What follows belongs to an exercise in optimizing a design on an open flow for small area and a short achievable clock period; a production flow would make more cautious choices. At most, simulation tests tie the RTL to the original design; equivalence was not proved. Not every run is shown, and edits may drop behaviour that the tests do not exercise. Function not checked in runs 6, 13 and 16: the RTL went through the layout flow alone.

<file path="flow/config.mk">
export PLATFORM = sky130hd
export DESIGN_NAME = RGBtoGray
export DESIGN_NICKNAME = RGBtoGray
export VERILOG_FILES = /design/flow/design.v
export SDC_FILE = /design/flow/constraint.sdc
export NUM_CORES = 4
export LEC_CHECK = 0
export ABC_AREA = 1
export CAP_MARGIN = 20
export CORE_MARGIN = 2
export CORE_UTILIZATION = 40
export CTS_BUF_LIST = sky130_fd_sc_hd__clkbuf_8
export CTS_CLUSTER_DIAMETER = 40
export CTS_CLUSTER_SIZE = 10
export PLACE_DENSITY = 0.6
export SLEW_MARGIN = 20
</file>
<file path="flow/constraint.sdc">
create_clock -name core_clock -period 12.0 [get_ports {clk}]
set_input_delay 2.4000 -clock core_clock [delete_from_list [all_inputs] [get_ports {clk}]]
set_output_delay 2.4000 -clock core_clock [all_outputs]
set_load 0.01 [all_outputs]
</file>
<file path="flow/design.v">
module mul_R(input [22:0] f, output [24:0] ha, output [24:0] hb, output cl);
  wire [22:0] fn = ~f;
  wire w1;
  wire w2;
  assign {w2,w1} = fn[15] + fn[13];
  wire w3;
  wire w4;
  assign {w4,w3} = fn[16] + fn[14] + fn[6];
  wire w5;
  wire w6;
  assign {w6,w5} = fn[16] + fn[7];
  wire w7;
  wire w8;
  assign {w8,w7} = fn[17] + fn[8] + fn[6];
  wire w9;
  wire w10;
  assign {w10,w9} = fn[18] + fn[9] + fn[7];
  wire w11;
  wire w12;
  assign {w12,w11} = fn[19] + fn[10] + fn[8];
  wire w13;
  wire w14;
  assign {w14,w13} = fn[0] + f[16] + f[12];
  wire w15;
  wire w16;
  assign {w16,w15} = fn[20] + fn[11] + fn[9];
  wire w17;
  wire w18;
  assign {w18,w17} = fn[1] + f[17] + f[13];
  wire w19;
  wire w20;
  assign {w20,w19} = fn[21] + fn[12] + fn[10];
  wire w21;
  wire w22;
  assign {w22,w21} = fn[2] + f[18] + f[14];
  wire w23;
  wire w24;
  assign {w24,w23} = f[8] + f[5];
  wire w25;
  wire w26;
  assign {w26,w25} = fn[22] + fn[13] + fn[11];
  wire w27;
  wire w28;
  assign {w28,w27} = fn[3] + f[19] + f[15];
  wire w29;
  wire w30;
  assign {w30,w29} = f[9] + f[6] + f[1];
  wire w31;
  wire w32;
  assign {w32,w31} = fn[14] + fn[12] + fn[4];
  wire w33;
  wire w34;
  assign {w34,w33} = f[20] + f[16] + f[10];
  wire w35;
  wire w36;
  assign {w36,w35} = f[7] + f[2] + f[0];
  wire w37;
  wire w38;
  assign {w38,w37} = w1 + fn[5] + f[21];
  wire w39;
  wire w40;
  assign {w40,w39} = f[17] + f[11] + f[8];
  wire w41;
  wire w42;
  assign {w42,w41} = f[3] + f[1] + 1'b1;
  wire w43;
  wire w44;
  assign {w44,w43} = w2 + w3 + f[22];
  wire w45;
  wire w46;
  assign {w46,w45} = f[18] + f[12] + f[9];
  wire w47;
  wire w48;
  assign {w48,w47} = f[4] + f[2] + 1'b1;
  wire w49;
  wire w50;
  assign {w50,w49} = w4 + fn[17] + fn[15];
  wire w51;
  wire w52;
  assign {w52,w51} = fn[7] + f[19] + f[13];
  wire w53;
  wire w54;
  assign {w54,w53} = f[10] + f[5] + f[3];
  wire w55;
  wire w56;
  assign {w56,w55} = fn[18] + fn[16] + fn[8];
  wire w57;
  wire w58;
  assign {w58,w57} = f[20] + f[14] + f[11];
  wire w59;
  wire w60;
  assign {w60,w59} = f[6] + f[4];
  wire w61;
  wire w62;
  assign {w62,w61} = fn[19] + fn[17] + fn[9];
  wire w63;
  wire w64;
  assign {w64,w63} = f[21] + f[15] + f[12];
  wire w65;
  wire w66;
  assign {w66,w65} = f[7] + f[5];
  wire w67;
  wire w68;
  assign {w68,w67} = fn[20] + fn[18] + fn[10];
  wire w69;
  wire w70;
  assign {w70,w69} = f[22] + f[16] + f[13];
  wire w71;
  wire w72;
  assign {w72,w71} = f[8] + f[6];
  wire w73;
  wire w74;
  assign {w74,w73} = fn[21] + fn[19] + fn[11];
  wire w75;
  wire w76;
  assign {w76,w75} = f[17] + f[14] + f[9];
  wire w77;
  wire w78;
  assign {w78,w77} = f[7] + 1'b1;
  wire w79;
  wire w80;
  assign {w80,w79} = fn[22] + fn[20] + fn[12];
  wire w81;
  wire w82;
  assign {w82,w81} = f[18] + f[15] + f[10];
  wire w83;
  wire w84;
  assign {w84,w83} = fn[21] + fn[13] + f[19];
  wire w85;
  wire w86;
  assign {w86,w85} = fn[22] + fn[14] + f[20];
  wire w87;
  wire w88;
  assign {w88,w87} = fn[15] + f[21];
  wire w89;
  wire w90;
  assign {w90,w89} = fn[9] + fn[0];
  wire w91;
  wire w92;
  assign {w92,w91} = fn[10] + fn[1];
  wire w93;
  wire w94;
  assign {w94,w93} = fn[11] + fn[2] + fn[0];
  wire w95;
  wire w96;
  assign {w96,w95} = f[8] + f[4];
  wire w97;
  wire w98;
  assign {w98,w97} = fn[12] + fn[3] + fn[1];
  wire w99;
  wire w100;
  assign {w100,w99} = f[9] + f[5];
  wire w101;
  wire w102;
  assign {w102,w101} = fn[13] + fn[4] + fn[2];
  wire w103;
  wire w104;
  assign {w104,w103} = f[10] + f[6] + f[0];
  wire w105;
  wire w106;
  assign {w106,w105} = fn[14] + fn[5] + fn[3];
  wire w107;
  wire w108;
  assign {w108,w107} = f[11] + f[7] + f[1];
  wire w109;
  wire w110;
  assign {w110,w109} = fn[15] + fn[6] + fn[4];
  wire w111;
  wire w112;
  assign {w112,w111} = f[12] + f[8] + f[2];
  wire w113;
  wire w114;
  assign {w114,w113} = w5 + fn[5] + f[13];
  wire w115;
  wire w116;
  assign {w116,w115} = f[9] + f[3] + f[0];
  wire w117;
  wire w118;
  assign {w118,w117} = w6 + w7 + f[14];
  wire w119;
  wire w120;
  assign {w120,w119} = f[10] + f[4] + f[1];
  wire w121;
  wire w122;
  assign {w122,w121} = w8 + w9 + f[15];
  wire w123;
  wire w124;
  assign {w124,w123} = f[11] + f[5] + f[2];
  wire w125;
  wire w126;
  assign {w126,w125} = w10 + w11 + w13;
  wire w127;
  wire w128;
  assign {w128,w127} = f[6] + f[3] + 1'b1;
  wire w129;
  wire w130;
  assign {w130,w129} = w12 + w14 + w15;
  wire w131;
  wire w132;
  assign {w132,w131} = w17 + f[7] + f[4];
  wire w133;
  wire w134;
  assign {w134,w133} = w16 + w18 + w19;
  wire w135;
  wire w136;
  assign {w136,w135} = w21 + w23 + f[0];
  wire w137;
  wire w138;
  assign {w138,w137} = w20 + w22 + w24;
  wire w139;
  wire w140;
  assign {w140,w139} = w25 + w27 + w29;
  wire w141;
  wire w142;
  assign {w142,w141} = w26 + w28 + w30;
  wire w143;
  wire w144;
  assign {w144,w143} = w31 + w33 + w35;
  wire w145;
  wire w146;
  assign {w146,w145} = w32 + w34 + w36;
  wire w147;
  wire w148;
  assign {w148,w147} = w37 + w39 + w41;
  wire w149;
  wire w150;
  assign {w150,w149} = w38 + w40 + w42;
  wire w151;
  wire w152;
  assign {w152,w151} = w43 + w45 + w47;
  wire w153;
  wire w154;
  assign {w154,w153} = w44 + w46 + w48;
  wire w155;
  wire w156;
  assign {w156,w155} = w49 + w51 + w53;
  wire w157;
  wire w158;
  assign {w158,w157} = w50 + w52 + w54;
  wire w159;
  wire w160;
  assign {w160,w159} = w55 + w57 + w59;
  wire w161;
  wire w162;
  assign {w162,w161} = w56 + w58 + w60;
  wire w163;
  wire w164;
  assign {w164,w163} = w61 + w63 + w65;
  wire w165;
  wire w166;
  assign {w166,w165} = w62 + w64 + w66;
  wire w167;
  wire w168;
  assign {w168,w167} = w67 + w69 + w71;
  wire w169;
  wire w170;
  assign {w170,w169} = w68 + w70 + w72;
  wire w171;
  wire w172;
  assign {w172,w171} = w73 + w75 + w77;
  wire w173;
  wire w174;
  assign {w174,w173} = w74 + w76 + w78;
  wire w175;
  wire w176;
  assign {w176,w175} = w79 + w81 + f[8];
  wire w177;
  wire w178;
  assign {w178,w177} = w80 + w82 + w83;
  wire w179;
  wire w180;
  assign {w180,w179} = f[16] + f[11] + f[9];
  wire w181;
  wire w182;
  assign {w182,w181} = w84 + w85 + f[17];
  wire w183;
  wire w184;
  assign {w184,w183} = f[12] + f[10] + 1'b1;
  wire w185;
  wire w186;
  assign {w186,w185} = w86 + w87 + f[18];
  wire w187;
  wire w188;
  assign {w188,w187} = f[13] + f[11] + 1'b1;
  wire w189;
  wire w190;
  assign {w190,w189} = w88 + fn[16] + f[22];
  wire w191;
  wire w192;
  assign {w192,w191} = f[19] + f[14] + f[12];
  wire w193;
  wire w194;
  assign {w194,w193} = fn[17] + f[20] + f[15];
  wire w195;
  wire w196;
  assign {w196,w195} = fn[18] + f[21];
  wire w197;
  wire w198;
  assign {w198,w197} = fn[19] + f[22];
  wire w199;
  wire w200;
  assign {w200,w199} = fn[20] + f[18];
  wire w201;
  wire w202;
  assign {w202,w201} = w89 + f[6];
  wire w203;
  wire w204;
  assign {w204,w203} = w90 + w91 + f[7];
  wire w205;
  wire w206;
  assign {w206,w205} = w92 + w93 + w95;
  wire w207;
  wire w208;
  assign {w208,w207} = w94 + w96 + w97;
  wire w209;
  wire w210;
  assign {w210,w209} = w98 + w100 + w101;
  wire w211;
  wire w212;
  assign {w212,w211} = w102 + w104 + w105;
  wire w213;
  wire w214;
  assign {w214,w213} = w106 + w108 + w109;
  wire w215;
  wire w216;
  assign {w216,w215} = w110 + w112 + w113;
  wire w217;
  wire w218;
  assign {w218,w217} = w114 + w116 + w117;
  wire w219;
  wire w220;
  assign {w220,w219} = w118 + w120 + w121;
  wire w221;
  wire w222;
  assign {w222,w221} = w122 + w124 + w125;
  wire w223;
  wire w224;
  assign {w224,w223} = w126 + w128 + w129;
  wire w225;
  wire w226;
  assign {w226,w225} = w130 + w132 + w133;
  wire w227;
  wire w228;
  assign {w228,w227} = w134 + w136 + w137;
  wire w229;
  wire w230;
  assign {w230,w229} = w138 + w140 + w141;
  wire w231;
  wire w232;
  assign {w232,w231} = w142 + w144 + w145;
  wire w233;
  wire w234;
  assign {w234,w233} = w146 + w148 + w149;
  wire w235;
  wire w236;
  assign {w236,w235} = w150 + w152 + w153;
  wire w237;
  wire w238;
  assign {w238,w237} = w154 + w156 + w157;
  wire w239;
  wire w240;
  assign {w240,w239} = w158 + w160 + w161;
  wire w241;
  wire w242;
  assign {w242,w241} = w162 + w164 + w165;
  wire w243;
  wire w244;
  assign {w244,w243} = w166 + w168 + w169;
  wire w245;
  wire w246;
  assign {w246,w245} = w170 + w172 + w173;
  wire w247;
  wire w248;
  assign {w248,w247} = w174 + w176 + w177;
  wire w249;
  wire w250;
  assign {w250,w249} = w178 + w180 + w181;
  wire w251;
  wire w252;
  assign {w252,w251} = w182 + w184 + w185;
  wire w253;
  wire w254;
  assign {w254,w253} = w186 + w188 + w189;
  wire w255;
  wire w256;
  assign {w256,w255} = w190 + w192 + w193;
  wire w257;
  wire w258;
  assign {w258,w257} = w194 + w195 + f[16];
  wire w259;
  wire w260;
  assign {w260,w259} = w196 + w197 + f[17];
  wire w261;
  wire w262;
  assign {w262,w261} = w198 + w199 + f[16];
  wire w263;
  wire w264;
  assign {w264,w263} = w200 + fn[21] + f[19];
  wire w265;
  wire w266;
  assign {w266,w265} = fn[22] + f[20];
  wire w267;
  wire w268;
  assign {w268,w267} = fn[7] + f[4];
  wire w269;
  wire w270;
  assign {w270,w269} = fn[8] + f[5] + f[1];
  wire w271;
  wire w272;
  assign {w272,w271} = w201 + f[2] + 1'b1;
  wire w273;
  wire w274;
  assign {w274,w273} = w202 + w203 + f[3];
  wire w275;
  wire w276;
  assign {w276,w275} = w204 + w205 + 1'b1;
  wire w277;
  wire w278;
  assign {w278,w277} = w206 + w207 + w99;
  wire w279;
  wire w280;
  assign {w280,w279} = w208 + w209 + w103;
  wire w281;
  wire w282;
  assign {w282,w281} = w210 + w211 + w107;
  wire w283;
  wire w284;
  assign {w284,w283} = w212 + w213 + w111;
  wire w285;
  wire w286;
  assign {w286,w285} = w214 + w215 + w115;
  wire w287;
  wire w288;
  assign {w288,w287} = w216 + w217 + w119;
  wire w289;
  wire w290;
  assign {w290,w289} = w218 + w219 + w123;
  wire w291;
  wire w292;
  assign {w292,w291} = w220 + w221 + w127;
  wire w293;
  wire w294;
  assign {w294,w293} = w222 + w223 + w131;
  wire w295;
  wire w296;
  assign {w296,w295} = w224 + w225 + w135;
  wire w297;
  wire w298;
  assign {w298,w297} = w226 + w227 + w139;
  wire w299;
  wire w300;
  assign {w300,w299} = w228 + w229 + w143;
  wire w301;
  wire w302;
  assign {w302,w301} = w230 + w231 + w147;
  wire w303;
  wire w304;
  assign {w304,w303} = w232 + w233 + w151;
  wire w305;
  wire w306;
  assign {w306,w305} = w234 + w235 + w155;
  wire w307;
  wire w308;
  assign {w308,w307} = w236 + w237 + w159;
  wire w309;
  wire w310;
  assign {w310,w309} = w238 + w239 + w163;
  wire w311;
  wire w312;
  assign {w312,w311} = w240 + w241 + w167;
  wire w313;
  wire w314;
  assign {w314,w313} = w242 + w243 + w171;
  wire w315;
  wire w316;
  assign {w316,w315} = w244 + w245 + w175;
  wire w317;
  wire w318;
  assign {w318,w317} = w246 + w247 + w179;
  wire w319;
  wire w320;
  assign {w320,w319} = w248 + w249 + w183;
  wire w321;
  wire w322;
  assign {w322,w321} = w250 + w251 + w187;
  wire w323;
  wire w324;
  assign {w324,w323} = w252 + w253 + w191;
  wire w325;
  wire w326;
  assign {w326,w325} = w254 + w255 + f[13];
  wire w327;
  wire w328;
  assign {w328,w327} = w256 + w257 + f[14];
  wire w329;
  wire w330;
  assign {w330,w329} = w258 + w259 + f[15];
  wire w331;
  wire w332;
  assign {w332,w331} = w260 + w261 + 1'b1;
  wire w333;
  wire w334;
  assign {w334,w333} = w262 + w263 + f[17];
  wire w335;
  wire w336;
  assign {w336,w335} = w264 + w265 + f[18];
  wire w337;
  wire w338;
  assign {w338,w337} = w266 + f[21] + f[19];
  wire w339;
  wire w340;
  assign {w340,w339} = f[22] + f[20] + 1'b1;
  wire [47:0] ra = {1'b0,1'b1,f[22],w340,w338,w336,w334,w332,w330,w328,w326,w324,w322,w320,w318,w316,w314,w312,w310,w308,w306,w304,w302,w300,w298,w296,w294,w292,w290,w288,w286,w284,w282,w280,w278,w276,w274,w272,w270,w268,w267,fn[6],fn[5],fn[4],fn[3],fn[2],fn[1],fn[0]};
  wire [47:0] rb = {1'b0,1'b0,1'b0,f[21],w339,w337,w335,w333,w331,w329,w327,w325,w323,w321,w319,w317,w315,w313,w311,w309,w307,w305,w303,w301,w299,w297,w295,w293,w291,w289,w287,w285,w283,w281,w279,w277,w275,w273,w271,w269,f[0],f[3],f[2],f[1],f[0],1'b0,1'b0,1'b1};
  wire [22:0] cs;
  mul_R_ct ulo(.a(ra[22:0]), .b(rb[22:0]), .ci(1'b0), .co(cl));
  assign ha = ra[47:23];
  assign hb = rb[47:23];
endmodule
module mul_G(input [22:0] f, output [24:0] ha, output [24:0] hb, output cl);
  wire [22:0] fn = ~f;
  wire w1;
  wire w2;
  assign {w2,w1} = fn[16] + fn[14];
  wire w3;
  wire w4;
  assign {w4,w3} = fn[17] + fn[15] + fn[7];
  wire w5;
  wire w6;
  assign {w6,w5} = fn[18] + fn[16];
  wire w7;
  wire w8;
  assign {w8,w7} = fn[19] + fn[17];
  wire w9;
  wire w10;
  assign {w10,w9} = fn[20] + fn[18];
  wire w11;
  wire w12;
  assign {w12,w11} = fn[21] + fn[19];
  wire w13;
  wire w14;
  assign {w14,w13} = fn[10] + fn[8] + fn[0];
  wire w15;
  wire w16;
  assign {w16,w15} = fn[11] + fn[9] + fn[1];
  wire w17;
  wire w18;
  assign {w18,w17} = fn[12] + fn[10] + fn[2];
  wire w19;
  wire w20;
  assign {w20,w19} = fn[0] + f[18] + f[14];
  wire w21;
  wire w22;
  assign {w22,w21} = fn[13] + fn[11] + fn[3];
  wire w23;
  wire w24;
  assign {w24,w23} = fn[1] + f[19] + f[15];
  wire w25;
  wire w26;
  assign {w26,w25} = fn[14] + fn[12] + fn[4];
  wire w27;
  wire w28;
  assign {w28,w27} = fn[2] + f[20] + f[16];
  wire w29;
  wire w30;
  assign {w30,w29} = f[10] + f[7];
  wire w31;
  wire w32;
  assign {w32,w31} = fn[15] + fn[13] + fn[5];
  wire w33;
  wire w34;
  assign {w34,w33} = fn[3] + f[21] + f[17];
  wire w35;
  wire w36;
  assign {w36,w35} = f[11] + f[8] + f[1];
  wire w37;
  wire w38;
  assign {w38,w37} = w1 + fn[6] + fn[4];
  wire w39;
  wire w40;
  assign {w40,w39} = f[22] + f[18] + f[12];
  wire w41;
  wire w42;
  assign {w42,w41} = f[9] + f[2] + f[0];
  wire w43;
  wire w44;
  assign {w44,w43} = w2 + w3 + fn[5];
  wire w45;
  wire w46;
  assign {w46,w45} = f[19] + f[13] + f[10];
  wire w47;
  wire w48;
  assign {w48,w47} = f[3] + f[1] + 1'b1;
  wire w49;
  wire w50;
  assign {w50,w49} = w4 + w5 + fn[8];
  wire w51;
  wire w52;
  assign {w52,w51} = fn[6] + f[20] + f[14];
  wire w53;
  wire w54;
  assign {w54,w53} = f[11] + f[4] + f[2];
  wire w55;
  wire w56;
  assign {w56,w55} = w6 + w7 + fn[9];
  wire w57;
  wire w58;
  assign {w58,w57} = fn[7] + f[21] + f[15];
  wire w59;
  wire w60;
  assign {w60,w59} = f[12] + f[5] + f[3];
  wire w61;
  wire w62;
  assign {w62,w61} = w8 + w9 + fn[10];
  wire w63;
  wire w64;
  assign {w64,w63} = fn[8] + f[22] + f[16];
  wire w65;
  wire w66;
  assign {w66,w65} = f[13] + f[6] + f[4];
  wire w67;
  wire w68;
  assign {w68,w67} = w10 + w11 + fn[11];
  wire w69;
  wire w70;
  assign {w70,w69} = fn[9] + f[17] + f[14];
  wire w71;
  wire w72;
  assign {w72,w71} = f[7] + f[5] + 1'b1;
  wire w73;
  wire w74;
  assign {w74,w73} = w12 + fn[22] + fn[20];
  wire w75;
  wire w76;
  assign {w76,w75} = fn[12] + fn[10] + f[18];
  wire w77;
  wire w78;
  assign {w78,w77} = f[15] + f[8] + f[6];
  wire w79;
  wire w80;
  assign {w80,w79} = fn[21] + fn[13] + fn[11];
  wire w81;
  wire w82;
  assign {w82,w81} = f[19] + f[16] + f[9];
  wire w83;
  wire w84;
  assign {w84,w83} = fn[22] + fn[14] + fn[12];
  wire w85;
  wire w86;
  assign {w86,w85} = f[20] + f[17] + f[10];
  wire w87;
  wire w88;
  assign {w88,w87} = fn[15] + fn[13] + f[21];
  wire w89;
  wire w90;
  assign {w90,w89} = f[18] + f[11];
  wire w91;
  wire w92;
  assign {w92,w91} = fn[16] + fn[14] + f[22];
  wire w93;
  wire w94;
  assign {w94,w93} = fn[2] + fn[0];
  wire w95;
  wire w96;
  assign {w96,w95} = fn[3] + fn[1];
  wire w97;
  wire w98;
  assign {w98,w97} = fn[4] + fn[2] + f[10];
  wire w99;
  wire w100;
  assign {w100,w99} = fn[5] + fn[3] + f[11];
  wire w101;
  wire w102;
  assign {w102,w101} = fn[6] + fn[4] + f[12];
  wire w103;
  wire w104;
  assign {w104,w103} = fn[7] + fn[5] + f[13];
  wire w105;
  wire w106;
  assign {w106,w105} = f[9] + f[3];
  wire w107;
  wire w108;
  assign {w108,w107} = fn[8] + fn[6] + f[14];
  wire w109;
  wire w110;
  assign {w110,w109} = f[10] + f[4] + f[1];
  wire w111;
  wire w112;
  assign {w112,w111} = fn[9] + fn[7] + f[15];
  wire w113;
  wire w114;
  assign {w114,w113} = f[11] + f[5] + f[2];
  wire w115;
  wire w116;
  assign {w116,w115} = w13 + f[16] + f[12];
  wire w117;
  wire w118;
  assign {w118,w117} = f[6] + f[3] + 1'b1;
  wire w119;
  wire w120;
  assign {w120,w119} = w14 + w15 + f[17];
  wire w121;
  wire w122;
  assign {w122,w121} = f[13] + f[7] + f[4];
  wire w123;
  wire w124;
  assign {w124,w123} = w16 + w17 + w19;
  wire w125;
  wire w126;
  assign {w126,w125} = f[8] + f[5] + 1'b1;
  wire w127;
  wire w128;
  assign {w128,w127} = w18 + w20 + w21;
  wire w129;
  wire w130;
  assign {w130,w129} = w23 + f[9] + f[6];
  wire w131;
  wire w132;
  assign {w132,w131} = w22 + w24 + w25;
  wire w133;
  wire w134;
  assign {w134,w133} = w27 + w29 + f[0];
  wire w135;
  wire w136;
  assign {w136,w135} = w26 + w28 + w30;
  wire w137;
  wire w138;
  assign {w138,w137} = w31 + w33 + w35;
  wire w139;
  wire w140;
  assign {w140,w139} = w32 + w34 + w36;
  wire w141;
  wire w142;
  assign {w142,w141} = w37 + w39 + w41;
  wire w143;
  wire w144;
  assign {w144,w143} = w38 + w40 + w42;
  wire w145;
  wire w146;
  assign {w146,w145} = w43 + w45 + w47;
  wire w147;
  wire w148;
  assign {w148,w147} = w44 + w46 + w48;
  wire w149;
  wire w150;
  assign {w150,w149} = w49 + w51 + w53;
  wire w151;
  wire w152;
  assign {w152,w151} = w50 + w52 + w54;
  wire w153;
  wire w154;
  assign {w154,w153} = w55 + w57 + w59;
  wire w155;
  wire w156;
  assign {w156,w155} = w56 + w58 + w60;
  wire w157;
  wire w158;
  assign {w158,w157} = w61 + w63 + w65;
  wire w159;
  wire w160;
  assign {w160,w159} = w62 + w64 + w66;
  wire w161;
  wire w162;
  assign {w162,w161} = w67 + w69 + w71;
  wire w163;
  wire w164;
  assign {w164,w163} = w68 + w70 + w72;
  wire w165;
  wire w166;
  assign {w166,w165} = w73 + w75 + w77;
  wire w167;
  wire w168;
  assign {w168,w167} = w74 + w76 + w78;
  wire w169;
  wire w170;
  assign {w170,w169} = w79 + w81 + f[7];
  wire w171;
  wire w172;
  assign {w172,w171} = w80 + w82 + w83;
  wire w173;
  wire w174;
  assign {w174,w173} = w85 + f[8] + 1'b1;
  wire w175;
  wire w176;
  assign {w176,w175} = w84 + w86 + w87;
  wire w177;
  wire w178;
  assign {w178,w177} = w89 + f[9] + 1'b1;
  wire w179;
  wire w180;
  assign {w180,w179} = w88 + w90 + w91;
  wire w181;
  wire w182;
  assign {w182,w181} = f[19] + f[12] + f[10];
  wire w183;
  wire w184;
  assign {w184,w183} = w92 + fn[17] + fn[15];
  wire w185;
  wire w186;
  assign {w186,w185} = f[20] + f[13] + f[11];
  wire w187;
  wire w188;
  assign {w188,w187} = fn[18] + fn[16] + f[21];
  wire w189;
  wire w190;
  assign {w190,w189} = f[14] + f[12];
  wire w191;
  wire w192;
  assign {w192,w191} = fn[19] + fn[17] + f[22];
  wire w193;
  wire w194;
  assign {w194,w193} = f[15] + f[13];
  wire w195;
  wire w196;
  assign {w196,w195} = fn[20] + fn[18] + f[16];
  wire w197;
  wire w198;
  assign {w198,w197} = f[14] + 1'b1;
  wire w199;
  wire w200;
  assign {w200,w199} = fn[21] + fn[19] + f[17];
  wire w201;
  wire w202;
  assign {w202,w201} = fn[22] + fn[20];
  wire w203;
  wire w204;
  assign {w204,w203} = fn[0] + f[6];
  wire w205;
  wire w206;
  assign {w206,w205} = fn[1] + f[7];
  wire w207;
  wire w208;
  assign {w208,w207} = w93 + f[8] + f[4];
  wire w209;
  wire w210;
  assign {w210,w209} = w94 + w95 + f[9];
  wire w211;
  wire w212;
  assign {w212,w211} = w96 + w97 + f[6];
  wire w213;
  wire w214;
  assign {w214,w213} = w98 + w99 + f[7];
  wire w215;
  wire w216;
  assign {w216,w215} = w100 + w101 + f[8];
  wire w217;
  wire w218;
  assign {w218,w217} = w102 + w103 + w105;
  wire w219;
  wire w220;
  assign {w220,w219} = w104 + w106 + w107;
  wire w221;
  wire w222;
  assign {w222,w221} = w108 + w110 + w111;
  wire w223;
  wire w224;
  assign {w224,w223} = w112 + w114 + w115;
  wire w225;
  wire w226;
  assign {w226,w225} = w116 + w118 + w119;
  wire w227;
  wire w228;
  assign {w228,w227} = w120 + w122 + w123;
  wire w229;
  wire w230;
  assign {w230,w229} = w124 + w126 + w127;
  wire w231;
  wire w232;
  assign {w232,w231} = w128 + w130 + w131;
  wire w233;
  wire w234;
  assign {w234,w233} = w132 + w134 + w135;
  wire w235;
  wire w236;
  assign {w236,w235} = w136 + w138 + w139;
  wire w237;
  wire w238;
  assign {w238,w237} = w140 + w142 + w143;
  wire w239;
  wire w240;
  assign {w240,w239} = w144 + w146 + w147;
  wire w241;
  wire w242;
  assign {w242,w241} = w148 + w150 + w151;
  wire w243;
  wire w244;
  assign {w244,w243} = w152 + w154 + w155;
  wire w245;
  wire w246;
  assign {w246,w245} = w156 + w158 + w159;
  wire w247;
  wire w248;
  assign {w248,w247} = w160 + w162 + w163;
  wire w249;
  wire w250;
  assign {w250,w249} = w164 + w166 + w167;
  wire w251;
  wire w252;
  assign {w252,w251} = w168 + w170 + w171;
  wire w253;
  wire w254;
  assign {w254,w253} = w172 + w174 + w175;
  wire w255;
  wire w256;
  assign {w256,w255} = w176 + w178 + w179;
  wire w257;
  wire w258;
  assign {w258,w257} = w180 + w182 + w183;
  wire w259;
  wire w260;
  assign {w260,w259} = w184 + w186 + w187;
  wire w261;
  wire w262;
  assign {w262,w261} = w188 + w190 + w191;
  wire w263;
  wire w264;
  assign {w264,w263} = w192 + w194 + w195;
  wire w265;
  wire w266;
  assign {w266,w265} = w196 + w198 + w199;
  wire w267;
  wire w268;
  assign {w268,w267} = w200 + w201 + f[18];
  wire w269;
  wire w270;
  assign {w270,w269} = w202 + fn[21] + f[19];
  wire w271;
  wire w272;
  assign {w272,w271} = fn[22] + f[20] + f[18];
  wire w273;
  wire w274;
  assign {w274,w273} = f[21] + f[19];
  wire w275;
  wire w276;
  assign {w276,w275} = w203 + f[2];
  wire w277;
  wire w278;
  assign {w278,w277} = w204 + w205 + f[3];
  wire w279;
  wire w280;
  assign {w280,w279} = w206 + w207 + 1'b1;
  wire w281;
  wire w282;
  assign {w282,w281} = w208 + w209 + f[5];
  wire w283;
  wire w284;
  assign {w284,w283} = w210 + w211 + f[0];
  wire w285;
  wire w286;
  assign {w286,w285} = w212 + w213 + f[1];
  wire w287;
  wire w288;
  assign {w288,w287} = w214 + w215 + f[2];
  wire w289;
  wire w290;
  assign {w290,w289} = w216 + w217 + f[0];
  wire w291;
  wire w292;
  assign {w292,w291} = w218 + w219 + w109;
  wire w293;
  wire w294;
  assign {w294,w293} = w220 + w221 + w113;
  wire w295;
  wire w296;
  assign {w296,w295} = w222 + w223 + w117;
  wire w297;
  wire w298;
  assign {w298,w297} = w224 + w225 + w121;
  wire w299;
  wire w300;
  assign {w300,w299} = w226 + w227 + w125;
  wire w301;
  wire w302;
  assign {w302,w301} = w228 + w229 + w129;
  wire w303;
  wire w304;
  assign {w304,w303} = w230 + w231 + w133;
  wire w305;
  wire w306;
  assign {w306,w305} = w232 + w233 + w137;
  wire w307;
  wire w308;
  assign {w308,w307} = w234 + w235 + w141;
  wire w309;
  wire w310;
  assign {w310,w309} = w236 + w237 + w145;
  wire w311;
  wire w312;
  assign {w312,w311} = w238 + w239 + w149;
  wire w313;
  wire w314;
  assign {w314,w313} = w240 + w241 + w153;
  wire w315;
  wire w316;
  assign {w316,w315} = w242 + w243 + w157;
  wire w317;
  wire w318;
  assign {w318,w317} = w244 + w245 + w161;
  wire w319;
  wire w320;
  assign {w320,w319} = w246 + w247 + w165;
  wire w321;
  wire w322;
  assign {w322,w321} = w248 + w249 + w169;
  wire w323;
  wire w324;
  assign {w324,w323} = w250 + w251 + w173;
  wire w325;
  wire w326;
  assign {w326,w325} = w252 + w253 + w177;
  wire w327;
  wire w328;
  assign {w328,w327} = w254 + w255 + w181;
  wire w329;
  wire w330;
  assign {w330,w329} = w256 + w257 + w185;
  wire w331;
  wire w332;
  assign {w332,w331} = w258 + w259 + w189;
  wire w333;
  wire w334;
  assign {w334,w333} = w260 + w261 + w193;
  wire w335;
  wire w336;
  assign {w336,w335} = w262 + w263 + w197;
  wire w337;
  wire w338;
  assign {w338,w337} = w264 + w265 + f[15];
  wire w339;
  wire w340;
  assign {w340,w339} = w266 + w267 + f[16];
  wire w341;
  wire w342;
  assign {w342,w341} = w268 + w269 + f[17];
  wire w343;
  wire w344;
  assign {w344,w343} = w270 + w271 + 1'b1;
  wire w345;
  wire w346;
  assign {w346,w345} = w272 + w273 + 1'b1;
  wire w347;
  wire w348;
  assign {w348,w347} = w274 + f[22] + f[20];
  wire [47:0] ra = {1'b0,1'b1,f[22],w348,w346,w344,w342,w340,w338,w336,w334,w332,w330,w328,w326,w324,w322,w320,w318,w316,w314,w312,w310,w308,w306,w304,w302,w300,w298,w296,w294,w292,w290,w288,w286,w284,w282,w280,w278,w276,w275,f[5],f[4],f[3],f[2],f[1],f[0],1'b0};
  wire [47:0] rb = {1'b0,1'b0,1'b0,f[21],w347,w345,w343,w341,w339,w337,w335,w333,w331,w329,w327,w325,w323,w321,w319,w317,w315,w313,w311,w309,w307,w305,w303,w301,w299,w297,w295,w293,w291,w289,w287,w285,w283,w281,w279,w277,1'b1,f[1],f[0],1'b0,1'b0,1'b0,1'b0,1'b0};
  wire [22:0] cs;
  mul_G_ct ulo(.a(ra[22:0]), .b(rb[22:0]), .ci(1'b0), .co(cl));
  assign ha = ra[47:23];
  assign hb = rb[47:23];
endmodule
module mul_B(input [22:0] f, output [24:0] ha, output [24:0] hb, output cl);
  wire [22:0] fn = ~f;
  wire w1;
  wire w2;
  assign {w2,w1} = fn[15] + fn[10] + fn[6];
  wire w3;
  wire w4;
  assign {w4,w3} = fn[16] + fn[11] + fn[7];
  wire w5;
  wire w6;
  assign {w6,w5} = fn[17] + fn[12] + fn[8];
  wire w7;
  wire w8;
  assign {w8,w7} = fn[18] + fn[13] + fn[9];
  wire w9;
  wire w10;
  assign {w10,w9} = fn[19] + fn[14] + fn[10];
  wire w11;
  wire w12;
  assign {w12,w11} = fn[20] + fn[15];
  wire w13;
  wire w14;
  assign {w14,w13} = fn[21] + fn[16];
  wire w15;
  wire w16;
  assign {w16,w15} = fn[5] + fn[0];
  wire w17;
  wire w18;
  assign {w18,w17} = fn[6] + fn[1];
  wire w19;
  wire w20;
  assign {w20,w19} = fn[7] + fn[2];
  wire w21;
  wire w22;
  assign {w22,w21} = fn[8] + fn[3];
  wire w23;
  wire w24;
  assign {w24,w23} = fn[9] + fn[4] + fn[0];
  wire w25;
  wire w26;
  assign {w26,w25} = f[15] + f[13];
  wire w27;
  wire w28;
  assign {w28,w27} = fn[10] + fn[5] + fn[1];
  wire w29;
  wire w30;
  assign {w30,w29} = f[16] + f[14];
  wire w31;
  wire w32;
  assign {w32,w31} = fn[11] + fn[6] + fn[2];
  wire w33;
  wire w34;
  assign {w34,w33} = f[17] + f[15] + f[13];
  wire w35;
  wire w36;
  assign {w36,w35} = fn[12] + fn[7] + fn[3];
  wire w37;
  wire w38;
  assign {w38,w37} = f[18] + f[16] + f[14];
  wire w39;
  wire w40;
  assign {w40,w39} = fn[13] + fn[8] + fn[4];
  wire w41;
  wire w42;
  assign {w42,w41} = f[19] + f[17] + f[15];
  wire w43;
  wire w44;
  assign {w44,w43} = f[11] + f[2];
  wire w45;
  wire w46;
  assign {w46,w45} = fn[14] + fn[9] + fn[5];
  wire w47;
  wire w48;
  assign {w48,w47} = f[20] + f[18] + f[16];
  wire w49;
  wire w50;
  assign {w50,w49} = f[12] + f[3] + f[1];
  wire w51;
  wire w52;
  assign {w52,w51} = w1 + fn[0] + f[21];
  wire w53;
  wire w54;
  assign {w54,w53} = f[19] + f[17] + f[13];
  wire w55;
  wire w56;
  assign {w56,w55} = f[4] + f[2] + 1'b1;
  wire w57;
  wire w58;
  assign {w58,w57} = w2 + w3 + fn[1];
  wire w59;
  wire w60;
  assign {w60,w59} = f[22] + f[20] + f[18];
  wire w61;
  wire w62;
  assign {w62,w61} = f[14] + f[5] + f[3];
  wire w63;
  wire w64;
  assign {w64,w63} = w4 + w5 + fn[2];
  wire w65;
  wire w66;
  assign {w66,w65} = f[21] + f[19] + f[15];
  wire w67;
  wire w68;
  assign {w68,w67} = f[6] + f[4] + 1'b1;
  wire w69;
  wire w70;
  assign {w70,w69} = w6 + w7 + fn[3];
  wire w71;
  wire w72;
  assign {w72,w71} = f[22] + f[20] + f[16];
  wire w73;
  wire w74;
  assign {w74,w73} = f[7] + f[5] + f[0];
  wire w75;
  wire w76;
  assign {w76,w75} = w8 + w9 + fn[4];
  wire w77;
  wire w78;
  assign {w78,w77} = f[21] + f[17] + f[8];
  wire w79;
  wire w80;
  assign {w80,w79} = f[6] + f[1] + 1'b1;
  wire w81;
  wire w82;
  assign {w82,w81} = w10 + w11 + fn[11];
  wire w83;
  wire w84;
  assign {w84,w83} = fn[5] + f[22] + f[18];
  wire w85;
  wire w86;
  assign {w86,w85} = f[9] + f[7] + f[2];
  wire w87;
  wire w88;
  assign {w88,w87} = w12 + w13 + fn[12];
  wire w89;
  wire w90;
  assign {w90,w89} = fn[6] + f[19] + f[10];
  wire w91;
  wire w92;
  assign {w92,w91} = f[8] + f[3] + 1'b1;
  wire w93;
  wire w94;
  assign {w94,w93} = w14 + fn[22] + fn[17];
  wire w95;
  wire w96;
  assign {w96,w95} = fn[13] + fn[7] + f[20];
  wire w97;
  wire w98;
  assign {w98,w97} = f[11] + f[9] + f[4];
  wire w99;
  wire w100;
  assign {w100,w99} = fn[18] + fn[14] + fn[8];
  wire w101;
  wire w102;
  assign {w102,w101} = f[21] + f[12] + f[10];
  wire w103;
  wire w104;
  assign {w104,w103} = fn[19] + fn[15] + fn[9];
  wire w105;
  wire w106;
  assign {w106,w105} = f[22] + f[13] + f[11];
  wire w107;
  wire w108;
  assign {w108,w107} = fn[20] + fn[16] + fn[10];
  wire w109;
  wire w110;
  assign {w110,w109} = fn[21] + fn[17];
  wire w111;
  wire w112;
  assign {w112,w111} = fn[22] + fn[18];
  wire w113;
  wire w114;
  assign {w114,w113} = fn[0] + f[6];
  wire w115;
  wire w116;
  assign {w116,w115} = fn[1] + f[7];
  wire w117;
  wire w118;
  assign {w118,w117} = fn[2] + f[8] + f[6];
  wire w119;
  wire w120;
  assign {w120,w119} = fn[3] + f[9] + f[7];
  wire w121;
  wire w122;
  assign {w122,w121} = fn[4] + f[10] + f[8];
  wire w123;
  wire w124;
  assign {w124,w123} = w15 + f[11] + f[9];
  wire w125;
  wire w126;
  assign {w126,w125} = f[7] + f[3];
  wire w127;
  wire w128;
  assign {w128,w127} = w16 + w17 + f[12];
  wire w129;
  wire w130;
  assign {w130,w129} = f[10] + f[8] + f[4];
  wire w131;
  wire w132;
  assign {w132,w131} = w18 + w19 + f[13];
  wire w133;
  wire w134;
  assign {w134,w133} = f[11] + f[9] + f[5];
  wire w135;
  wire w136;
  assign {w136,w135} = w20 + w21 + f[14];
  wire w137;
  wire w138;
  assign {w138,w137} = f[12] + f[10] + f[6];
  wire w139;
  wire w140;
  assign {w140,w139} = w22 + w23 + w25;
  wire w141;
  wire w142;
  assign {w142,w141} = f[11] + f[7] + 1'b1;
  wire w143;
  wire w144;
  assign {w144,w143} = w24 + w26 + w27;
  wire w145;
  wire w146;
  assign {w146,w145} = w29 + f[12] + f[8];
  wire w147;
  wire w148;
  assign {w148,w147} = w28 + w30 + w31;
  wire w149;
  wire w150;
  assign {w150,w149} = w33 + f[9] + f[0];
  wire w151;
  wire w152;
  assign {w152,w151} = w32 + w34 + w35;
  wire w153;
  wire w154;
  assign {w154,w153} = w37 + f[10] + f[1];
  wire w155;
  wire w156;
  assign {w156,w155} = w36 + w38 + w39;
  wire w157;
  wire w158;
  assign {w158,w157} = w41 + w43 + f[0];
  wire w159;
  wire w160;
  assign {w160,w159} = w40 + w42 + w44;
  wire w161;
  wire w162;
  assign {w162,w161} = w45 + w47 + w49;
  wire w163;
  wire w164;
  assign {w164,w163} = w46 + w48 + w50;
  wire w165;
  wire w166;
  assign {w166,w165} = w51 + w53 + w55;
  wire w167;
  wire w168;
  assign {w168,w167} = w52 + w54 + w56;
  wire w169;
  wire w170;
  assign {w170,w169} = w57 + w59 + w61;
  wire w171;
  wire w172;
  assign {w172,w171} = w58 + w60 + w62;
  wire w173;
  wire w174;
  assign {w174,w173} = w63 + w65 + w67;
  wire w175;
  wire w176;
  assign {w176,w175} = w64 + w66 + w68;
  wire w177;
  wire w178;
  assign {w178,w177} = w69 + w71 + w73;
  wire w179;
  wire w180;
  assign {w180,w179} = w70 + w72 + w74;
  wire w181;
  wire w182;
  assign {w182,w181} = w75 + w77 + w79;
  wire w183;
  wire w184;
  assign {w184,w183} = w76 + w78 + w80;
  wire w185;
  wire w186;
  assign {w186,w185} = w81 + w83 + w85;
  wire w187;
  wire w188;
  assign {w188,w187} = w82 + w84 + w86;
  wire w189;
  wire w190;
  assign {w190,w189} = w87 + w89 + w91;
  wire w191;
  wire w192;
  assign {w192,w191} = w88 + w90 + w92;
  wire w193;
  wire w194;
  assign {w194,w193} = w93 + w95 + w97;
  wire w195;
  wire w196;
  assign {w196,w195} = w94 + w96 + w98;
  wire w197;
  wire w198;
  assign {w198,w197} = w99 + w101 + f[5];
  wire w199;
  wire w200;
  assign {w200,w199} = w100 + w102 + w103;
  wire w201;
  wire w202;
  assign {w202,w201} = w105 + f[6] + 1'b1;
  wire w203;
  wire w204;
  assign {w204,w203} = w104 + w106 + w107;
  wire w205;
  wire w206;
  assign {w206,w205} = f[14] + f[12] + f[7];
  wire w207;
  wire w208;
  assign {w208,w207} = w108 + w109 + fn[11];
  wire w209;
  wire w210;
  assign {w210,w209} = f[15] + f[13] + f[8];
  wire w211;
  wire w212;
  assign {w212,w211} = w110 + w111 + fn[12];
  wire w213;
  wire w214;
  assign {w214,w213} = f[16] + f[14] + f[9];
  wire w215;
  wire w216;
  assign {w216,w215} = w112 + fn[19] + fn[13];
  wire w217;
  wire w218;
  assign {w218,w217} = f[17] + f[15] + f[10];
  wire w219;
  wire w220;
  assign {w220,w219} = fn[20] + fn[14] + f[18];
  wire w221;
  wire w222;
  assign {w222,w221} = f[16] + f[11] + 1'b1;
  wire w223;
  wire w224;
  assign {w224,w223} = fn[21] + fn[15] + f[19];
  wire w225;
  wire w226;
  assign {w226,w225} = f[17] + f[12] + 1'b1;
  wire w227;
  wire w228;
  assign {w228,w227} = fn[22] + fn[16] + f[20];
  wire w229;
  wire w230;
  assign {w230,w229} = f[18] + f[13] + 1'b1;
  wire w231;
  wire w232;
  assign {w232,w231} = fn[17] + f[21] + f[19];
  wire w233;
  wire w234;
  assign {w234,w233} = f[14] + 1'b1;
  wire w235;
  wire w236;
  assign {w236,w235} = fn[18] + f[22] + f[20];
  wire w237;
  wire w238;
  assign {w238,w237} = w113 + f[4];
  wire w239;
  wire w240;
  assign {w240,w239} = w114 + w115 + f[5];
  wire w241;
  wire w242;
  assign {w242,w241} = w116 + w117 + f[4];
  wire w243;
  wire w244;
  assign {w244,w243} = w118 + w119 + f[5];
  wire w245;
  wire w246;
  assign {w246,w245} = w120 + w121 + f[6];
  wire w247;
  wire w248;
  assign {w248,w247} = w122 + w123 + w125;
  wire w249;
  wire w250;
  assign {w250,w249} = w124 + w126 + w127;
  wire w251;
  wire w252;
  assign {w252,w251} = w128 + w130 + w131;
  wire w253;
  wire w254;
  assign {w254,w253} = w132 + w134 + w135;
  wire w255;
  wire w256;
  assign {w256,w255} = w136 + w138 + w139;
  wire w257;
  wire w258;
  assign {w258,w257} = w140 + w142 + w143;
  wire w259;
  wire w260;
  assign {w260,w259} = w144 + w146 + w147;
  wire w261;
  wire w262;
  assign {w262,w261} = w148 + w150 + w151;
  wire w263;
  wire w264;
  assign {w264,w263} = w152 + w154 + w155;
  wire w265;
  wire w266;
  assign {w266,w265} = w156 + w158 + w159;
  wire w267;
  wire w268;
  assign {w268,w267} = w160 + w162 + w163;
  wire w269;
  wire w270;
  assign {w270,w269} = w164 + w166 + w167;
  wire w271;
  wire w272;
  assign {w272,w271} = w168 + w170 + w171;
  wire w273;
  wire w274;
  assign {w274,w273} = w172 + w174 + w175;
  wire w275;
  wire w276;
  assign {w276,w275} = w176 + w178 + w179;
  wire w277;
  wire w278;
  assign {w278,w277} = w180 + w182 + w183;
  wire w279;
  wire w280;
  assign {w280,w279} = w184 + w186 + w187;
  wire w281;
  wire w282;
  assign {w282,w281} = w188 + w190 + w191;
  wire w283;
  wire w284;
  assign {w284,w283} = w192 + w194 + w195;
  wire w285;
  wire w286;
  assign {w286,w285} = w196 + w198 + w199;
  wire w287;
  wire w288;
  assign {w288,w287} = w200 + w202 + w203;
  wire w289;
  wire w290;
  assign {w290,w289} = w204 + w206 + w207;
  wire w291;
  wire w292;
  assign {w292,w291} = w208 + w210 + w211;
  wire w293;
  wire w294;
  assign {w294,w293} = w212 + w214 + w215;
  wire w295;
  wire w296;
  assign {w296,w295} = w216 + w218 + w219;
  wire w297;
  wire w298;
  assign {w298,w297} = w220 + w222 + w223;
  wire w299;
  wire w300;
  assign {w300,w299} = w224 + w226 + w227;
  wire w301;
  wire w302;
  assign {w302,w301} = w228 + w230 + w231;
  wire w303;
  wire w304;
  assign {w304,w303} = w232 + w234 + w235;
  wire w305;
  wire w306;
  assign {w306,w305} = w236 + fn[19] + f[21];
  wire w307;
  wire w308;
  assign {w308,w307} = fn[20] + f[22];
  wire w309;
  wire w310;
  assign {w310,w309} = fn[21] + f[18];
  wire w311;
  wire w312;
  assign {w312,w311} = f[4] + f[2];
  wire w313;
  wire w314;
  assign {w314,w313} = f[5] + f[3] + f[1];
  wire w315;
  wire w316;
  assign {w316,w315} = w237 + f[2] + 1'b1;
  wire w317;
  wire w318;
  assign {w318,w317} = w238 + w239 + f[3];
  wire w319;
  wire w320;
  assign {w320,w319} = w240 + w241 + f[0];
  wire w321;
  wire w322;
  assign {w322,w321} = w242 + w243 + f[1];
  wire w323;
  wire w324;
  assign {w324,w323} = w244 + w245 + f[2];
  wire w325;
  wire w326;
  assign {w326,w325} = w246 + w247 + 1'b1;
  wire w327;
  wire w328;
  assign {w328,w327} = w248 + w249 + w129;
  wire w329;
  wire w330;
  assign {w330,w329} = w250 + w251 + w133;
  wire w331;
  wire w332;
  assign {w332,w331} = w252 + w253 + w137;
  wire w333;
  wire w334;
  assign {w334,w333} = w254 + w255 + w141;
  wire w335;
  wire w336;
  assign {w336,w335} = w256 + w257 + w145;
  wire w337;
  wire w338;
  assign {w338,w337} = w258 + w259 + w149;
  wire w339;
  wire w340;
  assign {w340,w339} = w260 + w261 + w153;
  wire w341;
  wire w342;
  assign {w342,w341} = w262 + w263 + w157;
  wire w343;
  wire w344;
  assign {w344,w343} = w264 + w265 + w161;
  wire w345;
  wire w346;
  assign {w346,w345} = w266 + w267 + w165;
  wire w347;
  wire w348;
  assign {w348,w347} = w268 + w269 + w169;
  wire w349;
  wire w350;
  assign {w350,w349} = w270 + w271 + w173;
  wire w351;
  wire w352;
  assign {w352,w351} = w272 + w273 + w177;
  wire w353;
  wire w354;
  assign {w354,w353} = w274 + w275 + w181;
  wire w355;
  wire w356;
  assign {w356,w355} = w276 + w277 + w185;
  wire w357;
  wire w358;
  assign {w358,w357} = w278 + w279 + w189;
  wire w359;
  wire w360;
  assign {w360,w359} = w280 + w281 + w193;
  wire w361;
  wire w362;
  assign {w362,w361} = w282 + w283 + w197;
  wire w363;
  wire w364;
  assign {w364,w363} = w284 + w285 + w201;
  wire w365;
  wire w366;
  assign {w366,w365} = w286 + w287 + w205;
  wire w367;
  wire w368;
  assign {w368,w367} = w288 + w289 + w209;
  wire w369;
  wire w370;
  assign {w370,w369} = w290 + w291 + w213;
  wire w371;
  wire w372;
  assign {w372,w371} = w292 + w293 + w217;
  wire w373;
  wire w374;
  assign {w374,w373} = w294 + w295 + w221;
  wire w375;
  wire w376;
  assign {w376,w375} = w296 + w297 + w225;
  wire w377;
  wire w378;
  assign {w378,w377} = w298 + w299 + w229;
  wire w379;
  wire w380;
  assign {w380,w379} = w300 + w301 + w233;
  wire w381;
  wire w382;
  assign {w382,w381} = w302 + w303 + f[15];
  wire w383;
  wire w384;
  assign {w384,w383} = w304 + w305 + f[16];
  wire w385;
  wire w386;
  assign {w386,w385} = w306 + w307 + f[17];
  wire w387;
  wire w388;
  assign {w388,w387} = w308 + w309 + 1'b1;
  wire w389;
  wire w390;
  assign {w390,w389} = w310 + fn[22] + f[19];
  wire [47:0] ra = {1'b0,f[22],f[21],w390,w388,w386,w384,w382,w380,w378,w376,w374,w372,w370,w368,w366,w364,w362,w360,w358,w356,w354,w352,w350,w348,w346,w344,w342,w340,w338,w336,w334,w332,w330,w328,w326,w324,w322,w320,w318,w316,w314,w312,w311,f[3],f[2],f[1],f[0]};
  wire [47:0] rb = {1'b0,1'b1,1'b1,f[20],w389,w387,w385,w383,w381,w379,w377,w375,w373,w371,w369,w367,w365,w363,w361,w359,w357,w355,w353,w351,w349,w347,w345,w343,w341,w339,w337,w335,w333,w331,w329,w327,w325,w323,w321,w319,w317,w315,w313,f[0],f[1],f[0],1'b0,1'b0};
  wire [22:0] cs;
  mul_B_ct ulo(.a(ra[22:0]), .b(rb[22:0]), .ci(1'b0), .co(cl));
  assign ha = ra[47:23];
  assign hb = rb[47:23];
endmodule
module mul_R_ct(input [22:0] a, input [22:0] b, input ci, output co);
  wire [22:0] p = a ^ b;
  wire [22:0] g = a & b;
  wire G0c = g[0] | (p[0] & ci);
  wire T1 = g[1] | (p[1] & G0c);
  wire T2 = g[3] | (p[3] & g[2]);
  wire Q2 = p[3] & p[2];
  wire T3 = g[5] | (p[5] & g[4]);
  wire Q3 = p[5] & p[4];
  wire T4 = g[7] | (p[7] & g[6]);
  wire Q4 = p[7] & p[6];
  wire T5 = g[9] | (p[9] & g[8]);
  wire Q5 = p[9] & p[8];
  wire T6 = g[11] | (p[11] & g[10]);
  wire Q6 = p[11] & p[10];
  wire T7 = g[13] | (p[13] & g[12]);
  wire Q7 = p[13] & p[12];
  wire T8 = g[15] | (p[15] & g[14]);
  wire Q8 = p[15] & p[14];
  wire T9 = g[17] | (p[17] & g[16]);
  wire Q9 = p[17] & p[16];
  wire T10 = g[19] | (p[19] & g[18]);
  wire Q10 = p[19] & p[18];
  wire T11 = g[21] | (p[21] & g[20]);
  wire Q11 = p[21] & p[20];
  wire T12 = T2 | (Q2 & T1);
  wire T13 = T4 | (Q4 & T3);
  wire Q13 = Q4 & Q3;
  wire T14 = T6 | (Q6 & T5);
  wire Q14 = Q6 & Q5;
  wire T15 = T8 | (Q8 & T7);
  wire Q15 = Q8 & Q7;
  wire T16 = T10 | (Q10 & T9);
  wire Q16 = Q10 & Q9;
  wire T17 = g[22] | (p[22] & T11);
  wire Q17 = p[22] & Q11;
  wire T18 = T13 | (Q13 & T12);
  wire T19 = T15 | (Q15 & T14);
  wire Q19 = Q15 & Q14;
  wire T20 = T17 | (Q17 & T16);
  wire Q20 = Q17 & Q16;
  wire T21 = T19 | (Q19 & T18);
  wire T22 = T20 | (Q20 & T21);
  assign co = T22;
endmodule
module mul_G_ct(input [22:0] a, input [22:0] b, input ci, output co);
  wire [22:0] p = a ^ b;
  wire [22:0] g = a & b;
  wire G0c = g[0] | (p[0] & ci);
  wire T1 = g[1] | (p[1] & G0c);
  wire T2 = g[3] | (p[3] & g[2]);
  wire Q2 = p[3] & p[2];
  wire T3 = g[5] | (p[5] & g[4]);
  wire Q3 = p[5] & p[4];
  wire T4 = g[7] | (p[7] & g[6]);
  wire Q4 = p[7] & p[6];
  wire T5 = g[9] | (p[9] & g[8]);
  wire Q5 = p[9] & p[8];
  wire T6 = g[11] | (p[11] & g[10]);
  wire Q6 = p[11] & p[10];
  wire T7 = g[13] | (p[13] & g[12]);
  wire Q7 = p[13] & p[12];
  wire T8 = g[15] | (p[15] & g[14]);
  wire Q8 = p[15] & p[14];
  wire T9 = g[17] | (p[17] & g[16]);
  wire Q9 = p[17] & p[16];
  wire T10 = g[19] | (p[19] & g[18]);
  wire Q10 = p[19] & p[18];
  wire T11 = g[21] | (p[21] & g[20]);
  wire Q11 = p[21] & p[20];
  wire T12 = T2 | (Q2 & T1);
  wire T13 = T4 | (Q4 & T3);
  wire Q13 = Q4 & Q3;
  wire T14 = T6 | (Q6 & T5);
  wire Q14 = Q6 & Q5;
  wire T15 = T8 | (Q8 & T7);
  wire Q15 = Q8 & Q7;
  wire T16 = T10 | (Q10 & T9);
  wire Q16 = Q10 & Q9;
  wire T17 = g[22] | (p[22] & T11);
  wire Q17 = p[22] & Q11;
  wire T18 = T13 | (Q13 & T12);
  wire T19 = T15 | (Q15 & T14);
  wire Q19 = Q15 & Q14;
  wire T20 = T17 | (Q17 & T16);
  wire Q20 = Q17 & Q16;
  wire T21 = T19 | (Q19 & T18);
  wire T22 = T20 | (Q20 & T21);
  assign co = T22;
endmodule
module mul_B_ct(input [22:0] a, input [22:0] b, input ci, output co);
  wire [22:0] p = a ^ b;
  wire [22:0] g = a & b;
  wire G0c = g[0] | (p[0] & ci);
  wire T1 = g[1] | (p[1] & G0c);
  wire T2 = g[3] | (p[3] & g[2]);
  wire Q2 = p[3] & p[2];
  wire T3 = g[5] | (p[5] & g[4]);
  wire Q3 = p[5] & p[4];
  wire T4 = g[7] | (p[7] & g[6]);
  wire Q4 = p[7] & p[6];
  wire T5 = g[9] | (p[9] & g[8]);
  wire Q5 = p[9] & p[8];
  wire T6 = g[11] | (p[11] & g[10]);
  wire Q6 = p[11] & p[10];
  wire T7 = g[13] | (p[13] & g[12]);
  wire Q7 = p[13] & p[12];
  wire T8 = g[15] | (p[15] & g[14]);
  wire Q8 = p[15] & p[14];
  wire T9 = g[17] | (p[17] & g[16]);
  wire Q9 = p[17] & p[16];
  wire T10 = g[19] | (p[19] & g[18]);
  wire Q10 = p[19] & p[18];
  wire T11 = g[21] | (p[21] & g[20]);
  wire Q11 = p[21] & p[20];
  wire T12 = T2 | (Q2 & T1);
  wire T13 = T4 | (Q4 & T3);
  wire Q13 = Q4 & Q3;
  wire T14 = T6 | (Q6 & T5);
  wire Q14 = Q6 & Q5;
  wire T15 = T8 | (Q8 & T7);
  wire Q15 = Q8 & Q7;
  wire T16 = T10 | (Q10 & T9);
  wire Q16 = Q10 & Q9;
  wire T17 = g[22] | (p[22] & T11);
  wire Q17 = p[22] & Q11;
  wire T18 = T13 | (Q13 & T12);
  wire T19 = T15 | (Q15 & T14);
  wire Q19 = Q15 & Q14;
  wire T20 = T17 | (Q17 & T16);
  wire Q20 = Q17 & Q16;
  wire T21 = T19 | (Q19 & T18);
  wire T22 = T20 | (Q20 & T21);
  assign co = T22;
endmodule
module add25(input [24:0] a, input [24:0] b, input ci, output [24:0] s, output co);
  wire [24:0] p = a ^ b;
  wire [24:0] g = a & b;
  wire G0c = g[0] | (p[0] & ci);
  wire G1 = g[1] | (p[1] & G0c);
  wire G2 = g[3] | (p[3] & g[2]);
  wire P2 = p[3] & p[2];
  wire G3 = g[5] | (p[5] & g[4]);
  wire P3 = p[5] & p[4];
  wire G4 = g[7] | (p[7] & g[6]);
  wire P4 = p[7] & p[6];
  wire G5 = g[9] | (p[9] & g[8]);
  wire P5 = p[9] & p[8];
  wire G6 = g[11] | (p[11] & g[10]);
  wire P6 = p[11] & p[10];
  wire G7 = g[13] | (p[13] & g[12]);
  wire P7 = p[13] & p[12];
  wire G8 = g[15] | (p[15] & g[14]);
  wire P8 = p[15] & p[14];
  wire G9 = g[17] | (p[17] & g[16]);
  wire P9 = p[17] & p[16];
  wire G10 = g[19] | (p[19] & g[18]);
  wire P10 = p[19] & p[18];
  wire G11 = g[21] | (p[21] & g[20]);
  wire P11 = p[21] & p[20];
  wire G12 = g[23] | (p[23] & g[22]);
  wire P12 = p[23] & p[22];
  wire G13 = g[2] | (p[2] & G1);
  wire G14 = G2 | (P2 & G1);
  wire G15 = g[6] | (p[6] & G3);
  wire P15 = p[6] & P3;
  wire G16 = G4 | (P4 & G3);
  wire P16 = P4 & P3;
  wire G17 = g[10] | (p[10] & G5);
  wire P17 = p[10] & P5;
  wire G18 = G6 | (P6 & G5);
  wire P18 = P6 & P5;
  wire G19 = g[14] | (p[14] & G7);
  wire P19 = p[14] & P7;
  wire G20 = G8 | (P8 & G7);
  wire P20 = P8 & P7;
  wire G21 = g[18] | (p[18] & G9);
  wire P21 = p[18] & P9;
  wire G22 = G10 | (P10 & G9);
  wire P22 = P10 & P9;
  wire G23 = g[22] | (p[22] & G11);
  wire P23 = p[22] & P11;
  wire G24 = G12 | (P12 & G11);
  wire P24 = P12 & P11;
  wire G25 = g[4] | (p[4] & G14);
  wire G26 = G3 | (P3 & G14);
  wire G27 = G15 | (P15 & G14);
  wire G28 = G16 | (P16 & G14);
  wire G29 = g[12] | (p[12] & G18);
  wire P29 = p[12] & P18;
  wire G30 = G7 | (P7 & G18);
  wire P30 = P7 & P18;
  wire G31 = G19 | (P19 & G18);
  wire P31 = P19 & P18;
  wire G32 = G20 | (P20 & G18);
  wire P32 = P20 & P18;
  wire G33 = g[20] | (p[20] & G22);
  wire P33 = p[20] & P22;
  wire G34 = G11 | (P11 & G22);
  wire P34 = P11 & P22;
  wire G35 = G23 | (P23 & G22);
  wire P35 = P23 & P22;
  wire G36 = G24 | (P24 & G22);
  wire P36 = P24 & P22;
  wire G37 = g[8] | (p[8] & G28);
  wire G38 = G5 | (P5 & G28);
  wire G39 = G17 | (P17 & G28);
  wire G40 = G18 | (P18 & G28);
  wire G41 = G29 | (P29 & G28);
  wire G42 = G30 | (P30 & G28);
  wire G43 = G31 | (P31 & G28);
  wire G44 = G32 | (P32 & G28);
  wire G45 = g[24] | (p[24] & G36);
  wire P45 = p[24] & P36;
  wire G46 = g[16] | (p[16] & G44);
  wire G47 = G9 | (P9 & G44);
  wire G48 = G21 | (P21 & G44);
  wire G49 = G22 | (P22 & G44);
  wire G50 = G33 | (P33 & G44);
  wire G51 = G34 | (P34 & G44);
  wire G52 = G35 | (P35 & G44);
  wire G53 = G36 | (P36 & G44);
  wire G54 = G45 | (P45 & G44);
  wire [24:0] c = {G53,G52,G51,G50,G49,G48,G47,G46,G44,G43,G42,G41,G40,G39,G38,G37,G28,G27,G26,G25,G14,G13,G1,G0c,ci};
  assign s = p ^ c;
  assign co = G54;
endmodule
module a1_ct23(input [22:0] a, input [22:0] b, input ci, output co);
  wire [22:0] p = a ^ b;
  wire [22:0] g = a & b;
  wire G0c = g[0] | (p[0] & ci);
  wire T1 = g[1] | (p[1] & G0c);
  wire T2 = g[3] | (p[3] & g[2]);
  wire Q2 = p[3] & p[2];
  wire T3 = g[5] | (p[5] & g[4]);
  wire Q3 = p[5] & p[4];
  wire T4 = g[7] | (p[7] & g[6]);
  wire Q4 = p[7] & p[6];
  wire T5 = g[9] | (p[9] & g[8]);
  wire Q5 = p[9] & p[8];
  wire T6 = g[11] | (p[11] & g[10]);
  wire Q6 = p[11] & p[10];
  wire T7 = g[13] | (p[13] & g[12]);
  wire Q7 = p[13] & p[12];
  wire T8 = g[15] | (p[15] & g[14]);
  wire Q8 = p[15] & p[14];
  wire T9 = g[17] | (p[17] & g[16]);
  wire Q9 = p[17] & p[16];
  wire T10 = g[19] | (p[19] & g[18]);
  wire Q10 = p[19] & p[18];
  wire T11 = g[21] | (p[21] & g[20]);
  wire Q11 = p[21] & p[20];
  wire T12 = T2 | (Q2 & T1);
  wire T13 = T4 | (Q4 & T3);
  wire Q13 = Q4 & Q3;
  wire T14 = T6 | (Q6 & T5);
  wire Q14 = Q6 & Q5;
  wire T15 = T8 | (Q8 & T7);
  wire Q15 = Q8 & Q7;
  wire T16 = T10 | (Q10 & T9);
  wire Q16 = Q10 & Q9;
  wire T17 = g[22] | (p[22] & T11);
  wire Q17 = p[22] & Q11;
  wire T18 = T13 | (Q13 & T12);
  wire T19 = T15 | (Q15 & T14);
  wire Q19 = Q15 & Q14;
  wire T20 = T17 | (Q17 & T16);
  wire Q20 = Q17 & Q16;
  wire T21 = T19 | (Q19 & T18);
  wire T22 = T20 | (Q20 & T21);
  assign co = T22;
endmodule
module a2_ct23(input [22:0] a, input [22:0] b, input ci, output co);
  wire [22:0] p = a ^ b;
  wire [22:0] g = a & b;
  wire G0c = g[0] | (p[0] & ci);
  wire T1 = g[1] | (p[1] & G0c);
  wire T2 = g[3] | (p[3] & g[2]);
  wire Q2 = p[3] & p[2];
  wire T3 = g[5] | (p[5] & g[4]);
  wire Q3 = p[5] & p[4];
  wire T4 = g[7] | (p[7] & g[6]);
  wire Q4 = p[7] & p[6];
  wire T5 = g[9] | (p[9] & g[8]);
  wire Q5 = p[9] & p[8];
  wire T6 = g[11] | (p[11] & g[10]);
  wire Q6 = p[11] & p[10];
  wire T7 = g[13] | (p[13] & g[12]);
  wire Q7 = p[13] & p[12];
  wire T8 = g[15] | (p[15] & g[14]);
  wire Q8 = p[15] & p[14];
  wire T9 = g[17] | (p[17] & g[16]);
  wire Q9 = p[17] & p[16];
  wire T10 = g[19] | (p[19] & g[18]);
  wire Q10 = p[19] & p[18];
  wire T11 = g[21] | (p[21] & g[20]);
  wire Q11 = p[21] & p[20];
  wire T12 = T2 | (Q2 & T1);
  wire T13 = T4 | (Q4 & T3);
  wire Q13 = Q4 & Q3;
  wire T14 = T6 | (Q6 & T5);
  wire Q14 = Q6 & Q5;
  wire T15 = T8 | (Q8 & T7);
  wire Q15 = Q8 & Q7;
  wire T16 = T10 | (Q10 & T9);
  wire Q16 = Q10 & Q9;
  wire T17 = g[22] | (p[22] & T11);
  wire Q17 = p[22] & Q11;
  wire T18 = T13 | (Q13 & T12);
  wire T19 = T15 | (Q15 & T14);
  wire Q19 = Q15 & Q14;
  wire T20 = T17 | (Q17 & T16);
  wire Q20 = Q17 & Q16;
  wire T21 = T19 | (Q19 & T18);
  wire T22 = T20 | (Q20 & T21);
  assign co = T22;
endmodule
module add8(input [7:0] a, input [7:0] b, input ci, output [7:0] s, output co);
  wire [7:0] p = a ^ b;
  wire [7:0] g = a & b;
  wire G0c = g[0] | (p[0] & ci);
  wire G1 = g[1] | (p[1] & G0c);
  wire G2 = g[3] | (p[3] & g[2]);
  wire P2 = p[3] & p[2];
  wire G3 = g[5] | (p[5] & g[4]);
  wire P3 = p[5] & p[4];
  wire G4 = g[7] | (p[7] & g[6]);
  wire P4 = p[7] & p[6];
  wire G5 = g[2] | (p[2] & G1);
  wire G6 = G2 | (P2 & G1);
  wire G7 = g[6] | (p[6] & G3);
  wire P7 = p[6] & P3;
  wire G8 = G4 | (P4 & G3);
  wire P8 = P4 & P3;
  wire G9 = g[4] | (p[4] & G6);
  wire G10 = G3 | (P3 & G6);
  wire G11 = G7 | (P7 & G6);
  wire G12 = G8 | (P8 & G6);
  wire [7:0] c = {G11,G10,G9,G6,G5,G1,G0c,ci};
  assign s = p ^ c;
  assign co = G12;
endmodule
module add24(input [23:0] a, input [23:0] b, input ci, output [23:0] s, output co);
  wire [23:0] p = a ^ b;
  wire [23:0] g = a & b;
  wire G0c = g[0] | (p[0] & ci);
  wire G1 = g[1] | (p[1] & G0c);
  wire G2 = g[3] | (p[3] & g[2]);
  wire P2 = p[3] & p[2];
  wire G3 = g[5] | (p[5] & g[4]);
  wire P3 = p[5] & p[4];
  wire G4 = g[7] | (p[7] & g[6]);
  wire P4 = p[7] & p[6];
  wire G5 = g[9] | (p[9] & g[8]);
  wire P5 = p[9] & p[8];
  wire G6 = g[11] | (p[11] & g[10]);
  wire P6 = p[11] & p[10];
  wire G7 = g[13] | (p[13] & g[12]);
  wire P7 = p[13] & p[12];
  wire G8 = g[15] | (p[15] & g[14]);
  wire P8 = p[15] & p[14];
  wire G9 = g[17] | (p[17] & g[16]);
  wire P9 = p[17] & p[16];
  wire G10 = g[19] | (p[19] & g[18]);
  wire P10 = p[19] & p[18];
  wire G11 = g[21] | (p[21] & g[20]);
  wire P11 = p[21] & p[20];
  wire G12 = g[23] | (p[23] & g[22]);
  wire P12 = p[23] & p[22];
  wire G13 = g[2] | (p[2] & G1);
  wire G14 = G2 | (P2 & G1);
  wire G15 = g[6] | (p[6] & G3);
  wire P15 = p[6] & P3;
  wire G16 = G4 | (P4 & G3);
  wire P16 = P4 & P3;
  wire G17 = g[10] | (p[10] & G5);
  wire P17 = p[10] & P5;
  wire G18 = G6 | (P6 & G5);
  wire P18 = P6 & P5;
  wire G19 = g[14] | (p[14] & G7);
  wire P19 = p[14] & P7;
  wire G20 = G8 | (P8 & G7);
  wire P20 = P8 & P7;
  wire G21 = g[18] | (p[18] & G9);
  wire P21 = p[18] & P9;
  wire G22 = G10 | (P10 & G9);
  wire P22 = P10 & P9;
  wire G23 = g[22] | (p[22] & G11);
  wire P23 = p[22] & P11;
  wire G24 = G12 | (P12 & G11);
  wire P24 = P12 & P11;
  wire G25 = g[4] | (p[4] & G14);
  wire G26 = G3 | (P3 & G14);
  wire G27 = G15 | (P15 & G14);
  wire G28 = G16 | (P16 & G14);
  wire G29 = g[12] | (p[12] & G18);
  wire P29 = p[12] & P18;
  wire G30 = G7 | (P7 & G18);
  wire P30 = P7 & P18;
  wire G31 = G19 | (P19 & G18);
  wire P31 = P19 & P18;
  wire G32 = G20 | (P20 & G18);
  wire P32 = P20 & P18;
  wire G33 = g[20] | (p[20] & G22);
  wire P33 = p[20] & P22;
  wire G34 = G11 | (P11 & G22);
  wire P34 = P11 & P22;
  wire G35 = G23 | (P23 & G22);
  wire P35 = P23 & P22;
  wire G36 = G24 | (P24 & G22);
  wire P36 = P24 & P22;
  wire G37 = g[8] | (p[8] & G28);
  wire G38 = G5 | (P5 & G28);
  wire G39 = G17 | (P17 & G28);
  wire G40 = G18 | (P18 & G28);
  wire G41 = G29 | (P29 & G28);
  wire G42 = G30 | (P30 & G28);
  wire G43 = G31 | (P31 & G28);
  wire G44 = G32 | (P32 & G28);
  wire G45 = g[16] | (p[16] & G44);
  wire G46 = G9 | (P9 & G44);
  wire G47 = G21 | (P21 & G44);
  wire G48 = G22 | (P22 & G44);
  wire G49 = G33 | (P33 & G44);
  wire G50 = G34 | (P34 & G44);
  wire G51 = G35 | (P35 & G44);
  wire G52 = G36 | (P36 & G44);
  wire [23:0] c = {G51,G50,G49,G48,G47,G46,G45,G44,G43,G42,G41,G40,G39,G38,G37,G28,G27,G26,G25,G14,G13,G1,G0c,ci};
  assign s = p ^ c;
  assign co = G52;
endmodule
module RGBtoGray (r, g, b, valid_in, clk, rst, grayout, valid_out);
  input [31:0] r, g, b;
  input valid_in, clk, rst;
  output [31:0] grayout;
  output valid_out;
  reg [31:0] r_q1;
  always @(posedge clk) r_q1 <= r;
  reg [31:0] g_q1;
  always @(posedge clk) g_q1 <= g;
  reg [31:0] b_q1;
  always @(posedge clk) b_q1 <= b;
  wire [24:0] haR, hbR; wire clR;
  mul_R umR(.f(r_q1[22:0]), .ha(haR), .hb(hbR), .cl(clR));
  wire [0:0] hR = (r_q1[22:0] >= 23'd5639165);
  wire [7:0] eR = r_q1[30:23] + 8'd254 + {7'd0, hR};
  wire [0:0] sR = r_q1[31];
  wire [0:0] ziR = (r_q1[30:23] == 8'd0);
  wire [24:0] haG, hbG; wire clG;
  mul_G umG(.f(g_q1[22:0]), .ha(haG), .hb(hbG), .cl(clG));
  wire [0:0] hG = (g_q1[22:0] >= 23'd5902036);
  wire [7:0] eG = g_q1[30:23] + 8'd255 + {7'd0, hG};
  wire [0:0] sG = g_q1[31];
  wire [0:0] ziG = (g_q1[30:23] == 8'd0);
  wire [24:0] haB, hbB; wire clB;
  mul_B umB(.f(b_q1[22:0]), .ha(haB), .hb(hbB), .cl(clB));
  wire [0:0] hB = (b_q1[22:0] >= 23'd809428);
  wire [7:0] eB = b_q1[30:23] + 8'd252 + {7'd0, hB};
  wire [0:0] sB = b_q1[31];
  wire [0:0] ziB = (b_q1[30:23] == 8'd0);
  wire [0:0] zR = ziR | (eR == 8'd0);
  wire [0:0] zG = ziG | (eG == 8'd0);
  reg [24:0] haR_q2;
  always @(posedge clk) haR_q2 <= haR;
  reg [24:0] hbR_q2;
  always @(posedge clk) hbR_q2 <= hbR;
  reg [0:0] clR_q2;
  always @(posedge clk) clR_q2 <= clR;
  reg [0:0] hR_q2;
  always @(posedge clk) hR_q2 <= hR;
  reg [7:0] eR_q2;
  always @(posedge clk) eR_q2 <= eR;
  reg [0:0] sR_q2;
  always @(posedge clk) sR_q2 <= sR;
  reg [24:0] haG_q2;
  always @(posedge clk) haG_q2 <= haG;
  reg [24:0] hbG_q2;
  always @(posedge clk) hbG_q2 <= hbG;
  reg [0:0] clG_q2;
  always @(posedge clk) clG_q2 <= clG;
  reg [0:0] hG_q2;
  always @(posedge clk) hG_q2 <= hG;
  reg [7:0] eG_q2;
  always @(posedge clk) eG_q2 <= eG;
  reg [0:0] sG_q2;
  always @(posedge clk) sG_q2 <= sG;
  reg [24:0] haB_q2;
  always @(posedge clk) haB_q2 <= haB;
  reg [24:0] hbB_q2;
  always @(posedge clk) hbB_q2 <= hbB;
  reg [0:0] clB_q2;
  always @(posedge clk) clB_q2 <= clB;
  reg [0:0] hB_q2;
  always @(posedge clk) hB_q2 <= hB;
  reg [7:0] eB_q2;
  always @(posedge clk) eB_q2 <= eB;
  reg [0:0] sB_q2;
  always @(posedge clk) sB_q2 <= sB;
  reg [0:0] ziB_q2;
  always @(posedge clk) ziB_q2 <= ziB;
  reg [0:0] zR_q2;
  always @(posedge clk) zR_q2 <= zR;
  reg [0:0] zG_q2;
  always @(posedge clk) zG_q2 <= zG;
  wire [7:0] a1_dxy, a1_dyx; wire a1_cxy, a1_cyx;
  add8 a1_usxy(.a(eG_q2), .b(~eR_q2), .ci(1'b1), .s(a1_dxy), .co(a1_cxy));
  add8 a1_usyx(.a(eR_q2), .b(~eG_q2), .ci(1'b1), .s(a1_dyx), .co(a1_cyx));
  wire [0:0] a1_exlt = ~a1_cxy;
  wire [0:0] a1_eq = a1_cxy & a1_cyx;
  wire [7:0] a1_d = ~a1_cxy ? a1_dyx : a1_dxy;
  wire [24:0] pR; wire pcR;
  add25 uadR(.a(haR_q2), .b(hbR_q2), .ci(clR_q2), .s(pR), .co(pcR));
  wire [22:0] fR = hR_q2 ? pR[23:1] : pR[22:0];
  wire [24:0] pG; wire pcG;
  add25 uadG(.a(haG_q2), .b(hbG_q2), .ci(clG_q2), .s(pG), .co(pcG));
  wire [22:0] fG = hG_q2 ? pG[23:1] : pG[22:0];
  wire [24:0] pB; wire pcB;
  add25 uadB(.a(haB_q2), .b(hbB_q2), .ci(clB_q2), .s(pB), .co(pcB));
  wire [22:0] fB = hB_q2 ? pB[23:1] : pB[22:0];
  wire [0:0] sB2 = ziB_q2 ? 1'b0 : sB_q2;
  wire [7:0] eB2 = ziB_q2 ? 8'd0 : eB_q2;
  wire [22:0] fB2 = ziB_q2 ? 23'd0 : fB;
  reg [0:0] sR_q3;
  always @(posedge clk) sR_q3 <= sR_q2;
  reg [7:0] eR_q3;
  always @(posedge clk) eR_q3 <= eR_q2;
  reg [22:0] fR_q3;
  always @(posedge clk) fR_q3 <= fR;
  reg [0:0] zR_q3;
  always @(posedge clk) zR_q3 <= zR_q2;
  reg [0:0] sG_q3;
  always @(posedge clk) sG_q3 <= sG_q2;
  reg [7:0] eG_q3;
  always @(posedge clk) eG_q3 <= eG_q2;
  reg [22:0] fG_q3;
  always @(posedge clk) fG_q3 <= fG;
  reg [0:0] zG_q3;
  always @(posedge clk) zG_q3 <= zG_q2;
  reg [0:0] sB2_q3;
  always @(posedge clk) sB2_q3 <= sB2;
  reg [7:0] eB2_q3;
  always @(posedge clk) eB2_q3 <= eB2;
  reg [22:0] fB2_q3;
  always @(posedge clk) fB2_q3 <= fB2;
  reg [7:0] a1_d_q3;
  always @(posedge clk) a1_d_q3 <= a1_d;
  reg [0:0] a1_exlt_q3;
  always @(posedge clk) a1_exlt_q3 <= a1_exlt;
  reg [0:0] a1_eq_q3;
  always @(posedge clk) a1_eq_q3 <= a1_eq;
  wire [0:0] a1_sely = ~zR_q3 & (zG_q3 | a1_exlt_q3);
  wire [7:0] a1_el = a1_sely ? eR_q3 : eG_q3;
  wire [22:0] a1_flE = a1_sely ? fR_q3 : fG_q3;
  wire [22:0] a1_fsE = a1_sely ? fG_q3 : fR_q3;
  wire [0:0] a1_nz = ~zG_q3 & ~zR_q3;
  wire [0:0] a1_zxy = zG_q3 & zR_q3;
  wire a1_fxge;
  a1_ct23 a1_ucmp(.a(fG_q3), .b(~fR_q3), .ci(1'b1), .co(a1_fxge));
  wire [0:0] a1_swm = a1_nz & a1_eq_q3 & ~a1_fxge;
  wire [0:0] a1_sl = (a1_sely | a1_swm) ? sR_q3 : sG_q3;
  wire [0:0] a1_sub = sG_q3 ^ sR_q3;
  wire [0:0] a1_kill = zG_q3 | zR_q3 | (a1_d_q3[7:5] != 3'd0) | (a1_d_q3[4:3] == 2'b11);
  wire [23:0] a1_a0 = {1'b1, a1_fsE};
  wire [23:0] a1_a1 = a1_d_q3[0] ? {1'b0, a1_a0[23:1]} : a1_a0;
  wire [23:0] a1_a2 = a1_d_q3[1] ? {2'b0, a1_a1[23:2]} : a1_a1;
  wire [23:0] a1_a3 = a1_d_q3[2] ? {4'b0, a1_a2[23:4]} : a1_a2;
  wire [23:0] a1_a4 = a1_d_q3[3] ? {8'b0, a1_a3[23:8]} : a1_a3;
  wire [23:0] a1_a5 = a1_d_q3[4] ? {16'b0, a1_a4[23:16]} : a1_a4;
  wire [23:0] a1_msE = a1_kill ? 24'd0 : a1_a5;
  wire [22:0] a1_fl = a1_swm ? a1_msE[22:0] : a1_flE;
  wire [23:0] a1_ms = a1_swm ? {1'b1, a1_flE} : a1_msE;
  reg [7:0] a1_el_q4;
  always @(posedge clk) a1_el_q4 <= a1_el;
  reg [22:0] a1_fl_q4;
  always @(posedge clk) a1_fl_q4 <= a1_fl;
  reg [23:0] a1_ms_q4;
  always @(posedge clk) a1_ms_q4 <= a1_ms;
  reg [0:0] a1_sl_q4;
  always @(posedge clk) a1_sl_q4 <= a1_sl;
  reg [0:0] a1_sub_q4;
  always @(posedge clk) a1_sub_q4 <= a1_sub;
  reg [0:0] a1_zxy_q4;
  always @(posedge clk) a1_zxy_q4 <= a1_zxy;
  reg [0:0] a1_nz_q4;
  always @(posedge clk) a1_nz_q4 <= a1_nz;
  reg [0:0] sB2_q4;
  always @(posedge clk) sB2_q4 <= sB2_q3;
  reg [7:0] eB2_q4;
  always @(posedge clk) eB2_q4 <= eB2_q3;
  reg [22:0] fB2_q4;
  always @(posedge clk) fB2_q4 <= fB2_q3;
  wire [23:0] a1_ma; wire a1_mc;
  add24 a1_uadd(.a({1'b1, a1_fl_q4}), .b(a1_ms_q4 ^ {24{a1_sub_q4}}), .ci(a1_sub_q4), .s(a1_ma), .co(a1_mc));
  wire [24:0] a1_m = {a1_mc & ~a1_sub_q4, a1_ma};
  reg [7:0] a1_el_q5;
  always @(posedge clk) a1_el_q5 <= a1_el_q4;
  reg [24:0] a1_m_q5;
  always @(posedge clk) a1_m_q5 <= a1_m;
  reg [0:0] a1_sl_q5;
  always @(posedge clk) a1_sl_q5 <= a1_sl_q4;
  reg [0:0] a1_zxy_q5;
  always @(posedge clk) a1_zxy_q5 <= a1_zxy_q4;
  reg [0:0] a1_nz_q5;
  always @(posedge clk) a1_nz_q5 <= a1_nz_q4;
  reg [0:0] sB2_q5;
  always @(posedge clk) sB2_q5 <= sB2_q4;
  reg [7:0] eB2_q5;
  always @(posedge clk) eB2_q5 <= eB2_q4;
  reg [22:0] fB2_q5;
  always @(posedge clk) fB2_q5 <= fB2_q4;
  wire [23:0] a1_n0 = a1_m_q5[23:0];
  wire a1_z16 = (a1_n0[23:8] == 16'd0);
  wire [23:0] a1_n1 = a1_z16 ? {a1_n0[7:0], 16'd0} : a1_n0;
  wire a1_z8 = (a1_n1[23:16] == 8'd0);
  wire [23:0] a1_n2 = a1_z8 ? {a1_n1[15:0], 8'd0} : a1_n1;
  wire a1_z4 = (a1_n2[23:20] == 4'd0);
  wire [23:0] a1_n3 = a1_z4 ? {a1_n2[19:0], 4'd0} : a1_n2;
  wire a1_z2 = (a1_n3[23:22] == 2'd0);
  wire [23:0] a1_n4 = a1_z2 ? {a1_n3[21:0], 2'd0} : a1_n3;
  wire a1_z1 = ~a1_n4[23];
  wire [23:0] a1_n5 = a1_z1 ? {a1_n4[22:0], 1'b0} : a1_n4;
  wire [0:0] a1_mz = ~a1_m_q5[24] & ~a1_n4[23] & ~a1_n4[22];
  wire [22:0] a1_fo = a1_m_q5[24] ? a1_m_q5[23:1] : a1_n5[22:0];
  wire [5:0] a1_lzn = {a1_m_q5[24], ~a1_z16, ~a1_z8, ~a1_z4, ~a1_z2, ~a1_z1};
  reg [7:0] a1_el_q6;
  always @(posedge clk) a1_el_q6 <= a1_el_q5;
  reg [5:0] a1_lzn_q6;
  always @(posedge clk) a1_lzn_q6 <= a1_lzn;
  reg [22:0] a1_fo_q6;
  always @(posedge clk) a1_fo_q6 <= a1_fo;
  reg [0:0] a1_mz_q6;
  always @(posedge clk) a1_mz_q6 <= a1_mz;
  reg [0:0] a1_sl_q6;
  always @(posedge clk) a1_sl_q6 <= a1_sl_q5;
  reg [0:0] a1_zxy_q6;
  always @(posedge clk) a1_zxy_q6 <= a1_zxy_q5;
  reg [0:0] a1_nz_q6;
  always @(posedge clk) a1_nz_q6 <= a1_nz_q5;
  reg [0:0] sB2_q6;
  always @(posedge clk) sB2_q6 <= sB2_q5;
  reg [7:0] eB2_q6;
  always @(posedge clk) eB2_q6 <= eB2_q5;
  reg [22:0] fB2_q6;
  always @(posedge clk) fB2_q6 <= fB2_q5;
  wire [7:0] a1_eadd; wire a1_eco;
  add8 a1_uexp(.a(a1_el_q6), .b(a1_lzn_q6[5] ? 8'd0 : {3'b111, a1_lzn_q6[4:0]}), .ci(1'b1), .s(a1_eadd), .co(a1_eco));
  wire [7:0] a1_eo = a1_mz_q6 ? 8'd0 : a1_eadd;
  wire [0:0] a1_so = a1_mz_q6 ? 1'b0 : a1_sl_q6;
  wire [22:0] a1_fo2 = a1_fo_q6;
  wire [0:0] a1_zo = a1_zxy_q6 | (a1_nz_q6 & (a1_eo == 8'd0));
  wire [7:0] a2_dxy, a2_dyx; wire a2_cxy, a2_cyx;
  add8 a2_usxy(.a(eB2_q6), .b(~a1_eo), .ci(1'b1), .s(a2_dxy), .co(a2_cxy));
  add8 a2_usyx(.a(a1_eo), .b(~eB2_q6), .ci(1'b1), .s(a2_dyx), .co(a2_cyx));
  wire [0:0] a2_exlt = ~a2_cxy;
  wire [0:0] a2_eq = a2_cxy & a2_cyx;
  wire [7:0] a2_d = ~a2_cxy ? a2_dyx : a2_dxy;
  reg [0:0] a1_so_q7;
  always @(posedge clk) a1_so_q7 <= a1_so;
  reg [7:0] a1_eo_q7;
  always @(posedge clk) a1_eo_q7 <= a1_eo;
  reg [22:0] a1_fo2_q7;
  always @(posedge clk) a1_fo2_q7 <= a1_fo2;
  reg [0:0] a1_zo_q7;
  always @(posedge clk) a1_zo_q7 <= a1_zo;
  reg [0:0] sB2_q7;
  always @(posedge clk) sB2_q7 <= sB2_q6;
  reg [7:0] eB2_q7;
  always @(posedge clk) eB2_q7 <= eB2_q6;
  reg [22:0] fB2_q7;
  always @(posedge clk) fB2_q7 <= fB2_q6;
  reg [7:0] a2_d_q7;
  always @(posedge clk) a2_d_q7 <= a2_d;
  reg [0:0] a2_exlt_q7;
  always @(posedge clk) a2_exlt_q7 <= a2_exlt;
  reg [0:0] a2_eq_q7;
  always @(posedge clk) a2_eq_q7 <= a2_eq;
  wire [0:0] zBx = (eB2_q7 == 8'd0);
  wire [0:0] a2_sely = ~a1_zo_q7 & (zBx | a2_exlt_q7);
  wire [7:0] a2_el = a2_sely ? a1_eo_q7 : eB2_q7;
  wire [22:0] a2_flE = a2_sely ? a1_fo2_q7 : fB2_q7;
  wire [22:0] a2_fsE = a2_sely ? fB2_q7 : a1_fo2_q7;
  wire [0:0] a2_nz = ~zBx & ~a1_zo_q7;
  wire [0:0] a2_zxy = zBx & a1_zo_q7;
  wire a2_fxge;
  a2_ct23 a2_ucmp(.a(fB2_q7), .b(~a1_fo2_q7), .ci(1'b1), .co(a2_fxge));
  wire [0:0] a2_swm = a2_nz & a2_eq_q7 & ~a2_fxge;
  wire [0:0] a2_sl = (a2_sely | a2_swm) ? a1_so_q7 : sB2_q7;
  wire [0:0] a2_sub = sB2_q7 ^ a1_so_q7;
  wire [0:0] a2_kill = zBx | a1_zo_q7 | (a2_d_q7[7:5] != 3'd0) | (a2_d_q7[4:3] == 2'b11);
  wire [23:0] a2_a0 = {1'b1, a2_fsE};
  wire [23:0] a2_a1 = a2_d_q7[0] ? {1'b0, a2_a0[23:1]} : a2_a0;
  wire [23:0] a2_a2 = a2_d_q7[1] ? {2'b0, a2_a1[23:2]} : a2_a1;
  wire [23:0] a2_a3 = a2_d_q7[2] ? {4'b0, a2_a2[23:4]} : a2_a2;
  wire [23:0] a2_a4 = a2_d_q7[3] ? {8'b0, a2_a3[23:8]} : a2_a3;
  wire [23:0] a2_a5 = a2_d_q7[4] ? {16'b0, a2_a4[23:16]} : a2_a4;
  wire [23:0] a2_msE = a2_kill ? 24'd0 : a2_a5;
  wire [22:0] a2_fl = a2_swm ? a2_msE[22:0] : a2_flE;
  wire [23:0] a2_ms = a2_swm ? {1'b1, a2_flE} : a2_msE;
  reg [7:0] a2_el_q8;
  always @(posedge clk) a2_el_q8 <= a2_el;
  reg [22:0] a2_fl_q8;
  always @(posedge clk) a2_fl_q8 <= a2_fl;
  reg [23:0] a2_ms_q8;
  always @(posedge clk) a2_ms_q8 <= a2_ms;
  reg [0:0] a2_sl_q8;
  always @(posedge clk) a2_sl_q8 <= a2_sl;
  reg [0:0] a2_sub_q8;
  always @(posedge clk) a2_sub_q8 <= a2_sub;
  wire [23:0] a2_ma; wire a2_mc;
  add24 a2_uadd(.a({1'b1, a2_fl_q8}), .b(a2_ms_q8 ^ {24{a2_sub_q8}}), .ci(a2_sub_q8), .s(a2_ma), .co(a2_mc));
  wire [24:0] a2_m = {a2_mc & ~a2_sub_q8, a2_ma};
  reg [7:0] a2_el_q9;
  always @(posedge clk) a2_el_q9 <= a2_el_q8;
  reg [24:0] a2_m_q9;
  always @(posedge clk) a2_m_q9 <= a2_m;
  reg [0:0] a2_sl_q9;
  always @(posedge clk) a2_sl_q9 <= a2_sl_q8;
  wire [23:0] a2_n0 = a2_m_q9[23:0];
  wire a2_z16 = (a2_n0[23:8] == 16'd0);
  wire [23:0] a2_n1 = a2_z16 ? {a2_n0[7:0], 16'd0} : a2_n0;
  wire a2_z8 = (a2_n1[23:16] == 8'd0);
  wire [23:0] a2_n2 = a2_z8 ? {a2_n1[15:0], 8'd0} : a2_n1;
  wire a2_z4 = (a2_n2[23:20] == 4'd0);
  wire [23:0] a2_n3 = a2_z4 ? {a2_n2[19:0], 4'd0} : a2_n2;
  wire a2_z2 = (a2_n3[23:22] == 2'd0);
  wire [23:0] a2_n4 = a2_z2 ? {a2_n3[21:0], 2'd0} : a2_n3;
  wire a2_z1 = ~a2_n4[23];
  wire [23:0] a2_n5 = a2_z1 ? {a2_n4[22:0], 1'b0} : a2_n4;
  wire [0:0] a2_mz = ~a2_m_q9[24] & ~a2_n4[23] & ~a2_n4[22];
  wire [22:0] a2_fo = a2_m_q9[24] ? a2_m_q9[23:1] : a2_n5[22:0];
  wire [5:0] a2_lzn = {a2_m_q9[24], ~a2_z16, ~a2_z8, ~a2_z4, ~a2_z2, ~a2_z1};
  reg [7:0] a2_el_q10;
  always @(posedge clk) a2_el_q10 <= a2_el_q9;
  reg [5:0] a2_lzn_q10;
  always @(posedge clk) a2_lzn_q10 <= a2_lzn;
  reg [22:0] a2_fo_q10;
  always @(posedge clk) a2_fo_q10 <= a2_fo;
  reg [0:0] a2_mz_q10;
  always @(posedge clk) a2_mz_q10 <= a2_mz;
  reg [0:0] a2_sl_q10;
  always @(posedge clk) a2_sl_q10 <= a2_sl_q9;
  wire [7:0] a2_eadd; wire a2_eco;
  add8 a2_uexp(.a(a2_el_q10), .b(a2_lzn_q10[5] ? 8'd0 : {3'b111, a2_lzn_q10[4:0]}), .ci(1'b1), .s(a2_eadd), .co(a2_eco));
  wire [7:0] a2_eo = a2_mz_q10 ? 8'd0 : a2_eadd;
  wire [0:0] a2_so = a2_mz_q10 ? 1'b0 : a2_sl_q10;
  wire [22:0] a2_fo2 = a2_fo_q10;
  wire [31:0] gout = {a2_so, a2_eo, a2_fo2};
  reg [31:0] gout_q11;
  always @(posedge clk) gout_q11 <= gout;
  assign grayout = gout_q11;
  reg [10:0] vp;
  always @(posedge clk) vp <= rst ? 11'd0 : {vp[9:0], valid_in};
  assign valid_out = vp[10];
endmodule
</file>
<file path="flow/flow/run.sh">
#!/bin/bash
# 1. the standard synthesis (standard.sh synth), unchanged.
# 2. flow/invpush.py: full adders are self-dual, so an fa cell can take complemented inputs and
#    give complemented outputs; it flips fa cells where that needs fewer inverters. Registers,
#    ports and every register's and port's logic function stay as synthesis made them.
set -euo pipefail
R=orfs/results/${FLOW_PLATFORM}/RGBtoGray/base
bash standard.sh SETUP_SLACK_MARGIN=8 'BUFFER_PORTS_ARGS=-buffer_cell sky130_fd_sc_hd__buf_1' synth > synth.log 2>&1
python3 flow/invpush.py $R/1_2_yosys.v $R/1_2_yosys.inv.v > invpush.log 2>&1
mv $R/1_2_yosys.inv.v $R/1_2_yosys.v
rm -f $R/1_synth.odb
bash standard.sh SETUP_SLACK_MARGIN=8 'BUFFER_PORTS_ARGS=-buffer_cell sky130_fd_sc_hd__buf_1' finish > standard_flow.log 2>&1
</file>
<file path="flow/flow/invpush.py">
#!/usr/bin/env python3
"""Push inverters through full-adder cells in a flat sky130 netlist written by Yosys.
A full adder is self-dual: FA(~a,~b,~c) = (~sum, ~cout). Each fa cell may be flipped to take
complemented inputs and give complemented outputs; the flips are chosen greedily to need the
fewest inverters. The logic function of every net that is a port or a register pin is unchanged.
Usage: invpush.py IN.v OUT.v"""
import re, sys
from collections import defaultdict

src = open(sys.argv[1]).read()
inst_re = re.compile(r'^  (sky130_fd_sc_hd__\w+) (\S+)\s+\((.*?)\n  \);\n', re.S | re.M)
pin_re = re.compile(r'\.(\w+)\(([^()]*)\)')
OUTS = {'X', 'Y', 'Q', 'Q_N', 'SUM', 'COUT', 'HI', 'LO'}
insts = []
for m in inst_re.finditer(src):
    typ, name, body = m.group(1), m.group(2), m.group(3)
    pins = [(p, n.strip()) for p, n in pin_re.findall(body)]
    insts.append(dict(typ=typ, name=name, pins=pins, span=m.span()))
# ports
ports = set()
for m in re.finditer(r'^\s*(input|output)\s+(\[\d+:\d+\])?\s*(\S+);', src, re.M):
    w, n = m.group(2), m.group(3)
    if w:
        hi, lo = map(int, w[1:-1].split(':'))
        for i in range(min(hi, lo), max(hi, lo) + 1): ports.add(f"{n}[{i}]")
    ports.add(n)
def is_inv(t): return re.match(r'sky130_fd_sc_hd__(clk)?inv_\d+$', t) is not None
def is_fa(t): return re.match(r'sky130_fd_sc_hd__fa_\d+$', t) is not None
driver = {}
for k, it in enumerate(insts):
    for p, n in it['pins']:
        if p in OUTS: driver[n] = (k, p)
inv_in = {}
for k, it in enumerate(insts):
    if is_inv(it['typ']):
        d = dict(it['pins']); inv_in[d['Y']] = d['A']
# protected inverters: output is a port
def base(n):
    pol = 0
    seen = 0
    while n in inv_in and n not in ports and seen < 100:
        n = inv_in[n]; pol ^= 1; seen += 1
    return n, pol
removable = set()
for k, it in enumerate(insts):
    if is_inv(it['typ']):
        y = dict(it['pins'])['Y']
        if y not in ports: removable.add(k)
# loads: (inst k, pin p) for input pins of non-removable cells, on net n -> (base, pol)
loads = []
for k, it in enumerate(insts):
    if k in removable: continue
    for p, n in it['pins']:
        if p in OUTS: continue
        if n.startswith("1'") or n == '': continue
        b, pol = base(n)
        loads.append((k, p, b, pol))
fa = [k for k, it in enumerate(insts) if is_fa(it['typ'])
      and not any(p in OUTS and n in ports for p, n in it['pins'])]
flip = defaultdict(int)
def drvflip(b):
    d = driver.get(b)
    return flip[d[0]] if d and is_fa(insts[d[0]]['typ']) else 0
# per base: list of (load k, pol)
byb = defaultdict(list)
for k, p, b, pol in loads: byb[b].append((k, pol))
fa_in = defaultdict(set); fa_out = defaultdict(set)
for k, p, b, pol in loads:
    if is_fa(insts[k]['typ']): fa_in[k].add(b)
for b, (k, p) in driver.items():
    if is_fa(insts[k]['typ']): fa_out[k].add(b)
def cost_b(b):
    av = drvflip(b)
    return 1 if any((pol ^ flip[k]) != av for k, pol in byb[b]) else 0
def local(k):
    return sum(cost_b(b) for b in fa_in[k] | fa_out[k])
before = sum(cost_b(b) for b in byb)
for it_ in range(20):
    changed = 0
    for k in fa:
        c0 = local(k); flip[k] ^= 1; c1 = local(k)
        if c1 < c0: changed += 1
        else: flip[k] ^= 1
    if not changed: break
# then a short deterministic annealing run from the greedy result, keeping the best
import random, math
rng = random.Random(12345)
cur = sum(cost_b(b) for b in byb)
best = cur; best_flip = {k: flip[k] for k in fa}
T = 1.0
steps = 400 * len(fa) if fa else 0
for st in range(steps):
    k = fa[rng.randrange(len(fa))]
    c0 = local(k); flip[k] ^= 1; c1 = local(k)
    dlt = c1 - c0
    if dlt <= 0 or rng.random() < math.exp(-dlt / T):
        cur += dlt
        if cur < best:
            best = cur; best_flip = {k2: flip[k2] for k2 in fa}
    else:
        flip[k] ^= 1
    T = max(0.05, 1.0 * (1 - st / steps))
for k in fa: flip[k] = best_flip[k]
after = sum(cost_b(b) for b in byb)
# rewrite
newinv = {}
cnt = [0]
def inv_net(b):
    if b not in newinv:
        cnt[0] += 1
        newinv[b] = f"_invp{cnt[0]}_"
    return newinv[b]
repl = {}
for k, p, b, pol in loads:
    need = pol ^ flip[k]
    repl[(k, p)] = b if need == drvflip(b) else inv_net(b)
def esc(n):
    return n + ' ' if n.startswith('\\') else n
out = []
pos = 0
for k, it in enumerate(insts):
    s, e = it['span']
    out.append(src[pos:s]); pos = e
    if k in removable: continue
    lines = [f"  {it['typ']} {esc(it['name'])} ("]
    pl = []
    for p, n in it['pins']:
        pl.append(f"    .{p}({esc(repl.get((k, p), n))})")
    lines.append(",\n".join(pl))
    lines.append("  );\n")
    out.append("\n".join(lines))
rest = src[pos:]
extra = []
for b, n in newinv.items():
    extra.append(f"  sky130_fd_sc_hd__inv_1 {n}c (\n    .A({esc(b)}),\n    .Y({n})\n  );\n")
rest = rest.replace("endmodule", "".join(extra) + "endmodule", 1)
out.append(rest)
text = "".join(out)
decl = "".join(f"  wire {n};\n" for n in newinv.values())
text = re.sub(r'(module RGBtoGray\([^)]*\);\n)', lambda m: m.group(1) + decl, text, count=1)
open(sys.argv[2], 'w').write(text)
sys.stderr.write(f"invpush: inverters {len(removable)} -> {len(newinv)} (model {before} -> {after}), flipped {sum(flip[k] for k in fa)} of {len(fa)} fa\n")
</file>
<file path="flow/standard.sh">
#!/bin/bash
# synth_recipe.tcl (not shown) runs the flow's synth.tcl, then flattens the netlist and writes it again
# the make line also repeats each setting of config.mk as NAME=value (left out here)
make -C /OpenROAD-flow-scripts/flow DESIGN_CONFIG=/design/flow/config.mk WORK_HOME=/design/flow/orfs CLKGATE_MAP_FILE= SYNTH_SCRIPT=/design/flow/synth_recipe.tcl "${@:-finish}"
</file>
==> flow_metrics.tcl, run 1 <==
set metrics [dict create \
    status "no timing/DRC/antenna violations" \
    topRoutingLayerUsed "met4" \
    top_usage_layer "met2" \
    io_pins 132 \
    min-delay-start "a1_el_q4[6]" \
    critPathCapture "clR_q2" \
    drive_above_1_share_pct 7.51 \
    required_ns 12.70 \
    met3_length_um 4920 \
    synth_nets 5736 \
    place_area_um2 47600 \
    use_met2_pct 29.6 \
    skew_ns 0.0422 \
    ff2ff_setup_slack_ns 8.15 \
    period_minus_slack_ns 3.85 \
    timing.setup.tns_ns 0 \
    rsz0062_at_grt "false" \
    min_delay_path_depth 0 \
    critPathMaxFanout 7 \
    cp.arrival_ns 4.55 \
    fin_crit_sh_pct 32.1 \
    worst-path-buf-inv 1 \
    path_clk_slew_ns 0.07 \
    worstSetupStartpointType "flip-flop" \
    layout_common_cells "nand2_1 (1121), dfxtp_1 (811), inv_1 (533), fa_1 (500), ha_1 (330)" \
    crit_chain "clkinvlp_4, fa_1, fa_1, fa_1, fa_1, ha_1, a21oi_1, o21a_1, nor2_1, a211oi_1, nand3_1" \
    synthesis.area_um2 45600 \
    synthCells 4807 \
    first_pass_iters 5 \
    drc 0 \
    multiInputGateArea_um2 26000 \
    max_stage_delay_ns 0.58 \
    grt_max_degree 103 \
    worst_path_most_repeated_cell "fa_1" \
    drt_first_iter_violations 1648 \
    dpl.cell_count 6316 \
    antenna_found_initial 5 \
    cts_root_buf "clkbuf_8" \
    regArea_um2 17200 \
    regToRegStartpoint "r_q1[10]" \
    buffer_area_share_pct 1.62 \
    fin_cells 6574 \
    die_h_um 342 \
    dpl.hpwl_um 81500 \
    clk_share_pct 5.63 \
    drv_cap 0 \
    cp_top_family "adder cells" \
    finalSetupViolCount 0 \
]
### Wire density map, run 1

Bar = 100 um. The die is cut into 34 by 34 equal tiles; dark purple is low, yellow is high, scaled to the fullest tile. Values are wire area over tile area, all layers added.
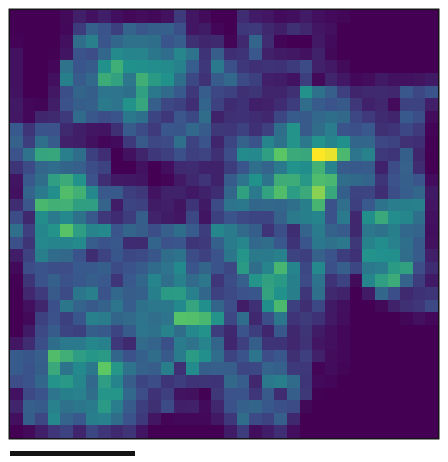
The densest ninth of the die: right middle. The emptiest ninth of the die: bottom right. The fullest tile reaches 0.61. The mean over all tiles is 0.14. 16% of the tiles are nearly empty. 7.5% of the tiles are over half the peak.
overall routing resource usage: 18.1%
per-cell routed wire length: 15.6 um
vias: 31202

### Cell sizes after repair, run 1

Bar = 100 um.
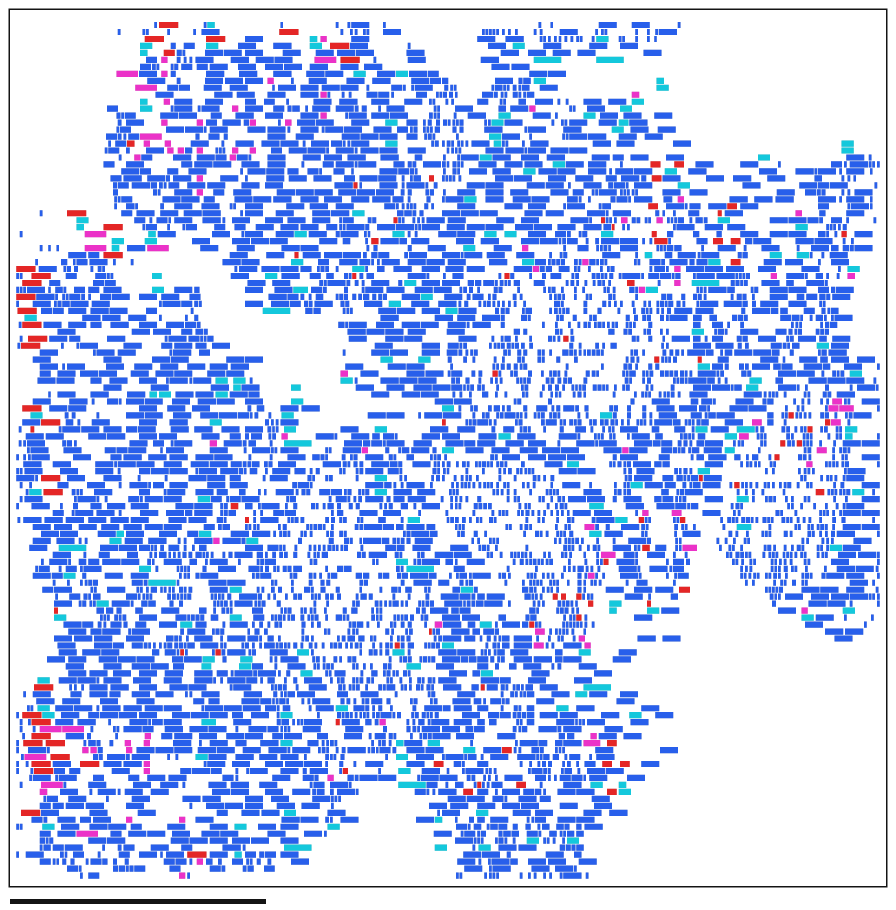
Key: x6 and larger = cyan [cells 186, share 3.7%]; x2 = red [cells 103, share 2.0%]; x3 and x4 = magenta [cells 92, share 1.8%]; x1 and smaller = blue [cells 4691, share 92%]
Final Cell Area: 50800 um2
Signal buffers: 175
final setup margin: 8.15 ns
area grow syn2layout: 11.4%

### Placement view, run 1

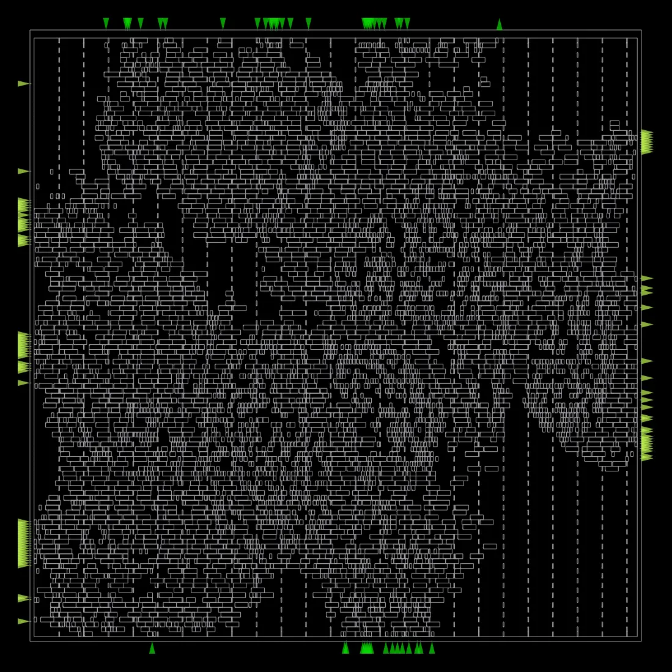
layout filler cell count: 10966
Final Core Density: 45.1%
Rows: 123

### The metal 3 layer, run 1

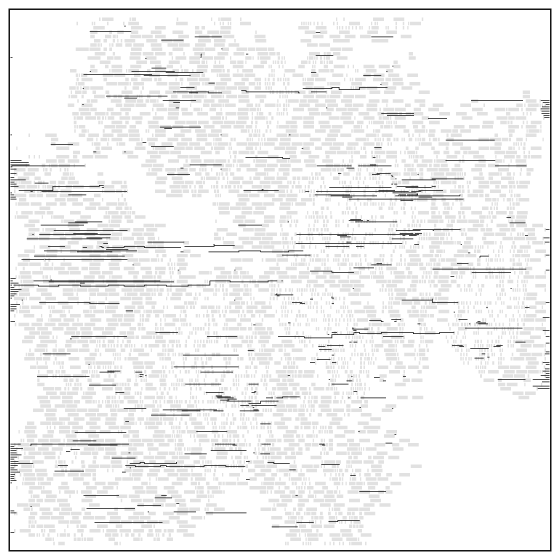
The layer holds 4.8% of the routed length. The layer carries 4920 um of wire. The wires run mostly horizontal. The longest straight run is 80.0 um.
grt met3 use: 3.46%
final wirelength: 103000 um

### Nets reached from selected ports, run 1

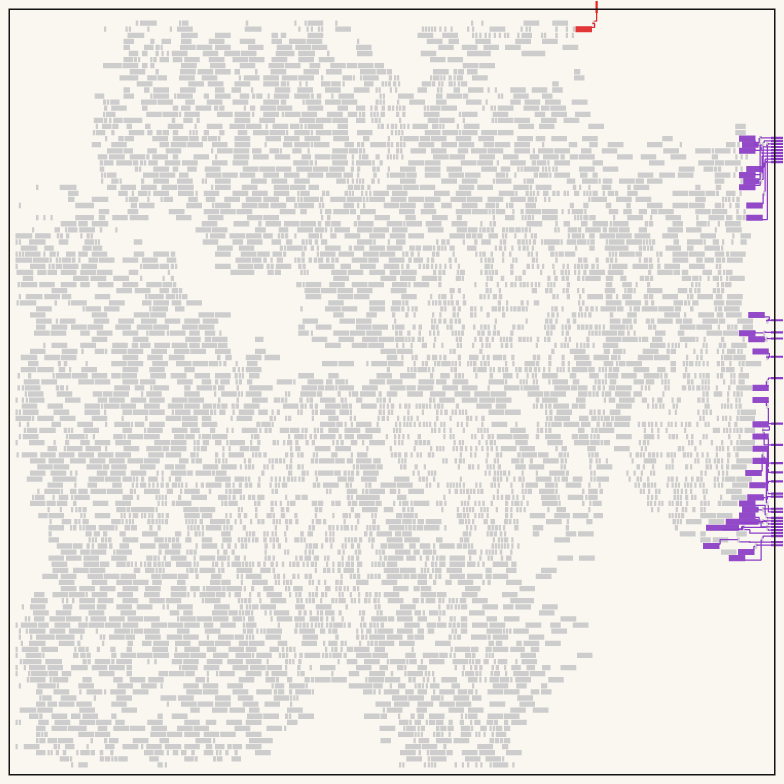

==> run 1 -> run 2 <==
--- a/flow/config.mk
+++ b/flow/config.mk
@@ -11,6 +11,6 @@
 export CORE_UTILIZATION = 40
 export CTS_BUF_LIST = sky130_fd_sc_hd__clkbuf_8
-export CTS_CLUSTER_DIAMETER = 40
-export CTS_CLUSTER_SIZE = 10
+export CTS_CLUSTER_DIAMETER = 45
+export CTS_CLUSTER_SIZE = 12
 export PLACE_DENSITY = 0.6
 export SLEW_MARGIN = 20
### Nets reached from selected ports, run 2

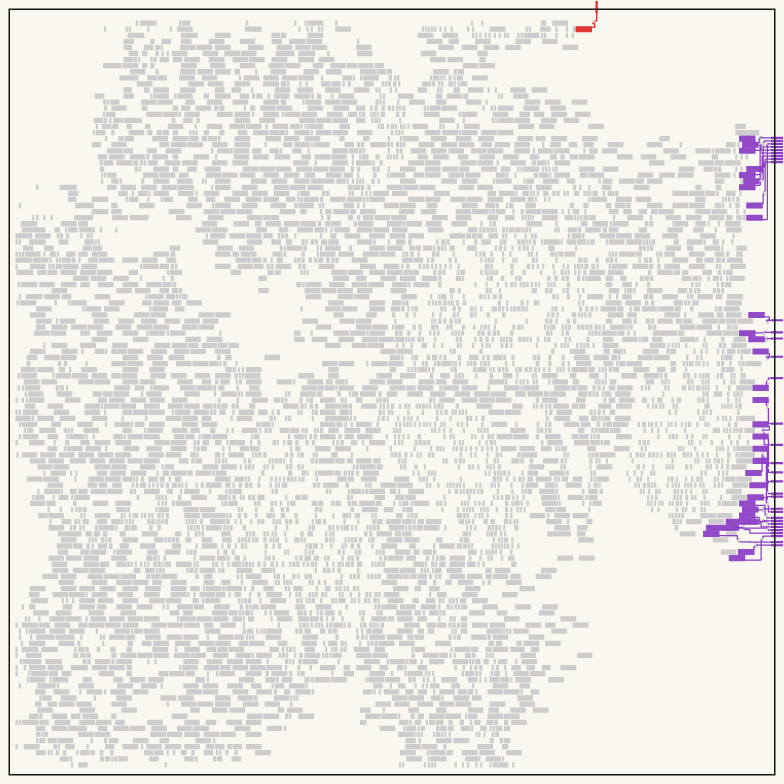
Key: valid_out = red [bits 1, direction output, edge top, end cells 1, buffers 1, wire 9.70 um]; grayout = purple [bits 32, direction output, edge right, end cells 32, buffers 32, wire 448 um]
Port-buffer cells: 131
IO Pins: 132

### Placement view, run 2

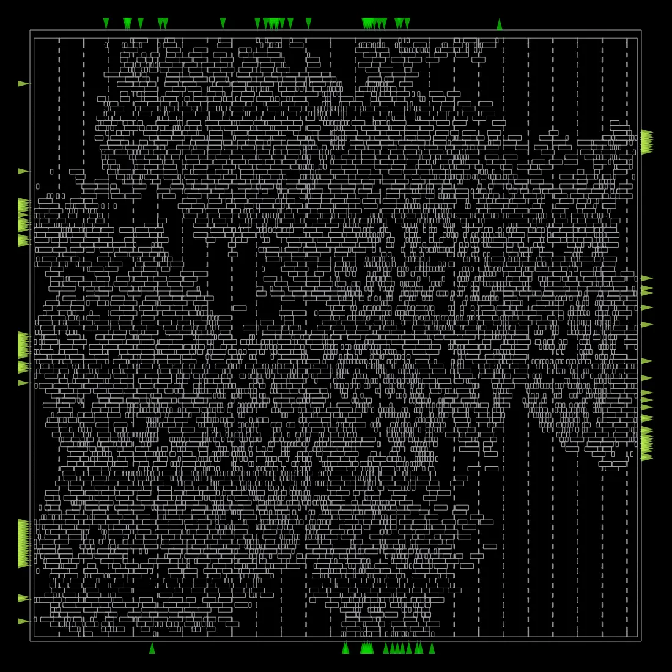
fraction of area in registers: 34.2%
Well Taps: 1500
layout filler cell count: 10997
FFs & Latches: 856

==> flow_metrics.tcl, run 2 <==
set metrics [dict create \
    status "no timing/DRC/antenna violations" \
    rsz0062_at_grt "true" \
    dpl.cell_count 6316 \
    dr_total_vias 31035 \
    max_stage_delay_ns 0.58 \
    critPathCapture "clR_q2" \
    finalSetupViolCount 0 \
    multiInputGateArea_um2 26000 \
    regToRegStartpoint "r_q1[10]" \
    clk_share_pct 4.70 \
    place_area_um2 47600 \
    drt_first_iter_violations 1810 \
    cts_root_buf "clkbuf_8" \
    synth_nets 5736 \
    cp.arrival_ns 4.48 \
    crit_chain "clkinvlp_4, fa_1, fa_1, fa_1, fa_1, ha_1, a21oi_1, o21a_1, nor2_1, a211oi_1, nand3_1" \
    antenna_found_initial 7 \
    fin_cells 6534 \
    min_delay_path_depth 0 \
]
### The metal 3 layer, run 2

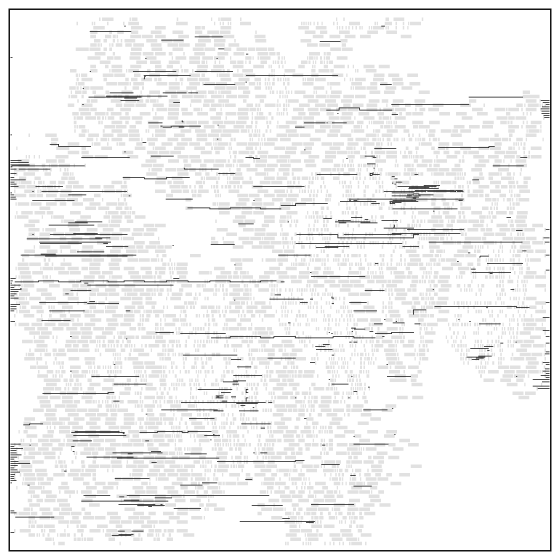
The wires run mostly horizontal. The longest straight run is 89.9 um.

### Cell sizes after repair, run 2

Bar = 100 um.
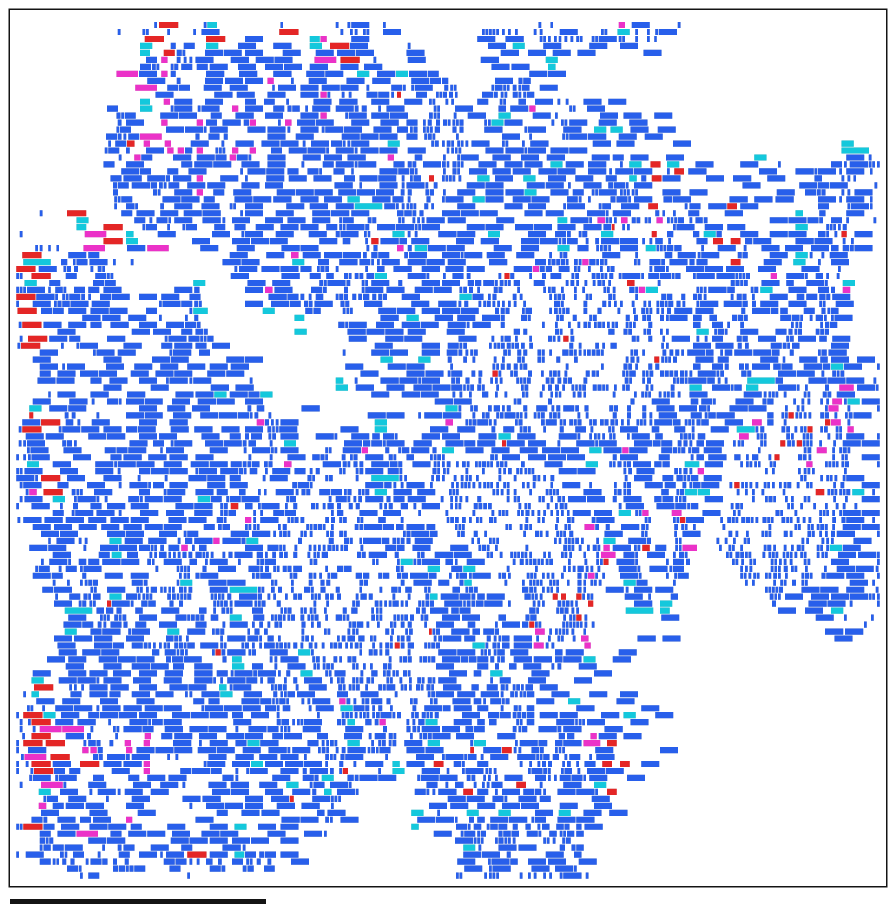

==> run 2 -> run 3 <==
--- a/flow/config.mk
+++ b/flow/config.mk
@@ -11,6 +11,6 @@
 export CORE_UTILIZATION = 40
 export CTS_BUF_LIST = sky130_fd_sc_hd__clkbuf_8
-export CTS_CLUSTER_DIAMETER = 45
-export CTS_CLUSTER_SIZE = 12
+export CTS_CLUSTER_DIAMETER = 55
+export CTS_CLUSTER_SIZE = 20
 export PLACE_DENSITY = 0.6
 export SLEW_MARGIN = 20
### Cell sizes after repair, run 3

Bar = 100 um.
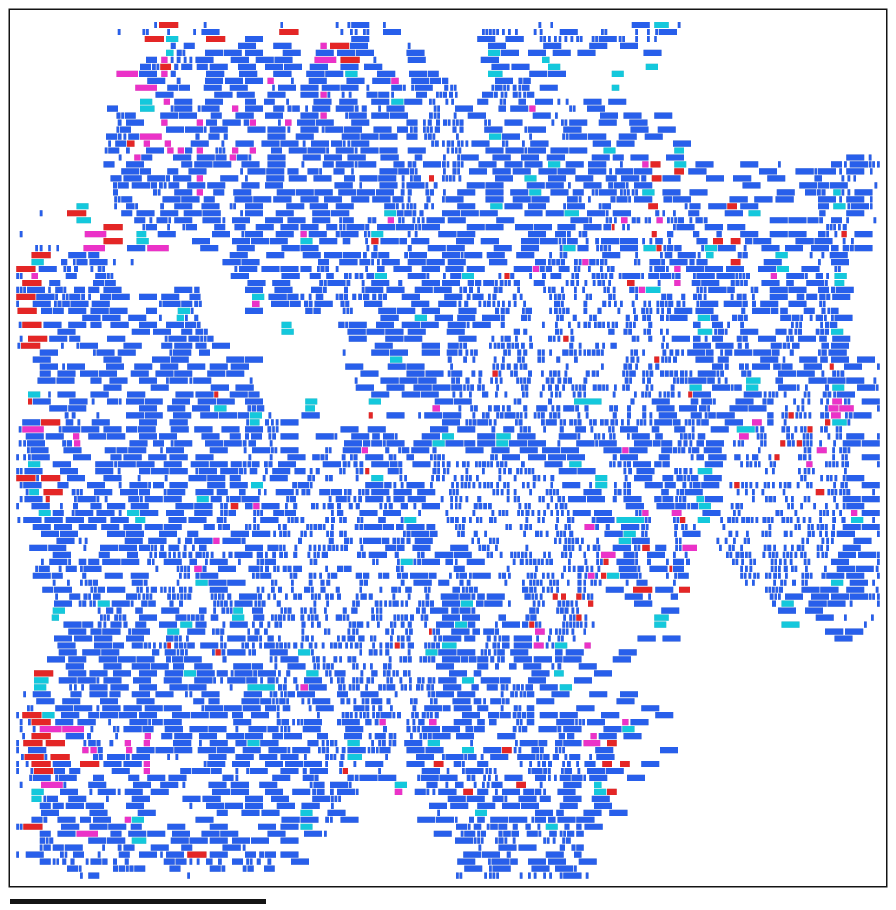
Key: x3 and x4 = magenta [cells 92, share 1.8%]; x6 and larger = cyan [cells 141, share 2.8%]; x1 and smaller = blue [cells 4678, share 93%]; x2 = red [cells 97, share 1.9%]
Signal buffers: 174
final setup margin: 8.15 ns
Final Cell Area: 50100 um2

### The metal 3 layer, run 3

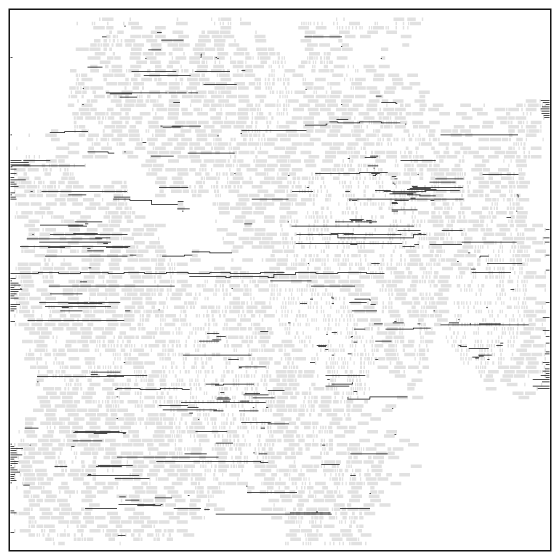
The wires run mostly horizontal. The layer holds 4.6% of the routed length. The longest straight run is 79.6 um. The layer carries 4740 um of wire.
vias: 30931
grt met3 use: 3.02%

==> flow_metrics.tcl, run 3 <==
set metrics [dict create \
    status "no timing/DRC/antenna violations" \
    dpl.hpwl_um 81500 \
    drc 0 \
    regArea_um2 17200 \
    num-fill-cells 10977 \
    worstSetupStartpointType "flip-flop" \
    die_h_um 342 \
    worst_path_most_repeated_cell "fa_1" \
    met3_length_um 4740 \
    ff2ff_setup_slack_ns 8.15 \
    grt_max_degree 103 \
    synth_nets 5736 \
    fin_crit_sh_pct 32.1 \
    drv_cap 0 \
    use_met2_pct 29.4 \
    crit_chain "inv_1, fa_1, fa_1, fa_1, fa_1, ha_1, a21oi_1, o21a_1, nor2_1, a211oi_1, nand3_1" \
    rsz0062_at_grt "false" \
    synthCells 4807 \
    place_area_um2 47600 \
    routedWlPerCell_um 15.7 \
    worst-path-buf-inv 1 \
    min-delay-start "fB2_q4[8]" \
    io_pins 132 \
    cp.arrival_ns 4.49 \
    timing.setup.tns_ns 0 \
    required_ns 12.64 \
    clk_share_pct 4.21 \
    dpl.cell_count 6316 \
    topRoutingLayerUsed "met4" \
    antenna_found_initial 4 \
    seq_cells 856 \
    multiInputGateArea_um2 26000 \
    fin_cells 6509 \
    io_buffers 131 \
    seq_area_share_pct 34.4 \
    drive_above_1_share_pct 6.59 \
    critPathMaxFanout 8 \
    track_usage_pct 17.9 \
    regToRegStartpoint "r_q1[18]" \
    finalSetupViolCount 0 \
    synthesis.area_um2 45600 \
    period_minus_slack_ns 3.85 \
    final_util_pct 44.4 \
    layout_common_cells "nand2_1 (1119), dfxtp_1 (809), inv_1 (522), fa_1 (500), ha_1 (330)" \
    min_path_type "flip-flop to flip-flop" \
    first_pass_iters 6 \
]
### Wire density map, run 3

Bar = 100 um. The die is cut into 34 by 34 equal tiles; dark purple is low, yellow is high, scaled to the fullest tile. Values are wire area over tile area, all layers added.
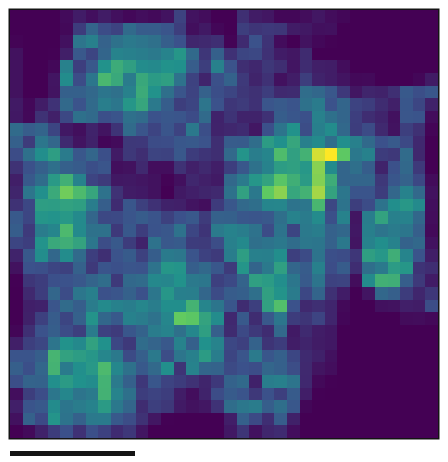
9.3% of the tiles are over half the peak. 17% of the tiles are nearly empty. The emptiest ninth of the die: bottom right.

### Nets reached from selected ports, run 3

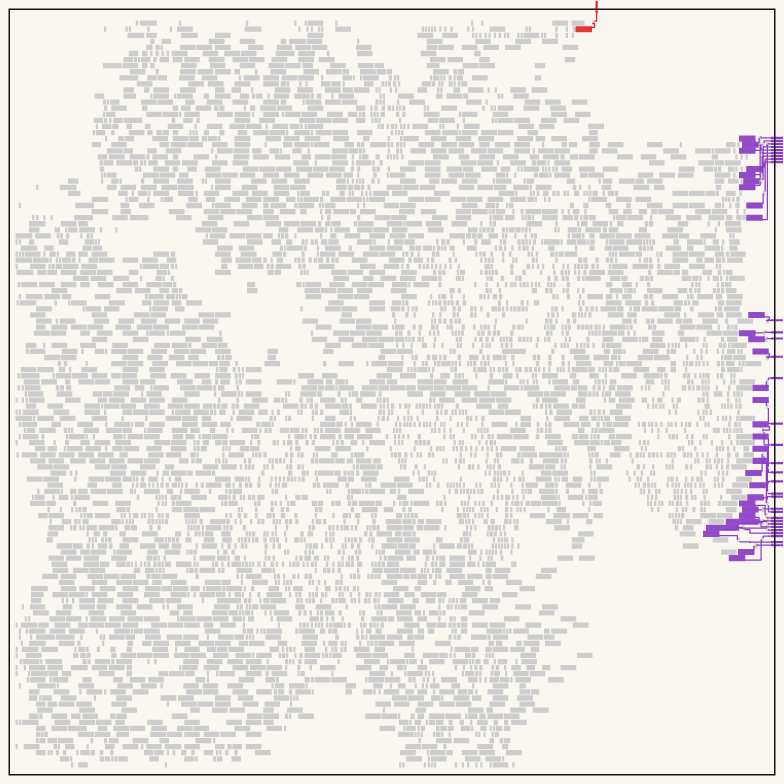

==> run 3 -> run 4 <==
--- a/flow/config.mk
+++ b/flow/config.mk
@@ -11,6 +11,6 @@
 export CORE_UTILIZATION = 40
 export CTS_BUF_LIST = sky130_fd_sc_hd__clkbuf_8
-export CTS_CLUSTER_DIAMETER = 55
-export CTS_CLUSTER_SIZE = 20
+export CTS_CLUSTER_DIAMETER = 50
+export CTS_CLUSTER_SIZE = 16
 export PLACE_DENSITY = 0.6
 export SLEW_MARGIN = 20
### Nets reached from selected ports, run 4

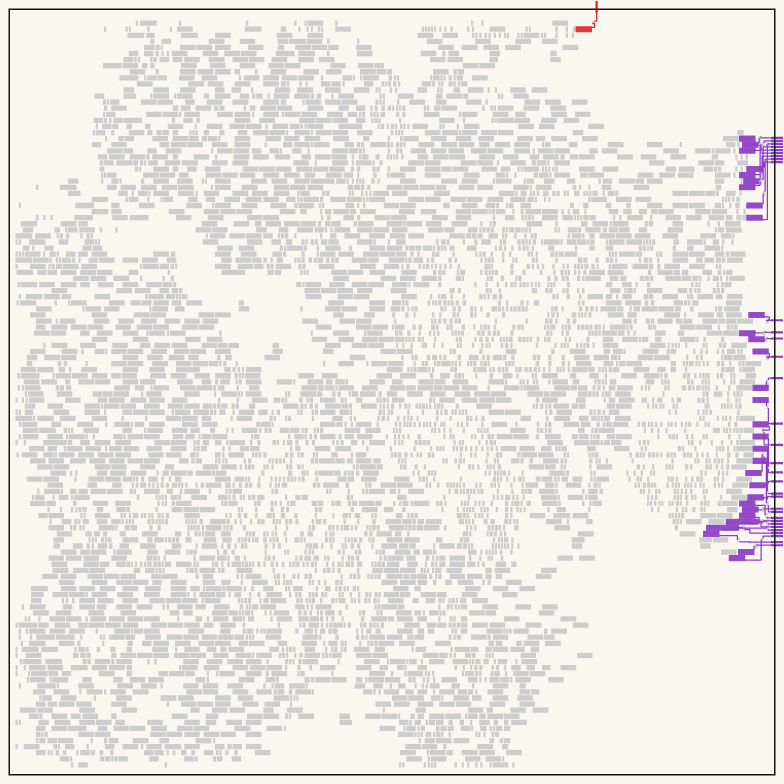
Key: valid_out = red [bits 1, direction output, edge top, end cells 1, buffers 1, wire 9.70 um]; grayout = purple [bits 32, direction output, edge right, end cells 32, buffers 32, wire 448 um]

### Wire density map, run 4

Bar = 100 um. The die is cut into 34 by 34 equal tiles; dark purple is low, yellow is high, scaled to the fullest tile. Values are wire area over tile area, all layers added.
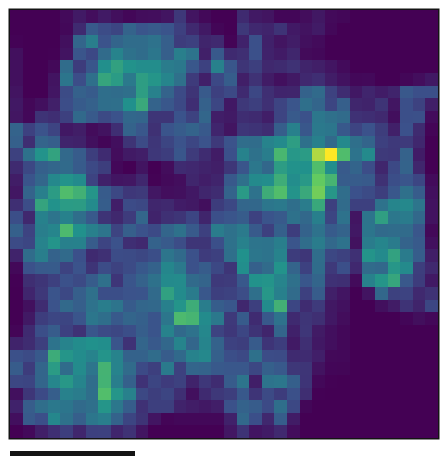
16% of the tiles are nearly empty. The emptiest ninth of the die: bottom right. The fullest tile reaches 0.64. The mean over all tiles is 0.14.

### Placement view, run 4

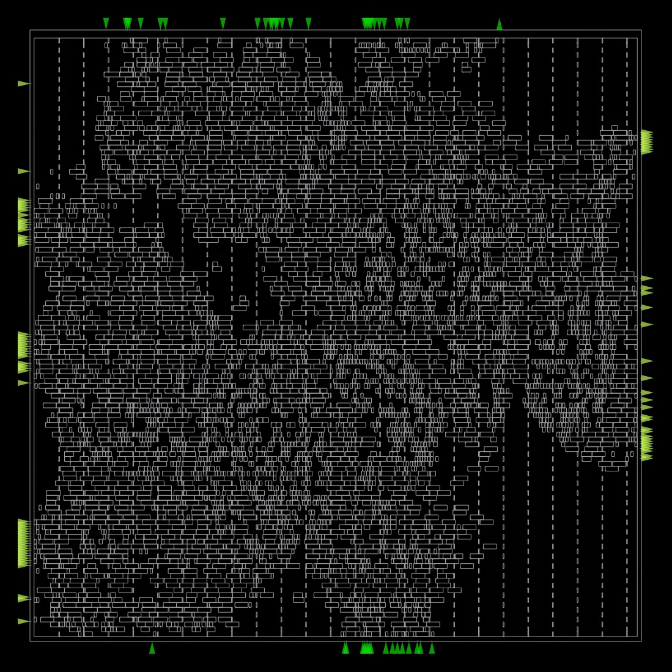
fin cells: 6520
Final Core Density: 44.5%

==> flow_metrics.tcl, run 4 <==
set metrics [dict create \
    status "no timing/DRC/antenna violations" \
    buffer_area_share_pct 1.59 \
    area_growth_syn_to_layout_pct 9.94 \
    period_minus_slack_ns 3.85 \
    taps 1500 \
    worst_path_most_repeated_cell "fa_1" \
    dpl.cell_count 6316 \
    synthCells 4807 \
    antenna_found_initial 6 \
    buffers 172 \
    setup_ws_ns 8.15 \
    path_clk_slew_ns 0.09 \
    critPathMaxFanout 7 \
    finalWirelength_um 102000 \
    use_met3_pct 3.11 \
    cp.arrival_ns 4.48 \
    skew_ns 0.0510 \
    layout_common_cells "nand2_1 (1120), dfxtp_1 (809), inv_1 (528), fa_1 (500), ha_1 (330)" \
    required_ns 12.63 \
    seq_cells 856 \
    min_delay_path_depth 0 \
    met3_length_um 4960 \
    routedWlPerCell_um 15.7 \
    rsz0062_at_grt "false" \
    multiInputGateArea_um2 26000 \
    crit_chain "inv_1, fa_1, fa_1, fa_1, fa_1, ha_1, a21oi_1, o21a_1, nor2_1, a211oi_1, nand3_1" \
    synthesis.area_um2 45600 \
    dr_total_vias 31053 \
    ff2ff_setup_slack_ns 8.15 \
    worstSetupStartpointType "flip-flop" \
    place_area_um2 47600 \
    worst-path-buf-inv 1 \
    drive_above_1_share_pct 6.62 \
    cp_top_family "adder cells" \
    die_h_um 342 \
    num-fill-cells 11006 \
]
### The metal 3 layer, run 4

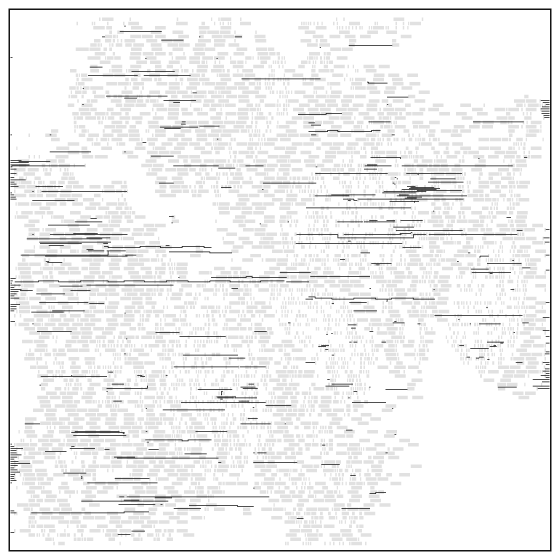

==> run 4 -> run 5 <==
--- a/flow/config.mk
+++ b/flow/config.mk
@@ -9,8 +9,8 @@
 export CAP_MARGIN = 20
 export CORE_MARGIN = 2
-export CORE_UTILIZATION = 40
+export CORE_UTILIZATION = 55
 export CTS_BUF_LIST = sky130_fd_sc_hd__clkbuf_8
 export CTS_CLUSTER_DIAMETER = 50
 export CTS_CLUSTER_SIZE = 16
-export PLACE_DENSITY = 0.6
+export PLACE_DENSITY = 0.75
 export SLEW_MARGIN = 20
### The metal 3 layer, run 5

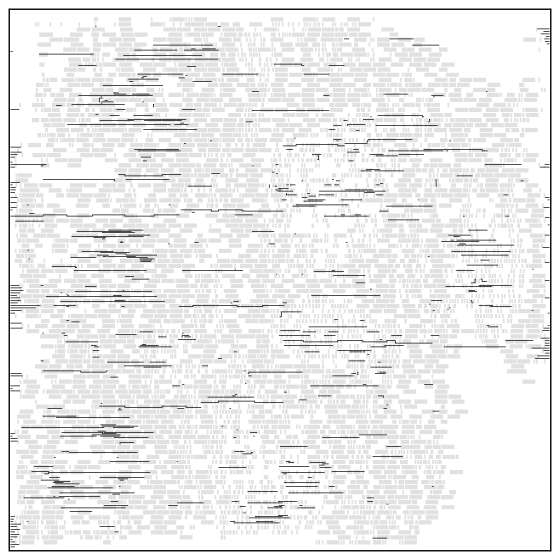
The wires run mostly horizontal. The longest straight run is 59.8 um. 352 nets have wire on it. The layer holds 5.0% of the routed length.
grt met3 use: 3.84%
vias: 31434
final wirelength: 100000 um

### Cell sizes after repair, run 5

Bar = 100 um.
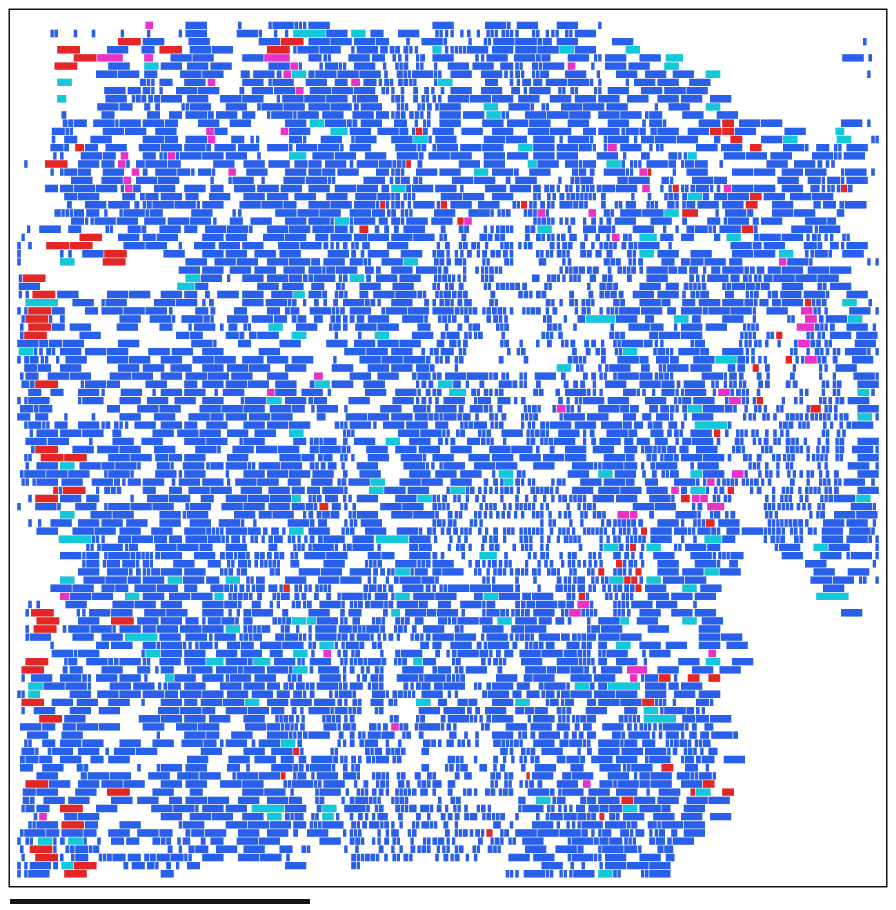
Key: x3 and x4 = magenta [cells 57, share 1.1%]; x6 and larger = cyan [cells 138, share 2.8%]; x1 and smaller = blue [cells 4699, share 94%]; x2 = red [cells 97, share 1.9%]
Final Cell Area: 49400 um2
Signal buffers: 160
area grow syn2layout: 8.23%

### Wire density map, run 5

Bar = 100 um. The die is cut into 29 by 29 equal tiles; dark purple is low, yellow is high, scaled to the fullest tile. Values are wire area over tile area, all layers added.
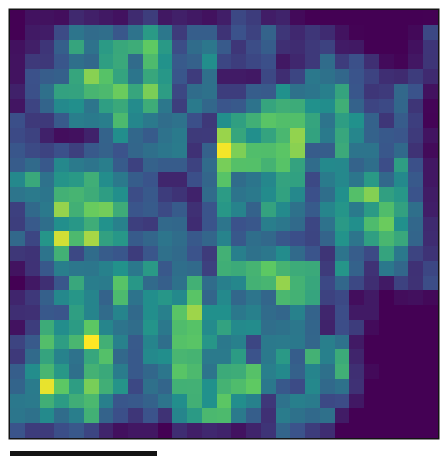
The densest ninth of the die: bottom middle. The mean over all tiles is 0.19. 8.2% of the tiles are nearly empty. The emptiest ninth of the die: bottom right. 23% of the tiles are over half the peak. The fullest tile reaches 0.55.

==> flow_metrics.tcl, run 5 <==
set metrics [dict create \
    grt_max_degree 103 \
    skew_ns 0.0480 \
    finalSetupViolCount 0 \
    final_util_pct 60.2 \
    rsz0062_at_grt "true" \
    buffer_area_share_pct 1.48 \
    synthesis.area_um2 45600 \
    routedWlPerCell_um 16.5 \
    required_ns 12.65 \
    rows 105 \
    layout_common_cells "nand2_1 (1121), dfxtp_1 (813), inv_1 (535), fa_1 (500), ha_1 (330)" \
    worstSetupStartpointType "flip-flop" \
    drc 0 \
    drive_above_1_share_pct 5.85 \
    met3_length_um 5010 \
    top_usage_layer "met2" \
    setup_ws_ns 8.17 \
    path_clk_slew_ns 0.08 \
    dpl.hpwl_um 79700 \
    fin_crit_sh_pct 31.9 \
    max_stage_delay_ns 0.77 \
    track_usage_pct 24.0 \
    worst-path-buf-inv 1 \
    multiInputGateArea_um2 26000 \
    period_minus_slack_ns 3.83 \
    antenna_found_initial 1 \
    cts_root_buf "clkbuf_8" \
    regToRegStartpoint "r_q1[13]" \
    io_buffers 131 \
    place_area_um2 47000 \
    status "no timing/DRC/antenna violations" \
    worst_path_most_repeated_cell "fa_1" \
]
### Nets reached from selected ports, run 5

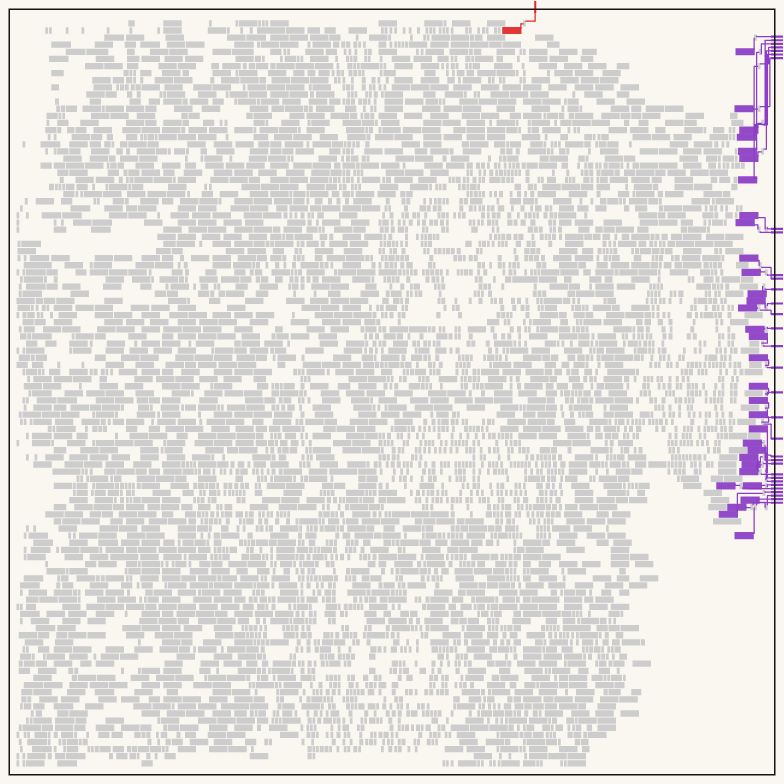

==> run 5 -> run 6 <==
--- a/flow/design.v
+++ b/flow/design.v
@@ -1644,5 +1644,5 @@
 endmodule
 module mul_R_ct(input [22:0] a, input [22:0] b, input ci, output co);
-  wire [22:0] p = a ^ b;
+  wire [22:0] p = a | b;
   wire [22:0] g = a & b;
   wire G0c = g[0] | (p[0] & ci);
@@ -1689,5 +1689,5 @@
 endmodule
 module mul_G_ct(input [22:0] a, input [22:0] b, input ci, output co);
-  wire [22:0] p = a ^ b;
+  wire [22:0] p = a | b;
   wire [22:0] g = a & b;
   wire G0c = g[0] | (p[0] & ci);
@@ -1734,5 +1734,5 @@
 endmodule
 module mul_B_ct(input [22:0] a, input [22:0] b, input ci, output co);
-  wire [22:0] p = a ^ b;
+  wire [22:0] p = a | b;
   wire [22:0] g = a & b;
   wire G0c = g[0] | (p[0] & ci);
@@ -1871,5 +1871,5 @@
 endmodule
 module a1_ct23(input [22:0] a, input [22:0] b, input ci, output co);
-  wire [22:0] p = a ^ b;
+  wire [22:0] p = a | b;
   wire [22:0] g = a & b;
   wire G0c = g[0] | (p[0] & ci);
@@ -1916,5 +1916,5 @@
 endmodule
 module a2_ct23(input [22:0] a, input [22:0] b, input ci, output co);
-  wire [22:0] p = a ^ b;
+  wire [22:0] p = a | b;
   wire [22:0] g = a & b;
   wire G0c = g[0] | (p[0] & ci);
--- a/flow/config.mk
+++ b/flow/config.mk
@@ -9,8 +9,8 @@
 export CAP_MARGIN = 20
 export CORE_MARGIN = 2
-export CORE_UTILIZATION = 55
+export CORE_UTILIZATION = 60
 export CTS_BUF_LIST = sky130_fd_sc_hd__clkbuf_8
 export CTS_CLUSTER_DIAMETER = 50
 export CTS_CLUSTER_SIZE = 16
-export PLACE_DENSITY = 0.75
+export PLACE_DENSITY = 0.8
 export SLEW_MARGIN = 20
### Nets reached from selected ports, run 6

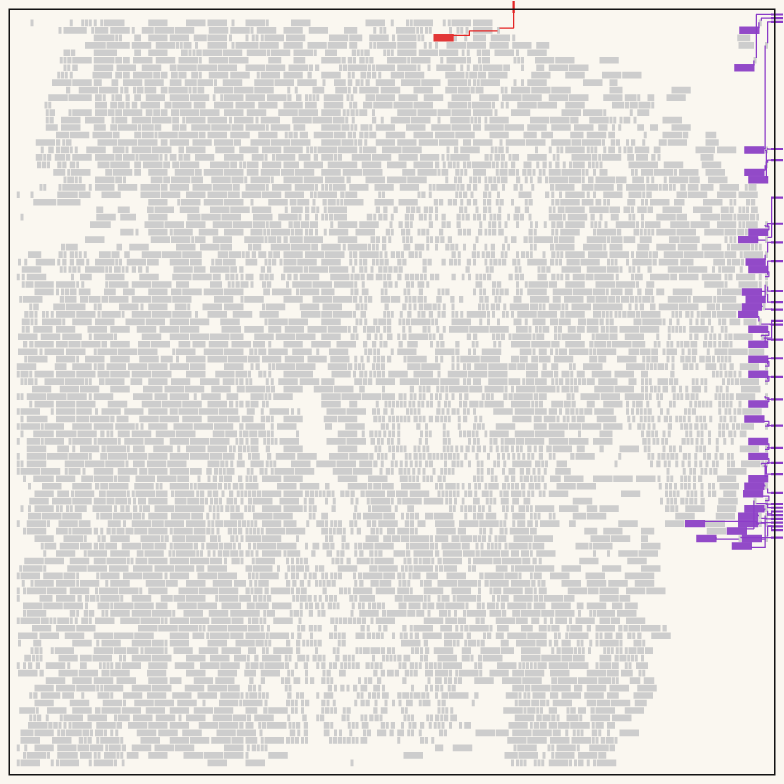
Key: valid_out = red [bits 1, direction output, edge top, end cells 1, buffers 1, wire 29.1 um]; grayout = purple [bits 32, direction output, edge right, end cells 32, buffers 32, wire 350 um]

### Cell sizes after repair, run 6

Bar = 100 um.
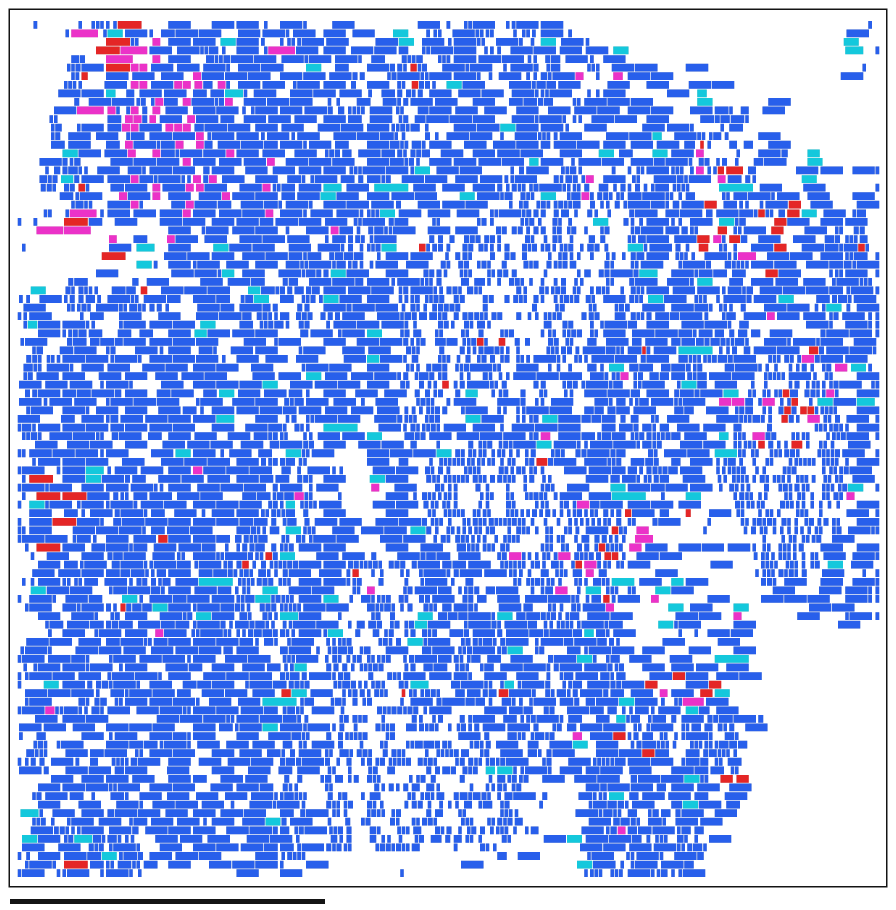
Key: x2 = red [cells 72, share 1.4%]; x3 and x4 = magenta [cells 103, share 2.1%]; x6 and larger = cyan [cells 140, share 2.8%]; x1 and smaller = blue [cells 4702, share 94%]

### The metal 3 layer, run 6

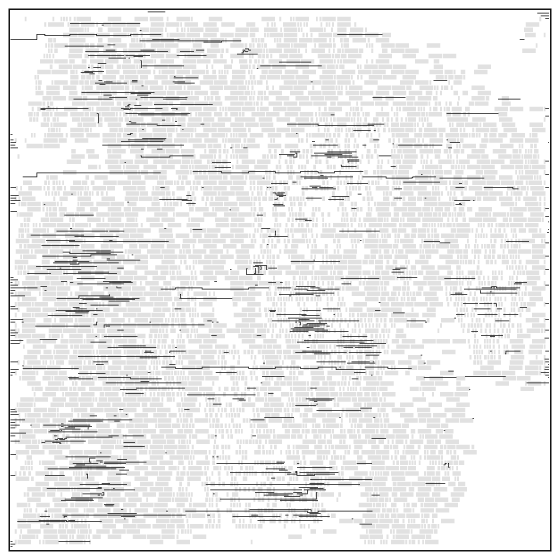
The longest straight run is 79.1 um. 415 nets have wire on it. The layer holds 6.1% of the routed length. The wires run mostly horizontal.
grt met3 use: 4.64%
vias: 31841
final wirelength: 99000 um

==> flow_metrics.tcl, run 6 <==
set metrics [dict create \
    status "no timing/DRC/antenna violations" \
    final_util_pct 65.6 \
    grt_max_degree 99 \
    timing.setup.tns_ns 0 \
    cp_top_family "adder cells" \
    dpl.cell_count 5787 \
    regToRegStartpoint "g_q1[11]" \
    min_delay_path_depth 0 \
    critPathMaxFanout 8 \
    antenna_found_initial 5 \
    min-delay-start "eB2_q5[4]" \
    regArea_um2 17200 \
    stdcell_area_um2 48800 \
    worstSetupStartpointType "flip-flop" \
    cts_root_buf "clkbuf_8" \
    fin_crit_sh_pct 32.2 \
    met3_length_um 6060 \
    max_stage_delay_ns 0.72 \
    drv_cap 0 \
    seq_area_share_pct 35.2 \
    min_path_type "flip-flop to flip-flop" \
    fin_cells 5990 \
    die_h_um 278 \
    drive_above_1_share_pct 6.28 \
    worst-path-buf-inv 2 \
    ff2ff_setup_slack_ns 8.14 \
    path_clk_slew_ns 0.09 \
    buffers 181 \
    cp.arrival_ns 4.49 \
    taps 969 \
    topRoutingLayerUsed "met4" \
    track_usage_pct 26.0 \
    area_growth_syn_to_layout_pct 8.39 \
    required_ns 12.63 \
    synth_nets 5645 \
]
### Placement view, run 6

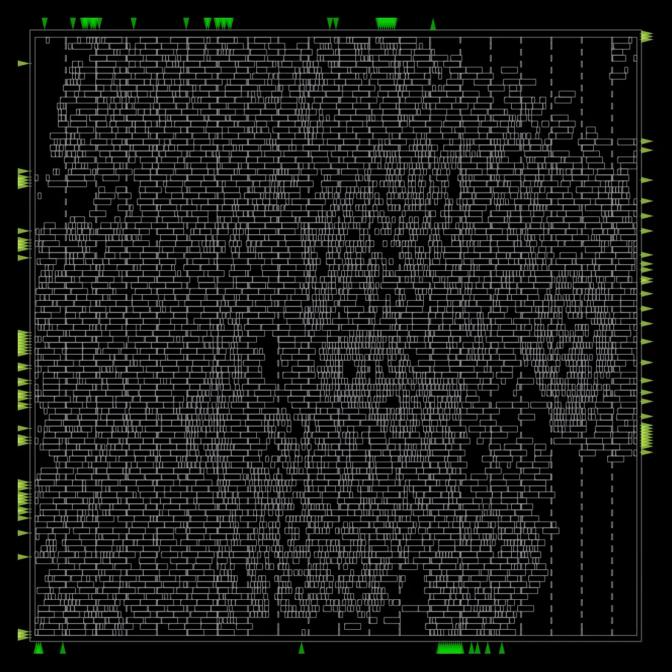

==> run 6 -> run 7 <==
--- a/flow/design.v
+++ b/flow/design.v
@@ -2212,6 +2212,6 @@
   wire [23:0] a1_a5 = a1_d_q3[4] ? {16'b0, a1_a4[23:16]} : a1_a4;
   wire [23:0] a1_msE = a1_kill ? 24'd0 : a1_a5;
-  wire [22:0] a1_fl = a1_swm ? a1_msE[22:0] : a1_flE;
-  wire [23:0] a1_ms = a1_swm ? {1'b1, a1_flE} : a1_msE;
+  wire [22:0] a1_fl = a1_flE;
+  wire [23:0] a1_ms = a1_msE;
   reg [7:0] a1_el_q4;
   always @(posedge clk) a1_el_q4 <= a1_el;
@@ -2228,4 +2228,6 @@
   reg [0:0] a1_nz_q4;
   always @(posedge clk) a1_nz_q4 <= a1_nz;
+  reg [0:0] a1_swm_q4;
+  always @(posedge clk) a1_swm_q4 <= a1_swm;
   reg [0:0] sB2_q4;
   always @(posedge clk) sB2_q4 <= sB2_q3;
@@ -2235,5 +2237,5 @@
   always @(posedge clk) fB2_q4 <= fB2_q3;
   wire [23:0] a1_ma; wire a1_mc;
-  add24 a1_uadd(.a({1'b1, a1_fl_q4}), .b(a1_ms_q4 ^ {24{a1_sub_q4}}), .ci(a1_sub_q4), .s(a1_ma), .co(a1_mc));
+  add24 a1_uadd(.a({1'b1, a1_fl_q4}), .b(a1_ms_q4 ^ {24{a1_sub_q4}}), .ci(a1_sub_q4 & ~a1_swm_q4), .s(a1_ma), .co(a1_mc));
   wire [24:0] a1_m = {a1_mc & ~a1_sub_q4, a1_ma};
   reg [7:0] a1_el_q5;
@@ -2247,4 +2249,6 @@
   reg [0:0] a1_nz_q5;
   always @(posedge clk) a1_nz_q5 <= a1_nz_q4;
+  reg [0:0] a1_swm_q5;
+  always @(posedge clk) a1_swm_q5 <= a1_swm_q4;
   reg [0:0] sB2_q5;
   always @(posedge clk) sB2_q5 <= sB2_q4;
@@ -2253,5 +2257,5 @@
   reg [22:0] fB2_q5;
   always @(posedge clk) fB2_q5 <= fB2_q4;
-  wire [23:0] a1_n0 = a1_m_q5[23:0];
+  wire [23:0] a1_n0 = a1_m_q5[23:0] ^ {24{a1_swm_q5}};
   wire a1_z16 = (a1_n0[23:8] == 16'd0);
   wire [23:0] a1_n1 = a1_z16 ? {a1_n0[7:0], 16'd0} : a1_n0;
@@ -2339,6 +2343,6 @@
   wire [23:0] a2_a5 = a2_d_q7[4] ? {16'b0, a2_a4[23:16]} : a2_a4;
   wire [23:0] a2_msE = a2_kill ? 24'd0 : a2_a5;
-  wire [22:0] a2_fl = a2_swm ? a2_msE[22:0] : a2_flE;
-  wire [23:0] a2_ms = a2_swm ? {1'b1, a2_flE} : a2_msE;
+  wire [22:0] a2_fl = a2_flE;
+  wire [23:0] a2_ms = a2_msE;
   reg [7:0] a2_el_q8;
   always @(posedge clk) a2_el_q8 <= a2_el;
@@ -2351,6 +2355,8 @@
   reg [0:0] a2_sub_q8;
   always @(posedge clk) a2_sub_q8 <= a2_sub;
+  reg [0:0] a2_swm_q8;
+  always @(posedge clk) a2_swm_q8 <= a2_swm;
   wire [23:0] a2_ma; wire a2_mc;
-  add24 a2_uadd(.a({1'b1, a2_fl_q8}), .b(a2_ms_q8 ^ {24{a2_sub_q8}}), .ci(a2_sub_q8), .s(a2_ma), .co(a2_mc));
+  add24 a2_uadd(.a({1'b1, a2_fl_q8}), .b(a2_ms_q8 ^ {24{a2_sub_q8}}), .ci(a2_sub_q8 & ~a2_swm_q8), .s(a2_ma), .co(a2_mc));
   wire [24:0] a2_m = {a2_mc & ~a2_sub_q8, a2_ma};
   reg [7:0] a2_el_q9;
@@ -2360,5 +2366,7 @@
   reg [0:0] a2_sl_q9;
   always @(posedge clk) a2_sl_q9 <= a2_sl_q8;
-  wire [23:0] a2_n0 = a2_m_q9[23:0];
+  reg [0:0] a2_swm_q9;
+  always @(posedge clk) a2_swm_q9 <= a2_swm_q8;
+  wire [23:0] a2_n0 = a2_m_q9[23:0] ^ {24{a2_swm_q9}};
   wire a2_z16 = (a2_n0[23:8] == 16'd0);
   wire [23:0] a2_n1 = a2_z16 ? {a2_n0[7:0], 16'd0} : a2_n0;
### Placement view, run 7

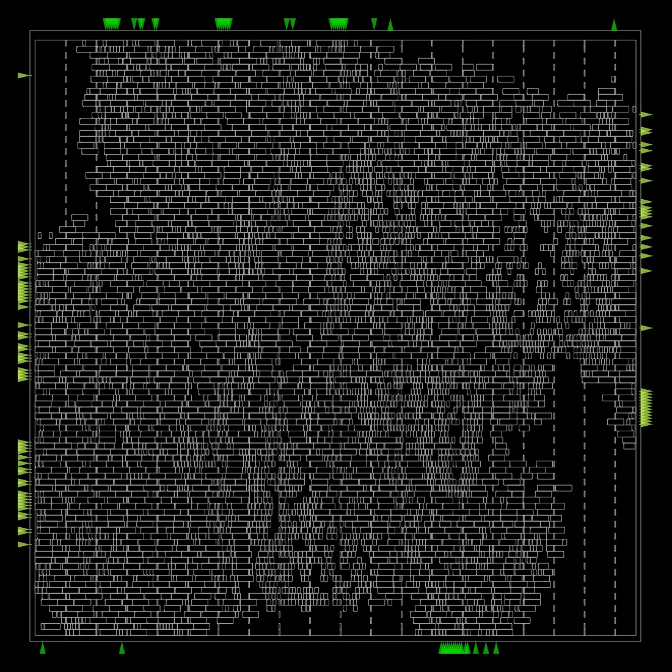
FFs & Latches: 860
layout filler cell count: 5561
fin cells: 5856
Well Taps: 959

### Nets reached from selected ports, run 7

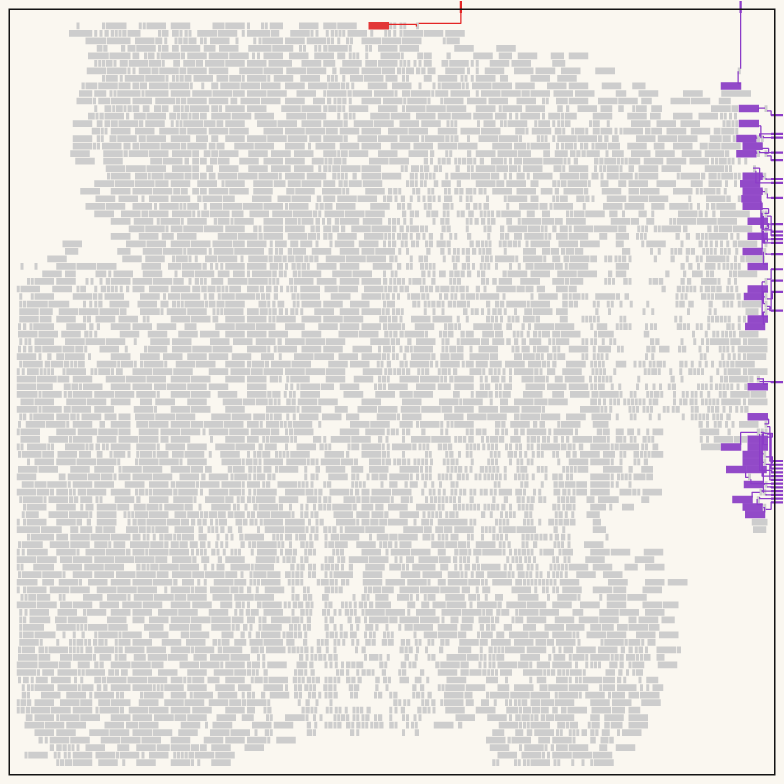
Key: grayout = purple [bits 32, direction output, edge 31 right, 1 top, end cells 32, buffers 32, wire 391 um]; valid_out = red [bits 1, direction output, edge top, end cells 1, buffers 1, wire 30.6 um]

==> flow_metrics.tcl, run 7 <==
set metrics [dict create \
    status "no timing/DRC/antenna violations" \
    grt_max_degree 97 \
    finalWirelength_um 97600 \
    worst-path-buf-inv 1 \
    topRoutingLayerUsed "met5" \
    buffers 187 \
    worstSetupStartpointType "flip-flop" \
    seq_area_share_pct 35.8 \
    min_delay_path_depth 0 \
    clk_share_pct 4.02 \
    top_usage_layer "met2" \
    use_met3_pct 5.04 \
    use_met2_pct 42.9 \
    drive_above_1_share_pct 6.78 \
    critPathMaxFanout 5 \
    ff2ff_setup_slack_ns 8.06 \
    multiInputGateArea_um2 24700 \
    timing.setup.tns_ns 0 \
    crit_chain "clkinvlp_4, fa_1, fa_1, fa_1, fa_1, nor2_1, nor2_1, o21ai_0, a21oi_1, a211oi_1, o31ai_1, a21o_1" \
    drv_cap 0 \
    synth_nets 5510 \
    buffer_area_share_pct 1.91 \
    routedWlPerCell_um 16.7 \
    critPathCapture "clB_q2" \
    track_usage_pct 25.7 \
    drc 0 \
    first_pass_iters 8 \
]
### Wire density map, run 7

Bar = 100 um. The die is cut into 28 by 28 equal tiles; dark purple is low, yellow is high, scaled to the fullest tile. Values are wire area over tile area, all layers added.
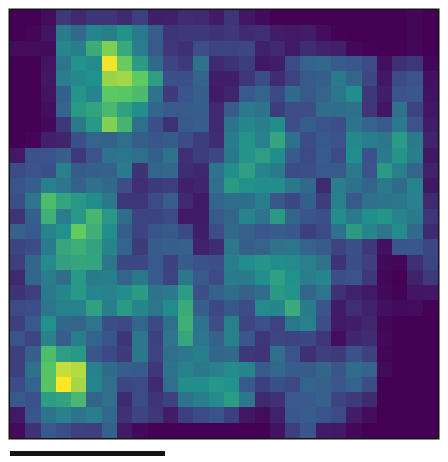
The mean over all tiles is 0.21. The emptiest ninth of the die: bottom right. The fullest tile reaches 0.77.

### The metal 3 layer, run 7

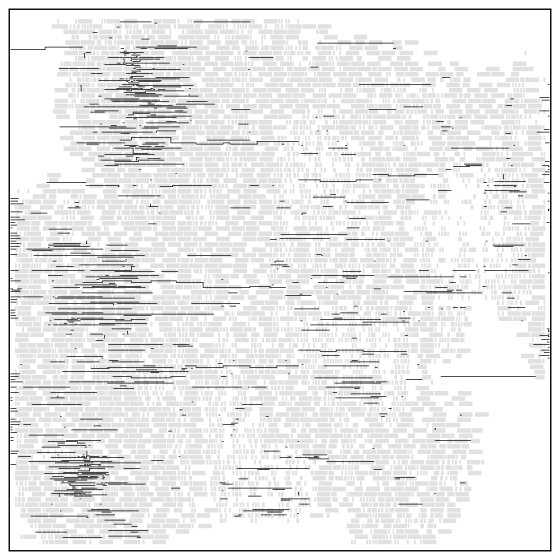

==> run 7 -> run 8 <==
--- a/flow/flow/run.sh
+++ b/flow/flow/run.sh
@@ -6,7 +6,7 @@
 set -euo pipefail
 R=orfs/results/${FLOW_PLATFORM}/RGBtoGray/base
-bash standard.sh SETUP_SLACK_MARGIN=8 'BUFFER_PORTS_ARGS=-buffer_cell sky130_fd_sc_hd__buf_1' synth > synth.log 2>&1
+bash standard.sh SETUP_SLACK_MARGIN=8.75 'BUFFER_PORTS_ARGS=-buffer_cell sky130_fd_sc_hd__buf_1' synth > synth.log 2>&1
 python3 flow/invpush.py $R/1_2_yosys.v $R/1_2_yosys.inv.v > invpush.log 2>&1
 mv $R/1_2_yosys.inv.v $R/1_2_yosys.v
 rm -f $R/1_synth.odb
-bash standard.sh SETUP_SLACK_MARGIN=8 'BUFFER_PORTS_ARGS=-buffer_cell sky130_fd_sc_hd__buf_1' finish > standard_flow.log 2>&1
+bash standard.sh SETUP_SLACK_MARGIN=8.75 'BUFFER_PORTS_ARGS=-buffer_cell sky130_fd_sc_hd__buf_1' finish > standard_flow.log 2>&1
### The metal 3 layer, run 8

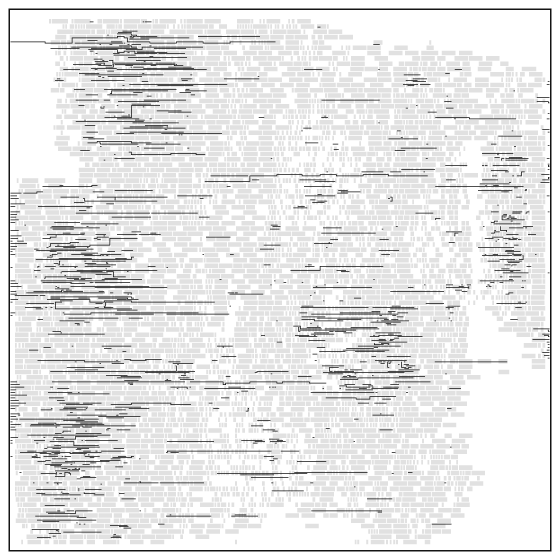
The layer carries 8230 um of wire. The wires run mostly horizontal.
vias: 33671
final wirelength: 114000 um
grt met3 use: 5.05%

### Nets reached from selected ports, run 8

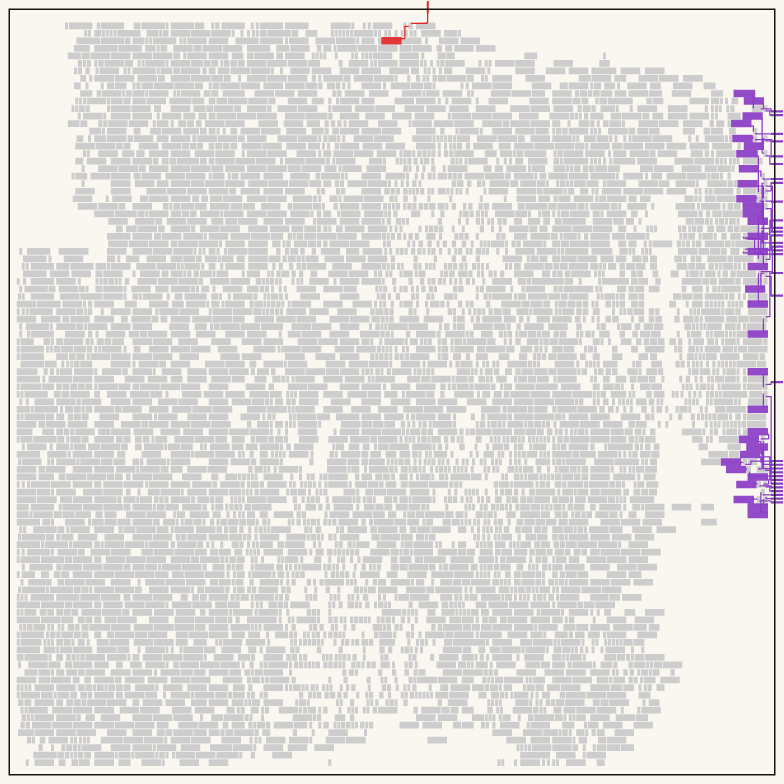
Key: valid_out = red [bits 1, direction output, edge top, end cells 1, buffers 1, wire 17.8 um]; grayout = purple [bits 32, direction output, edge right, end cells 32, buffers 32, wire 511 um]

==> flow_metrics.tcl, run 8 <==
set metrics [dict create \
    met3_length_um 8230 \
    stdcell_area_um2 52800 \
    min-delay-start "a2_fo_q10[8]" \
    synthesis.area_um2 44500 \
    max_stage_delay_ns 0.57 \
    grt_max_degree 103 \
    io_pins 132 \
    critPathCapture "clB_q2" \
    top_usage_layer "met2" \
    min_delay_path_depth 0 \
    drc 0 \
    clk_share_pct 3.59 \
    drive_above_1_share_pct 20.6 \
    cts_root_buf "clkbuf_8" \
    setup_ws_ns 8.37 \
    regArea_um2 17500 \
    io_buffers 131 \
    taps 959 \
    dpl.cell_count 5657 \
    first_pass_iters 6 \
    ff2ff_setup_slack_ns 8.37 \
    status "no timing/DRC/antenna violations" \
    worstSetupStartpointType "flip-flop" \
    dpl.hpwl_um 75600 \
    num-fill-cells 4866 \
    synthCells 4677 \
    synth_nets 5510 \
    worst-path-buf-inv 2 \
    seq_cells 860 \
]
### Placement view, run 8

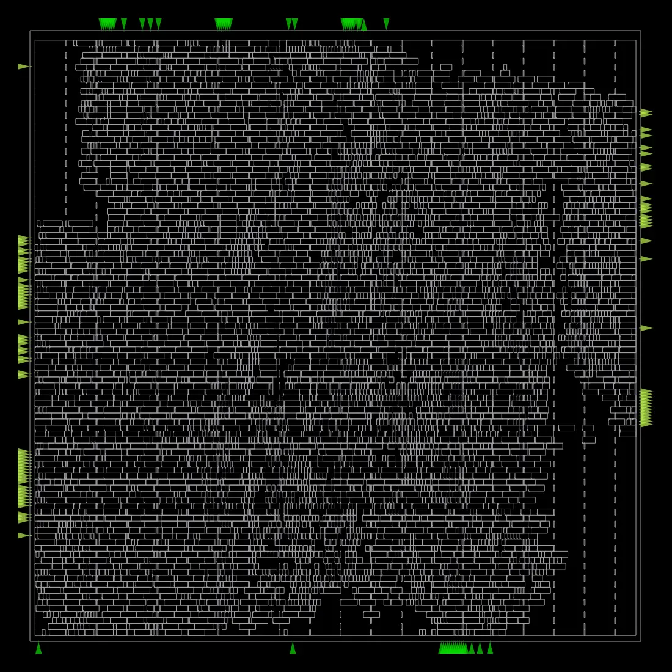
Core Area: 73200 um2
Final Core Density: 72.1%
Rows: 99
fraction of area in registers: 33.1%

### Wire density map, run 8

Bar = 100 um. The die is cut into 28 by 28 equal tiles; dark purple is low, yellow is high, scaled to the fullest tile. Values are wire area over tile area, all layers added.
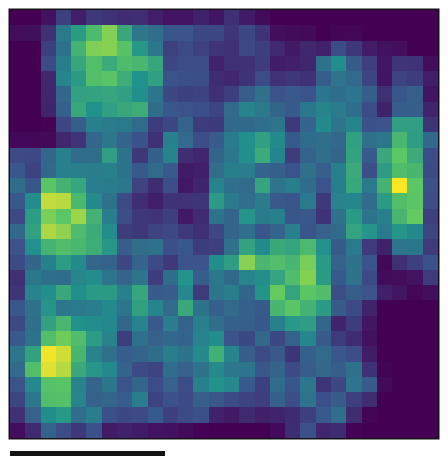

==> run 8 -> run 9 <==
--- a/flow/flow/run.sh
+++ b/flow/flow/run.sh
@@ -6,7 +6,7 @@
 set -euo pipefail
 R=orfs/results/${FLOW_PLATFORM}/RGBtoGray/base
-bash standard.sh SETUP_SLACK_MARGIN=8.75 'BUFFER_PORTS_ARGS=-buffer_cell sky130_fd_sc_hd__buf_1' synth > synth.log 2>&1
+bash standard.sh SETUP_SLACK_MARGIN=8.5 'BUFFER_PORTS_ARGS=-buffer_cell sky130_fd_sc_hd__buf_1' synth > synth.log 2>&1
 python3 flow/invpush.py $R/1_2_yosys.v $R/1_2_yosys.inv.v > invpush.log 2>&1
 mv $R/1_2_yosys.inv.v $R/1_2_yosys.v
 rm -f $R/1_synth.odb
-bash standard.sh SETUP_SLACK_MARGIN=8.75 'BUFFER_PORTS_ARGS=-buffer_cell sky130_fd_sc_hd__buf_1' finish > standard_flow.log 2>&1
+bash standard.sh SETUP_SLACK_MARGIN=8.5 'BUFFER_PORTS_ARGS=-buffer_cell sky130_fd_sc_hd__buf_1' finish > standard_flow.log 2>&1
### Wire density map, run 9

Bar = 100 um. The die is cut into 28 by 28 equal tiles; dark purple is low, yellow is high, scaled to the fullest tile. Values are wire area over tile area, all layers added.
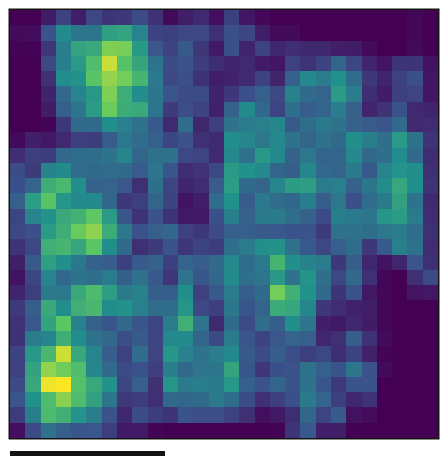
The emptiest ninth of the die: bottom right. The fullest tile reaches 0.80. The mean over all tiles is 0.23. 13% of the tiles are over half the peak.

### Placement view, run 9

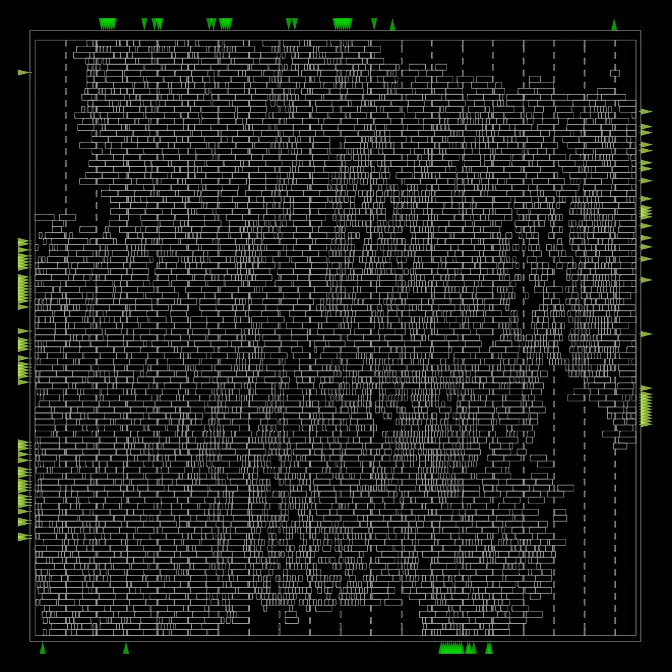
fraction of area in registers: 34.6%
fin cells: 5992

==> flow_metrics.tcl, run 9 <==
set metrics [dict create \
    status "no timing/DRC/antenna violations" \
    finalWirelength_um 105000 \
    fp.coreArea_um2 73200 \
    required_ns 12.61 \
    taps 959 \
    min_delay_path_depth 0 \
    top_usage_layer "met2" \
    num-fill-cells 5281 \
    stdcell_area_um2 50400 \
    rsz0062_at_grt "true" \
    synth_nets 5510 \
    worst-path-buf-inv 1 \
    min_path_type "flip-flop to flip-flop" \
    regToRegStartpoint "b_q1[13]" \
    synthesis.area_um2 44500 \
    path_clk_slew_ns 0.09 \
    cp.arrival_ns 4.21 \
    final_util_pct 68.8 \
    drv_cap 0 \
    io_buffers 131 \
    layout_common_cells "nand2_1 (1013), dfxtp_1 (784), inv_1 (521), fa_1 (488), o21ai_0 (314)" \
    cts_root_buf "clkbuf_8" \
    period_minus_slack_ns 3.61 \
    area_growth_syn_to_layout_pct 13.2 \
    min-delay-start "fB2_q6[0]" \
    rows 99 \
    drive_above_1_share_pct 13.7 \
    multiInputGateArea_um2 25400 \
    use_met2_pct 45.2 \
    worst_path_most_repeated_cell "fa_1" \
    grt_max_degree 97 \
    seq_cells 860 \
    drc 0 \
    max_stage_delay_ns 0.53 \
    worstSetupStartpointType "flip-flop" \
    synthCells 4677 \
    topRoutingLayerUsed "met4" \
]
### Nets reached from selected ports, run 9

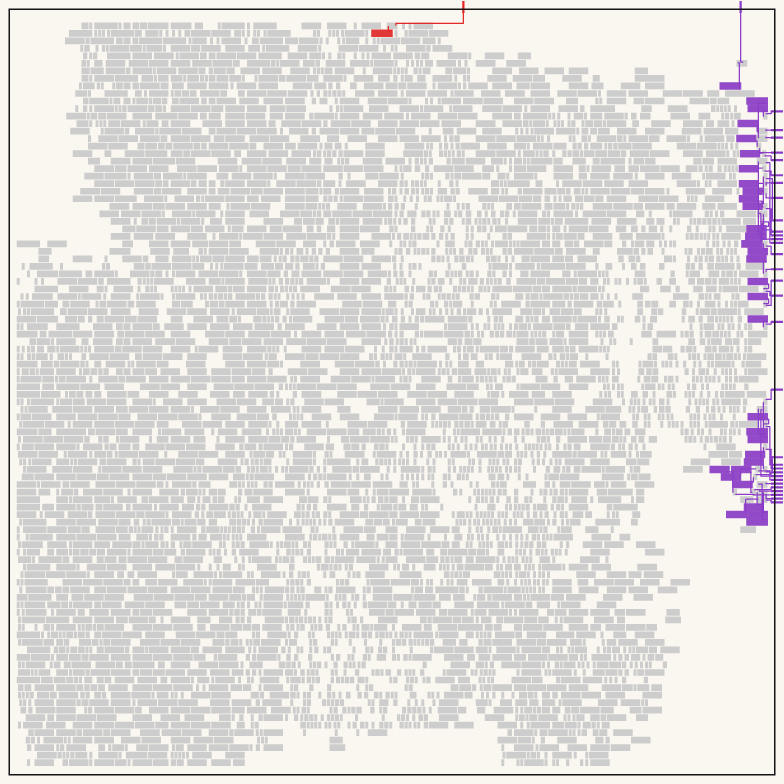
Key: valid_out = red [bits 1, direction output, edge top, end cells 1, buffers 1, wire 32.3 um]; grayout = purple [bits 32, direction output, edge 31 right, 1 top, end cells 32, buffers 32, wire 500 um]

### Cell sizes after repair, run 9

Bar = 100 um.
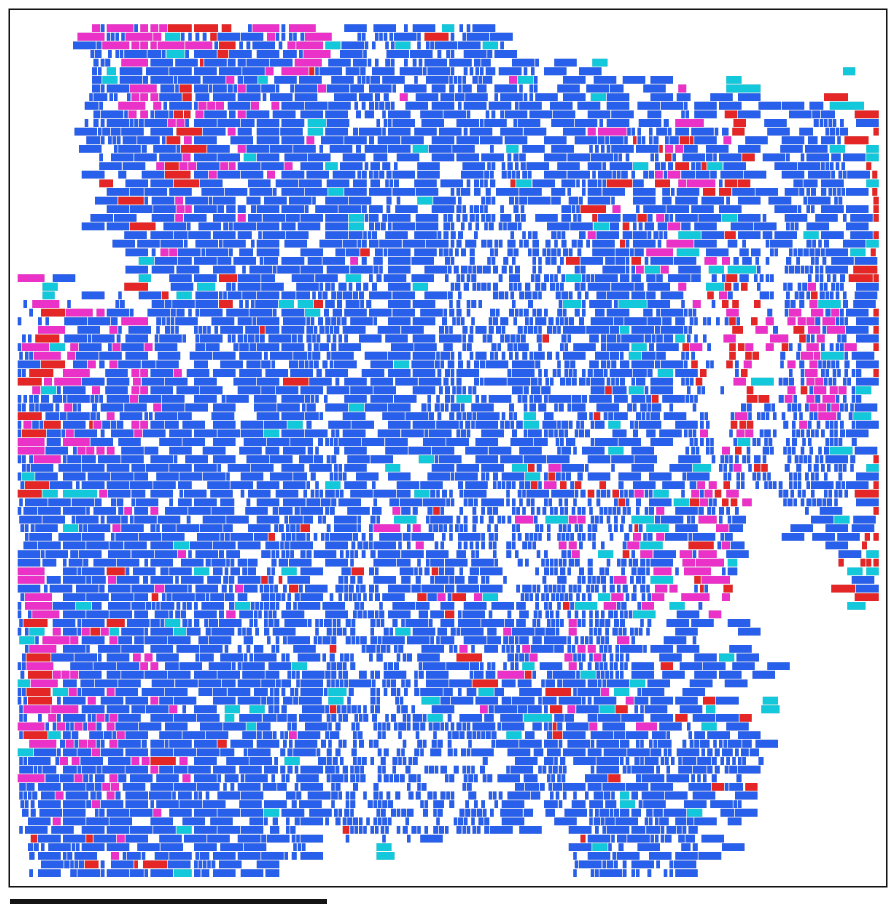

==> run 9 -> run 10 <==
--- a/flow/config.mk
+++ b/flow/config.mk
@@ -9,8 +9,8 @@
 export CAP_MARGIN = 20
 export CORE_MARGIN = 2
-export CORE_UTILIZATION = 60
+export CORE_UTILIZATION = 70
 export CTS_BUF_LIST = sky130_fd_sc_hd__clkbuf_8
 export CTS_CLUSTER_DIAMETER = 50
 export CTS_CLUSTER_SIZE = 16
-export PLACE_DENSITY = 0.8
+export PLACE_DENSITY = 0.88
 export SLEW_MARGIN = 20
### Cell sizes after repair, run 10

Bar = 100 um.
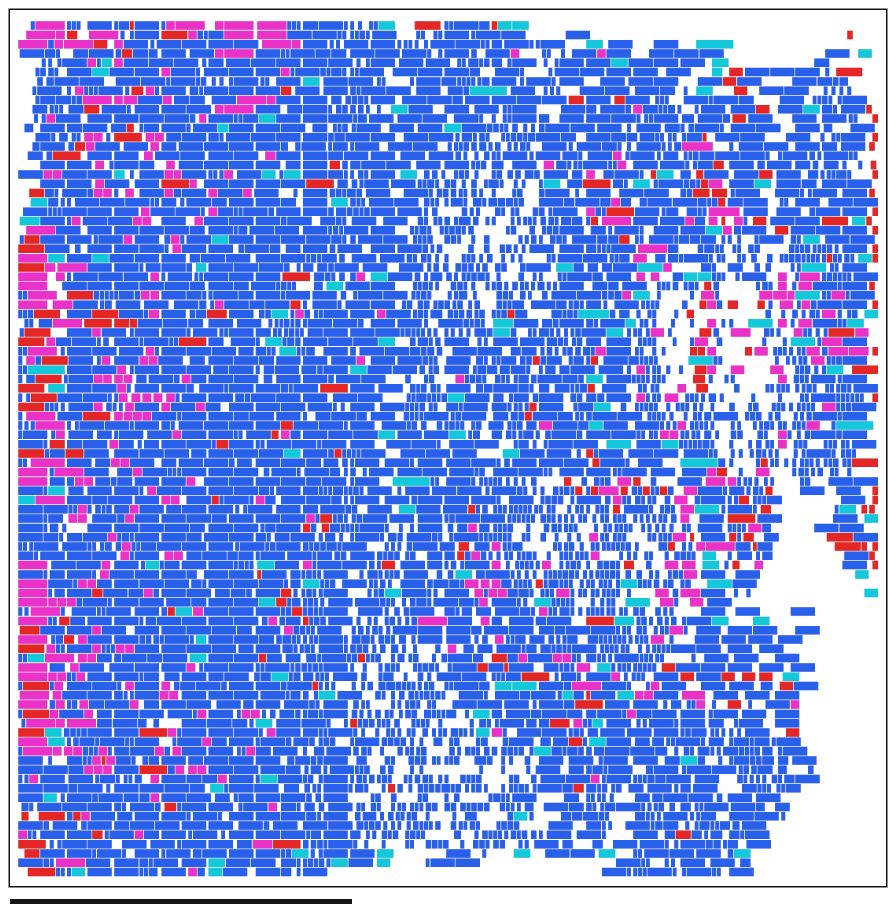
Key: x3 and x4 = magenta [cells 363, share 7.2%]; x2 = red [cells 203, share 4.0%]; x6 and larger = cyan [cells 136, share 2.7%]; x1 and smaller = blue [cells 4329, share 86%]
Signal buffers: 326
final setup margin: 8.18 ns
area grow syn2layout: 12.7%

### Placement view, run 10

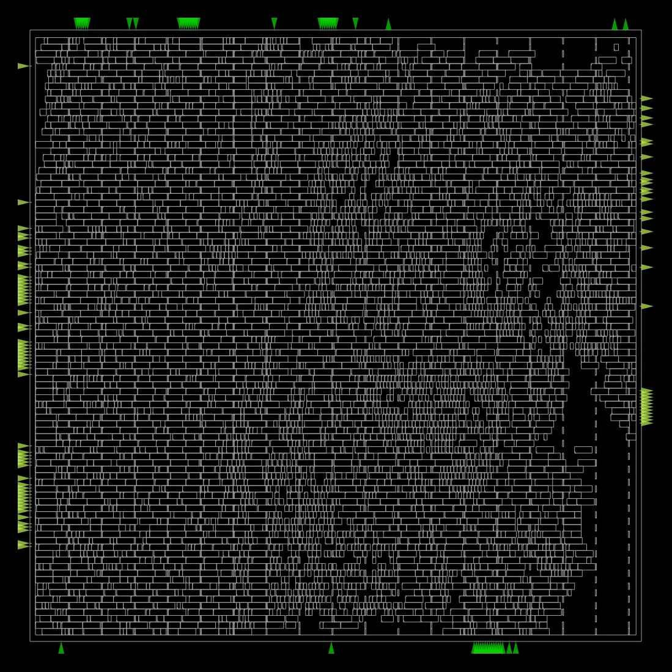
Well Taps: 846
Rows: 92
fraction of area in registers: 34.8%
fin cells: 5879

### Wire density map, run 10

Bar = 100 um. The die is cut into 26 by 26 equal tiles; dark purple is low, yellow is high, scaled to the fullest tile. Values are wire area over tile area, all layers added.
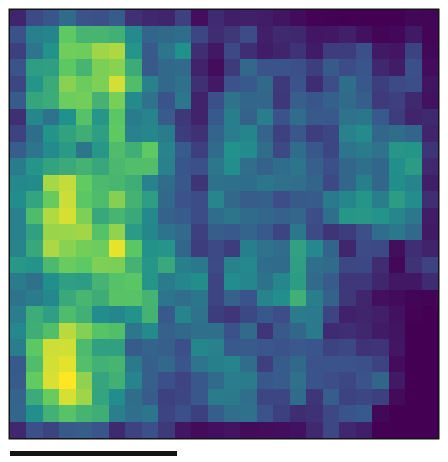
The mean over all tiles is 0.36. 24% of the tiles are over half the peak. The fullest tile reaches 1.0. The densest ninth of the die: left middle. The emptiest ninth of the die: bottom right.

==> flow_metrics.tcl, run 10 <==
set metrics [dict create \
    status "no timing/DRC/antenna violations" \
    min_path_type "flip-flop to flip-flop" \
    fin_crit_sh_pct 31.9 \
    drv_cap 0 \
    drc 0 \
    rsz0062_at_grt "true" \
    critPathMaxFanout 3 \
    min-delay-start "a1_fo_q6[7]" \
    place_area_um2 45600 \
    use_met2_pct 60.2 \
    top_usage_layer "met2" \
    io_buffers 131 \
    dpl.cell_count 5542 \
    track_usage_pct 35.8 \
    finalSetupViolCount 0 \
    worst_path_most_repeated_cell "fa_1" \
    first_pass_iters 10 \
    finalWirelength_um 131000 \
    met3_length_um 15000 \
    critPathCapture "clG_q2" \
    worstSetupStartpointType "flip-flop" \
    dpl.hpwl_um 78800 \
    antenna_found_initial 2 \
]
### Nets reached from selected ports, run 10

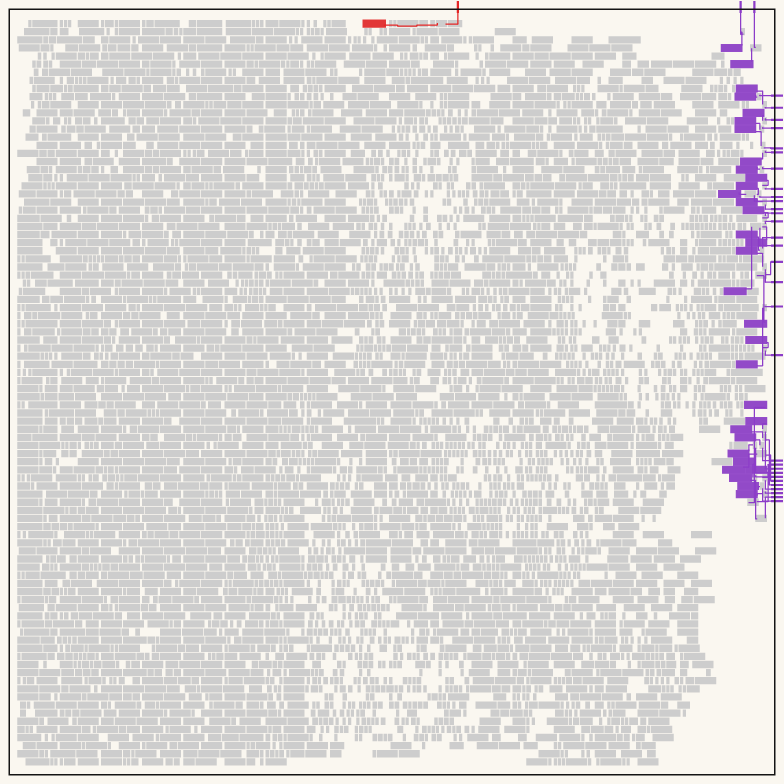

==> run 10 -> run 11 <==
--- a/flow/flow/run.sh
+++ b/flow/flow/run.sh
@@ -6,7 +6,7 @@
 set -euo pipefail
 R=orfs/results/${FLOW_PLATFORM}/RGBtoGray/base
-bash standard.sh SETUP_SLACK_MARGIN=8.5 'BUFFER_PORTS_ARGS=-buffer_cell sky130_fd_sc_hd__buf_1' synth > synth.log 2>&1
+bash standard.sh SETUP_SLACK_MARGIN=8.6 'BUFFER_PORTS_ARGS=-buffer_cell sky130_fd_sc_hd__buf_1' synth > synth.log 2>&1
 python3 flow/invpush.py $R/1_2_yosys.v $R/1_2_yosys.inv.v > invpush.log 2>&1
 mv $R/1_2_yosys.inv.v $R/1_2_yosys.v
 rm -f $R/1_synth.odb
-bash standard.sh SETUP_SLACK_MARGIN=8.5 'BUFFER_PORTS_ARGS=-buffer_cell sky130_fd_sc_hd__buf_1' finish > standard_flow.log 2>&1
+bash standard.sh SETUP_SLACK_MARGIN=8.6 'BUFFER_PORTS_ARGS=-buffer_cell sky130_fd_sc_hd__buf_1' finish > standard_flow.log 2>&1
--- a/flow/config.mk
+++ b/flow/config.mk
@@ -9,8 +9,8 @@
 export CAP_MARGIN = 20
 export CORE_MARGIN = 2
-export CORE_UTILIZATION = 70
+export CORE_UTILIZATION = 60
 export CTS_BUF_LIST = sky130_fd_sc_hd__clkbuf_8
 export CTS_CLUSTER_DIAMETER = 50
 export CTS_CLUSTER_SIZE = 16
-export PLACE_DENSITY = 0.88
+export PLACE_DENSITY = 0.8
 export SLEW_MARGIN = 20
### Nets reached from selected ports, run 11

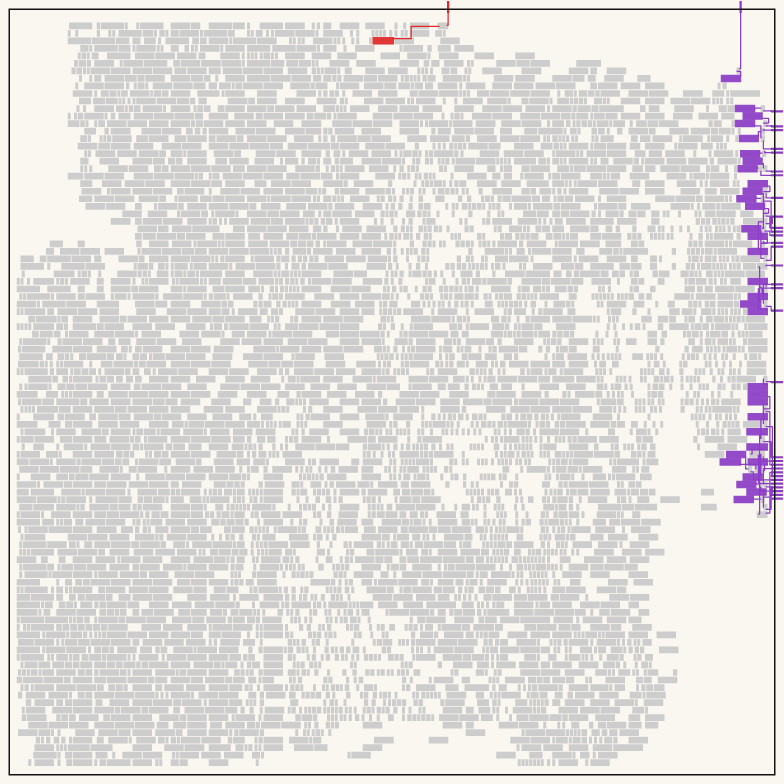
Key: grayout = purple [bits 32, direction output, edge 31 right, 1 top, end cells 32, buffers 32, wire 469 um]; valid_out = red [bits 1, direction output, edge top, end cells 1, buffers 1, wire 27.2 um]

### Cell sizes after repair, run 11

Bar = 100 um.
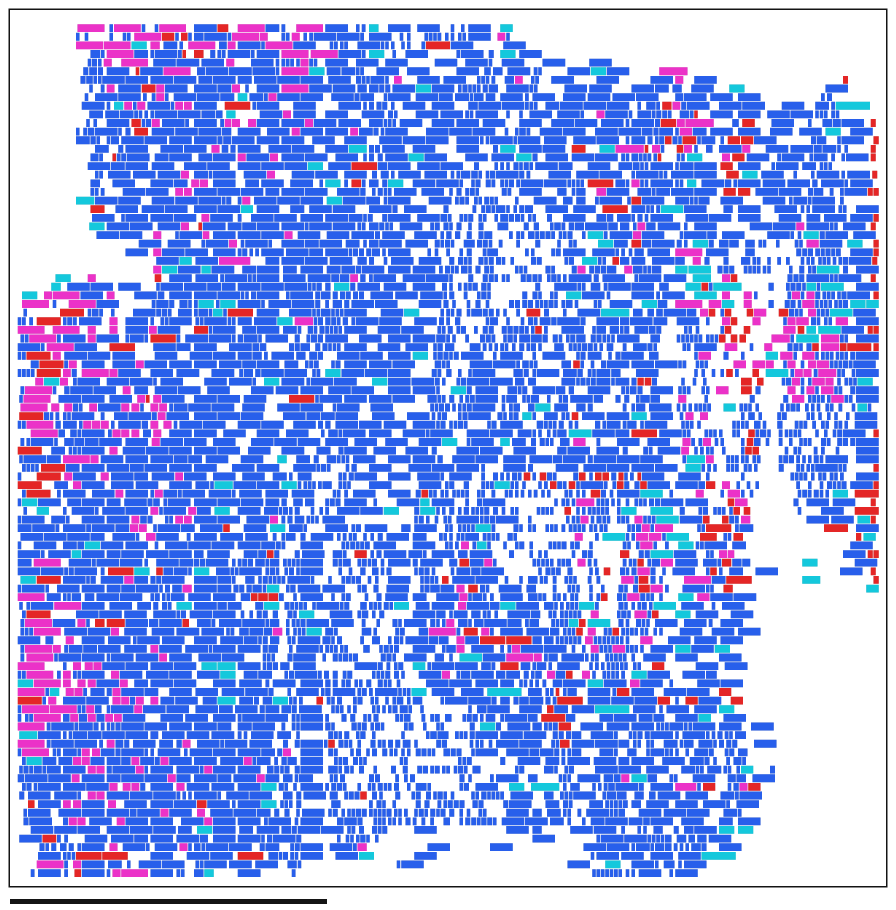
Key: x6 and larger = cyan [cells 165, share 3.3%]; x1 and smaller = blue [cells 4337, share 86%]; x3 and x4 = magenta [cells 346, share 6.9%]; x2 = red [cells 202, share 4.0%]

==> flow_metrics.tcl, run 11 <==
set metrics [dict create \
    dpl.cell_count 5657 \
    drv_cap 0 \
    min_path_type "flip-flop to flip-flop" \
    regArea_um2 17500 \
    track_usage_pct 27.2 \
    clk_share_pct 3.74 \
    rsz0062_at_grt "true" \
    ff2ff_setup_slack_ns 8.41 \
    setup_ws_ns 8.41 \
    crit_chain "clkinvlp_4, buf_4, ha_1, fa_1, fa_1, fa_1, a22oi_1, nor3_2, a311oi_1, a21boi_2, o31ai_2, a21o_1" \
    timing.setup.tns_ns 0 \
    worstSetupStartpointType "flip-flop" \
    first_pass_iters 8 \
    fin_crit_sh_pct 29.9 \
    use_met3_pct 4.60 \
    rows 99 \
    fp.coreArea_um2 73200 \
    io_buffers 131 \
    dpl.hpwl_um 76700 \
    antenna_found_initial 1 \
    routedWlPerCell_um 17.7 \
    period_minus_slack_ns 3.59 \
    layout_common_cells "nand2_1 (1008), dfxtp_1 (784), inv_1 (517), fa_1 (484), o21ai_0 (313)" \
    multiInputGateArea_um2 25500 \
    taps 959 \
    use_met2_pct 46.5 \
    worst_path_most_repeated_cell "fa_1" \
    synthCells 4677 \
    io_pins 132 \
    min_delay_path_depth 0 \
    skew_ns 0.0304 \
    cts_root_buf "clkbuf_8" \
    critPathMaxFanout 3 \
    status "no timing/DRC/antenna violations" \
    cp.arrival_ns 4.18 \
    max_stage_delay_ns 0.57 \
    drive_above_1_share_pct 14.1 \
    die_h_um 276 \
    drc 0 \
    dr_total_vias 32575 \
    topRoutingLayerUsed "met4" \
    finalSetupViolCount 0 \
    finalWirelength_um 107000 \
]
### Placement view, run 11

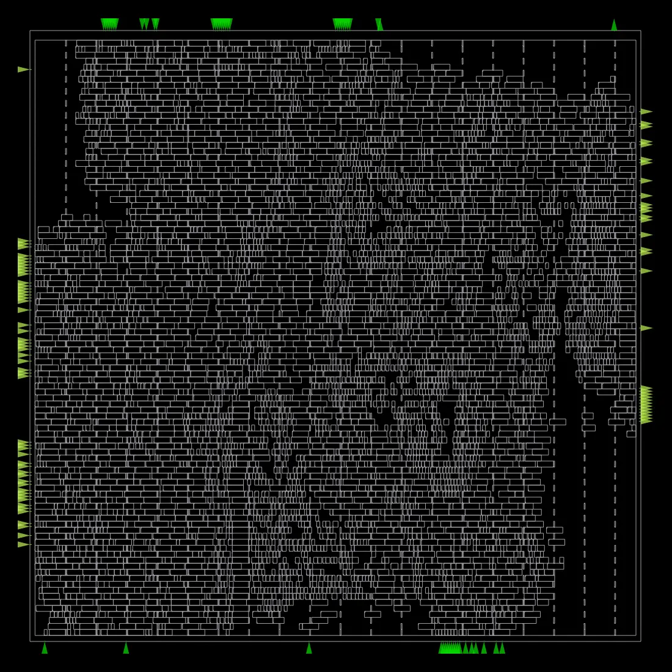
layout filler cell count: 5237
fin cells: 6010
fraction of area in registers: 34.5%
Final Core Density: 69.1%

### Wire density map, run 11

Bar = 100 um. The die is cut into 28 by 28 equal tiles; dark purple is low, yellow is high, scaled to the fullest tile. Values are wire area over tile area, all layers added.
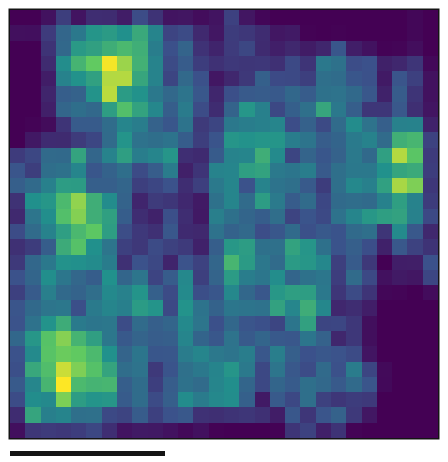

==> run 11 -> run 12 <==
--- a/flow/flow/run.sh
+++ b/flow/flow/run.sh
@@ -6,7 +6,7 @@
 set -euo pipefail
 R=orfs/results/${FLOW_PLATFORM}/RGBtoGray/base
-bash standard.sh SETUP_SLACK_MARGIN=8.6 'BUFFER_PORTS_ARGS=-buffer_cell sky130_fd_sc_hd__buf_1' synth > synth.log 2>&1
+bash standard.sh SETUP_SLACK_MARGIN=8.4 'BUFFER_PORTS_ARGS=-buffer_cell sky130_fd_sc_hd__buf_1' synth > synth.log 2>&1
 python3 flow/invpush.py $R/1_2_yosys.v $R/1_2_yosys.inv.v > invpush.log 2>&1
 mv $R/1_2_yosys.inv.v $R/1_2_yosys.v
 rm -f $R/1_synth.odb
-bash standard.sh SETUP_SLACK_MARGIN=8.6 'BUFFER_PORTS_ARGS=-buffer_cell sky130_fd_sc_hd__buf_1' finish > standard_flow.log 2>&1
+bash standard.sh SETUP_SLACK_MARGIN=8.4 'BUFFER_PORTS_ARGS=-buffer_cell sky130_fd_sc_hd__buf_1' finish > standard_flow.log 2>&1
--- a/flow/config.mk
+++ b/flow/config.mk
@@ -11,6 +11,6 @@
 export CORE_UTILIZATION = 60
 export CTS_BUF_LIST = sky130_fd_sc_hd__clkbuf_8
-export CTS_CLUSTER_DIAMETER = 50
-export CTS_CLUSTER_SIZE = 16
+export CTS_CLUSTER_DIAMETER = 55
+export CTS_CLUSTER_SIZE = 20
 export PLACE_DENSITY = 0.8
 export SLEW_MARGIN = 20
### Wire density map, run 12

Bar = 100 um. The die is cut into 28 by 28 equal tiles; dark purple is low, yellow is high, scaled to the fullest tile. Values are wire area over tile area, all layers added.
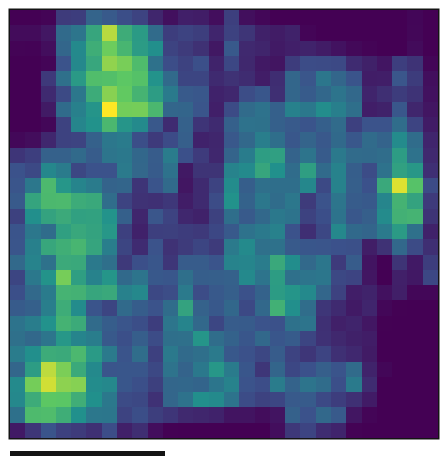
14% of the tiles are over half the peak. 12% of the tiles are nearly empty. The mean over all tiles is 0.24.
vias: 32340
per-cell routed wire length: 18.0 um
final wirelength: 107000 um
overall routing resource usage: 26.2%

### Cell sizes after repair, run 12

Bar = 100 um.
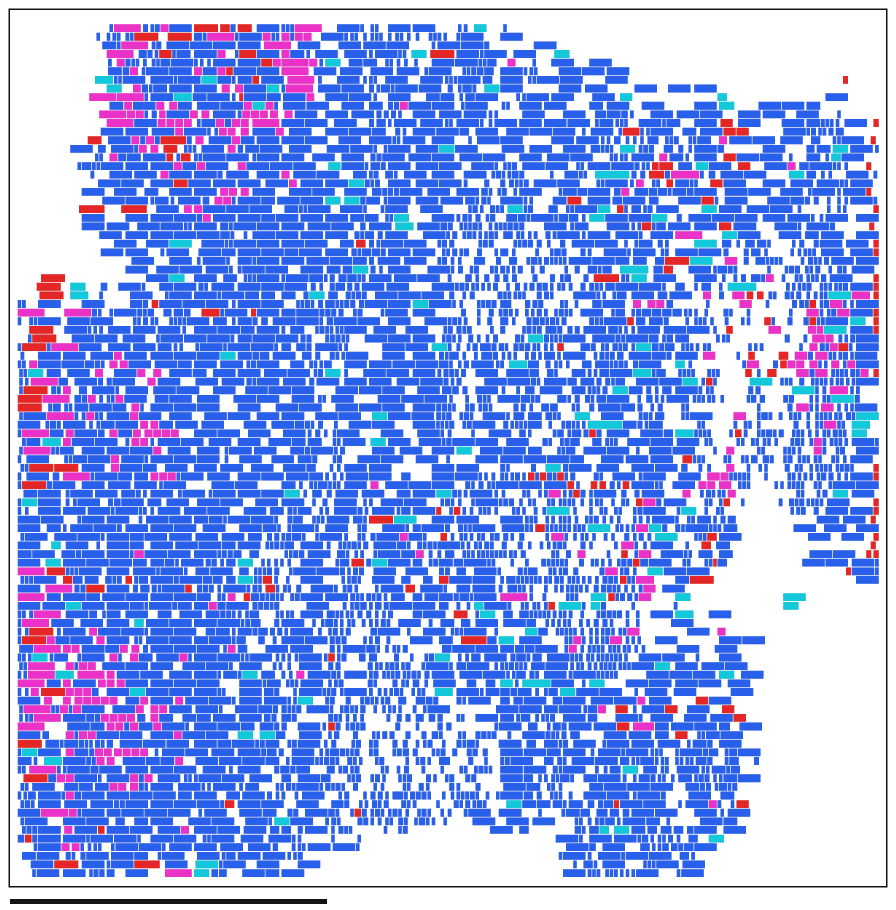
Key: x2 = red [cells 158, share 3.2%]; x1 and smaller = blue [cells 4425, share 88%]; x6 and larger = cyan [cells 127, share 2.5%]; x3 and x4 = magenta [cells 295, share 5.9%]
Signal buffers: 308
area grow syn2layout: 11.6%
final setup margin: 8.29 ns

### Placement view, run 12

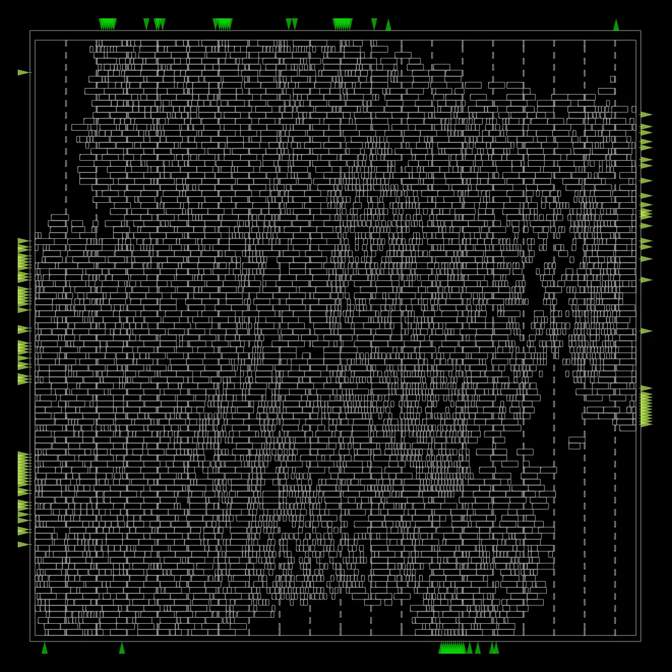
Rows: 99
Final Core Density: 67.9%

==> flow_metrics.tcl, run 12 <==
set metrics [dict create \
    status "no timing/DRC/antenna violations" \
    dpl.cell_count 5659 \
    timing.setup.tns_ns 0 \
    synth_nets 5510 \
    regArea_um2 17400 \
    skew_ns 0.0321 \
    critPathCapture "clB_q2" \
    finalSetupViolCount 0 \
    grt_max_degree 101 \
    worstSetupStartpointType "flip-flop" \
    cp.arrival_ns 4.30 \
    dpl.hpwl_um 75300 \
    max_stage_delay_ns 0.60 \
    clk_share_pct 3.22 \
    worst_path_most_repeated_cell "fa_1" \
    num-fill-cells 5353 \
    regToRegStartpoint "b_q1[2]" \
    cp_top_family "adder cells" \
    synthCells 4677 \
    first_pass_iters 6 \
    seq_cells 860 \
    required_ns 12.59 \
    seq_area_share_pct 35.0 \
    min-delay-start "a1_el_q4[2]" \
    io_pins 132 \
    drc 0 \
    layout_common_cells "nand2_1 (1036), dfxtp_1 (793), inv_1 (534), fa_1 (496), o21ai_0 (317)" \
    antenna_found_initial 4 \
    fin_crit_sh_pct 30.9 \
    die_h_um 276 \
    use_met3_pct 5.10 \
    fin_cells 5965 \
    crit_chain "clkinvlp_4, buf_4, fa_1, fa_1, fa_1, fa_1, nor2_1, nor2_1, o21ai_2, a21oi_1, a211oi_2, o31ai_2, a21o_1" \
    rsz0062_at_grt "true" \
    place_area_um2 45800 \
    cts_root_buf "clkbuf_8" \
    min_path_type "flip-flop to flip-flop" \
    worst-path-buf-inv 2 \
    use_met2_pct 45.1 \
    topRoutingLayerUsed "met5" \
    ff2ff_setup_slack_ns 8.29 \
    multiInputGateArea_um2 25200 \
    drive_above_1_share_pct 11.6 \
    drv_cap 0 \
    drt_first_iter_violations 2440 \
    io_buffers 131 \
    synthesis.area_um2 44500 \
    buffer_area_share_pct 4.03 \
    stdcell_area_um2 49700 \
    fp.coreArea_um2 73200 \
]
### The metal 3 layer, run 12

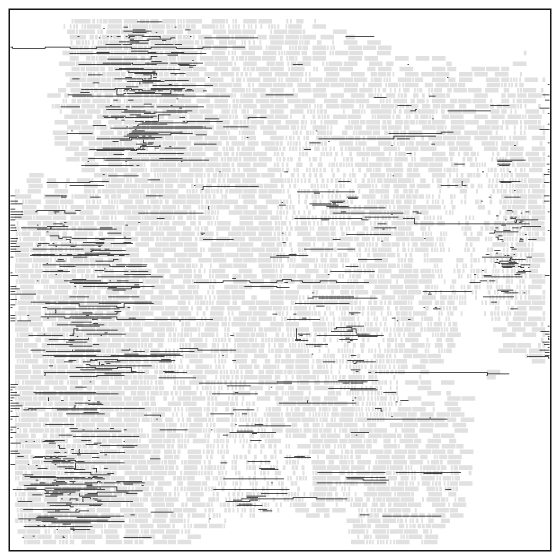

==> run 12 -> run 13 <==
--- a/flow/design.v
+++ b/flow/design.v
@@ -2085,5 +2085,5 @@
   reg [31:0] b_q1;
   always @(posedge clk) b_q1 <= b;
-  wire [24:0] haR, hbR; wire clR;
+  wire [24:0] haR, hbR; wire [0:0] clR;
   mul_R umR(.f(r_q1[22:0]), .ha(haR), .hb(hbR), .cl(clR));
   wire [0:0] hR = (r_q1[22:0] >= 23'd5639165);
@@ -2091,5 +2091,5 @@
   wire [0:0] sR = r_q1[31];
   wire [0:0] ziR = (r_q1[30:23] == 8'd0);
-  wire [24:0] haG, hbG; wire clG;
+  wire [24:0] haG, hbG; wire [0:0] clG;
   mul_G umG(.f(g_q1[22:0]), .ha(haG), .hb(hbG), .cl(clG));
   wire [0:0] hG = (g_q1[22:0] >= 23'd5902036);
@@ -2097,5 +2097,5 @@
   wire [0:0] sG = g_q1[31];
   wire [0:0] ziG = (g_q1[30:23] == 8'd0);
-  wire [24:0] haB, hbB; wire clB;
+  wire [24:0] haB, hbB; wire [0:0] clB;
   mul_B umB(.f(b_q1[22:0]), .ha(haB), .hb(hbB), .cl(clB));
   wire [0:0] hB = (b_q1[22:0] >= 23'd809428);
--- a/flow/flow/run.sh
+++ b/flow/flow/run.sh
@@ -6,7 +6,7 @@
 set -euo pipefail
 R=orfs/results/${FLOW_PLATFORM}/RGBtoGray/base
-bash standard.sh SETUP_SLACK_MARGIN=8.4 'BUFFER_PORTS_ARGS=-buffer_cell sky130_fd_sc_hd__buf_1' synth > synth.log 2>&1
+bash standard.sh SETUP_SLACK_MARGIN=8.5 'BUFFER_PORTS_ARGS=-buffer_cell sky130_fd_sc_hd__buf_1' synth > synth.log 2>&1
 python3 flow/invpush.py $R/1_2_yosys.v $R/1_2_yosys.inv.v > invpush.log 2>&1
 mv $R/1_2_yosys.inv.v $R/1_2_yosys.v
 rm -f $R/1_synth.odb
-bash standard.sh SETUP_SLACK_MARGIN=8.4 'BUFFER_PORTS_ARGS=-buffer_cell sky130_fd_sc_hd__buf_1' finish > standard_flow.log 2>&1
+bash standard.sh SETUP_SLACK_MARGIN=8.5 'BUFFER_PORTS_ARGS=-buffer_cell sky130_fd_sc_hd__buf_1' finish > standard_flow.log 2>&1
--- a/flow/config.mk
+++ b/flow/config.mk
@@ -10,7 +10,7 @@
 export CORE_MARGIN = 2
 export CORE_UTILIZATION = 60
-export CTS_BUF_LIST = sky130_fd_sc_hd__clkbuf_8
-export CTS_CLUSTER_DIAMETER = 55
-export CTS_CLUSTER_SIZE = 20
+export CTS_BUF_LIST = sky130_fd_sc_hd__clkbuf_16
+export CTS_CLUSTER_DIAMETER = 60
+export CTS_CLUSTER_SIZE = 25
 export PLACE_DENSITY = 0.8
 export SLEW_MARGIN = 20
### The metal 3 layer, run 13

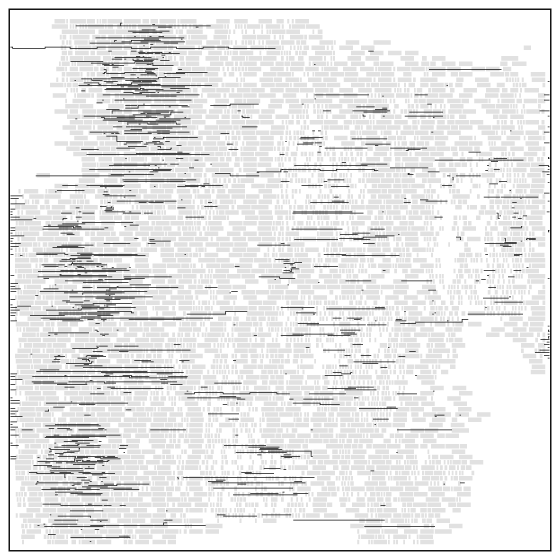
The longest straight run is 87.9 um. The layer holds 7.2% of the routed length.

### Cell sizes after repair, run 13

Bar = 100 um.
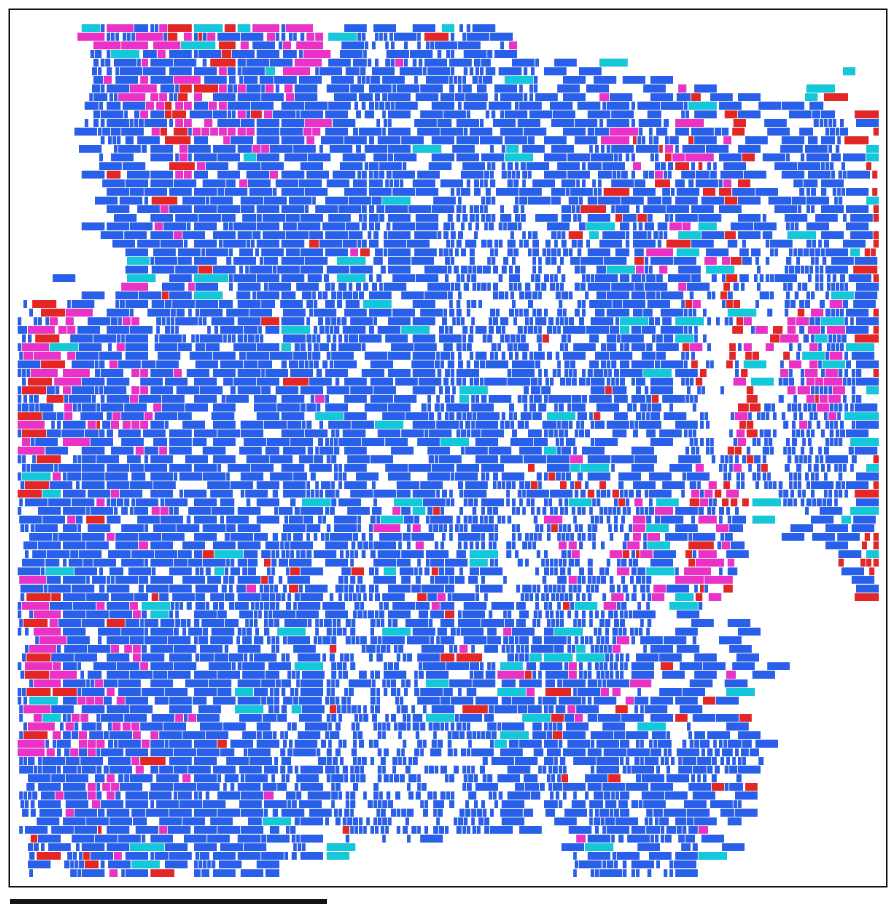
Key: x1 and smaller = blue [cells 4338, share 87%]; x2 = red [cells 208, share 4.2%]; x3 and x4 = magenta [cells 310, share 6.2%]; x6 and larger = cyan [cells 125, share 2.5%]
Final Cell Area: 50600 um2
Signal buffers: 307
final setup margin: 8.28 ns
area grow syn2layout: 13.6%

==> flow_metrics.tcl, run 13 <==
set metrics [dict create \
    status "no timing/DRC/antenna violations" \
    path_clk_slew_ns 0.08 \
    io_buffers 131 \
    synth_nets 5510 \
    first_pass_iters 6 \
    max_stage_delay_ns 0.62 \
    drc 0 \
    regToRegStartpoint "b_q1[1]" \
    top_usage_layer "met2" \
    layout_common_cells "nand2_1 (1018), dfxtp_1 (785), inv_1 (517), fa_1 (490), o21ai_0 (315)" \
    cp_top_family "adder cells" \
    place_area_um2 45800 \
    antenna_found_initial 2 \
    regArea_um2 17400 \
    crit_chain "clkinvlp_4, fa_1, fa_1, fa_1, fa_1, nor2_2, nor2_2, o21ai_2, buf_4, o31ai_2, a21o_1" \
    track_usage_pct 27.0 \
    critPathMaxFanout 5 \
    drv_cap 0 \
    io_pins 132 \
    rsz0062_at_grt "true" \
    fin_crit_sh_pct 31.0 \
    routedWlPerCell_um 18.2 \
    finalSetupViolCount 0 \
    fp.coreArea_um2 73200 \
    synthesis.area_um2 44500 \
    die_h_um 276 \
    drt_first_iter_violations 2749 \
    grt_max_degree 97 \
    dr_total_vias 32467 \
    dpl.cell_count 5659 \
    cts_root_buf "clkbuf_16" \
    min-delay-start "a1_fo_q6[20]" \
    rows 99 \
    fin_cells 5941 \
    min_delay_path_depth 0 \
    min_path_type "flip-flop to flip-flop" \
    taps 959 \
    required_ns 12.59 \
    met3_length_um 7840 \
    final_util_pct 69.1 \
]
### Nets reached from selected ports, run 13

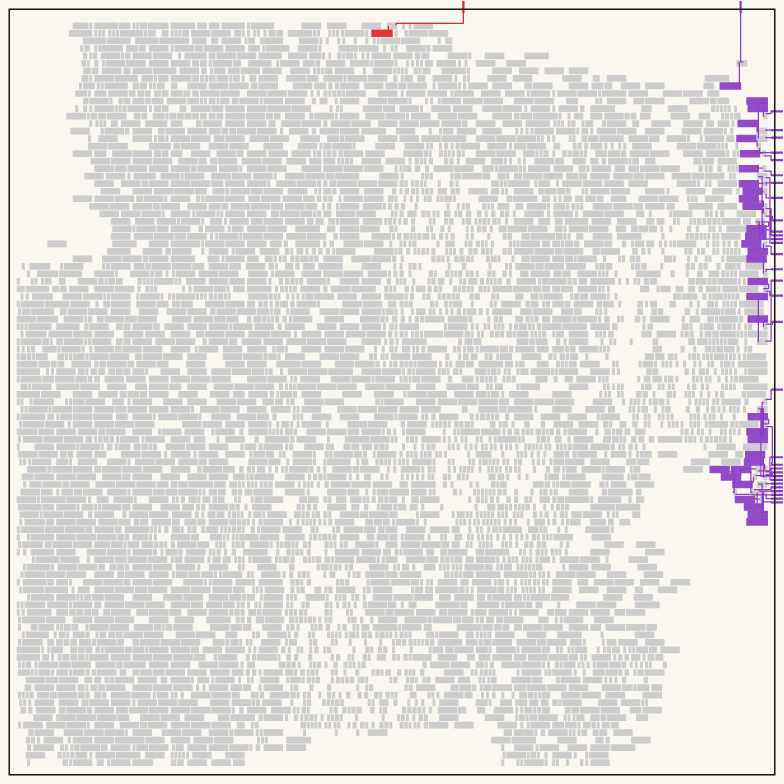
Key: grayout = purple [bits 32, direction output, edge 31 right, 1 top, end cells 32, buffers 32, wire 489 um]; valid_out = red [bits 1, direction output, edge top, end cells 1, buffers 1, wire 32.3 um]

### Wire density map, run 13

Bar = 100 um. The die is cut into 28 by 28 equal tiles; dark purple is low, yellow is high, scaled to the fullest tile. Values are wire area over tile area, all layers added.
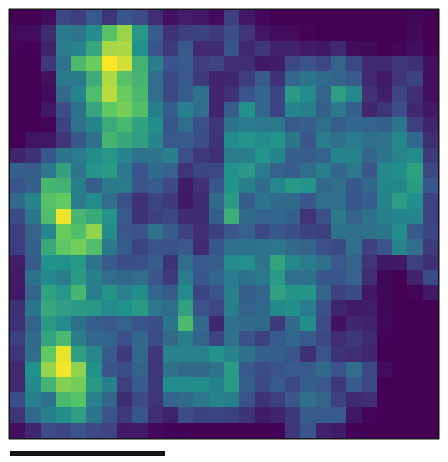

==> run 13 -> run 14 <==
--- a/flow/design.v
+++ b/flow/design.v
@@ -2085,5 +2085,5 @@
   reg [31:0] b_q1;
   always @(posedge clk) b_q1 <= b;
-  wire [24:0] haR, hbR; wire [0:0] clR;
+  wire [24:0] haR, hbR; wire clR;
   mul_R umR(.f(r_q1[22:0]), .ha(haR), .hb(hbR), .cl(clR));
   wire [0:0] hR = (r_q1[22:0] >= 23'd5639165);
@@ -2091,5 +2091,5 @@
   wire [0:0] sR = r_q1[31];
   wire [0:0] ziR = (r_q1[30:23] == 8'd0);
-  wire [24:0] haG, hbG; wire [0:0] clG;
+  wire [24:0] haG, hbG; wire clG;
   mul_G umG(.f(g_q1[22:0]), .ha(haG), .hb(hbG), .cl(clG));
   wire [0:0] hG = (g_q1[22:0] >= 23'd5902036);
@@ -2097,5 +2097,5 @@
   wire [0:0] sG = g_q1[31];
   wire [0:0] ziG = (g_q1[30:23] == 8'd0);
-  wire [24:0] haB, hbB; wire [0:0] clB;
+  wire [24:0] haB, hbB; wire clB;
   mul_B umB(.f(b_q1[22:0]), .ha(haB), .hb(hbB), .cl(clB));
   wire [0:0] hB = (b_q1[22:0] >= 23'd809428);
==> flow/flow/run.sh (replaced) <==
#!/bin/bash
# 1. the standard synthesis (standard.sh synth), unchanged.
# 2. flow/invpush.py: full adders are self-dual, so an fa cell can take complemented inputs and
#    give complemented outputs; it flips fa cells where that needs fewer inverters.
# 3. flow/reabc.ys: ABC re-maps the remaining combinational cells (area script flow/reabc.script);
#    fa, ha and flip-flop cells are kept, so registers keep their names and cell types.
set -euo pipefail
R=orfs/results/${FLOW_PLATFORM}/RGBtoGray/base
LIB=${FLOW_HOME}/platforms/${FLOW_PLATFORM}/lib/sky130_fd_sc_hd__tt_025C_1v80.lib
YOSYS=$(command -v yosys || echo ${FLOW_HOME}/../tools/install/yosys/bin/yosys)
bash standard.sh SETUP_SLACK_MARGIN=8.5 'BUFFER_PORTS_ARGS=-buffer_cell sky130_fd_sc_hd__buf_1' synth > synth.log 2>&1
python3 flow/invpush.py $R/1_2_yosys.v $R/1_2_yosys.inv.v > invpush.log 2>&1
sed "s#@LIB@#$LIB#g; s#@IN@#$R/1_2_yosys.inv.v#; s#@OUT@#$R/1_2_yosys.abc.v#; s#@SCRIPT@#flow/reabc.script#" flow/reabc.ys > reabc_run.ys
$YOSYS -s reabc_run.ys > reabc.log 2>&1
mv $R/1_2_yosys.abc.v $R/1_2_yosys.v
rm -f $R/1_synth.odb
bash standard.sh SETUP_SLACK_MARGIN=8.5 'BUFFER_PORTS_ARGS=-buffer_cell sky130_fd_sc_hd__buf_1' finish > standard_flow.log 2>&1
==> flow/flow/reabc.script (new file) <==
strash
&get -n
&st
&dch -f
&nf -R 1000
&put
topo
stime -c
buffer -c
upsize -c
dnsize -c
==> flow/flow/reabc.ys (new file) <==
# Re-map the combinational cells of the synthesized netlist with ABC (script reabc.script).
# Full adders, half adders, flip-flops and tie cells stay as they are, so every register keeps
# its name and cell type. @LIB@, @IN@, @OUT@, @SCRIPT@ are filled in by run.sh.
read_liberty -ignore_miss_func -ignore_miss_dir @LIB@
read_verilog @IN@
hierarchy -top RGBtoGray
setattr -mod -set keep_hierarchy 1 sky130_fd_sc_hd__fa_* sky130_fd_sc_hd__ha_* sky130_fd_sc_hd__df* sky130_fd_sc_hd__conb_*
flatten
opt_clean
abc -liberty @LIB@ -dont_use sky130_fd_sc_hd__probe_p_8 -dont_use sky130_fd_sc_hd__probec_p_8 -dont_use sky130_fd_sc_hd__lpflow_bleeder_1 -dont_use sky130_fd_sc_hd__lpflow_clkbufkapwr_1 -dont_use sky130_fd_sc_hd__lpflow_clkbufkapwr_16 -dont_use sky130_fd_sc_hd__lpflow_clkbufkapwr_2 -dont_use sky130_fd_sc_hd__lpflow_clkbufkapwr_4 -dont_use sky130_fd_sc_hd__lpflow_clkbufkapwr_8 -dont_use sky130_fd_sc_hd__lpflow_clkinvkapwr_1 -dont_use sky130_fd_sc_hd__lpflow_clkinvkapwr_16 -dont_use sky130_fd_sc_hd__lpflow_clkinvkapwr_2 -dont_use sky130_fd_sc_hd__lpflow_clkinvkapwr_4 -dont_use sky130_fd_sc_hd__lpflow_clkinvkapwr_8 -dont_use sky130_fd_sc_hd__lpflow_decapkapwr_12 -dont_use sky130_fd_sc_hd__lpflow_decapkapwr_3 -dont_use sky130_fd_sc_hd__lpflow_decapkapwr_4 -dont_use sky130_fd_sc_hd__lpflow_decapkapwr_6 -dont_use sky130_fd_sc_hd__lpflow_decapkapwr_8 -dont_use sky130_fd_sc_hd__lpflow_inputiso0n_1 -dont_use sky130_fd_sc_hd__lpflow_inputiso0p_1 -dont_use sky130_fd_sc_hd__lpflow_inputiso1n_1 -dont_use sky130_fd_sc_hd__lpflow_inputiso1p_1 -dont_use sky130_fd_sc_hd__lpflow_inputisolatch_1 -dont_use sky130_fd_sc_hd__lpflow_isobufsrc_1 -dont_use sky130_fd_sc_hd__lpflow_isobufsrc_16 -dont_use sky130_fd_sc_hd__lpflow_isobufsrc_2 -dont_use sky130_fd_sc_hd__lpflow_isobufsrc_4 -dont_use sky130_fd_sc_hd__lpflow_isobufsrc_8 -dont_use sky130_fd_sc_hd__lpflow_isobufsrckapwr_16 -dont_use sky130_fd_sc_hd__lpflow_lsbuf_lh_hl_isowell_tap_1 -dont_use sky130_fd_sc_hd__lpflow_lsbuf_lh_hl_isowell_tap_2 -dont_use sky130_fd_sc_hd__lpflow_lsbuf_lh_hl_isowell_tap_4 -dont_use sky130_fd_sc_hd__lpflow_lsbuf_lh_isowell_4 -dont_use sky130_fd_sc_hd__lpflow_lsbuf_lh_isowell_tap_1 -dont_use sky130_fd_sc_hd__lpflow_lsbuf_lh_isowell_tap_2 -dont_use sky130_fd_sc_hd__lpflow_lsbuf_lh_isowell_tap_4  -script @SCRIPT@
opt_clean
hierarchy -top RGBtoGray
delete sky130_fd_sc_hd__*
write_verilog -noattr -noexpr @OUT@
--- a/flow/config.mk
+++ b/flow/config.mk
@@ -10,7 +10,7 @@
 export CORE_MARGIN = 2
 export CORE_UTILIZATION = 60
-export CTS_BUF_LIST = sky130_fd_sc_hd__clkbuf_16
-export CTS_CLUSTER_DIAMETER = 60
-export CTS_CLUSTER_SIZE = 25
+export CTS_BUF_LIST = sky130_fd_sc_hd__clkbuf_8
+export CTS_CLUSTER_DIAMETER = 50
+export CTS_CLUSTER_SIZE = 16
 export PLACE_DENSITY = 0.8
 export SLEW_MARGIN = 20
### Wire density map, run 14

Bar = 100 um. The die is cut into 27 by 27 equal tiles; dark purple is low, yellow is high, scaled to the fullest tile. Values are wire area over tile area, all layers added.
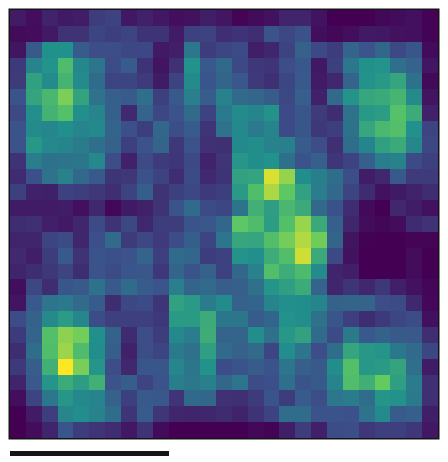
The fullest tile reaches 0.83. 15% of the tiles are over half the peak. The mean over all tiles is 0.24.
per-cell routed wire length: 20.2 um
overall routing resource usage: 27.5%

### Nets reached from selected ports, run 14

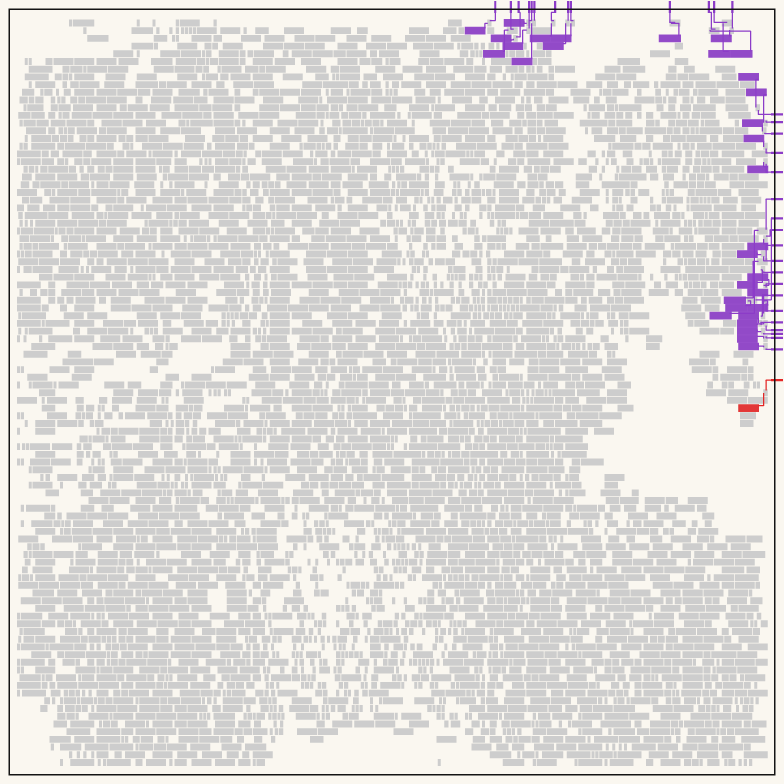
Key: grayout = purple [bits 32, direction output, edge 19 right, 13 top, end cells 32, buffers 32, wire 429 um]; valid_out = red [bits 1, direction output, edge right, end cells 1, buffers 1, wire 11.9 um]

==> flow_metrics.tcl, run 14 <==
set metrics [dict create \
    status "no timing/DRC/antenna violations" \
    antenna_found_initial 2 \
    multiInputGateArea_um2 26300 \
    required_ns 12.58 \
    top_usage_layer "met2" \
    buffer_area_share_pct 6.09 \
    taps 940 \
    regArea_um2 17400 \
    final_util_pct 73.1 \
    finalWirelength_um 105000 \
    ff2ff_setup_slack_ns 8.02 \
    max_stage_delay_ns 0.56 \
    min-delay-start "a2_fo_q10[0]" \
    first_pass_iters 12 \
    grt_max_degree 65 \
    synthesis.area_um2 42400 \
    skew_ns 0.0252 \
    min_path_type "flip-flop to flip-flop" \
    io_buffers 131 \
    clk_share_pct 3.62 \
    seq_cells 860 \
    drv_cap 0 \
    fin_cells 5199 \
    topRoutingLayerUsed "met5" \
    drc 0 \
    min_delay_path_depth 0 \
    cp_top_family "simple AND/OR/NAND/NOR gates" \
    seq_area_share_pct 34.1 \
    rsz0062_at_grt "true" \
    critPathMaxFanout 7 \
    buffers 415 \
    regToRegStartpoint "a2_swm_q9" \
    period_minus_slack_ns 3.98 \
    cts_root_buf "clkbuf_8" \
    dpl.hpwl_um 69900 \
    area_growth_syn_to_layout_pct 20.7 \
    stdcell_area_um2 51200 \
    place_area_um2 44300 \
]
### Cell sizes after repair, run 14

Bar = 100 um.
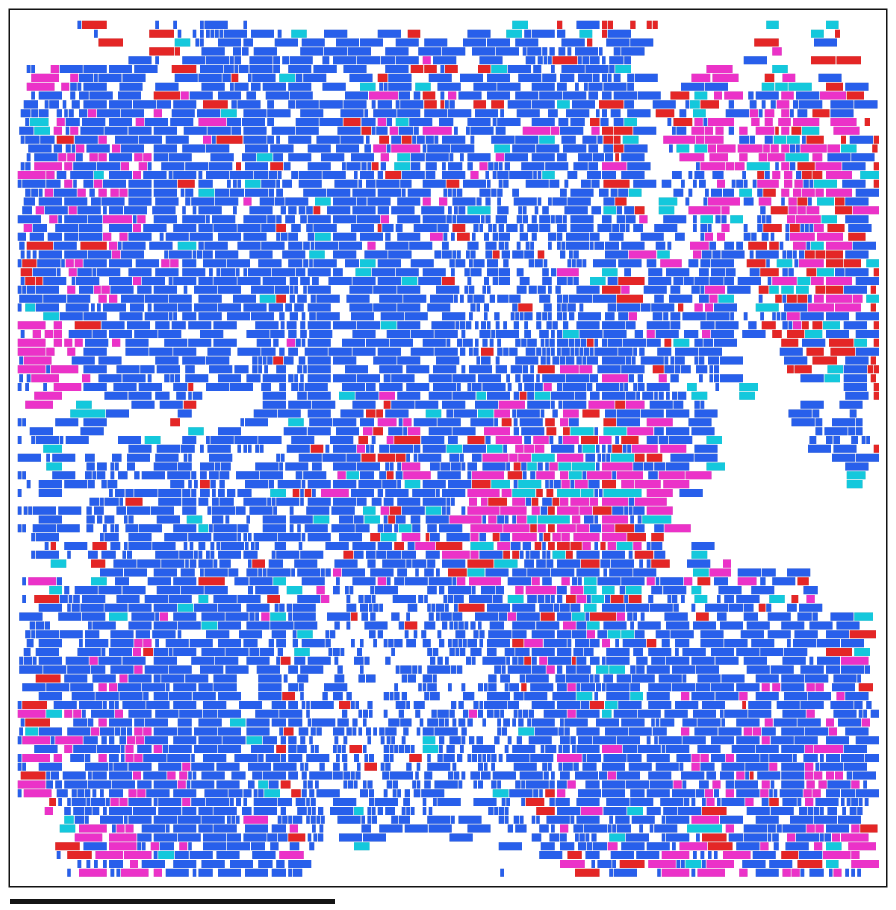
Key: x3 and x4 = magenta [cells 472, share 11%]; x2 = red [cells 286, share 6.7%]; x1 and smaller = blue [cells 3299, share 77%]; x6 and larger = cyan [cells 201, share 4.7%]

### The metal 3 layer, run 14

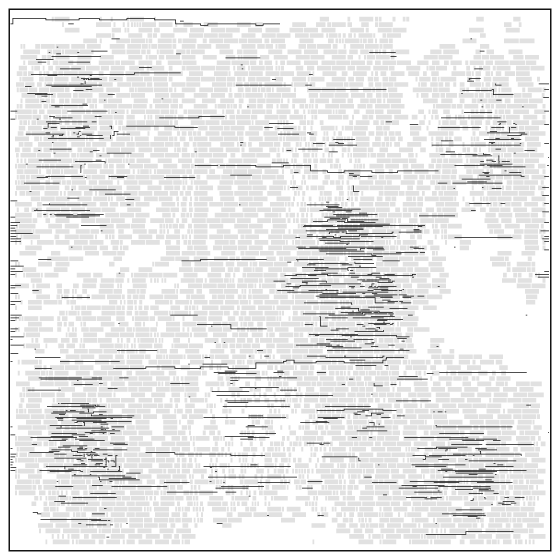

==> run 14 -> run 15 <==
==> flow/flow/reabc.script (replaced) <==
strash
dch -f
map -B 0.9
topo
stime -c
buffer -c
upsize -c
dnsize -c
### The metal 3 layer, run 15

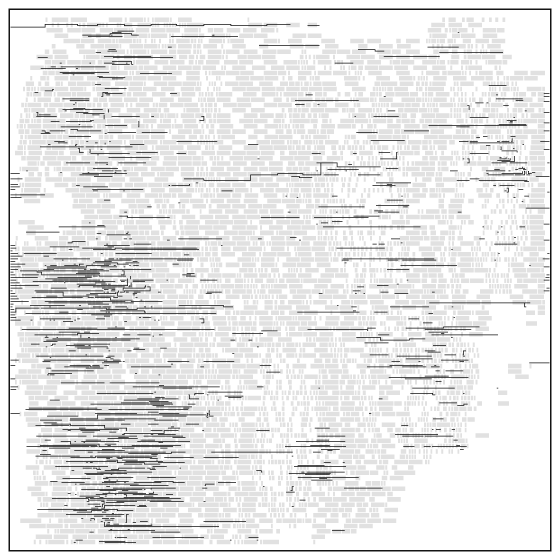
The longest straight run is 98.0 um. 572 nets have wire on it.

### Wire density map, run 15

Bar = 100 um. The die is cut into 28 by 28 equal tiles; dark purple is low, yellow is high, scaled to the fullest tile. Values are wire area over tile area, all layers added.
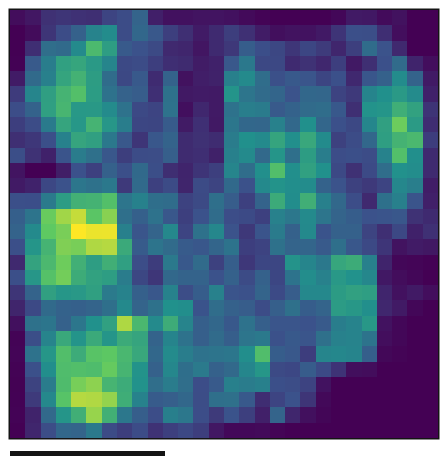
9.8% of the tiles are nearly empty. 18% of the tiles are over half the peak. The fullest tile reaches 0.80. The mean over all tiles is 0.24. The emptiest ninth of the die: bottom right.

==> flow_metrics.tcl, run 15 <==
set metrics [dict create \
    status "no timing/DRC/antenna violations" \
    worst-path-buf-inv 1 \
    finalSetupViolCount 0 \
    buffer_area_share_pct 4.65 \
    drt_first_iter_violations 2626 \
    use_met3_pct 5.26 \
    critPathMaxFanout 6 \
    ff2ff_setup_slack_ns 8.34 \
    track_usage_pct 27.5 \
    top_usage_layer "met2" \
    taps 959 \
    dpl.cell_count 5639 \
    cp.arrival_ns 4.26 \
    cts_root_buf "clkbuf_8" \
    routedWlPerCell_um 18.3 \
    first_pass_iters 8 \
    layout_common_cells "nand2_1 (1077), dfxtp_1 (768), inv_1 (511), fa_1 (492), o21ai_0 (302)" \
    fin_cells 5990 \
    critPathCapture "clB_q2" \
    regToRegStartpoint "b_q1[13]" \
    crit_chain "inv_2, fa_1, fa_1, fa_1, fa_1, nor2_2, nor3_2, a221o_1, o21bai_1, nand2_1, nand2_1" \
    timing.setup.tns_ns 0 \
    grt_max_degree 95 \
    worstSetupStartpointType "flip-flop" \
    drv_cap 0 \
    cp_top_family "adder cells" \
]
### Nets reached from selected ports, run 15

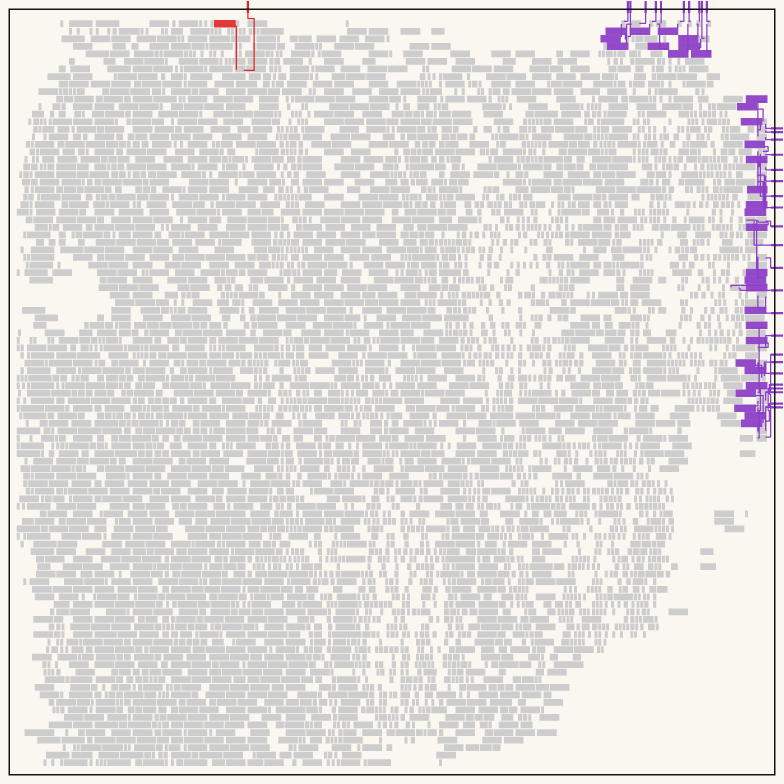
Key: valid_out = red [bits 1, direction output, edge top, end cells 1, buffers 1, wire 44.1 um]; grayout = purple [bits 32, direction output, edge 22 right, 10 top, end cells 32, buffers 32, wire 543 um]

### Cell sizes after repair, run 15

Bar = 100 um.
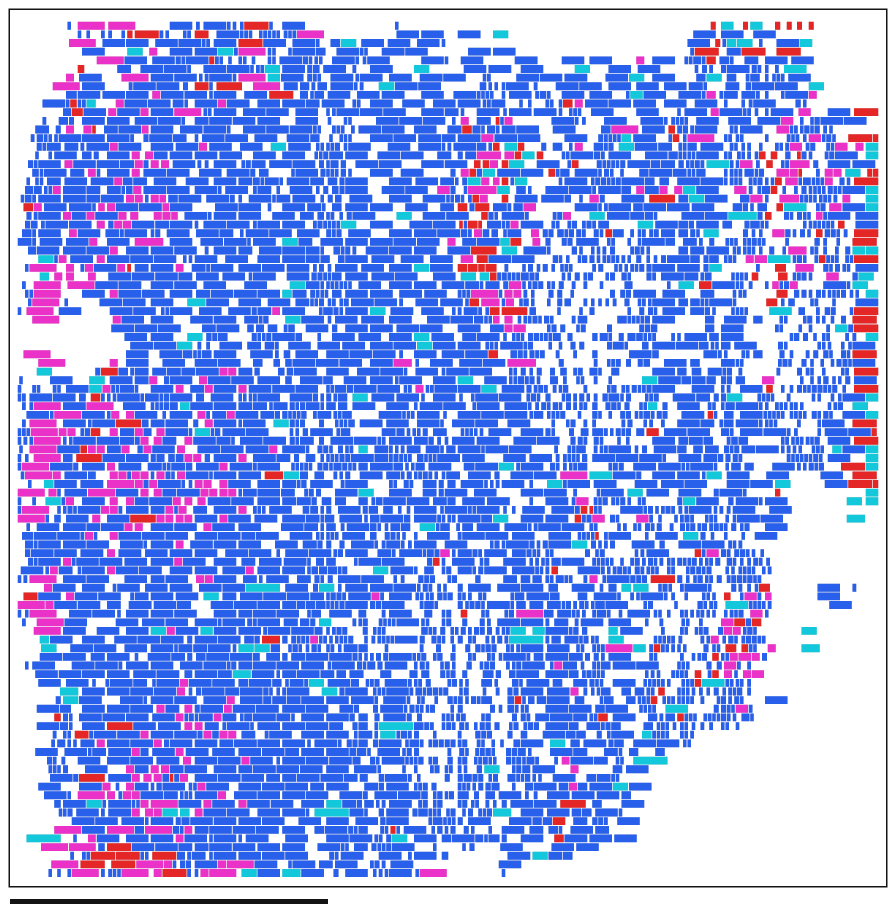

==> run 15 -> run 16 <==
--- a/flow/design.v
+++ b/flow/design.v
@@ -1,3 +1,3 @@
-module mul_R(input [22:0] f, output [24:0] ha, output [24:0] hb, output cl);
+module mul_R(input [22:0] f, output [24:0] ha, output [24:0] hb, output [2:0] cl);
   wire [22:0] fn = ~f;
   wire w1;
@@ -514,9 +514,13 @@
   wire [47:0] rb = {1'b0,1'b0,1'b0,f[21],w339,w337,w335,w333,w331,w329,w327,w325,w323,w321,w319,w317,w315,w313,w311,w309,w307,w305,w303,w301,w299,w297,w295,w293,w291,w289,w287,w285,w283,w281,w279,w277,w275,w273,w271,w269,f[0],f[3],f[2],f[1],f[0],1'b0,1'b0,1'b1};
   wire [22:0] cs;
-  mul_R_ct ulo(.a(ra[22:0]), .b(rb[22:0]), .ci(1'b0), .co(cl));
+  wire clo, chg;
+  mul_R_ctl ulo(.a(ra[11:0]), .b(rb[11:0]), .ci(1'b0), .co(clo));
+  mul_R_cth uhi(.a(ra[22:12]), .b(rb[22:12]), .ci(1'b0), .co(chg));
+  wire chp = &(ra[22:12] | rb[22:12]);
+  assign cl = {chg, chp, clo};
   assign ha = ra[47:23];
   assign hb = rb[47:23];
 endmodule
-module mul_G(input [22:0] f, output [24:0] ha, output [24:0] hb, output cl);
+module mul_G(input [22:0] f, output [24:0] ha, output [24:0] hb, output [2:0] cl);
   wire [22:0] fn = ~f;
   wire w1;
@@ -1045,9 +1049,13 @@
   wire [47:0] rb = {1'b0,1'b0,1'b0,f[21],w347,w345,w343,w341,w339,w337,w335,w333,w331,w329,w327,w325,w323,w321,w319,w317,w315,w313,w311,w309,w307,w305,w303,w301,w299,w297,w295,w293,w291,w289,w287,w285,w283,w281,w279,w277,1'b1,f[1],f[0],1'b0,1'b0,1'b0,1'b0,1'b0};
   wire [22:0] cs;
-  mul_G_ct ulo(.a(ra[22:0]), .b(rb[22:0]), .ci(1'b0), .co(cl));
+  wire clo, chg;
+  mul_G_ctl ulo(.a(ra[11:0]), .b(rb[11:0]), .ci(1'b0), .co(clo));
+  mul_G_cth uhi(.a(ra[22:12]), .b(rb[22:12]), .ci(1'b0), .co(chg));
+  wire chp = &(ra[22:12] | rb[22:12]);
+  assign cl = {chg, chp, clo};
   assign ha = ra[47:23];
   assign hb = rb[47:23];
 endmodule
-module mul_B(input [22:0] f, output [24:0] ha, output [24:0] hb, output cl);
+module mul_B(input [22:0] f, output [24:0] ha, output [24:0] hb, output [2:0] cl);
   wire [22:0] fn = ~f;
   wire w1;
@@ -1639,11 +1647,15 @@
   wire [47:0] rb = {1'b0,1'b1,1'b1,f[20],w389,w387,w385,w383,w381,w379,w377,w375,w373,w371,w369,w367,w365,w363,w361,w359,w357,w355,w353,w351,w349,w347,w345,w343,w341,w339,w337,w335,w333,w331,w329,w327,w325,w323,w321,w319,w317,w315,w313,f[0],f[1],f[0],1'b0,1'b0};
   wire [22:0] cs;
-  mul_B_ct ulo(.a(ra[22:0]), .b(rb[22:0]), .ci(1'b0), .co(cl));
+  wire clo, chg;
+  mul_B_ctl ulo(.a(ra[11:0]), .b(rb[11:0]), .ci(1'b0), .co(clo));
+  mul_B_cth uhi(.a(ra[22:12]), .b(rb[22:12]), .ci(1'b0), .co(chg));
+  wire chp = &(ra[22:12] | rb[22:12]);
+  assign cl = {chg, chp, clo};
   assign ha = ra[47:23];
   assign hb = rb[47:23];
 endmodule
-module mul_R_ct(input [22:0] a, input [22:0] b, input ci, output co);
-  wire [22:0] p = a | b;
-  wire [22:0] g = a & b;
+module mul_R_ctl(input [11:0] a, input [11:0] b, input ci, output co);
+  wire [11:0] p = a | b;
+  wire [11:0] g = a & b;
   wire G0c = g[0] | (p[0] & ci);
   wire T1 = g[1] | (p[1] & G0c);
@@ -1658,37 +1670,38 @@
   wire T6 = g[11] | (p[11] & g[10]);
   wire Q6 = p[11] & p[10];
-  wire T7 = g[13] | (p[13] & g[12]);
-  wire Q7 = p[13] & p[12];
-  wire T8 = g[15] | (p[15] & g[14]);
-  wire Q8 = p[15] & p[14];
-  wire T9 = g[17] | (p[17] & g[16]);
-  wire Q9 = p[17] & p[16];
-  wire T10 = g[19] | (p[19] & g[18]);
-  wire Q10 = p[19] & p[18];
-  wire T11 = g[21] | (p[21] & g[20]);
-  wire Q11 = p[21] & p[20];
-  wire T12 = T2 | (Q2 & T1);
-  wire T13 = T4 | (Q4 & T3);
-  wire Q13 = Q4 & Q3;
-  wire T14 = T6 | (Q6 & T5);
-  wire Q14 = Q6 & Q5;
-  wire T15 = T8 | (Q8 & T7);
-  wire Q15 = Q8 & Q7;
-  wire T16 = T10 | (Q10 & T9);
-  wire Q16 = Q10 & Q9;
-  wire T17 = g[22] | (p[22] & T11);
-  wire Q17 = p[22] & Q11;
-  wire T18 = T13 | (Q13 & T12);
-  wire T19 = T15 | (Q15 & T14);
-  wire Q19 = Q15 & Q14;
-  wire T20 = T17 | (Q17 & T16);
-  wire Q20 = Q17 & Q16;
-  wire T21 = T19 | (Q19 & T18);
-  wire T22 = T20 | (Q20 & T21);
-  assign co = T22;
+  wire T7 = T2 | (Q2 & T1);
+  wire T8 = T4 | (Q4 & T3);
+  wire Q8 = Q4 & Q3;
+  wire T9 = T6 | (Q6 & T5);
+  wire Q9 = Q6 & Q5;
+  wire T10 = T8 | (Q8 & T7);
+  wire T11 = T9 | (Q9 & T10);
+  assign co = T11;
 endmodule
-module mul_G_ct(input [22:0] a, input [22:0] b, input ci, output co);
-  wire [22:0] p = a | b;
-  wire [22:0] g = a & b;
+module mul_R_cth(input [10:0] a, input [10:0] b, input ci, output co);
+  wire [10:0] p = a | b;
+  wire [10:0] g = a & b;
+  wire G0c = g[0] | (p[0] & ci);
+  wire T1 = g[1] | (p[1] & G0c);
+  wire T2 = g[3] | (p[3] & g[2]);
+  wire Q2 = p[3] & p[2];
+  wire T3 = g[5] | (p[5] & g[4]);
+  wire Q3 = p[5] & p[4];
+  wire T4 = g[7] | (p[7] & g[6]);
+  wire Q4 = p[7] & p[6];
+  wire T5 = g[9] | (p[9] & g[8]);
+  wire Q5 = p[9] & p[8];
+  wire T6 = T2 | (Q2 & T1);
+  wire T7 = T4 | (Q4 & T3);
+  wire Q7 = Q4 & Q3;
+  wire T8 = g[10] | (p[10] & T5);
+  wire Q8 = p[10] & Q5;
+  wire T9 = T7 | (Q7 & T6);
+  wire T10 = T8 | (Q8 & T9);
+  assign co = T10;
+endmodule
+module mul_G_ctl(input [11:0] a, input [11:0] b, input ci, output co);
+  wire [11:0] p = a | b;
+  wire [11:0] g = a & b;
   wire G0c = g[0] | (p[0] & ci);
   wire T1 = g[1] | (p[1] & G0c);
@@ -1703,37 +1716,38 @@
   wire T6 = g[11] | (p[11] & g[10]);
   wire Q6 = p[11] & p[10];
-  wire T7 = g[13] | (p[13] & g[12]);
-  wire Q7 = p[13] & p[12];
-  wire T8 = g[15] | (p[15] & g[14]);
-  wire Q8 = p[15] & p[14];
-  wire T9 = g[17] | (p[17] & g[16]);
-  wire Q9 = p[17] & p[16];
-  wire T10 = g[19] | (p[19] & g[18]);
-  wire Q10 = p[19] & p[18];
-  wire T11 = g[21] | (p[21] & g[20]);
-  wire Q11 = p[21] & p[20];
-  wire T12 = T2 | (Q2 & T1);
-  wire T13 = T4 | (Q4 & T3);
-  wire Q13 = Q4 & Q3;
-  wire T14 = T6 | (Q6 & T5);
-  wire Q14 = Q6 & Q5;
-  wire T15 = T8 | (Q8 & T7);
-  wire Q15 = Q8 & Q7;
-  wire T16 = T10 | (Q10 & T9);
-  wire Q16 = Q10 & Q9;
-  wire T17 = g[22] | (p[22] & T11);
-  wire Q17 = p[22] & Q11;
-  wire T18 = T13 | (Q13 & T12);
-  wire T19 = T15 | (Q15 & T14);
-  wire Q19 = Q15 & Q14;
-  wire T20 = T17 | (Q17 & T16);
-  wire Q20 = Q17 & Q16;
-  wire T21 = T19 | (Q19 & T18);
-  wire T22 = T20 | (Q20 & T21);
-  assign co = T22;
+  wire T7 = T2 | (Q2 & T1);
+  wire T8 = T4 | (Q4 & T3);
+  wire Q8 = Q4 & Q3;
+  wire T9 = T6 | (Q6 & T5);
+  wire Q9 = Q6 & Q5;
+  wire T10 = T8 | (Q8 & T7);
+  wire T11 = T9 | (Q9 & T10);
+  assign co = T11;
 endmodule
-module mul_B_ct(input [22:0] a, input [22:0] b, input ci, output co);
-  wire [22:0] p = a | b;
-  wire [22:0] g = a & b;
+module mul_G_cth(input [10:0] a, input [10:0] b, input ci, output co);
+  wire [10:0] p = a | b;
+  wire [10:0] g = a & b;
+  wire G0c = g[0] | (p[0] & ci);
+  wire T1 = g[1] | (p[1] & G0c);
+  wire T2 = g[3] | (p[3] & g[2]);
+  wire Q2 = p[3] & p[2];
+  wire T3 = g[5] | (p[5] & g[4]);
+  wire Q3 = p[5] & p[4];
+  wire T4 = g[7] | (p[7] & g[6]);
+  wire Q4 = p[7] & p[6];
+  wire T5 = g[9] | (p[9] & g[8]);
+  wire Q5 = p[9] & p[8];
+  wire T6 = T2 | (Q2 & T1);
+  wire T7 = T4 | (Q4 & T3);
+  wire Q7 = Q4 & Q3;
+  wire T8 = g[10] | (p[10] & T5);
+  wire Q8 = p[10] & Q5;
+  wire T9 = T7 | (Q7 & T6);
+  wire T10 = T8 | (Q8 & T9);
+  assign co = T10;
+endmodule
+module mul_B_ctl(input [11:0] a, input [11:0] b, input ci, output co);
+  wire [11:0] p = a | b;
+  wire [11:0] g = a & b;
   wire G0c = g[0] | (p[0] & ci);
   wire T1 = g[1] | (p[1] & G0c);
@@ -1748,33 +1762,34 @@
   wire T6 = g[11] | (p[11] & g[10]);
   wire Q6 = p[11] & p[10];
-  wire T7 = g[13] | (p[13] & g[12]);
-  wire Q7 = p[13] & p[12];
-  wire T8 = g[15] | (p[15] & g[14]);
-  wire Q8 = p[15] & p[14];
-  wire T9 = g[17] | (p[17] & g[16]);
-  wire Q9 = p[17] & p[16];
-  wire T10 = g[19] | (p[19] & g[18]);
-  wire Q10 = p[19] & p[18];
-  wire T11 = g[21] | (p[21] & g[20]);
-  wire Q11 = p[21] & p[20];
-  wire T12 = T2 | (Q2 & T1);
-  wire T13 = T4 | (Q4 & T3);
-  wire Q13 = Q4 & Q3;
-  wire T14 = T6 | (Q6 & T5);
-  wire Q14 = Q6 & Q5;
-  wire T15 = T8 | (Q8 & T7);
-  wire Q15 = Q8 & Q7;
-  wire T16 = T10 | (Q10 & T9);
-  wire Q16 = Q10 & Q9;
-  wire T17 = g[22] | (p[22] & T11);
-  wire Q17 = p[22] & Q11;
-  wire T18 = T13 | (Q13 & T12);
-  wire T19 = T15 | (Q15 & T14);
-  wire Q19 = Q15 & Q14;
-  wire T20 = T17 | (Q17 & T16);
-  wire Q20 = Q17 & Q16;
-  wire T21 = T19 | (Q19 & T18);
-  wire T22 = T20 | (Q20 & T21);
-  assign co = T22;
+  wire T7 = T2 | (Q2 & T1);
+  wire T8 = T4 | (Q4 & T3);
+  wire Q8 = Q4 & Q3;
+  wire T9 = T6 | (Q6 & T5);
+  wire Q9 = Q6 & Q5;
+  wire T10 = T8 | (Q8 & T7);
+  wire T11 = T9 | (Q9 & T10);
+  assign co = T11;
+endmodule
+module mul_B_cth(input [10:0] a, input [10:0] b, input ci, output co);
+  wire [10:0] p = a | b;
+  wire [10:0] g = a & b;
+  wire G0c = g[0] | (p[0] & ci);
+  wire T1 = g[1] | (p[1] & G0c);
+  wire T2 = g[3] | (p[3] & g[2]);
+  wire Q2 = p[3] & p[2];
+  wire T3 = g[5] | (p[5] & g[4]);
+  wire Q3 = p[5] & p[4];
+  wire T4 = g[7] | (p[7] & g[6]);
+  wire Q4 = p[7] & p[6];
+  wire T5 = g[9] | (p[9] & g[8]);
+  wire Q5 = p[9] & p[8];
+  wire T6 = T2 | (Q2 & T1);
+  wire T7 = T4 | (Q4 & T3);
+  wire Q7 = Q4 & Q3;
+  wire T8 = g[10] | (p[10] & T5);
+  wire Q8 = p[10] & Q5;
+  wire T9 = T7 | (Q7 & T6);
+  wire T10 = T8 | (Q8 & T9);
+  assign co = T10;
 endmodule
 module add25(input [24:0] a, input [24:0] b, input ci, output [24:0] s, output co);
@@ -2085,5 +2100,5 @@
   reg [31:0] b_q1;
   always @(posedge clk) b_q1 <= b;
-  wire [24:0] haR, hbR; wire clR;
+  wire [24:0] haR, hbR; wire [2:0] clR;
   mul_R umR(.f(r_q1[22:0]), .ha(haR), .hb(hbR), .cl(clR));
   wire [0:0] hR = (r_q1[22:0] >= 23'd5639165);
@@ -2091,5 +2106,5 @@
   wire [0:0] sR = r_q1[31];
   wire [0:0] ziR = (r_q1[30:23] == 8'd0);
-  wire [24:0] haG, hbG; wire clG;
+  wire [24:0] haG, hbG; wire [2:0] clG;
   mul_G umG(.f(g_q1[22:0]), .ha(haG), .hb(hbG), .cl(clG));
   wire [0:0] hG = (g_q1[22:0] >= 23'd5902036);
@@ -2097,5 +2112,5 @@
   wire [0:0] sG = g_q1[31];
   wire [0:0] ziG = (g_q1[30:23] == 8'd0);
-  wire [24:0] haB, hbB; wire clB;
+  wire [24:0] haB, hbB; wire [2:0] clB;
   mul_B umB(.f(b_q1[22:0]), .ha(haB), .hb(hbB), .cl(clB));
   wire [0:0] hB = (b_q1[22:0] >= 23'd809428);
@@ -2109,5 +2124,5 @@
   reg [24:0] hbR_q2;
   always @(posedge clk) hbR_q2 <= hbR;
-  reg [0:0] clR_q2;
+  reg [2:0] clR_q2;
   always @(posedge clk) clR_q2 <= clR;
   reg [0:0] hR_q2;
@@ -2121,5 +2136,5 @@
   reg [24:0] hbG_q2;
   always @(posedge clk) hbG_q2 <= hbG;
-  reg [0:0] clG_q2;
+  reg [2:0] clG_q2;
   always @(posedge clk) clG_q2 <= clG;
   reg [0:0] hG_q2;
@@ -2133,5 +2148,5 @@
   reg [24:0] hbB_q2;
   always @(posedge clk) hbB_q2 <= hbB;
-  reg [0:0] clB_q2;
+  reg [2:0] clB_q2;
   always @(posedge clk) clB_q2 <= clB;
   reg [0:0] hB_q2;
@@ -2154,11 +2169,11 @@
   wire [7:0] a1_d = ~a1_cxy ? a1_dyx : a1_dxy;
   wire [24:0] pR; wire pcR;
-  add25 uadR(.a(haR_q2), .b(hbR_q2), .ci(clR_q2), .s(pR), .co(pcR));
+  add25 uadR(.a(haR_q2), .b(hbR_q2), .ci((clR_q2[2] | (clR_q2[1] & clR_q2[0]))), .s(pR), .co(pcR));
   wire [22:0] fR = hR_q2 ? pR[23:1] : pR[22:0];
   wire [24:0] pG; wire pcG;
-  add25 uadG(.a(haG_q2), .b(hbG_q2), .ci(clG_q2), .s(pG), .co(pcG));
+  add25 uadG(.a(haG_q2), .b(hbG_q2), .ci((clG_q2[2] | (clG_q2[1] & clG_q2[0]))), .s(pG), .co(pcG));
   wire [22:0] fG = hG_q2 ? pG[23:1] : pG[22:0];
   wire [24:0] pB; wire pcB;
-  add25 uadB(.a(haB_q2), .b(hbB_q2), .ci(clB_q2), .s(pB), .co(pcB));
+  add25 uadB(.a(haB_q2), .b(hbB_q2), .ci((clB_q2[2] | (clB_q2[1] & clB_q2[0]))), .s(pB), .co(pcB));
   wire [22:0] fB = hB_q2 ? pB[23:1] : pB[22:0];
   wire [0:0] sB2 = ziB_q2 ? 1'b0 : sB_q2;
==> flow/flow/run.sh (replaced) <==
#!/bin/bash
# 1. the standard synthesis (standard.sh synth), unchanged.
# 2. flow/invpush.py: full adders are self-dual, so an fa cell can take complemented inputs and
#    give complemented outputs; it flips fa cells where that needs fewer inverters. Registers,
#    ports and every register's and port's logic function stay as synthesis made them.
set -euo pipefail
R=orfs/results/${FLOW_PLATFORM}/RGBtoGray/base
bash standard.sh SETUP_SLACK_MARGIN=8.5 'BUFFER_PORTS_ARGS=-buffer_cell sky130_fd_sc_hd__buf_1' synth > synth.log 2>&1
python3 flow/invpush.py $R/1_2_yosys.v $R/1_2_yosys.inv.v > invpush.log 2>&1
mv $R/1_2_yosys.inv.v $R/1_2_yosys.v
rm -f $R/1_synth.odb
bash standard.sh SETUP_SLACK_MARGIN=8.5 'BUFFER_PORTS_ARGS=-buffer_cell sky130_fd_sc_hd__buf_1' finish > standard_flow.log 2>&1
removed: flow/flow/reabc.script
removed: flow/flow/reabc.ys
### Cell sizes after repair, run 16

Bar = 100 um.
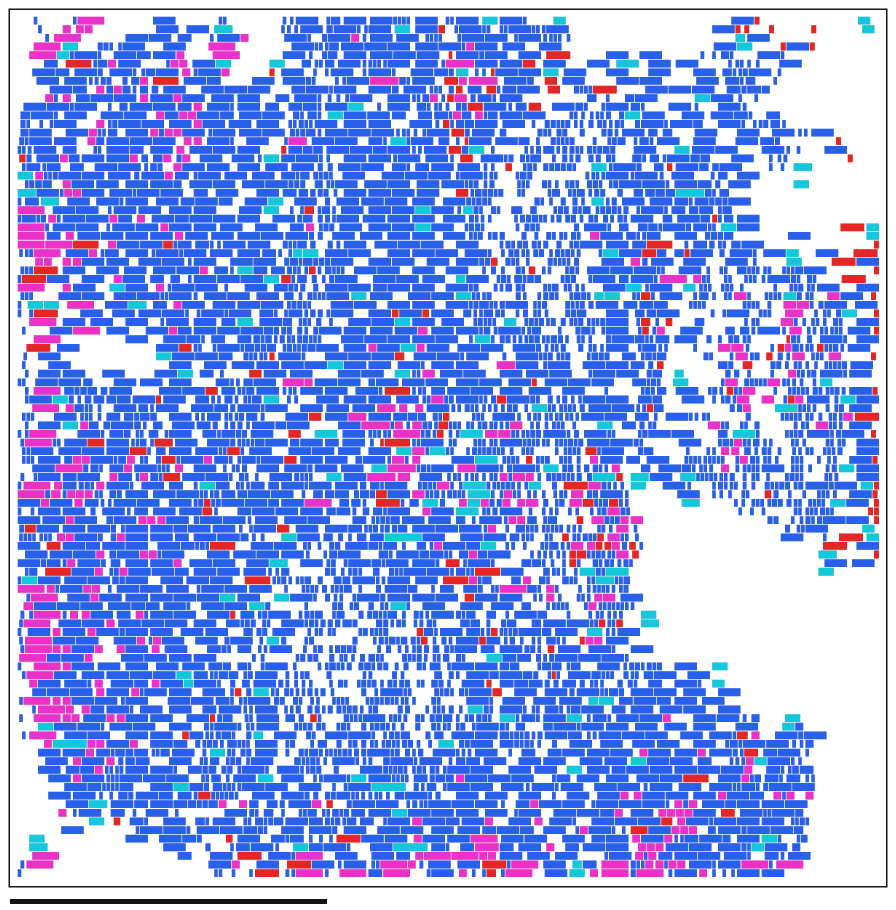
Key: x6 and larger = cyan [cells 158, share 3.1%]; x2 = red [cells 175, share 3.5%]; x3 and x4 = magenta [cells 358, share 7.1%]; x1 and smaller = blue [cells 4372, share 86%]

### Nets reached from selected ports, run 16

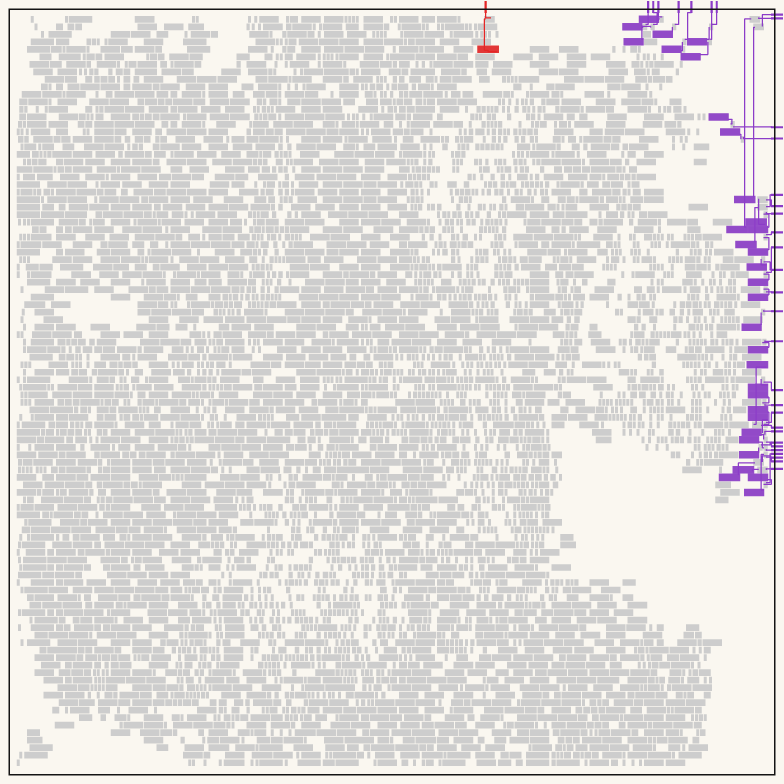
Key: grayout = purple [bits 32, direction output, edge 25 right, 7 top, end cells 32, buffers 32, wire 527 um]; valid_out = red [bits 1, direction output, edge top, end cells 1, buffers 1, wire 21.4 um]

==> flow_metrics.tcl, run 16 <==
set metrics [dict create \
    path_clk_slew_ns 0.10 \
    final_util_pct 68.4 \
    topRoutingLayerUsed "met5" \
    regArea_um2 17600 \
    taps 969 \
    first_pass_iters 6 \
    setup_ws_ns 8.36 \
    cts_root_buf "clkbuf_8" \
    fin_crit_sh_pct 30.4 \
    skew_ns 0.0377 \
    use_met2_pct 46.4 \
    finalWirelength_um 107000 \
    met3_length_um 7950 \
    cp.arrival_ns 4.19 \
    antenna_found_initial 2 \
    critPathCapture "clR_q2[2]" \
    io_pins 132 \
    buffer_area_share_pct 4.26 \
    synthCells 4687 \
    dpl.cell_count 5675 \
    use_met3_pct 4.97 \
    min-delay-start "a1_el_q5[2]" \
    seq_area_share_pct 34.7 \
    stdcell_area_um2 50700 \
    finalSetupViolCount 0 \
    io_buffers 131 \
    cp_top_family "adder cells" \
    buffers 324 \
    worstSetupStartpointType "flip-flop" \
    dpl.hpwl_um 76500 \
    worst_path_most_repeated_cell "fa_1" \
    status "no timing/DRC/antenna violations" \
    dr_total_vias 32360 \
    critPathMaxFanout 4 \
    regToRegStartpoint "r_q1[10]" \
    track_usage_pct 27.4 \
    rsz0062_at_grt "true" \
    timing.setup.tns_ns 0 \
    multiInputGateArea_um2 25400 \
    die_h_um 277 \
    period_minus_slack_ns 3.64 \
    ff2ff_setup_slack_ns 8.36 \
    drv_cap 0 \
    min_path_type "flip-flop to flip-flop" \
    place_area_um2 45900 \
    crit_chain "clkinvlp_4, buf_4, fa_1, fa_1, fa_1, fa_1, buf_4, nor2_1, a21oi_1, o21ai_1, o211ai_1" \
    drt_first_iter_violations 2499 \
]
### Placement view, run 16

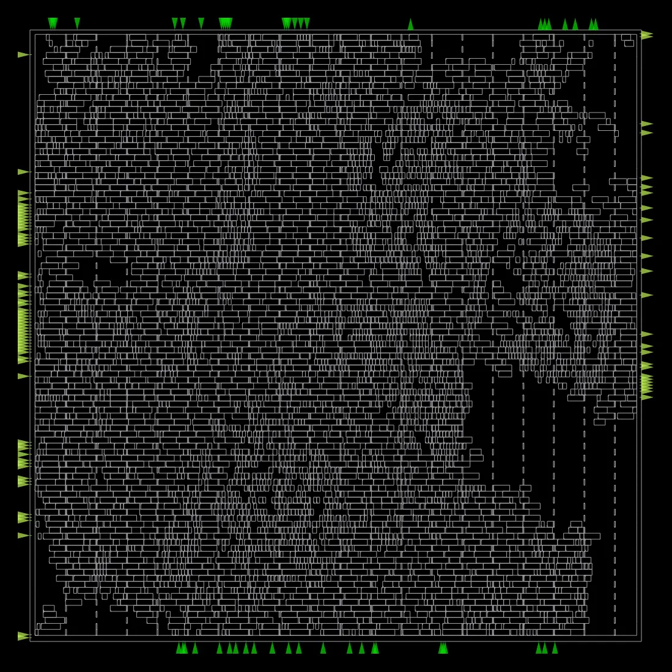
layout filler cell count: 5481
Rows: 100
Core Area: 74100 um2
FFs & Latches: 866
fin cells: 6033

### Wire density map, run 16

Bar = 100 um. The die is cut into 28 by 28 equal tiles; dark purple is low, yellow is high, scaled to the fullest tile. Values are wire area over tile area, all layers added.
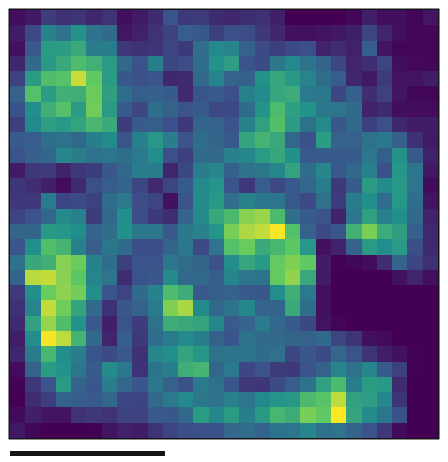

## Run 17: large edit since run 16, in outline
flow/design.v: 2421 -> 1732 lines; modules unchanged: 0
  mul_R: edited, 523 -> 517 lines
  mul_G: edited, 535 -> 529 lines
  mul_B: edited, 598 -> 592 lines
  fadd_u: new, 36 lines
  RGBtoGray: edited, 331 -> 58 lines
  removed: mul_R_ctl, mul_R_cth, mul_G_ctl, mul_G_cth, mul_B_ctl, mul_B_cth, add25, a1_ct23, a2_ct23, add8, add24
==> module RGBtoGray as of run 17 <==
module RGBtoGray (r, g, b, valid_in, clk, rst, grayout, valid_out);
  input [31:0] r, g, b;
  input valid_in, clk, rst;
  output [31:0] grayout;
  output valid_out;
  reg [31:0] r1;
  always @(posedge clk) r1 <= r;
  reg [31:0] g1;
  always @(posedge clk) g1 <= g;
  reg [31:0] b1;
  always @(posedge clk) b1 <= b;
  wire [24:0] pR;
  mul_R umR(.f(r1[22:0]), .p(pR));
  wire hR = (r1[22:0] >= 23'd5639165);
  wire [7:0] eR = r1[30:23] + 8'd254 + {7'd0, hR};
  wire [22:0] fR = hR ? pR[23:1] : pR[22:0];
  wire sR = r1[31];
  wire ziR = (r1[30:23] == 8'd0);
  wire [24:0] pG;
  mul_G umG(.f(g1[22:0]), .p(pG));
  wire hG = (g1[22:0] >= 23'd5902036);
  wire [7:0] eG = g1[30:23] + 8'd255 + {7'd0, hG};
  wire [22:0] fG = hG ? pG[23:1] : pG[22:0];
  wire sG = g1[31];
  wire ziG = (g1[30:23] == 8'd0);
  wire [24:0] pB;
  mul_B umB(.f(b1[22:0]), .p(pB));
  wire hB = (b1[22:0] >= 23'd809428);
  wire [7:0] eB = b1[30:23] + 8'd252 + {7'd0, hB};
  wire [22:0] fB = hB ? pB[23:1] : pB[22:0];
  wire sB = b1[31];
  wire ziB = (b1[30:23] == 8'd0);
  wire zR = ziR | (eR == 8'd0);
  wire zG = ziG | (eG == 8'd0);
  wire [31:0] pb = ziB ? 32'd0 : {sB, eB, fB};
  reg [32:0] r2;
  always @(posedge clk) r2 <= {zR,sR,eR,fR};
  reg [32:0] g2;
  always @(posedge clk) g2 <= {zG,sG,eG,fG};
  reg [31:0] b2;
  always @(posedge clk) b2 <= pb;
  wire ts, tz; wire [7:0] te; wire [22:0] tf;
  fadd_u a1(.sx(g2[31]), .ex(g2[30:23]), .fx(g2[22:0]), .zx(g2[32]),
            .sy(r2[31]), .ey(r2[30:23]), .fy(r2[22:0]), .zy(r2[32]), .so(ts), .eo(te), .fo(tf), .zo(tz));
  reg [32:0] t3;
  always @(posedge clk) t3 <= {tz,ts,te,tf};
  reg [31:0] b3;
  always @(posedge clk) b3 <= b2;
  wire gs; wire [7:0] ge; wire [22:0] gf;
  fadd_u a2(.sx(b3[31]), .ex(b3[30:23]), .fx(b3[22:0]), .zx(b3[30:23]==8'd0),
            .sy(t3[31]), .ey(t3[30:23]), .fy(t3[22:0]), .zy(t3[32]), .so(gs), .eo(ge), .fo(gf), .zo());
  reg [31:0] o4;
  always @(posedge clk) o4 <= {gs,ge,gf};
  assign grayout = o4;
  reg [3:0] vp;
  always @(posedge clk) vp <= rst ? 4'd0 : {vp[2:0], valid_in};
  assign valid_out = vp[3];
endmodule
==> flow/run.sh (new file) <==
#!/bin/bash
# synth_recipe.tcl (not shown) runs the flow's synth.tcl, then flattens the netlist and writes it again
# the make line also repeats each setting of config.mk as NAME=value (left out here)
make -C /OpenROAD-flow-scripts/flow DESIGN_CONFIG=/design/flow/config.mk WORK_HOME=/design/flow/orfs CLKGATE_MAP_FILE= SYNTH_SCRIPT=/design/flow/synth_recipe.tcl finish
--- a/flow/config.mk
+++ b/flow/config.mk
@@ -9,8 +9,5 @@
 export CAP_MARGIN = 20
 export CORE_MARGIN = 2
-export CORE_UTILIZATION = 60
-export CTS_BUF_LIST = sky130_fd_sc_hd__clkbuf_8
-export CTS_CLUSTER_DIAMETER = 50
-export CTS_CLUSTER_SIZE = 16
-export PLACE_DENSITY = 0.8
+export CORE_UTILIZATION = 40
+export PLACE_DENSITY = 0.6
 export SLEW_MARGIN = 20
removed: flow/flow/run.sh
removed: flow/flow/invpush.py
removed: flow/standard.sh
### Wire density map, run 17

Bar = 100 um. The die is cut into 31 by 31 equal tiles; dark purple is low, yellow is high, scaled to the fullest tile. Values are wire area over tile area, all layers added.
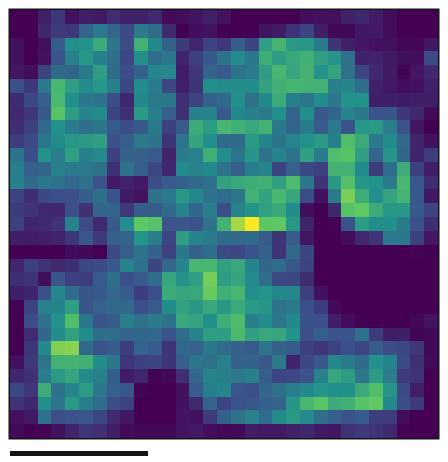
18% of the tiles are over half the peak. The mean over all tiles is 0.17. The fullest tile reaches 0.59. The densest ninth of the die: middle.

### Cell sizes after repair, run 17

Bar = 100 um.
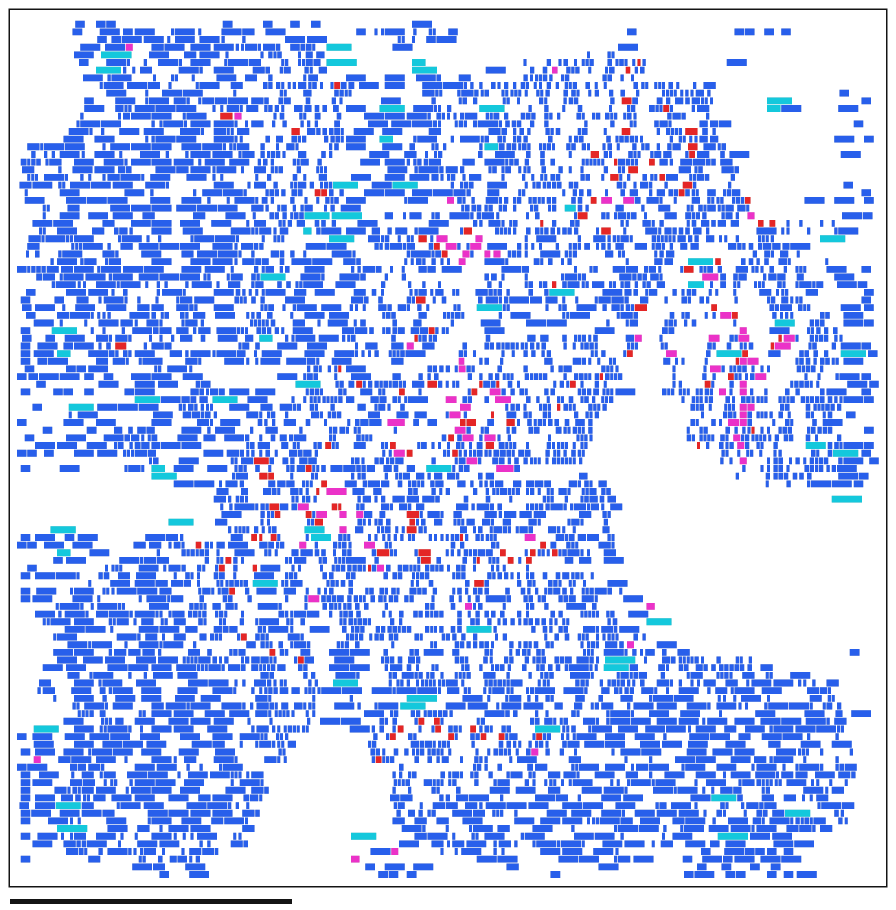
Key: x6 and larger = cyan [cells 62, share 1.2%]; x2 = red [cells 121, share 2.4%]; x1 and smaller = blue [cells 4770, share 95%]; x3 and x4 = magenta [cells 72, share 1.4%]
final setup margin: 1.14 ns
Final Cell Area: 41500 um2

### The metal 3 layer, run 17

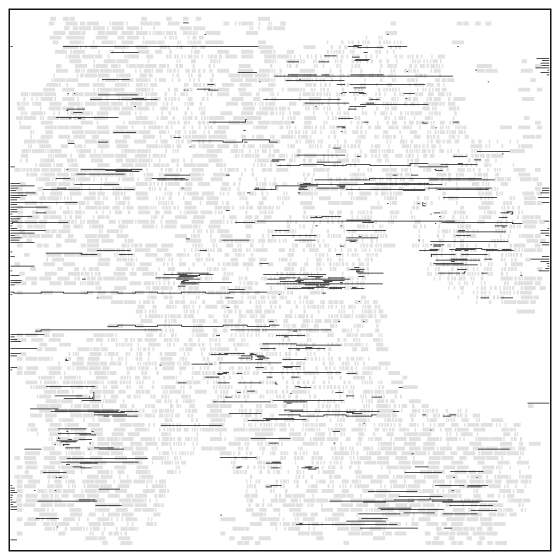
The longest straight run is 114 um. The layer carries 5990 um of wire. The wires run mostly horizontal.
vias: 31823
final wirelength: 105000 um

==> flow_metrics.tcl, run 17 <==
set metrics [dict create \
    place_area_um2 40000 \
    ff2ff_setup_slack_ns 1.14 \
    first_pass_iters 5 \
    min_delay_path_depth 0 \
    regArea_um2 5910 \
    max_stage_delay_ns 0.47 \
    multiInputGateArea_um2 27900 \
    rows 112 \
    track_usage_pct 21.8 \
    topRoutingLayerUsed "met4" \
    synthCells 4932 \
    num-fill-cells 9566 \
    io_pins 132 \
    period_minus_slack_ns 10.86 \
    skew_ns 0.0354 \
    buffers 163 \
    grt_max_degree 80 \
    worst_path_most_repeated_cell "nand2_1" \
    cp_top_family "simple AND/OR/NAND/NOR gates" \
    fin_cells 6279 \
    taps 1254 \
    min_path_type "flip-flop to flip-flop" \
    io_buffers 131 \
    worstSetupStartpointType "flip-flop" \
    fin_crit_sh_pct 90.5 \
    critPathCapture "o4[29]" \
    rsz0062_at_grt "false" \
    synth_nets 5841 \
    die_h_um 311 \
    min-delay-start "b2[9]" \
    use_met3_pct 3.51 \
    status "no timing/DRC/antenna violations" \
    area_growth_syn_to_layout_pct 10.2 \
    finalSetupViolCount 0 \
    seq_area_share_pct 14.2 \
    met3_length_um 5990 \
]

## re-timing with driven ports
In the flow no input, the clock included, has a driving cell. The finished layouts below were timed again as built, in two steps. Step 1 (the two cells are an assumption about what drives the block):
set clk [get_ports {clk}]
set_driving_cell -lib_cell sky130_fd_sc_hd__clkbuf_16 $clk
set_driving_cell -lib_cell sky130_fd_sc_hd__buf_2 [delete_from_list [all_inputs] $clk]
Step 2 also shifts input and output timing later by t, the mid clock arrival at the registers, as if the neighbouring blocks saw the same clock. a / b / c = ideal ports / drivers / drivers and shift; a / b = the first two.
run | t (ns) | slack for setup (ns) | worst setup path at the end
run 1 | 0.876 | 8.148 / 8.148 / 8.148 | register to register
run 2 | 0.824 | 8.159 / 8.159 / 8.159 | register to register
run 3 | 0.789 | 8.146 / 8.146 / 8.146 | register to register
run 4 | 0.816 | 8.150 / 8.150 / 8.150 | register to register
run 5 | 0.795 | 8.174 / 8.174 / 8.174 | register to register
run 6 | 0.772 | 8.136 / 8.136 / 8.136 | register to register
run 7 | 0.762 | 8.060 / 8.060 / 8.060 | register to register
run 8 | 0.778 | 8.368 / 8.357 / 8.368 | register to register
run 9 | 0.768 | 8.394 / 8.377 / 8.394 | register to register
run 10 | 0.808 | 8.176 / 8.176 / 8.176 | register to register
run 11 | 0.768 | 8.413 / 8.381 / 8.413 | register to register
run 12 | 0.758 | 8.293 / 8.293 / 8.293 | register to register
run 13 | 0.705 | 8.277 / 8.277 / 8.277 | register to register
run 14 | 0.768 | 8.021 / 8.021 / 8.021 | register to register
run 15 | 0.774 | 8.343 / 8.343 / 8.343 | register to register
run 16 | 0.790 | 8.357 / 8.350 / 8.357 | register to register
run 17 | 0.665 | 1.142 / 1.142 / 1.142 | register to register
After both steps every run listed still meets setup and hold.
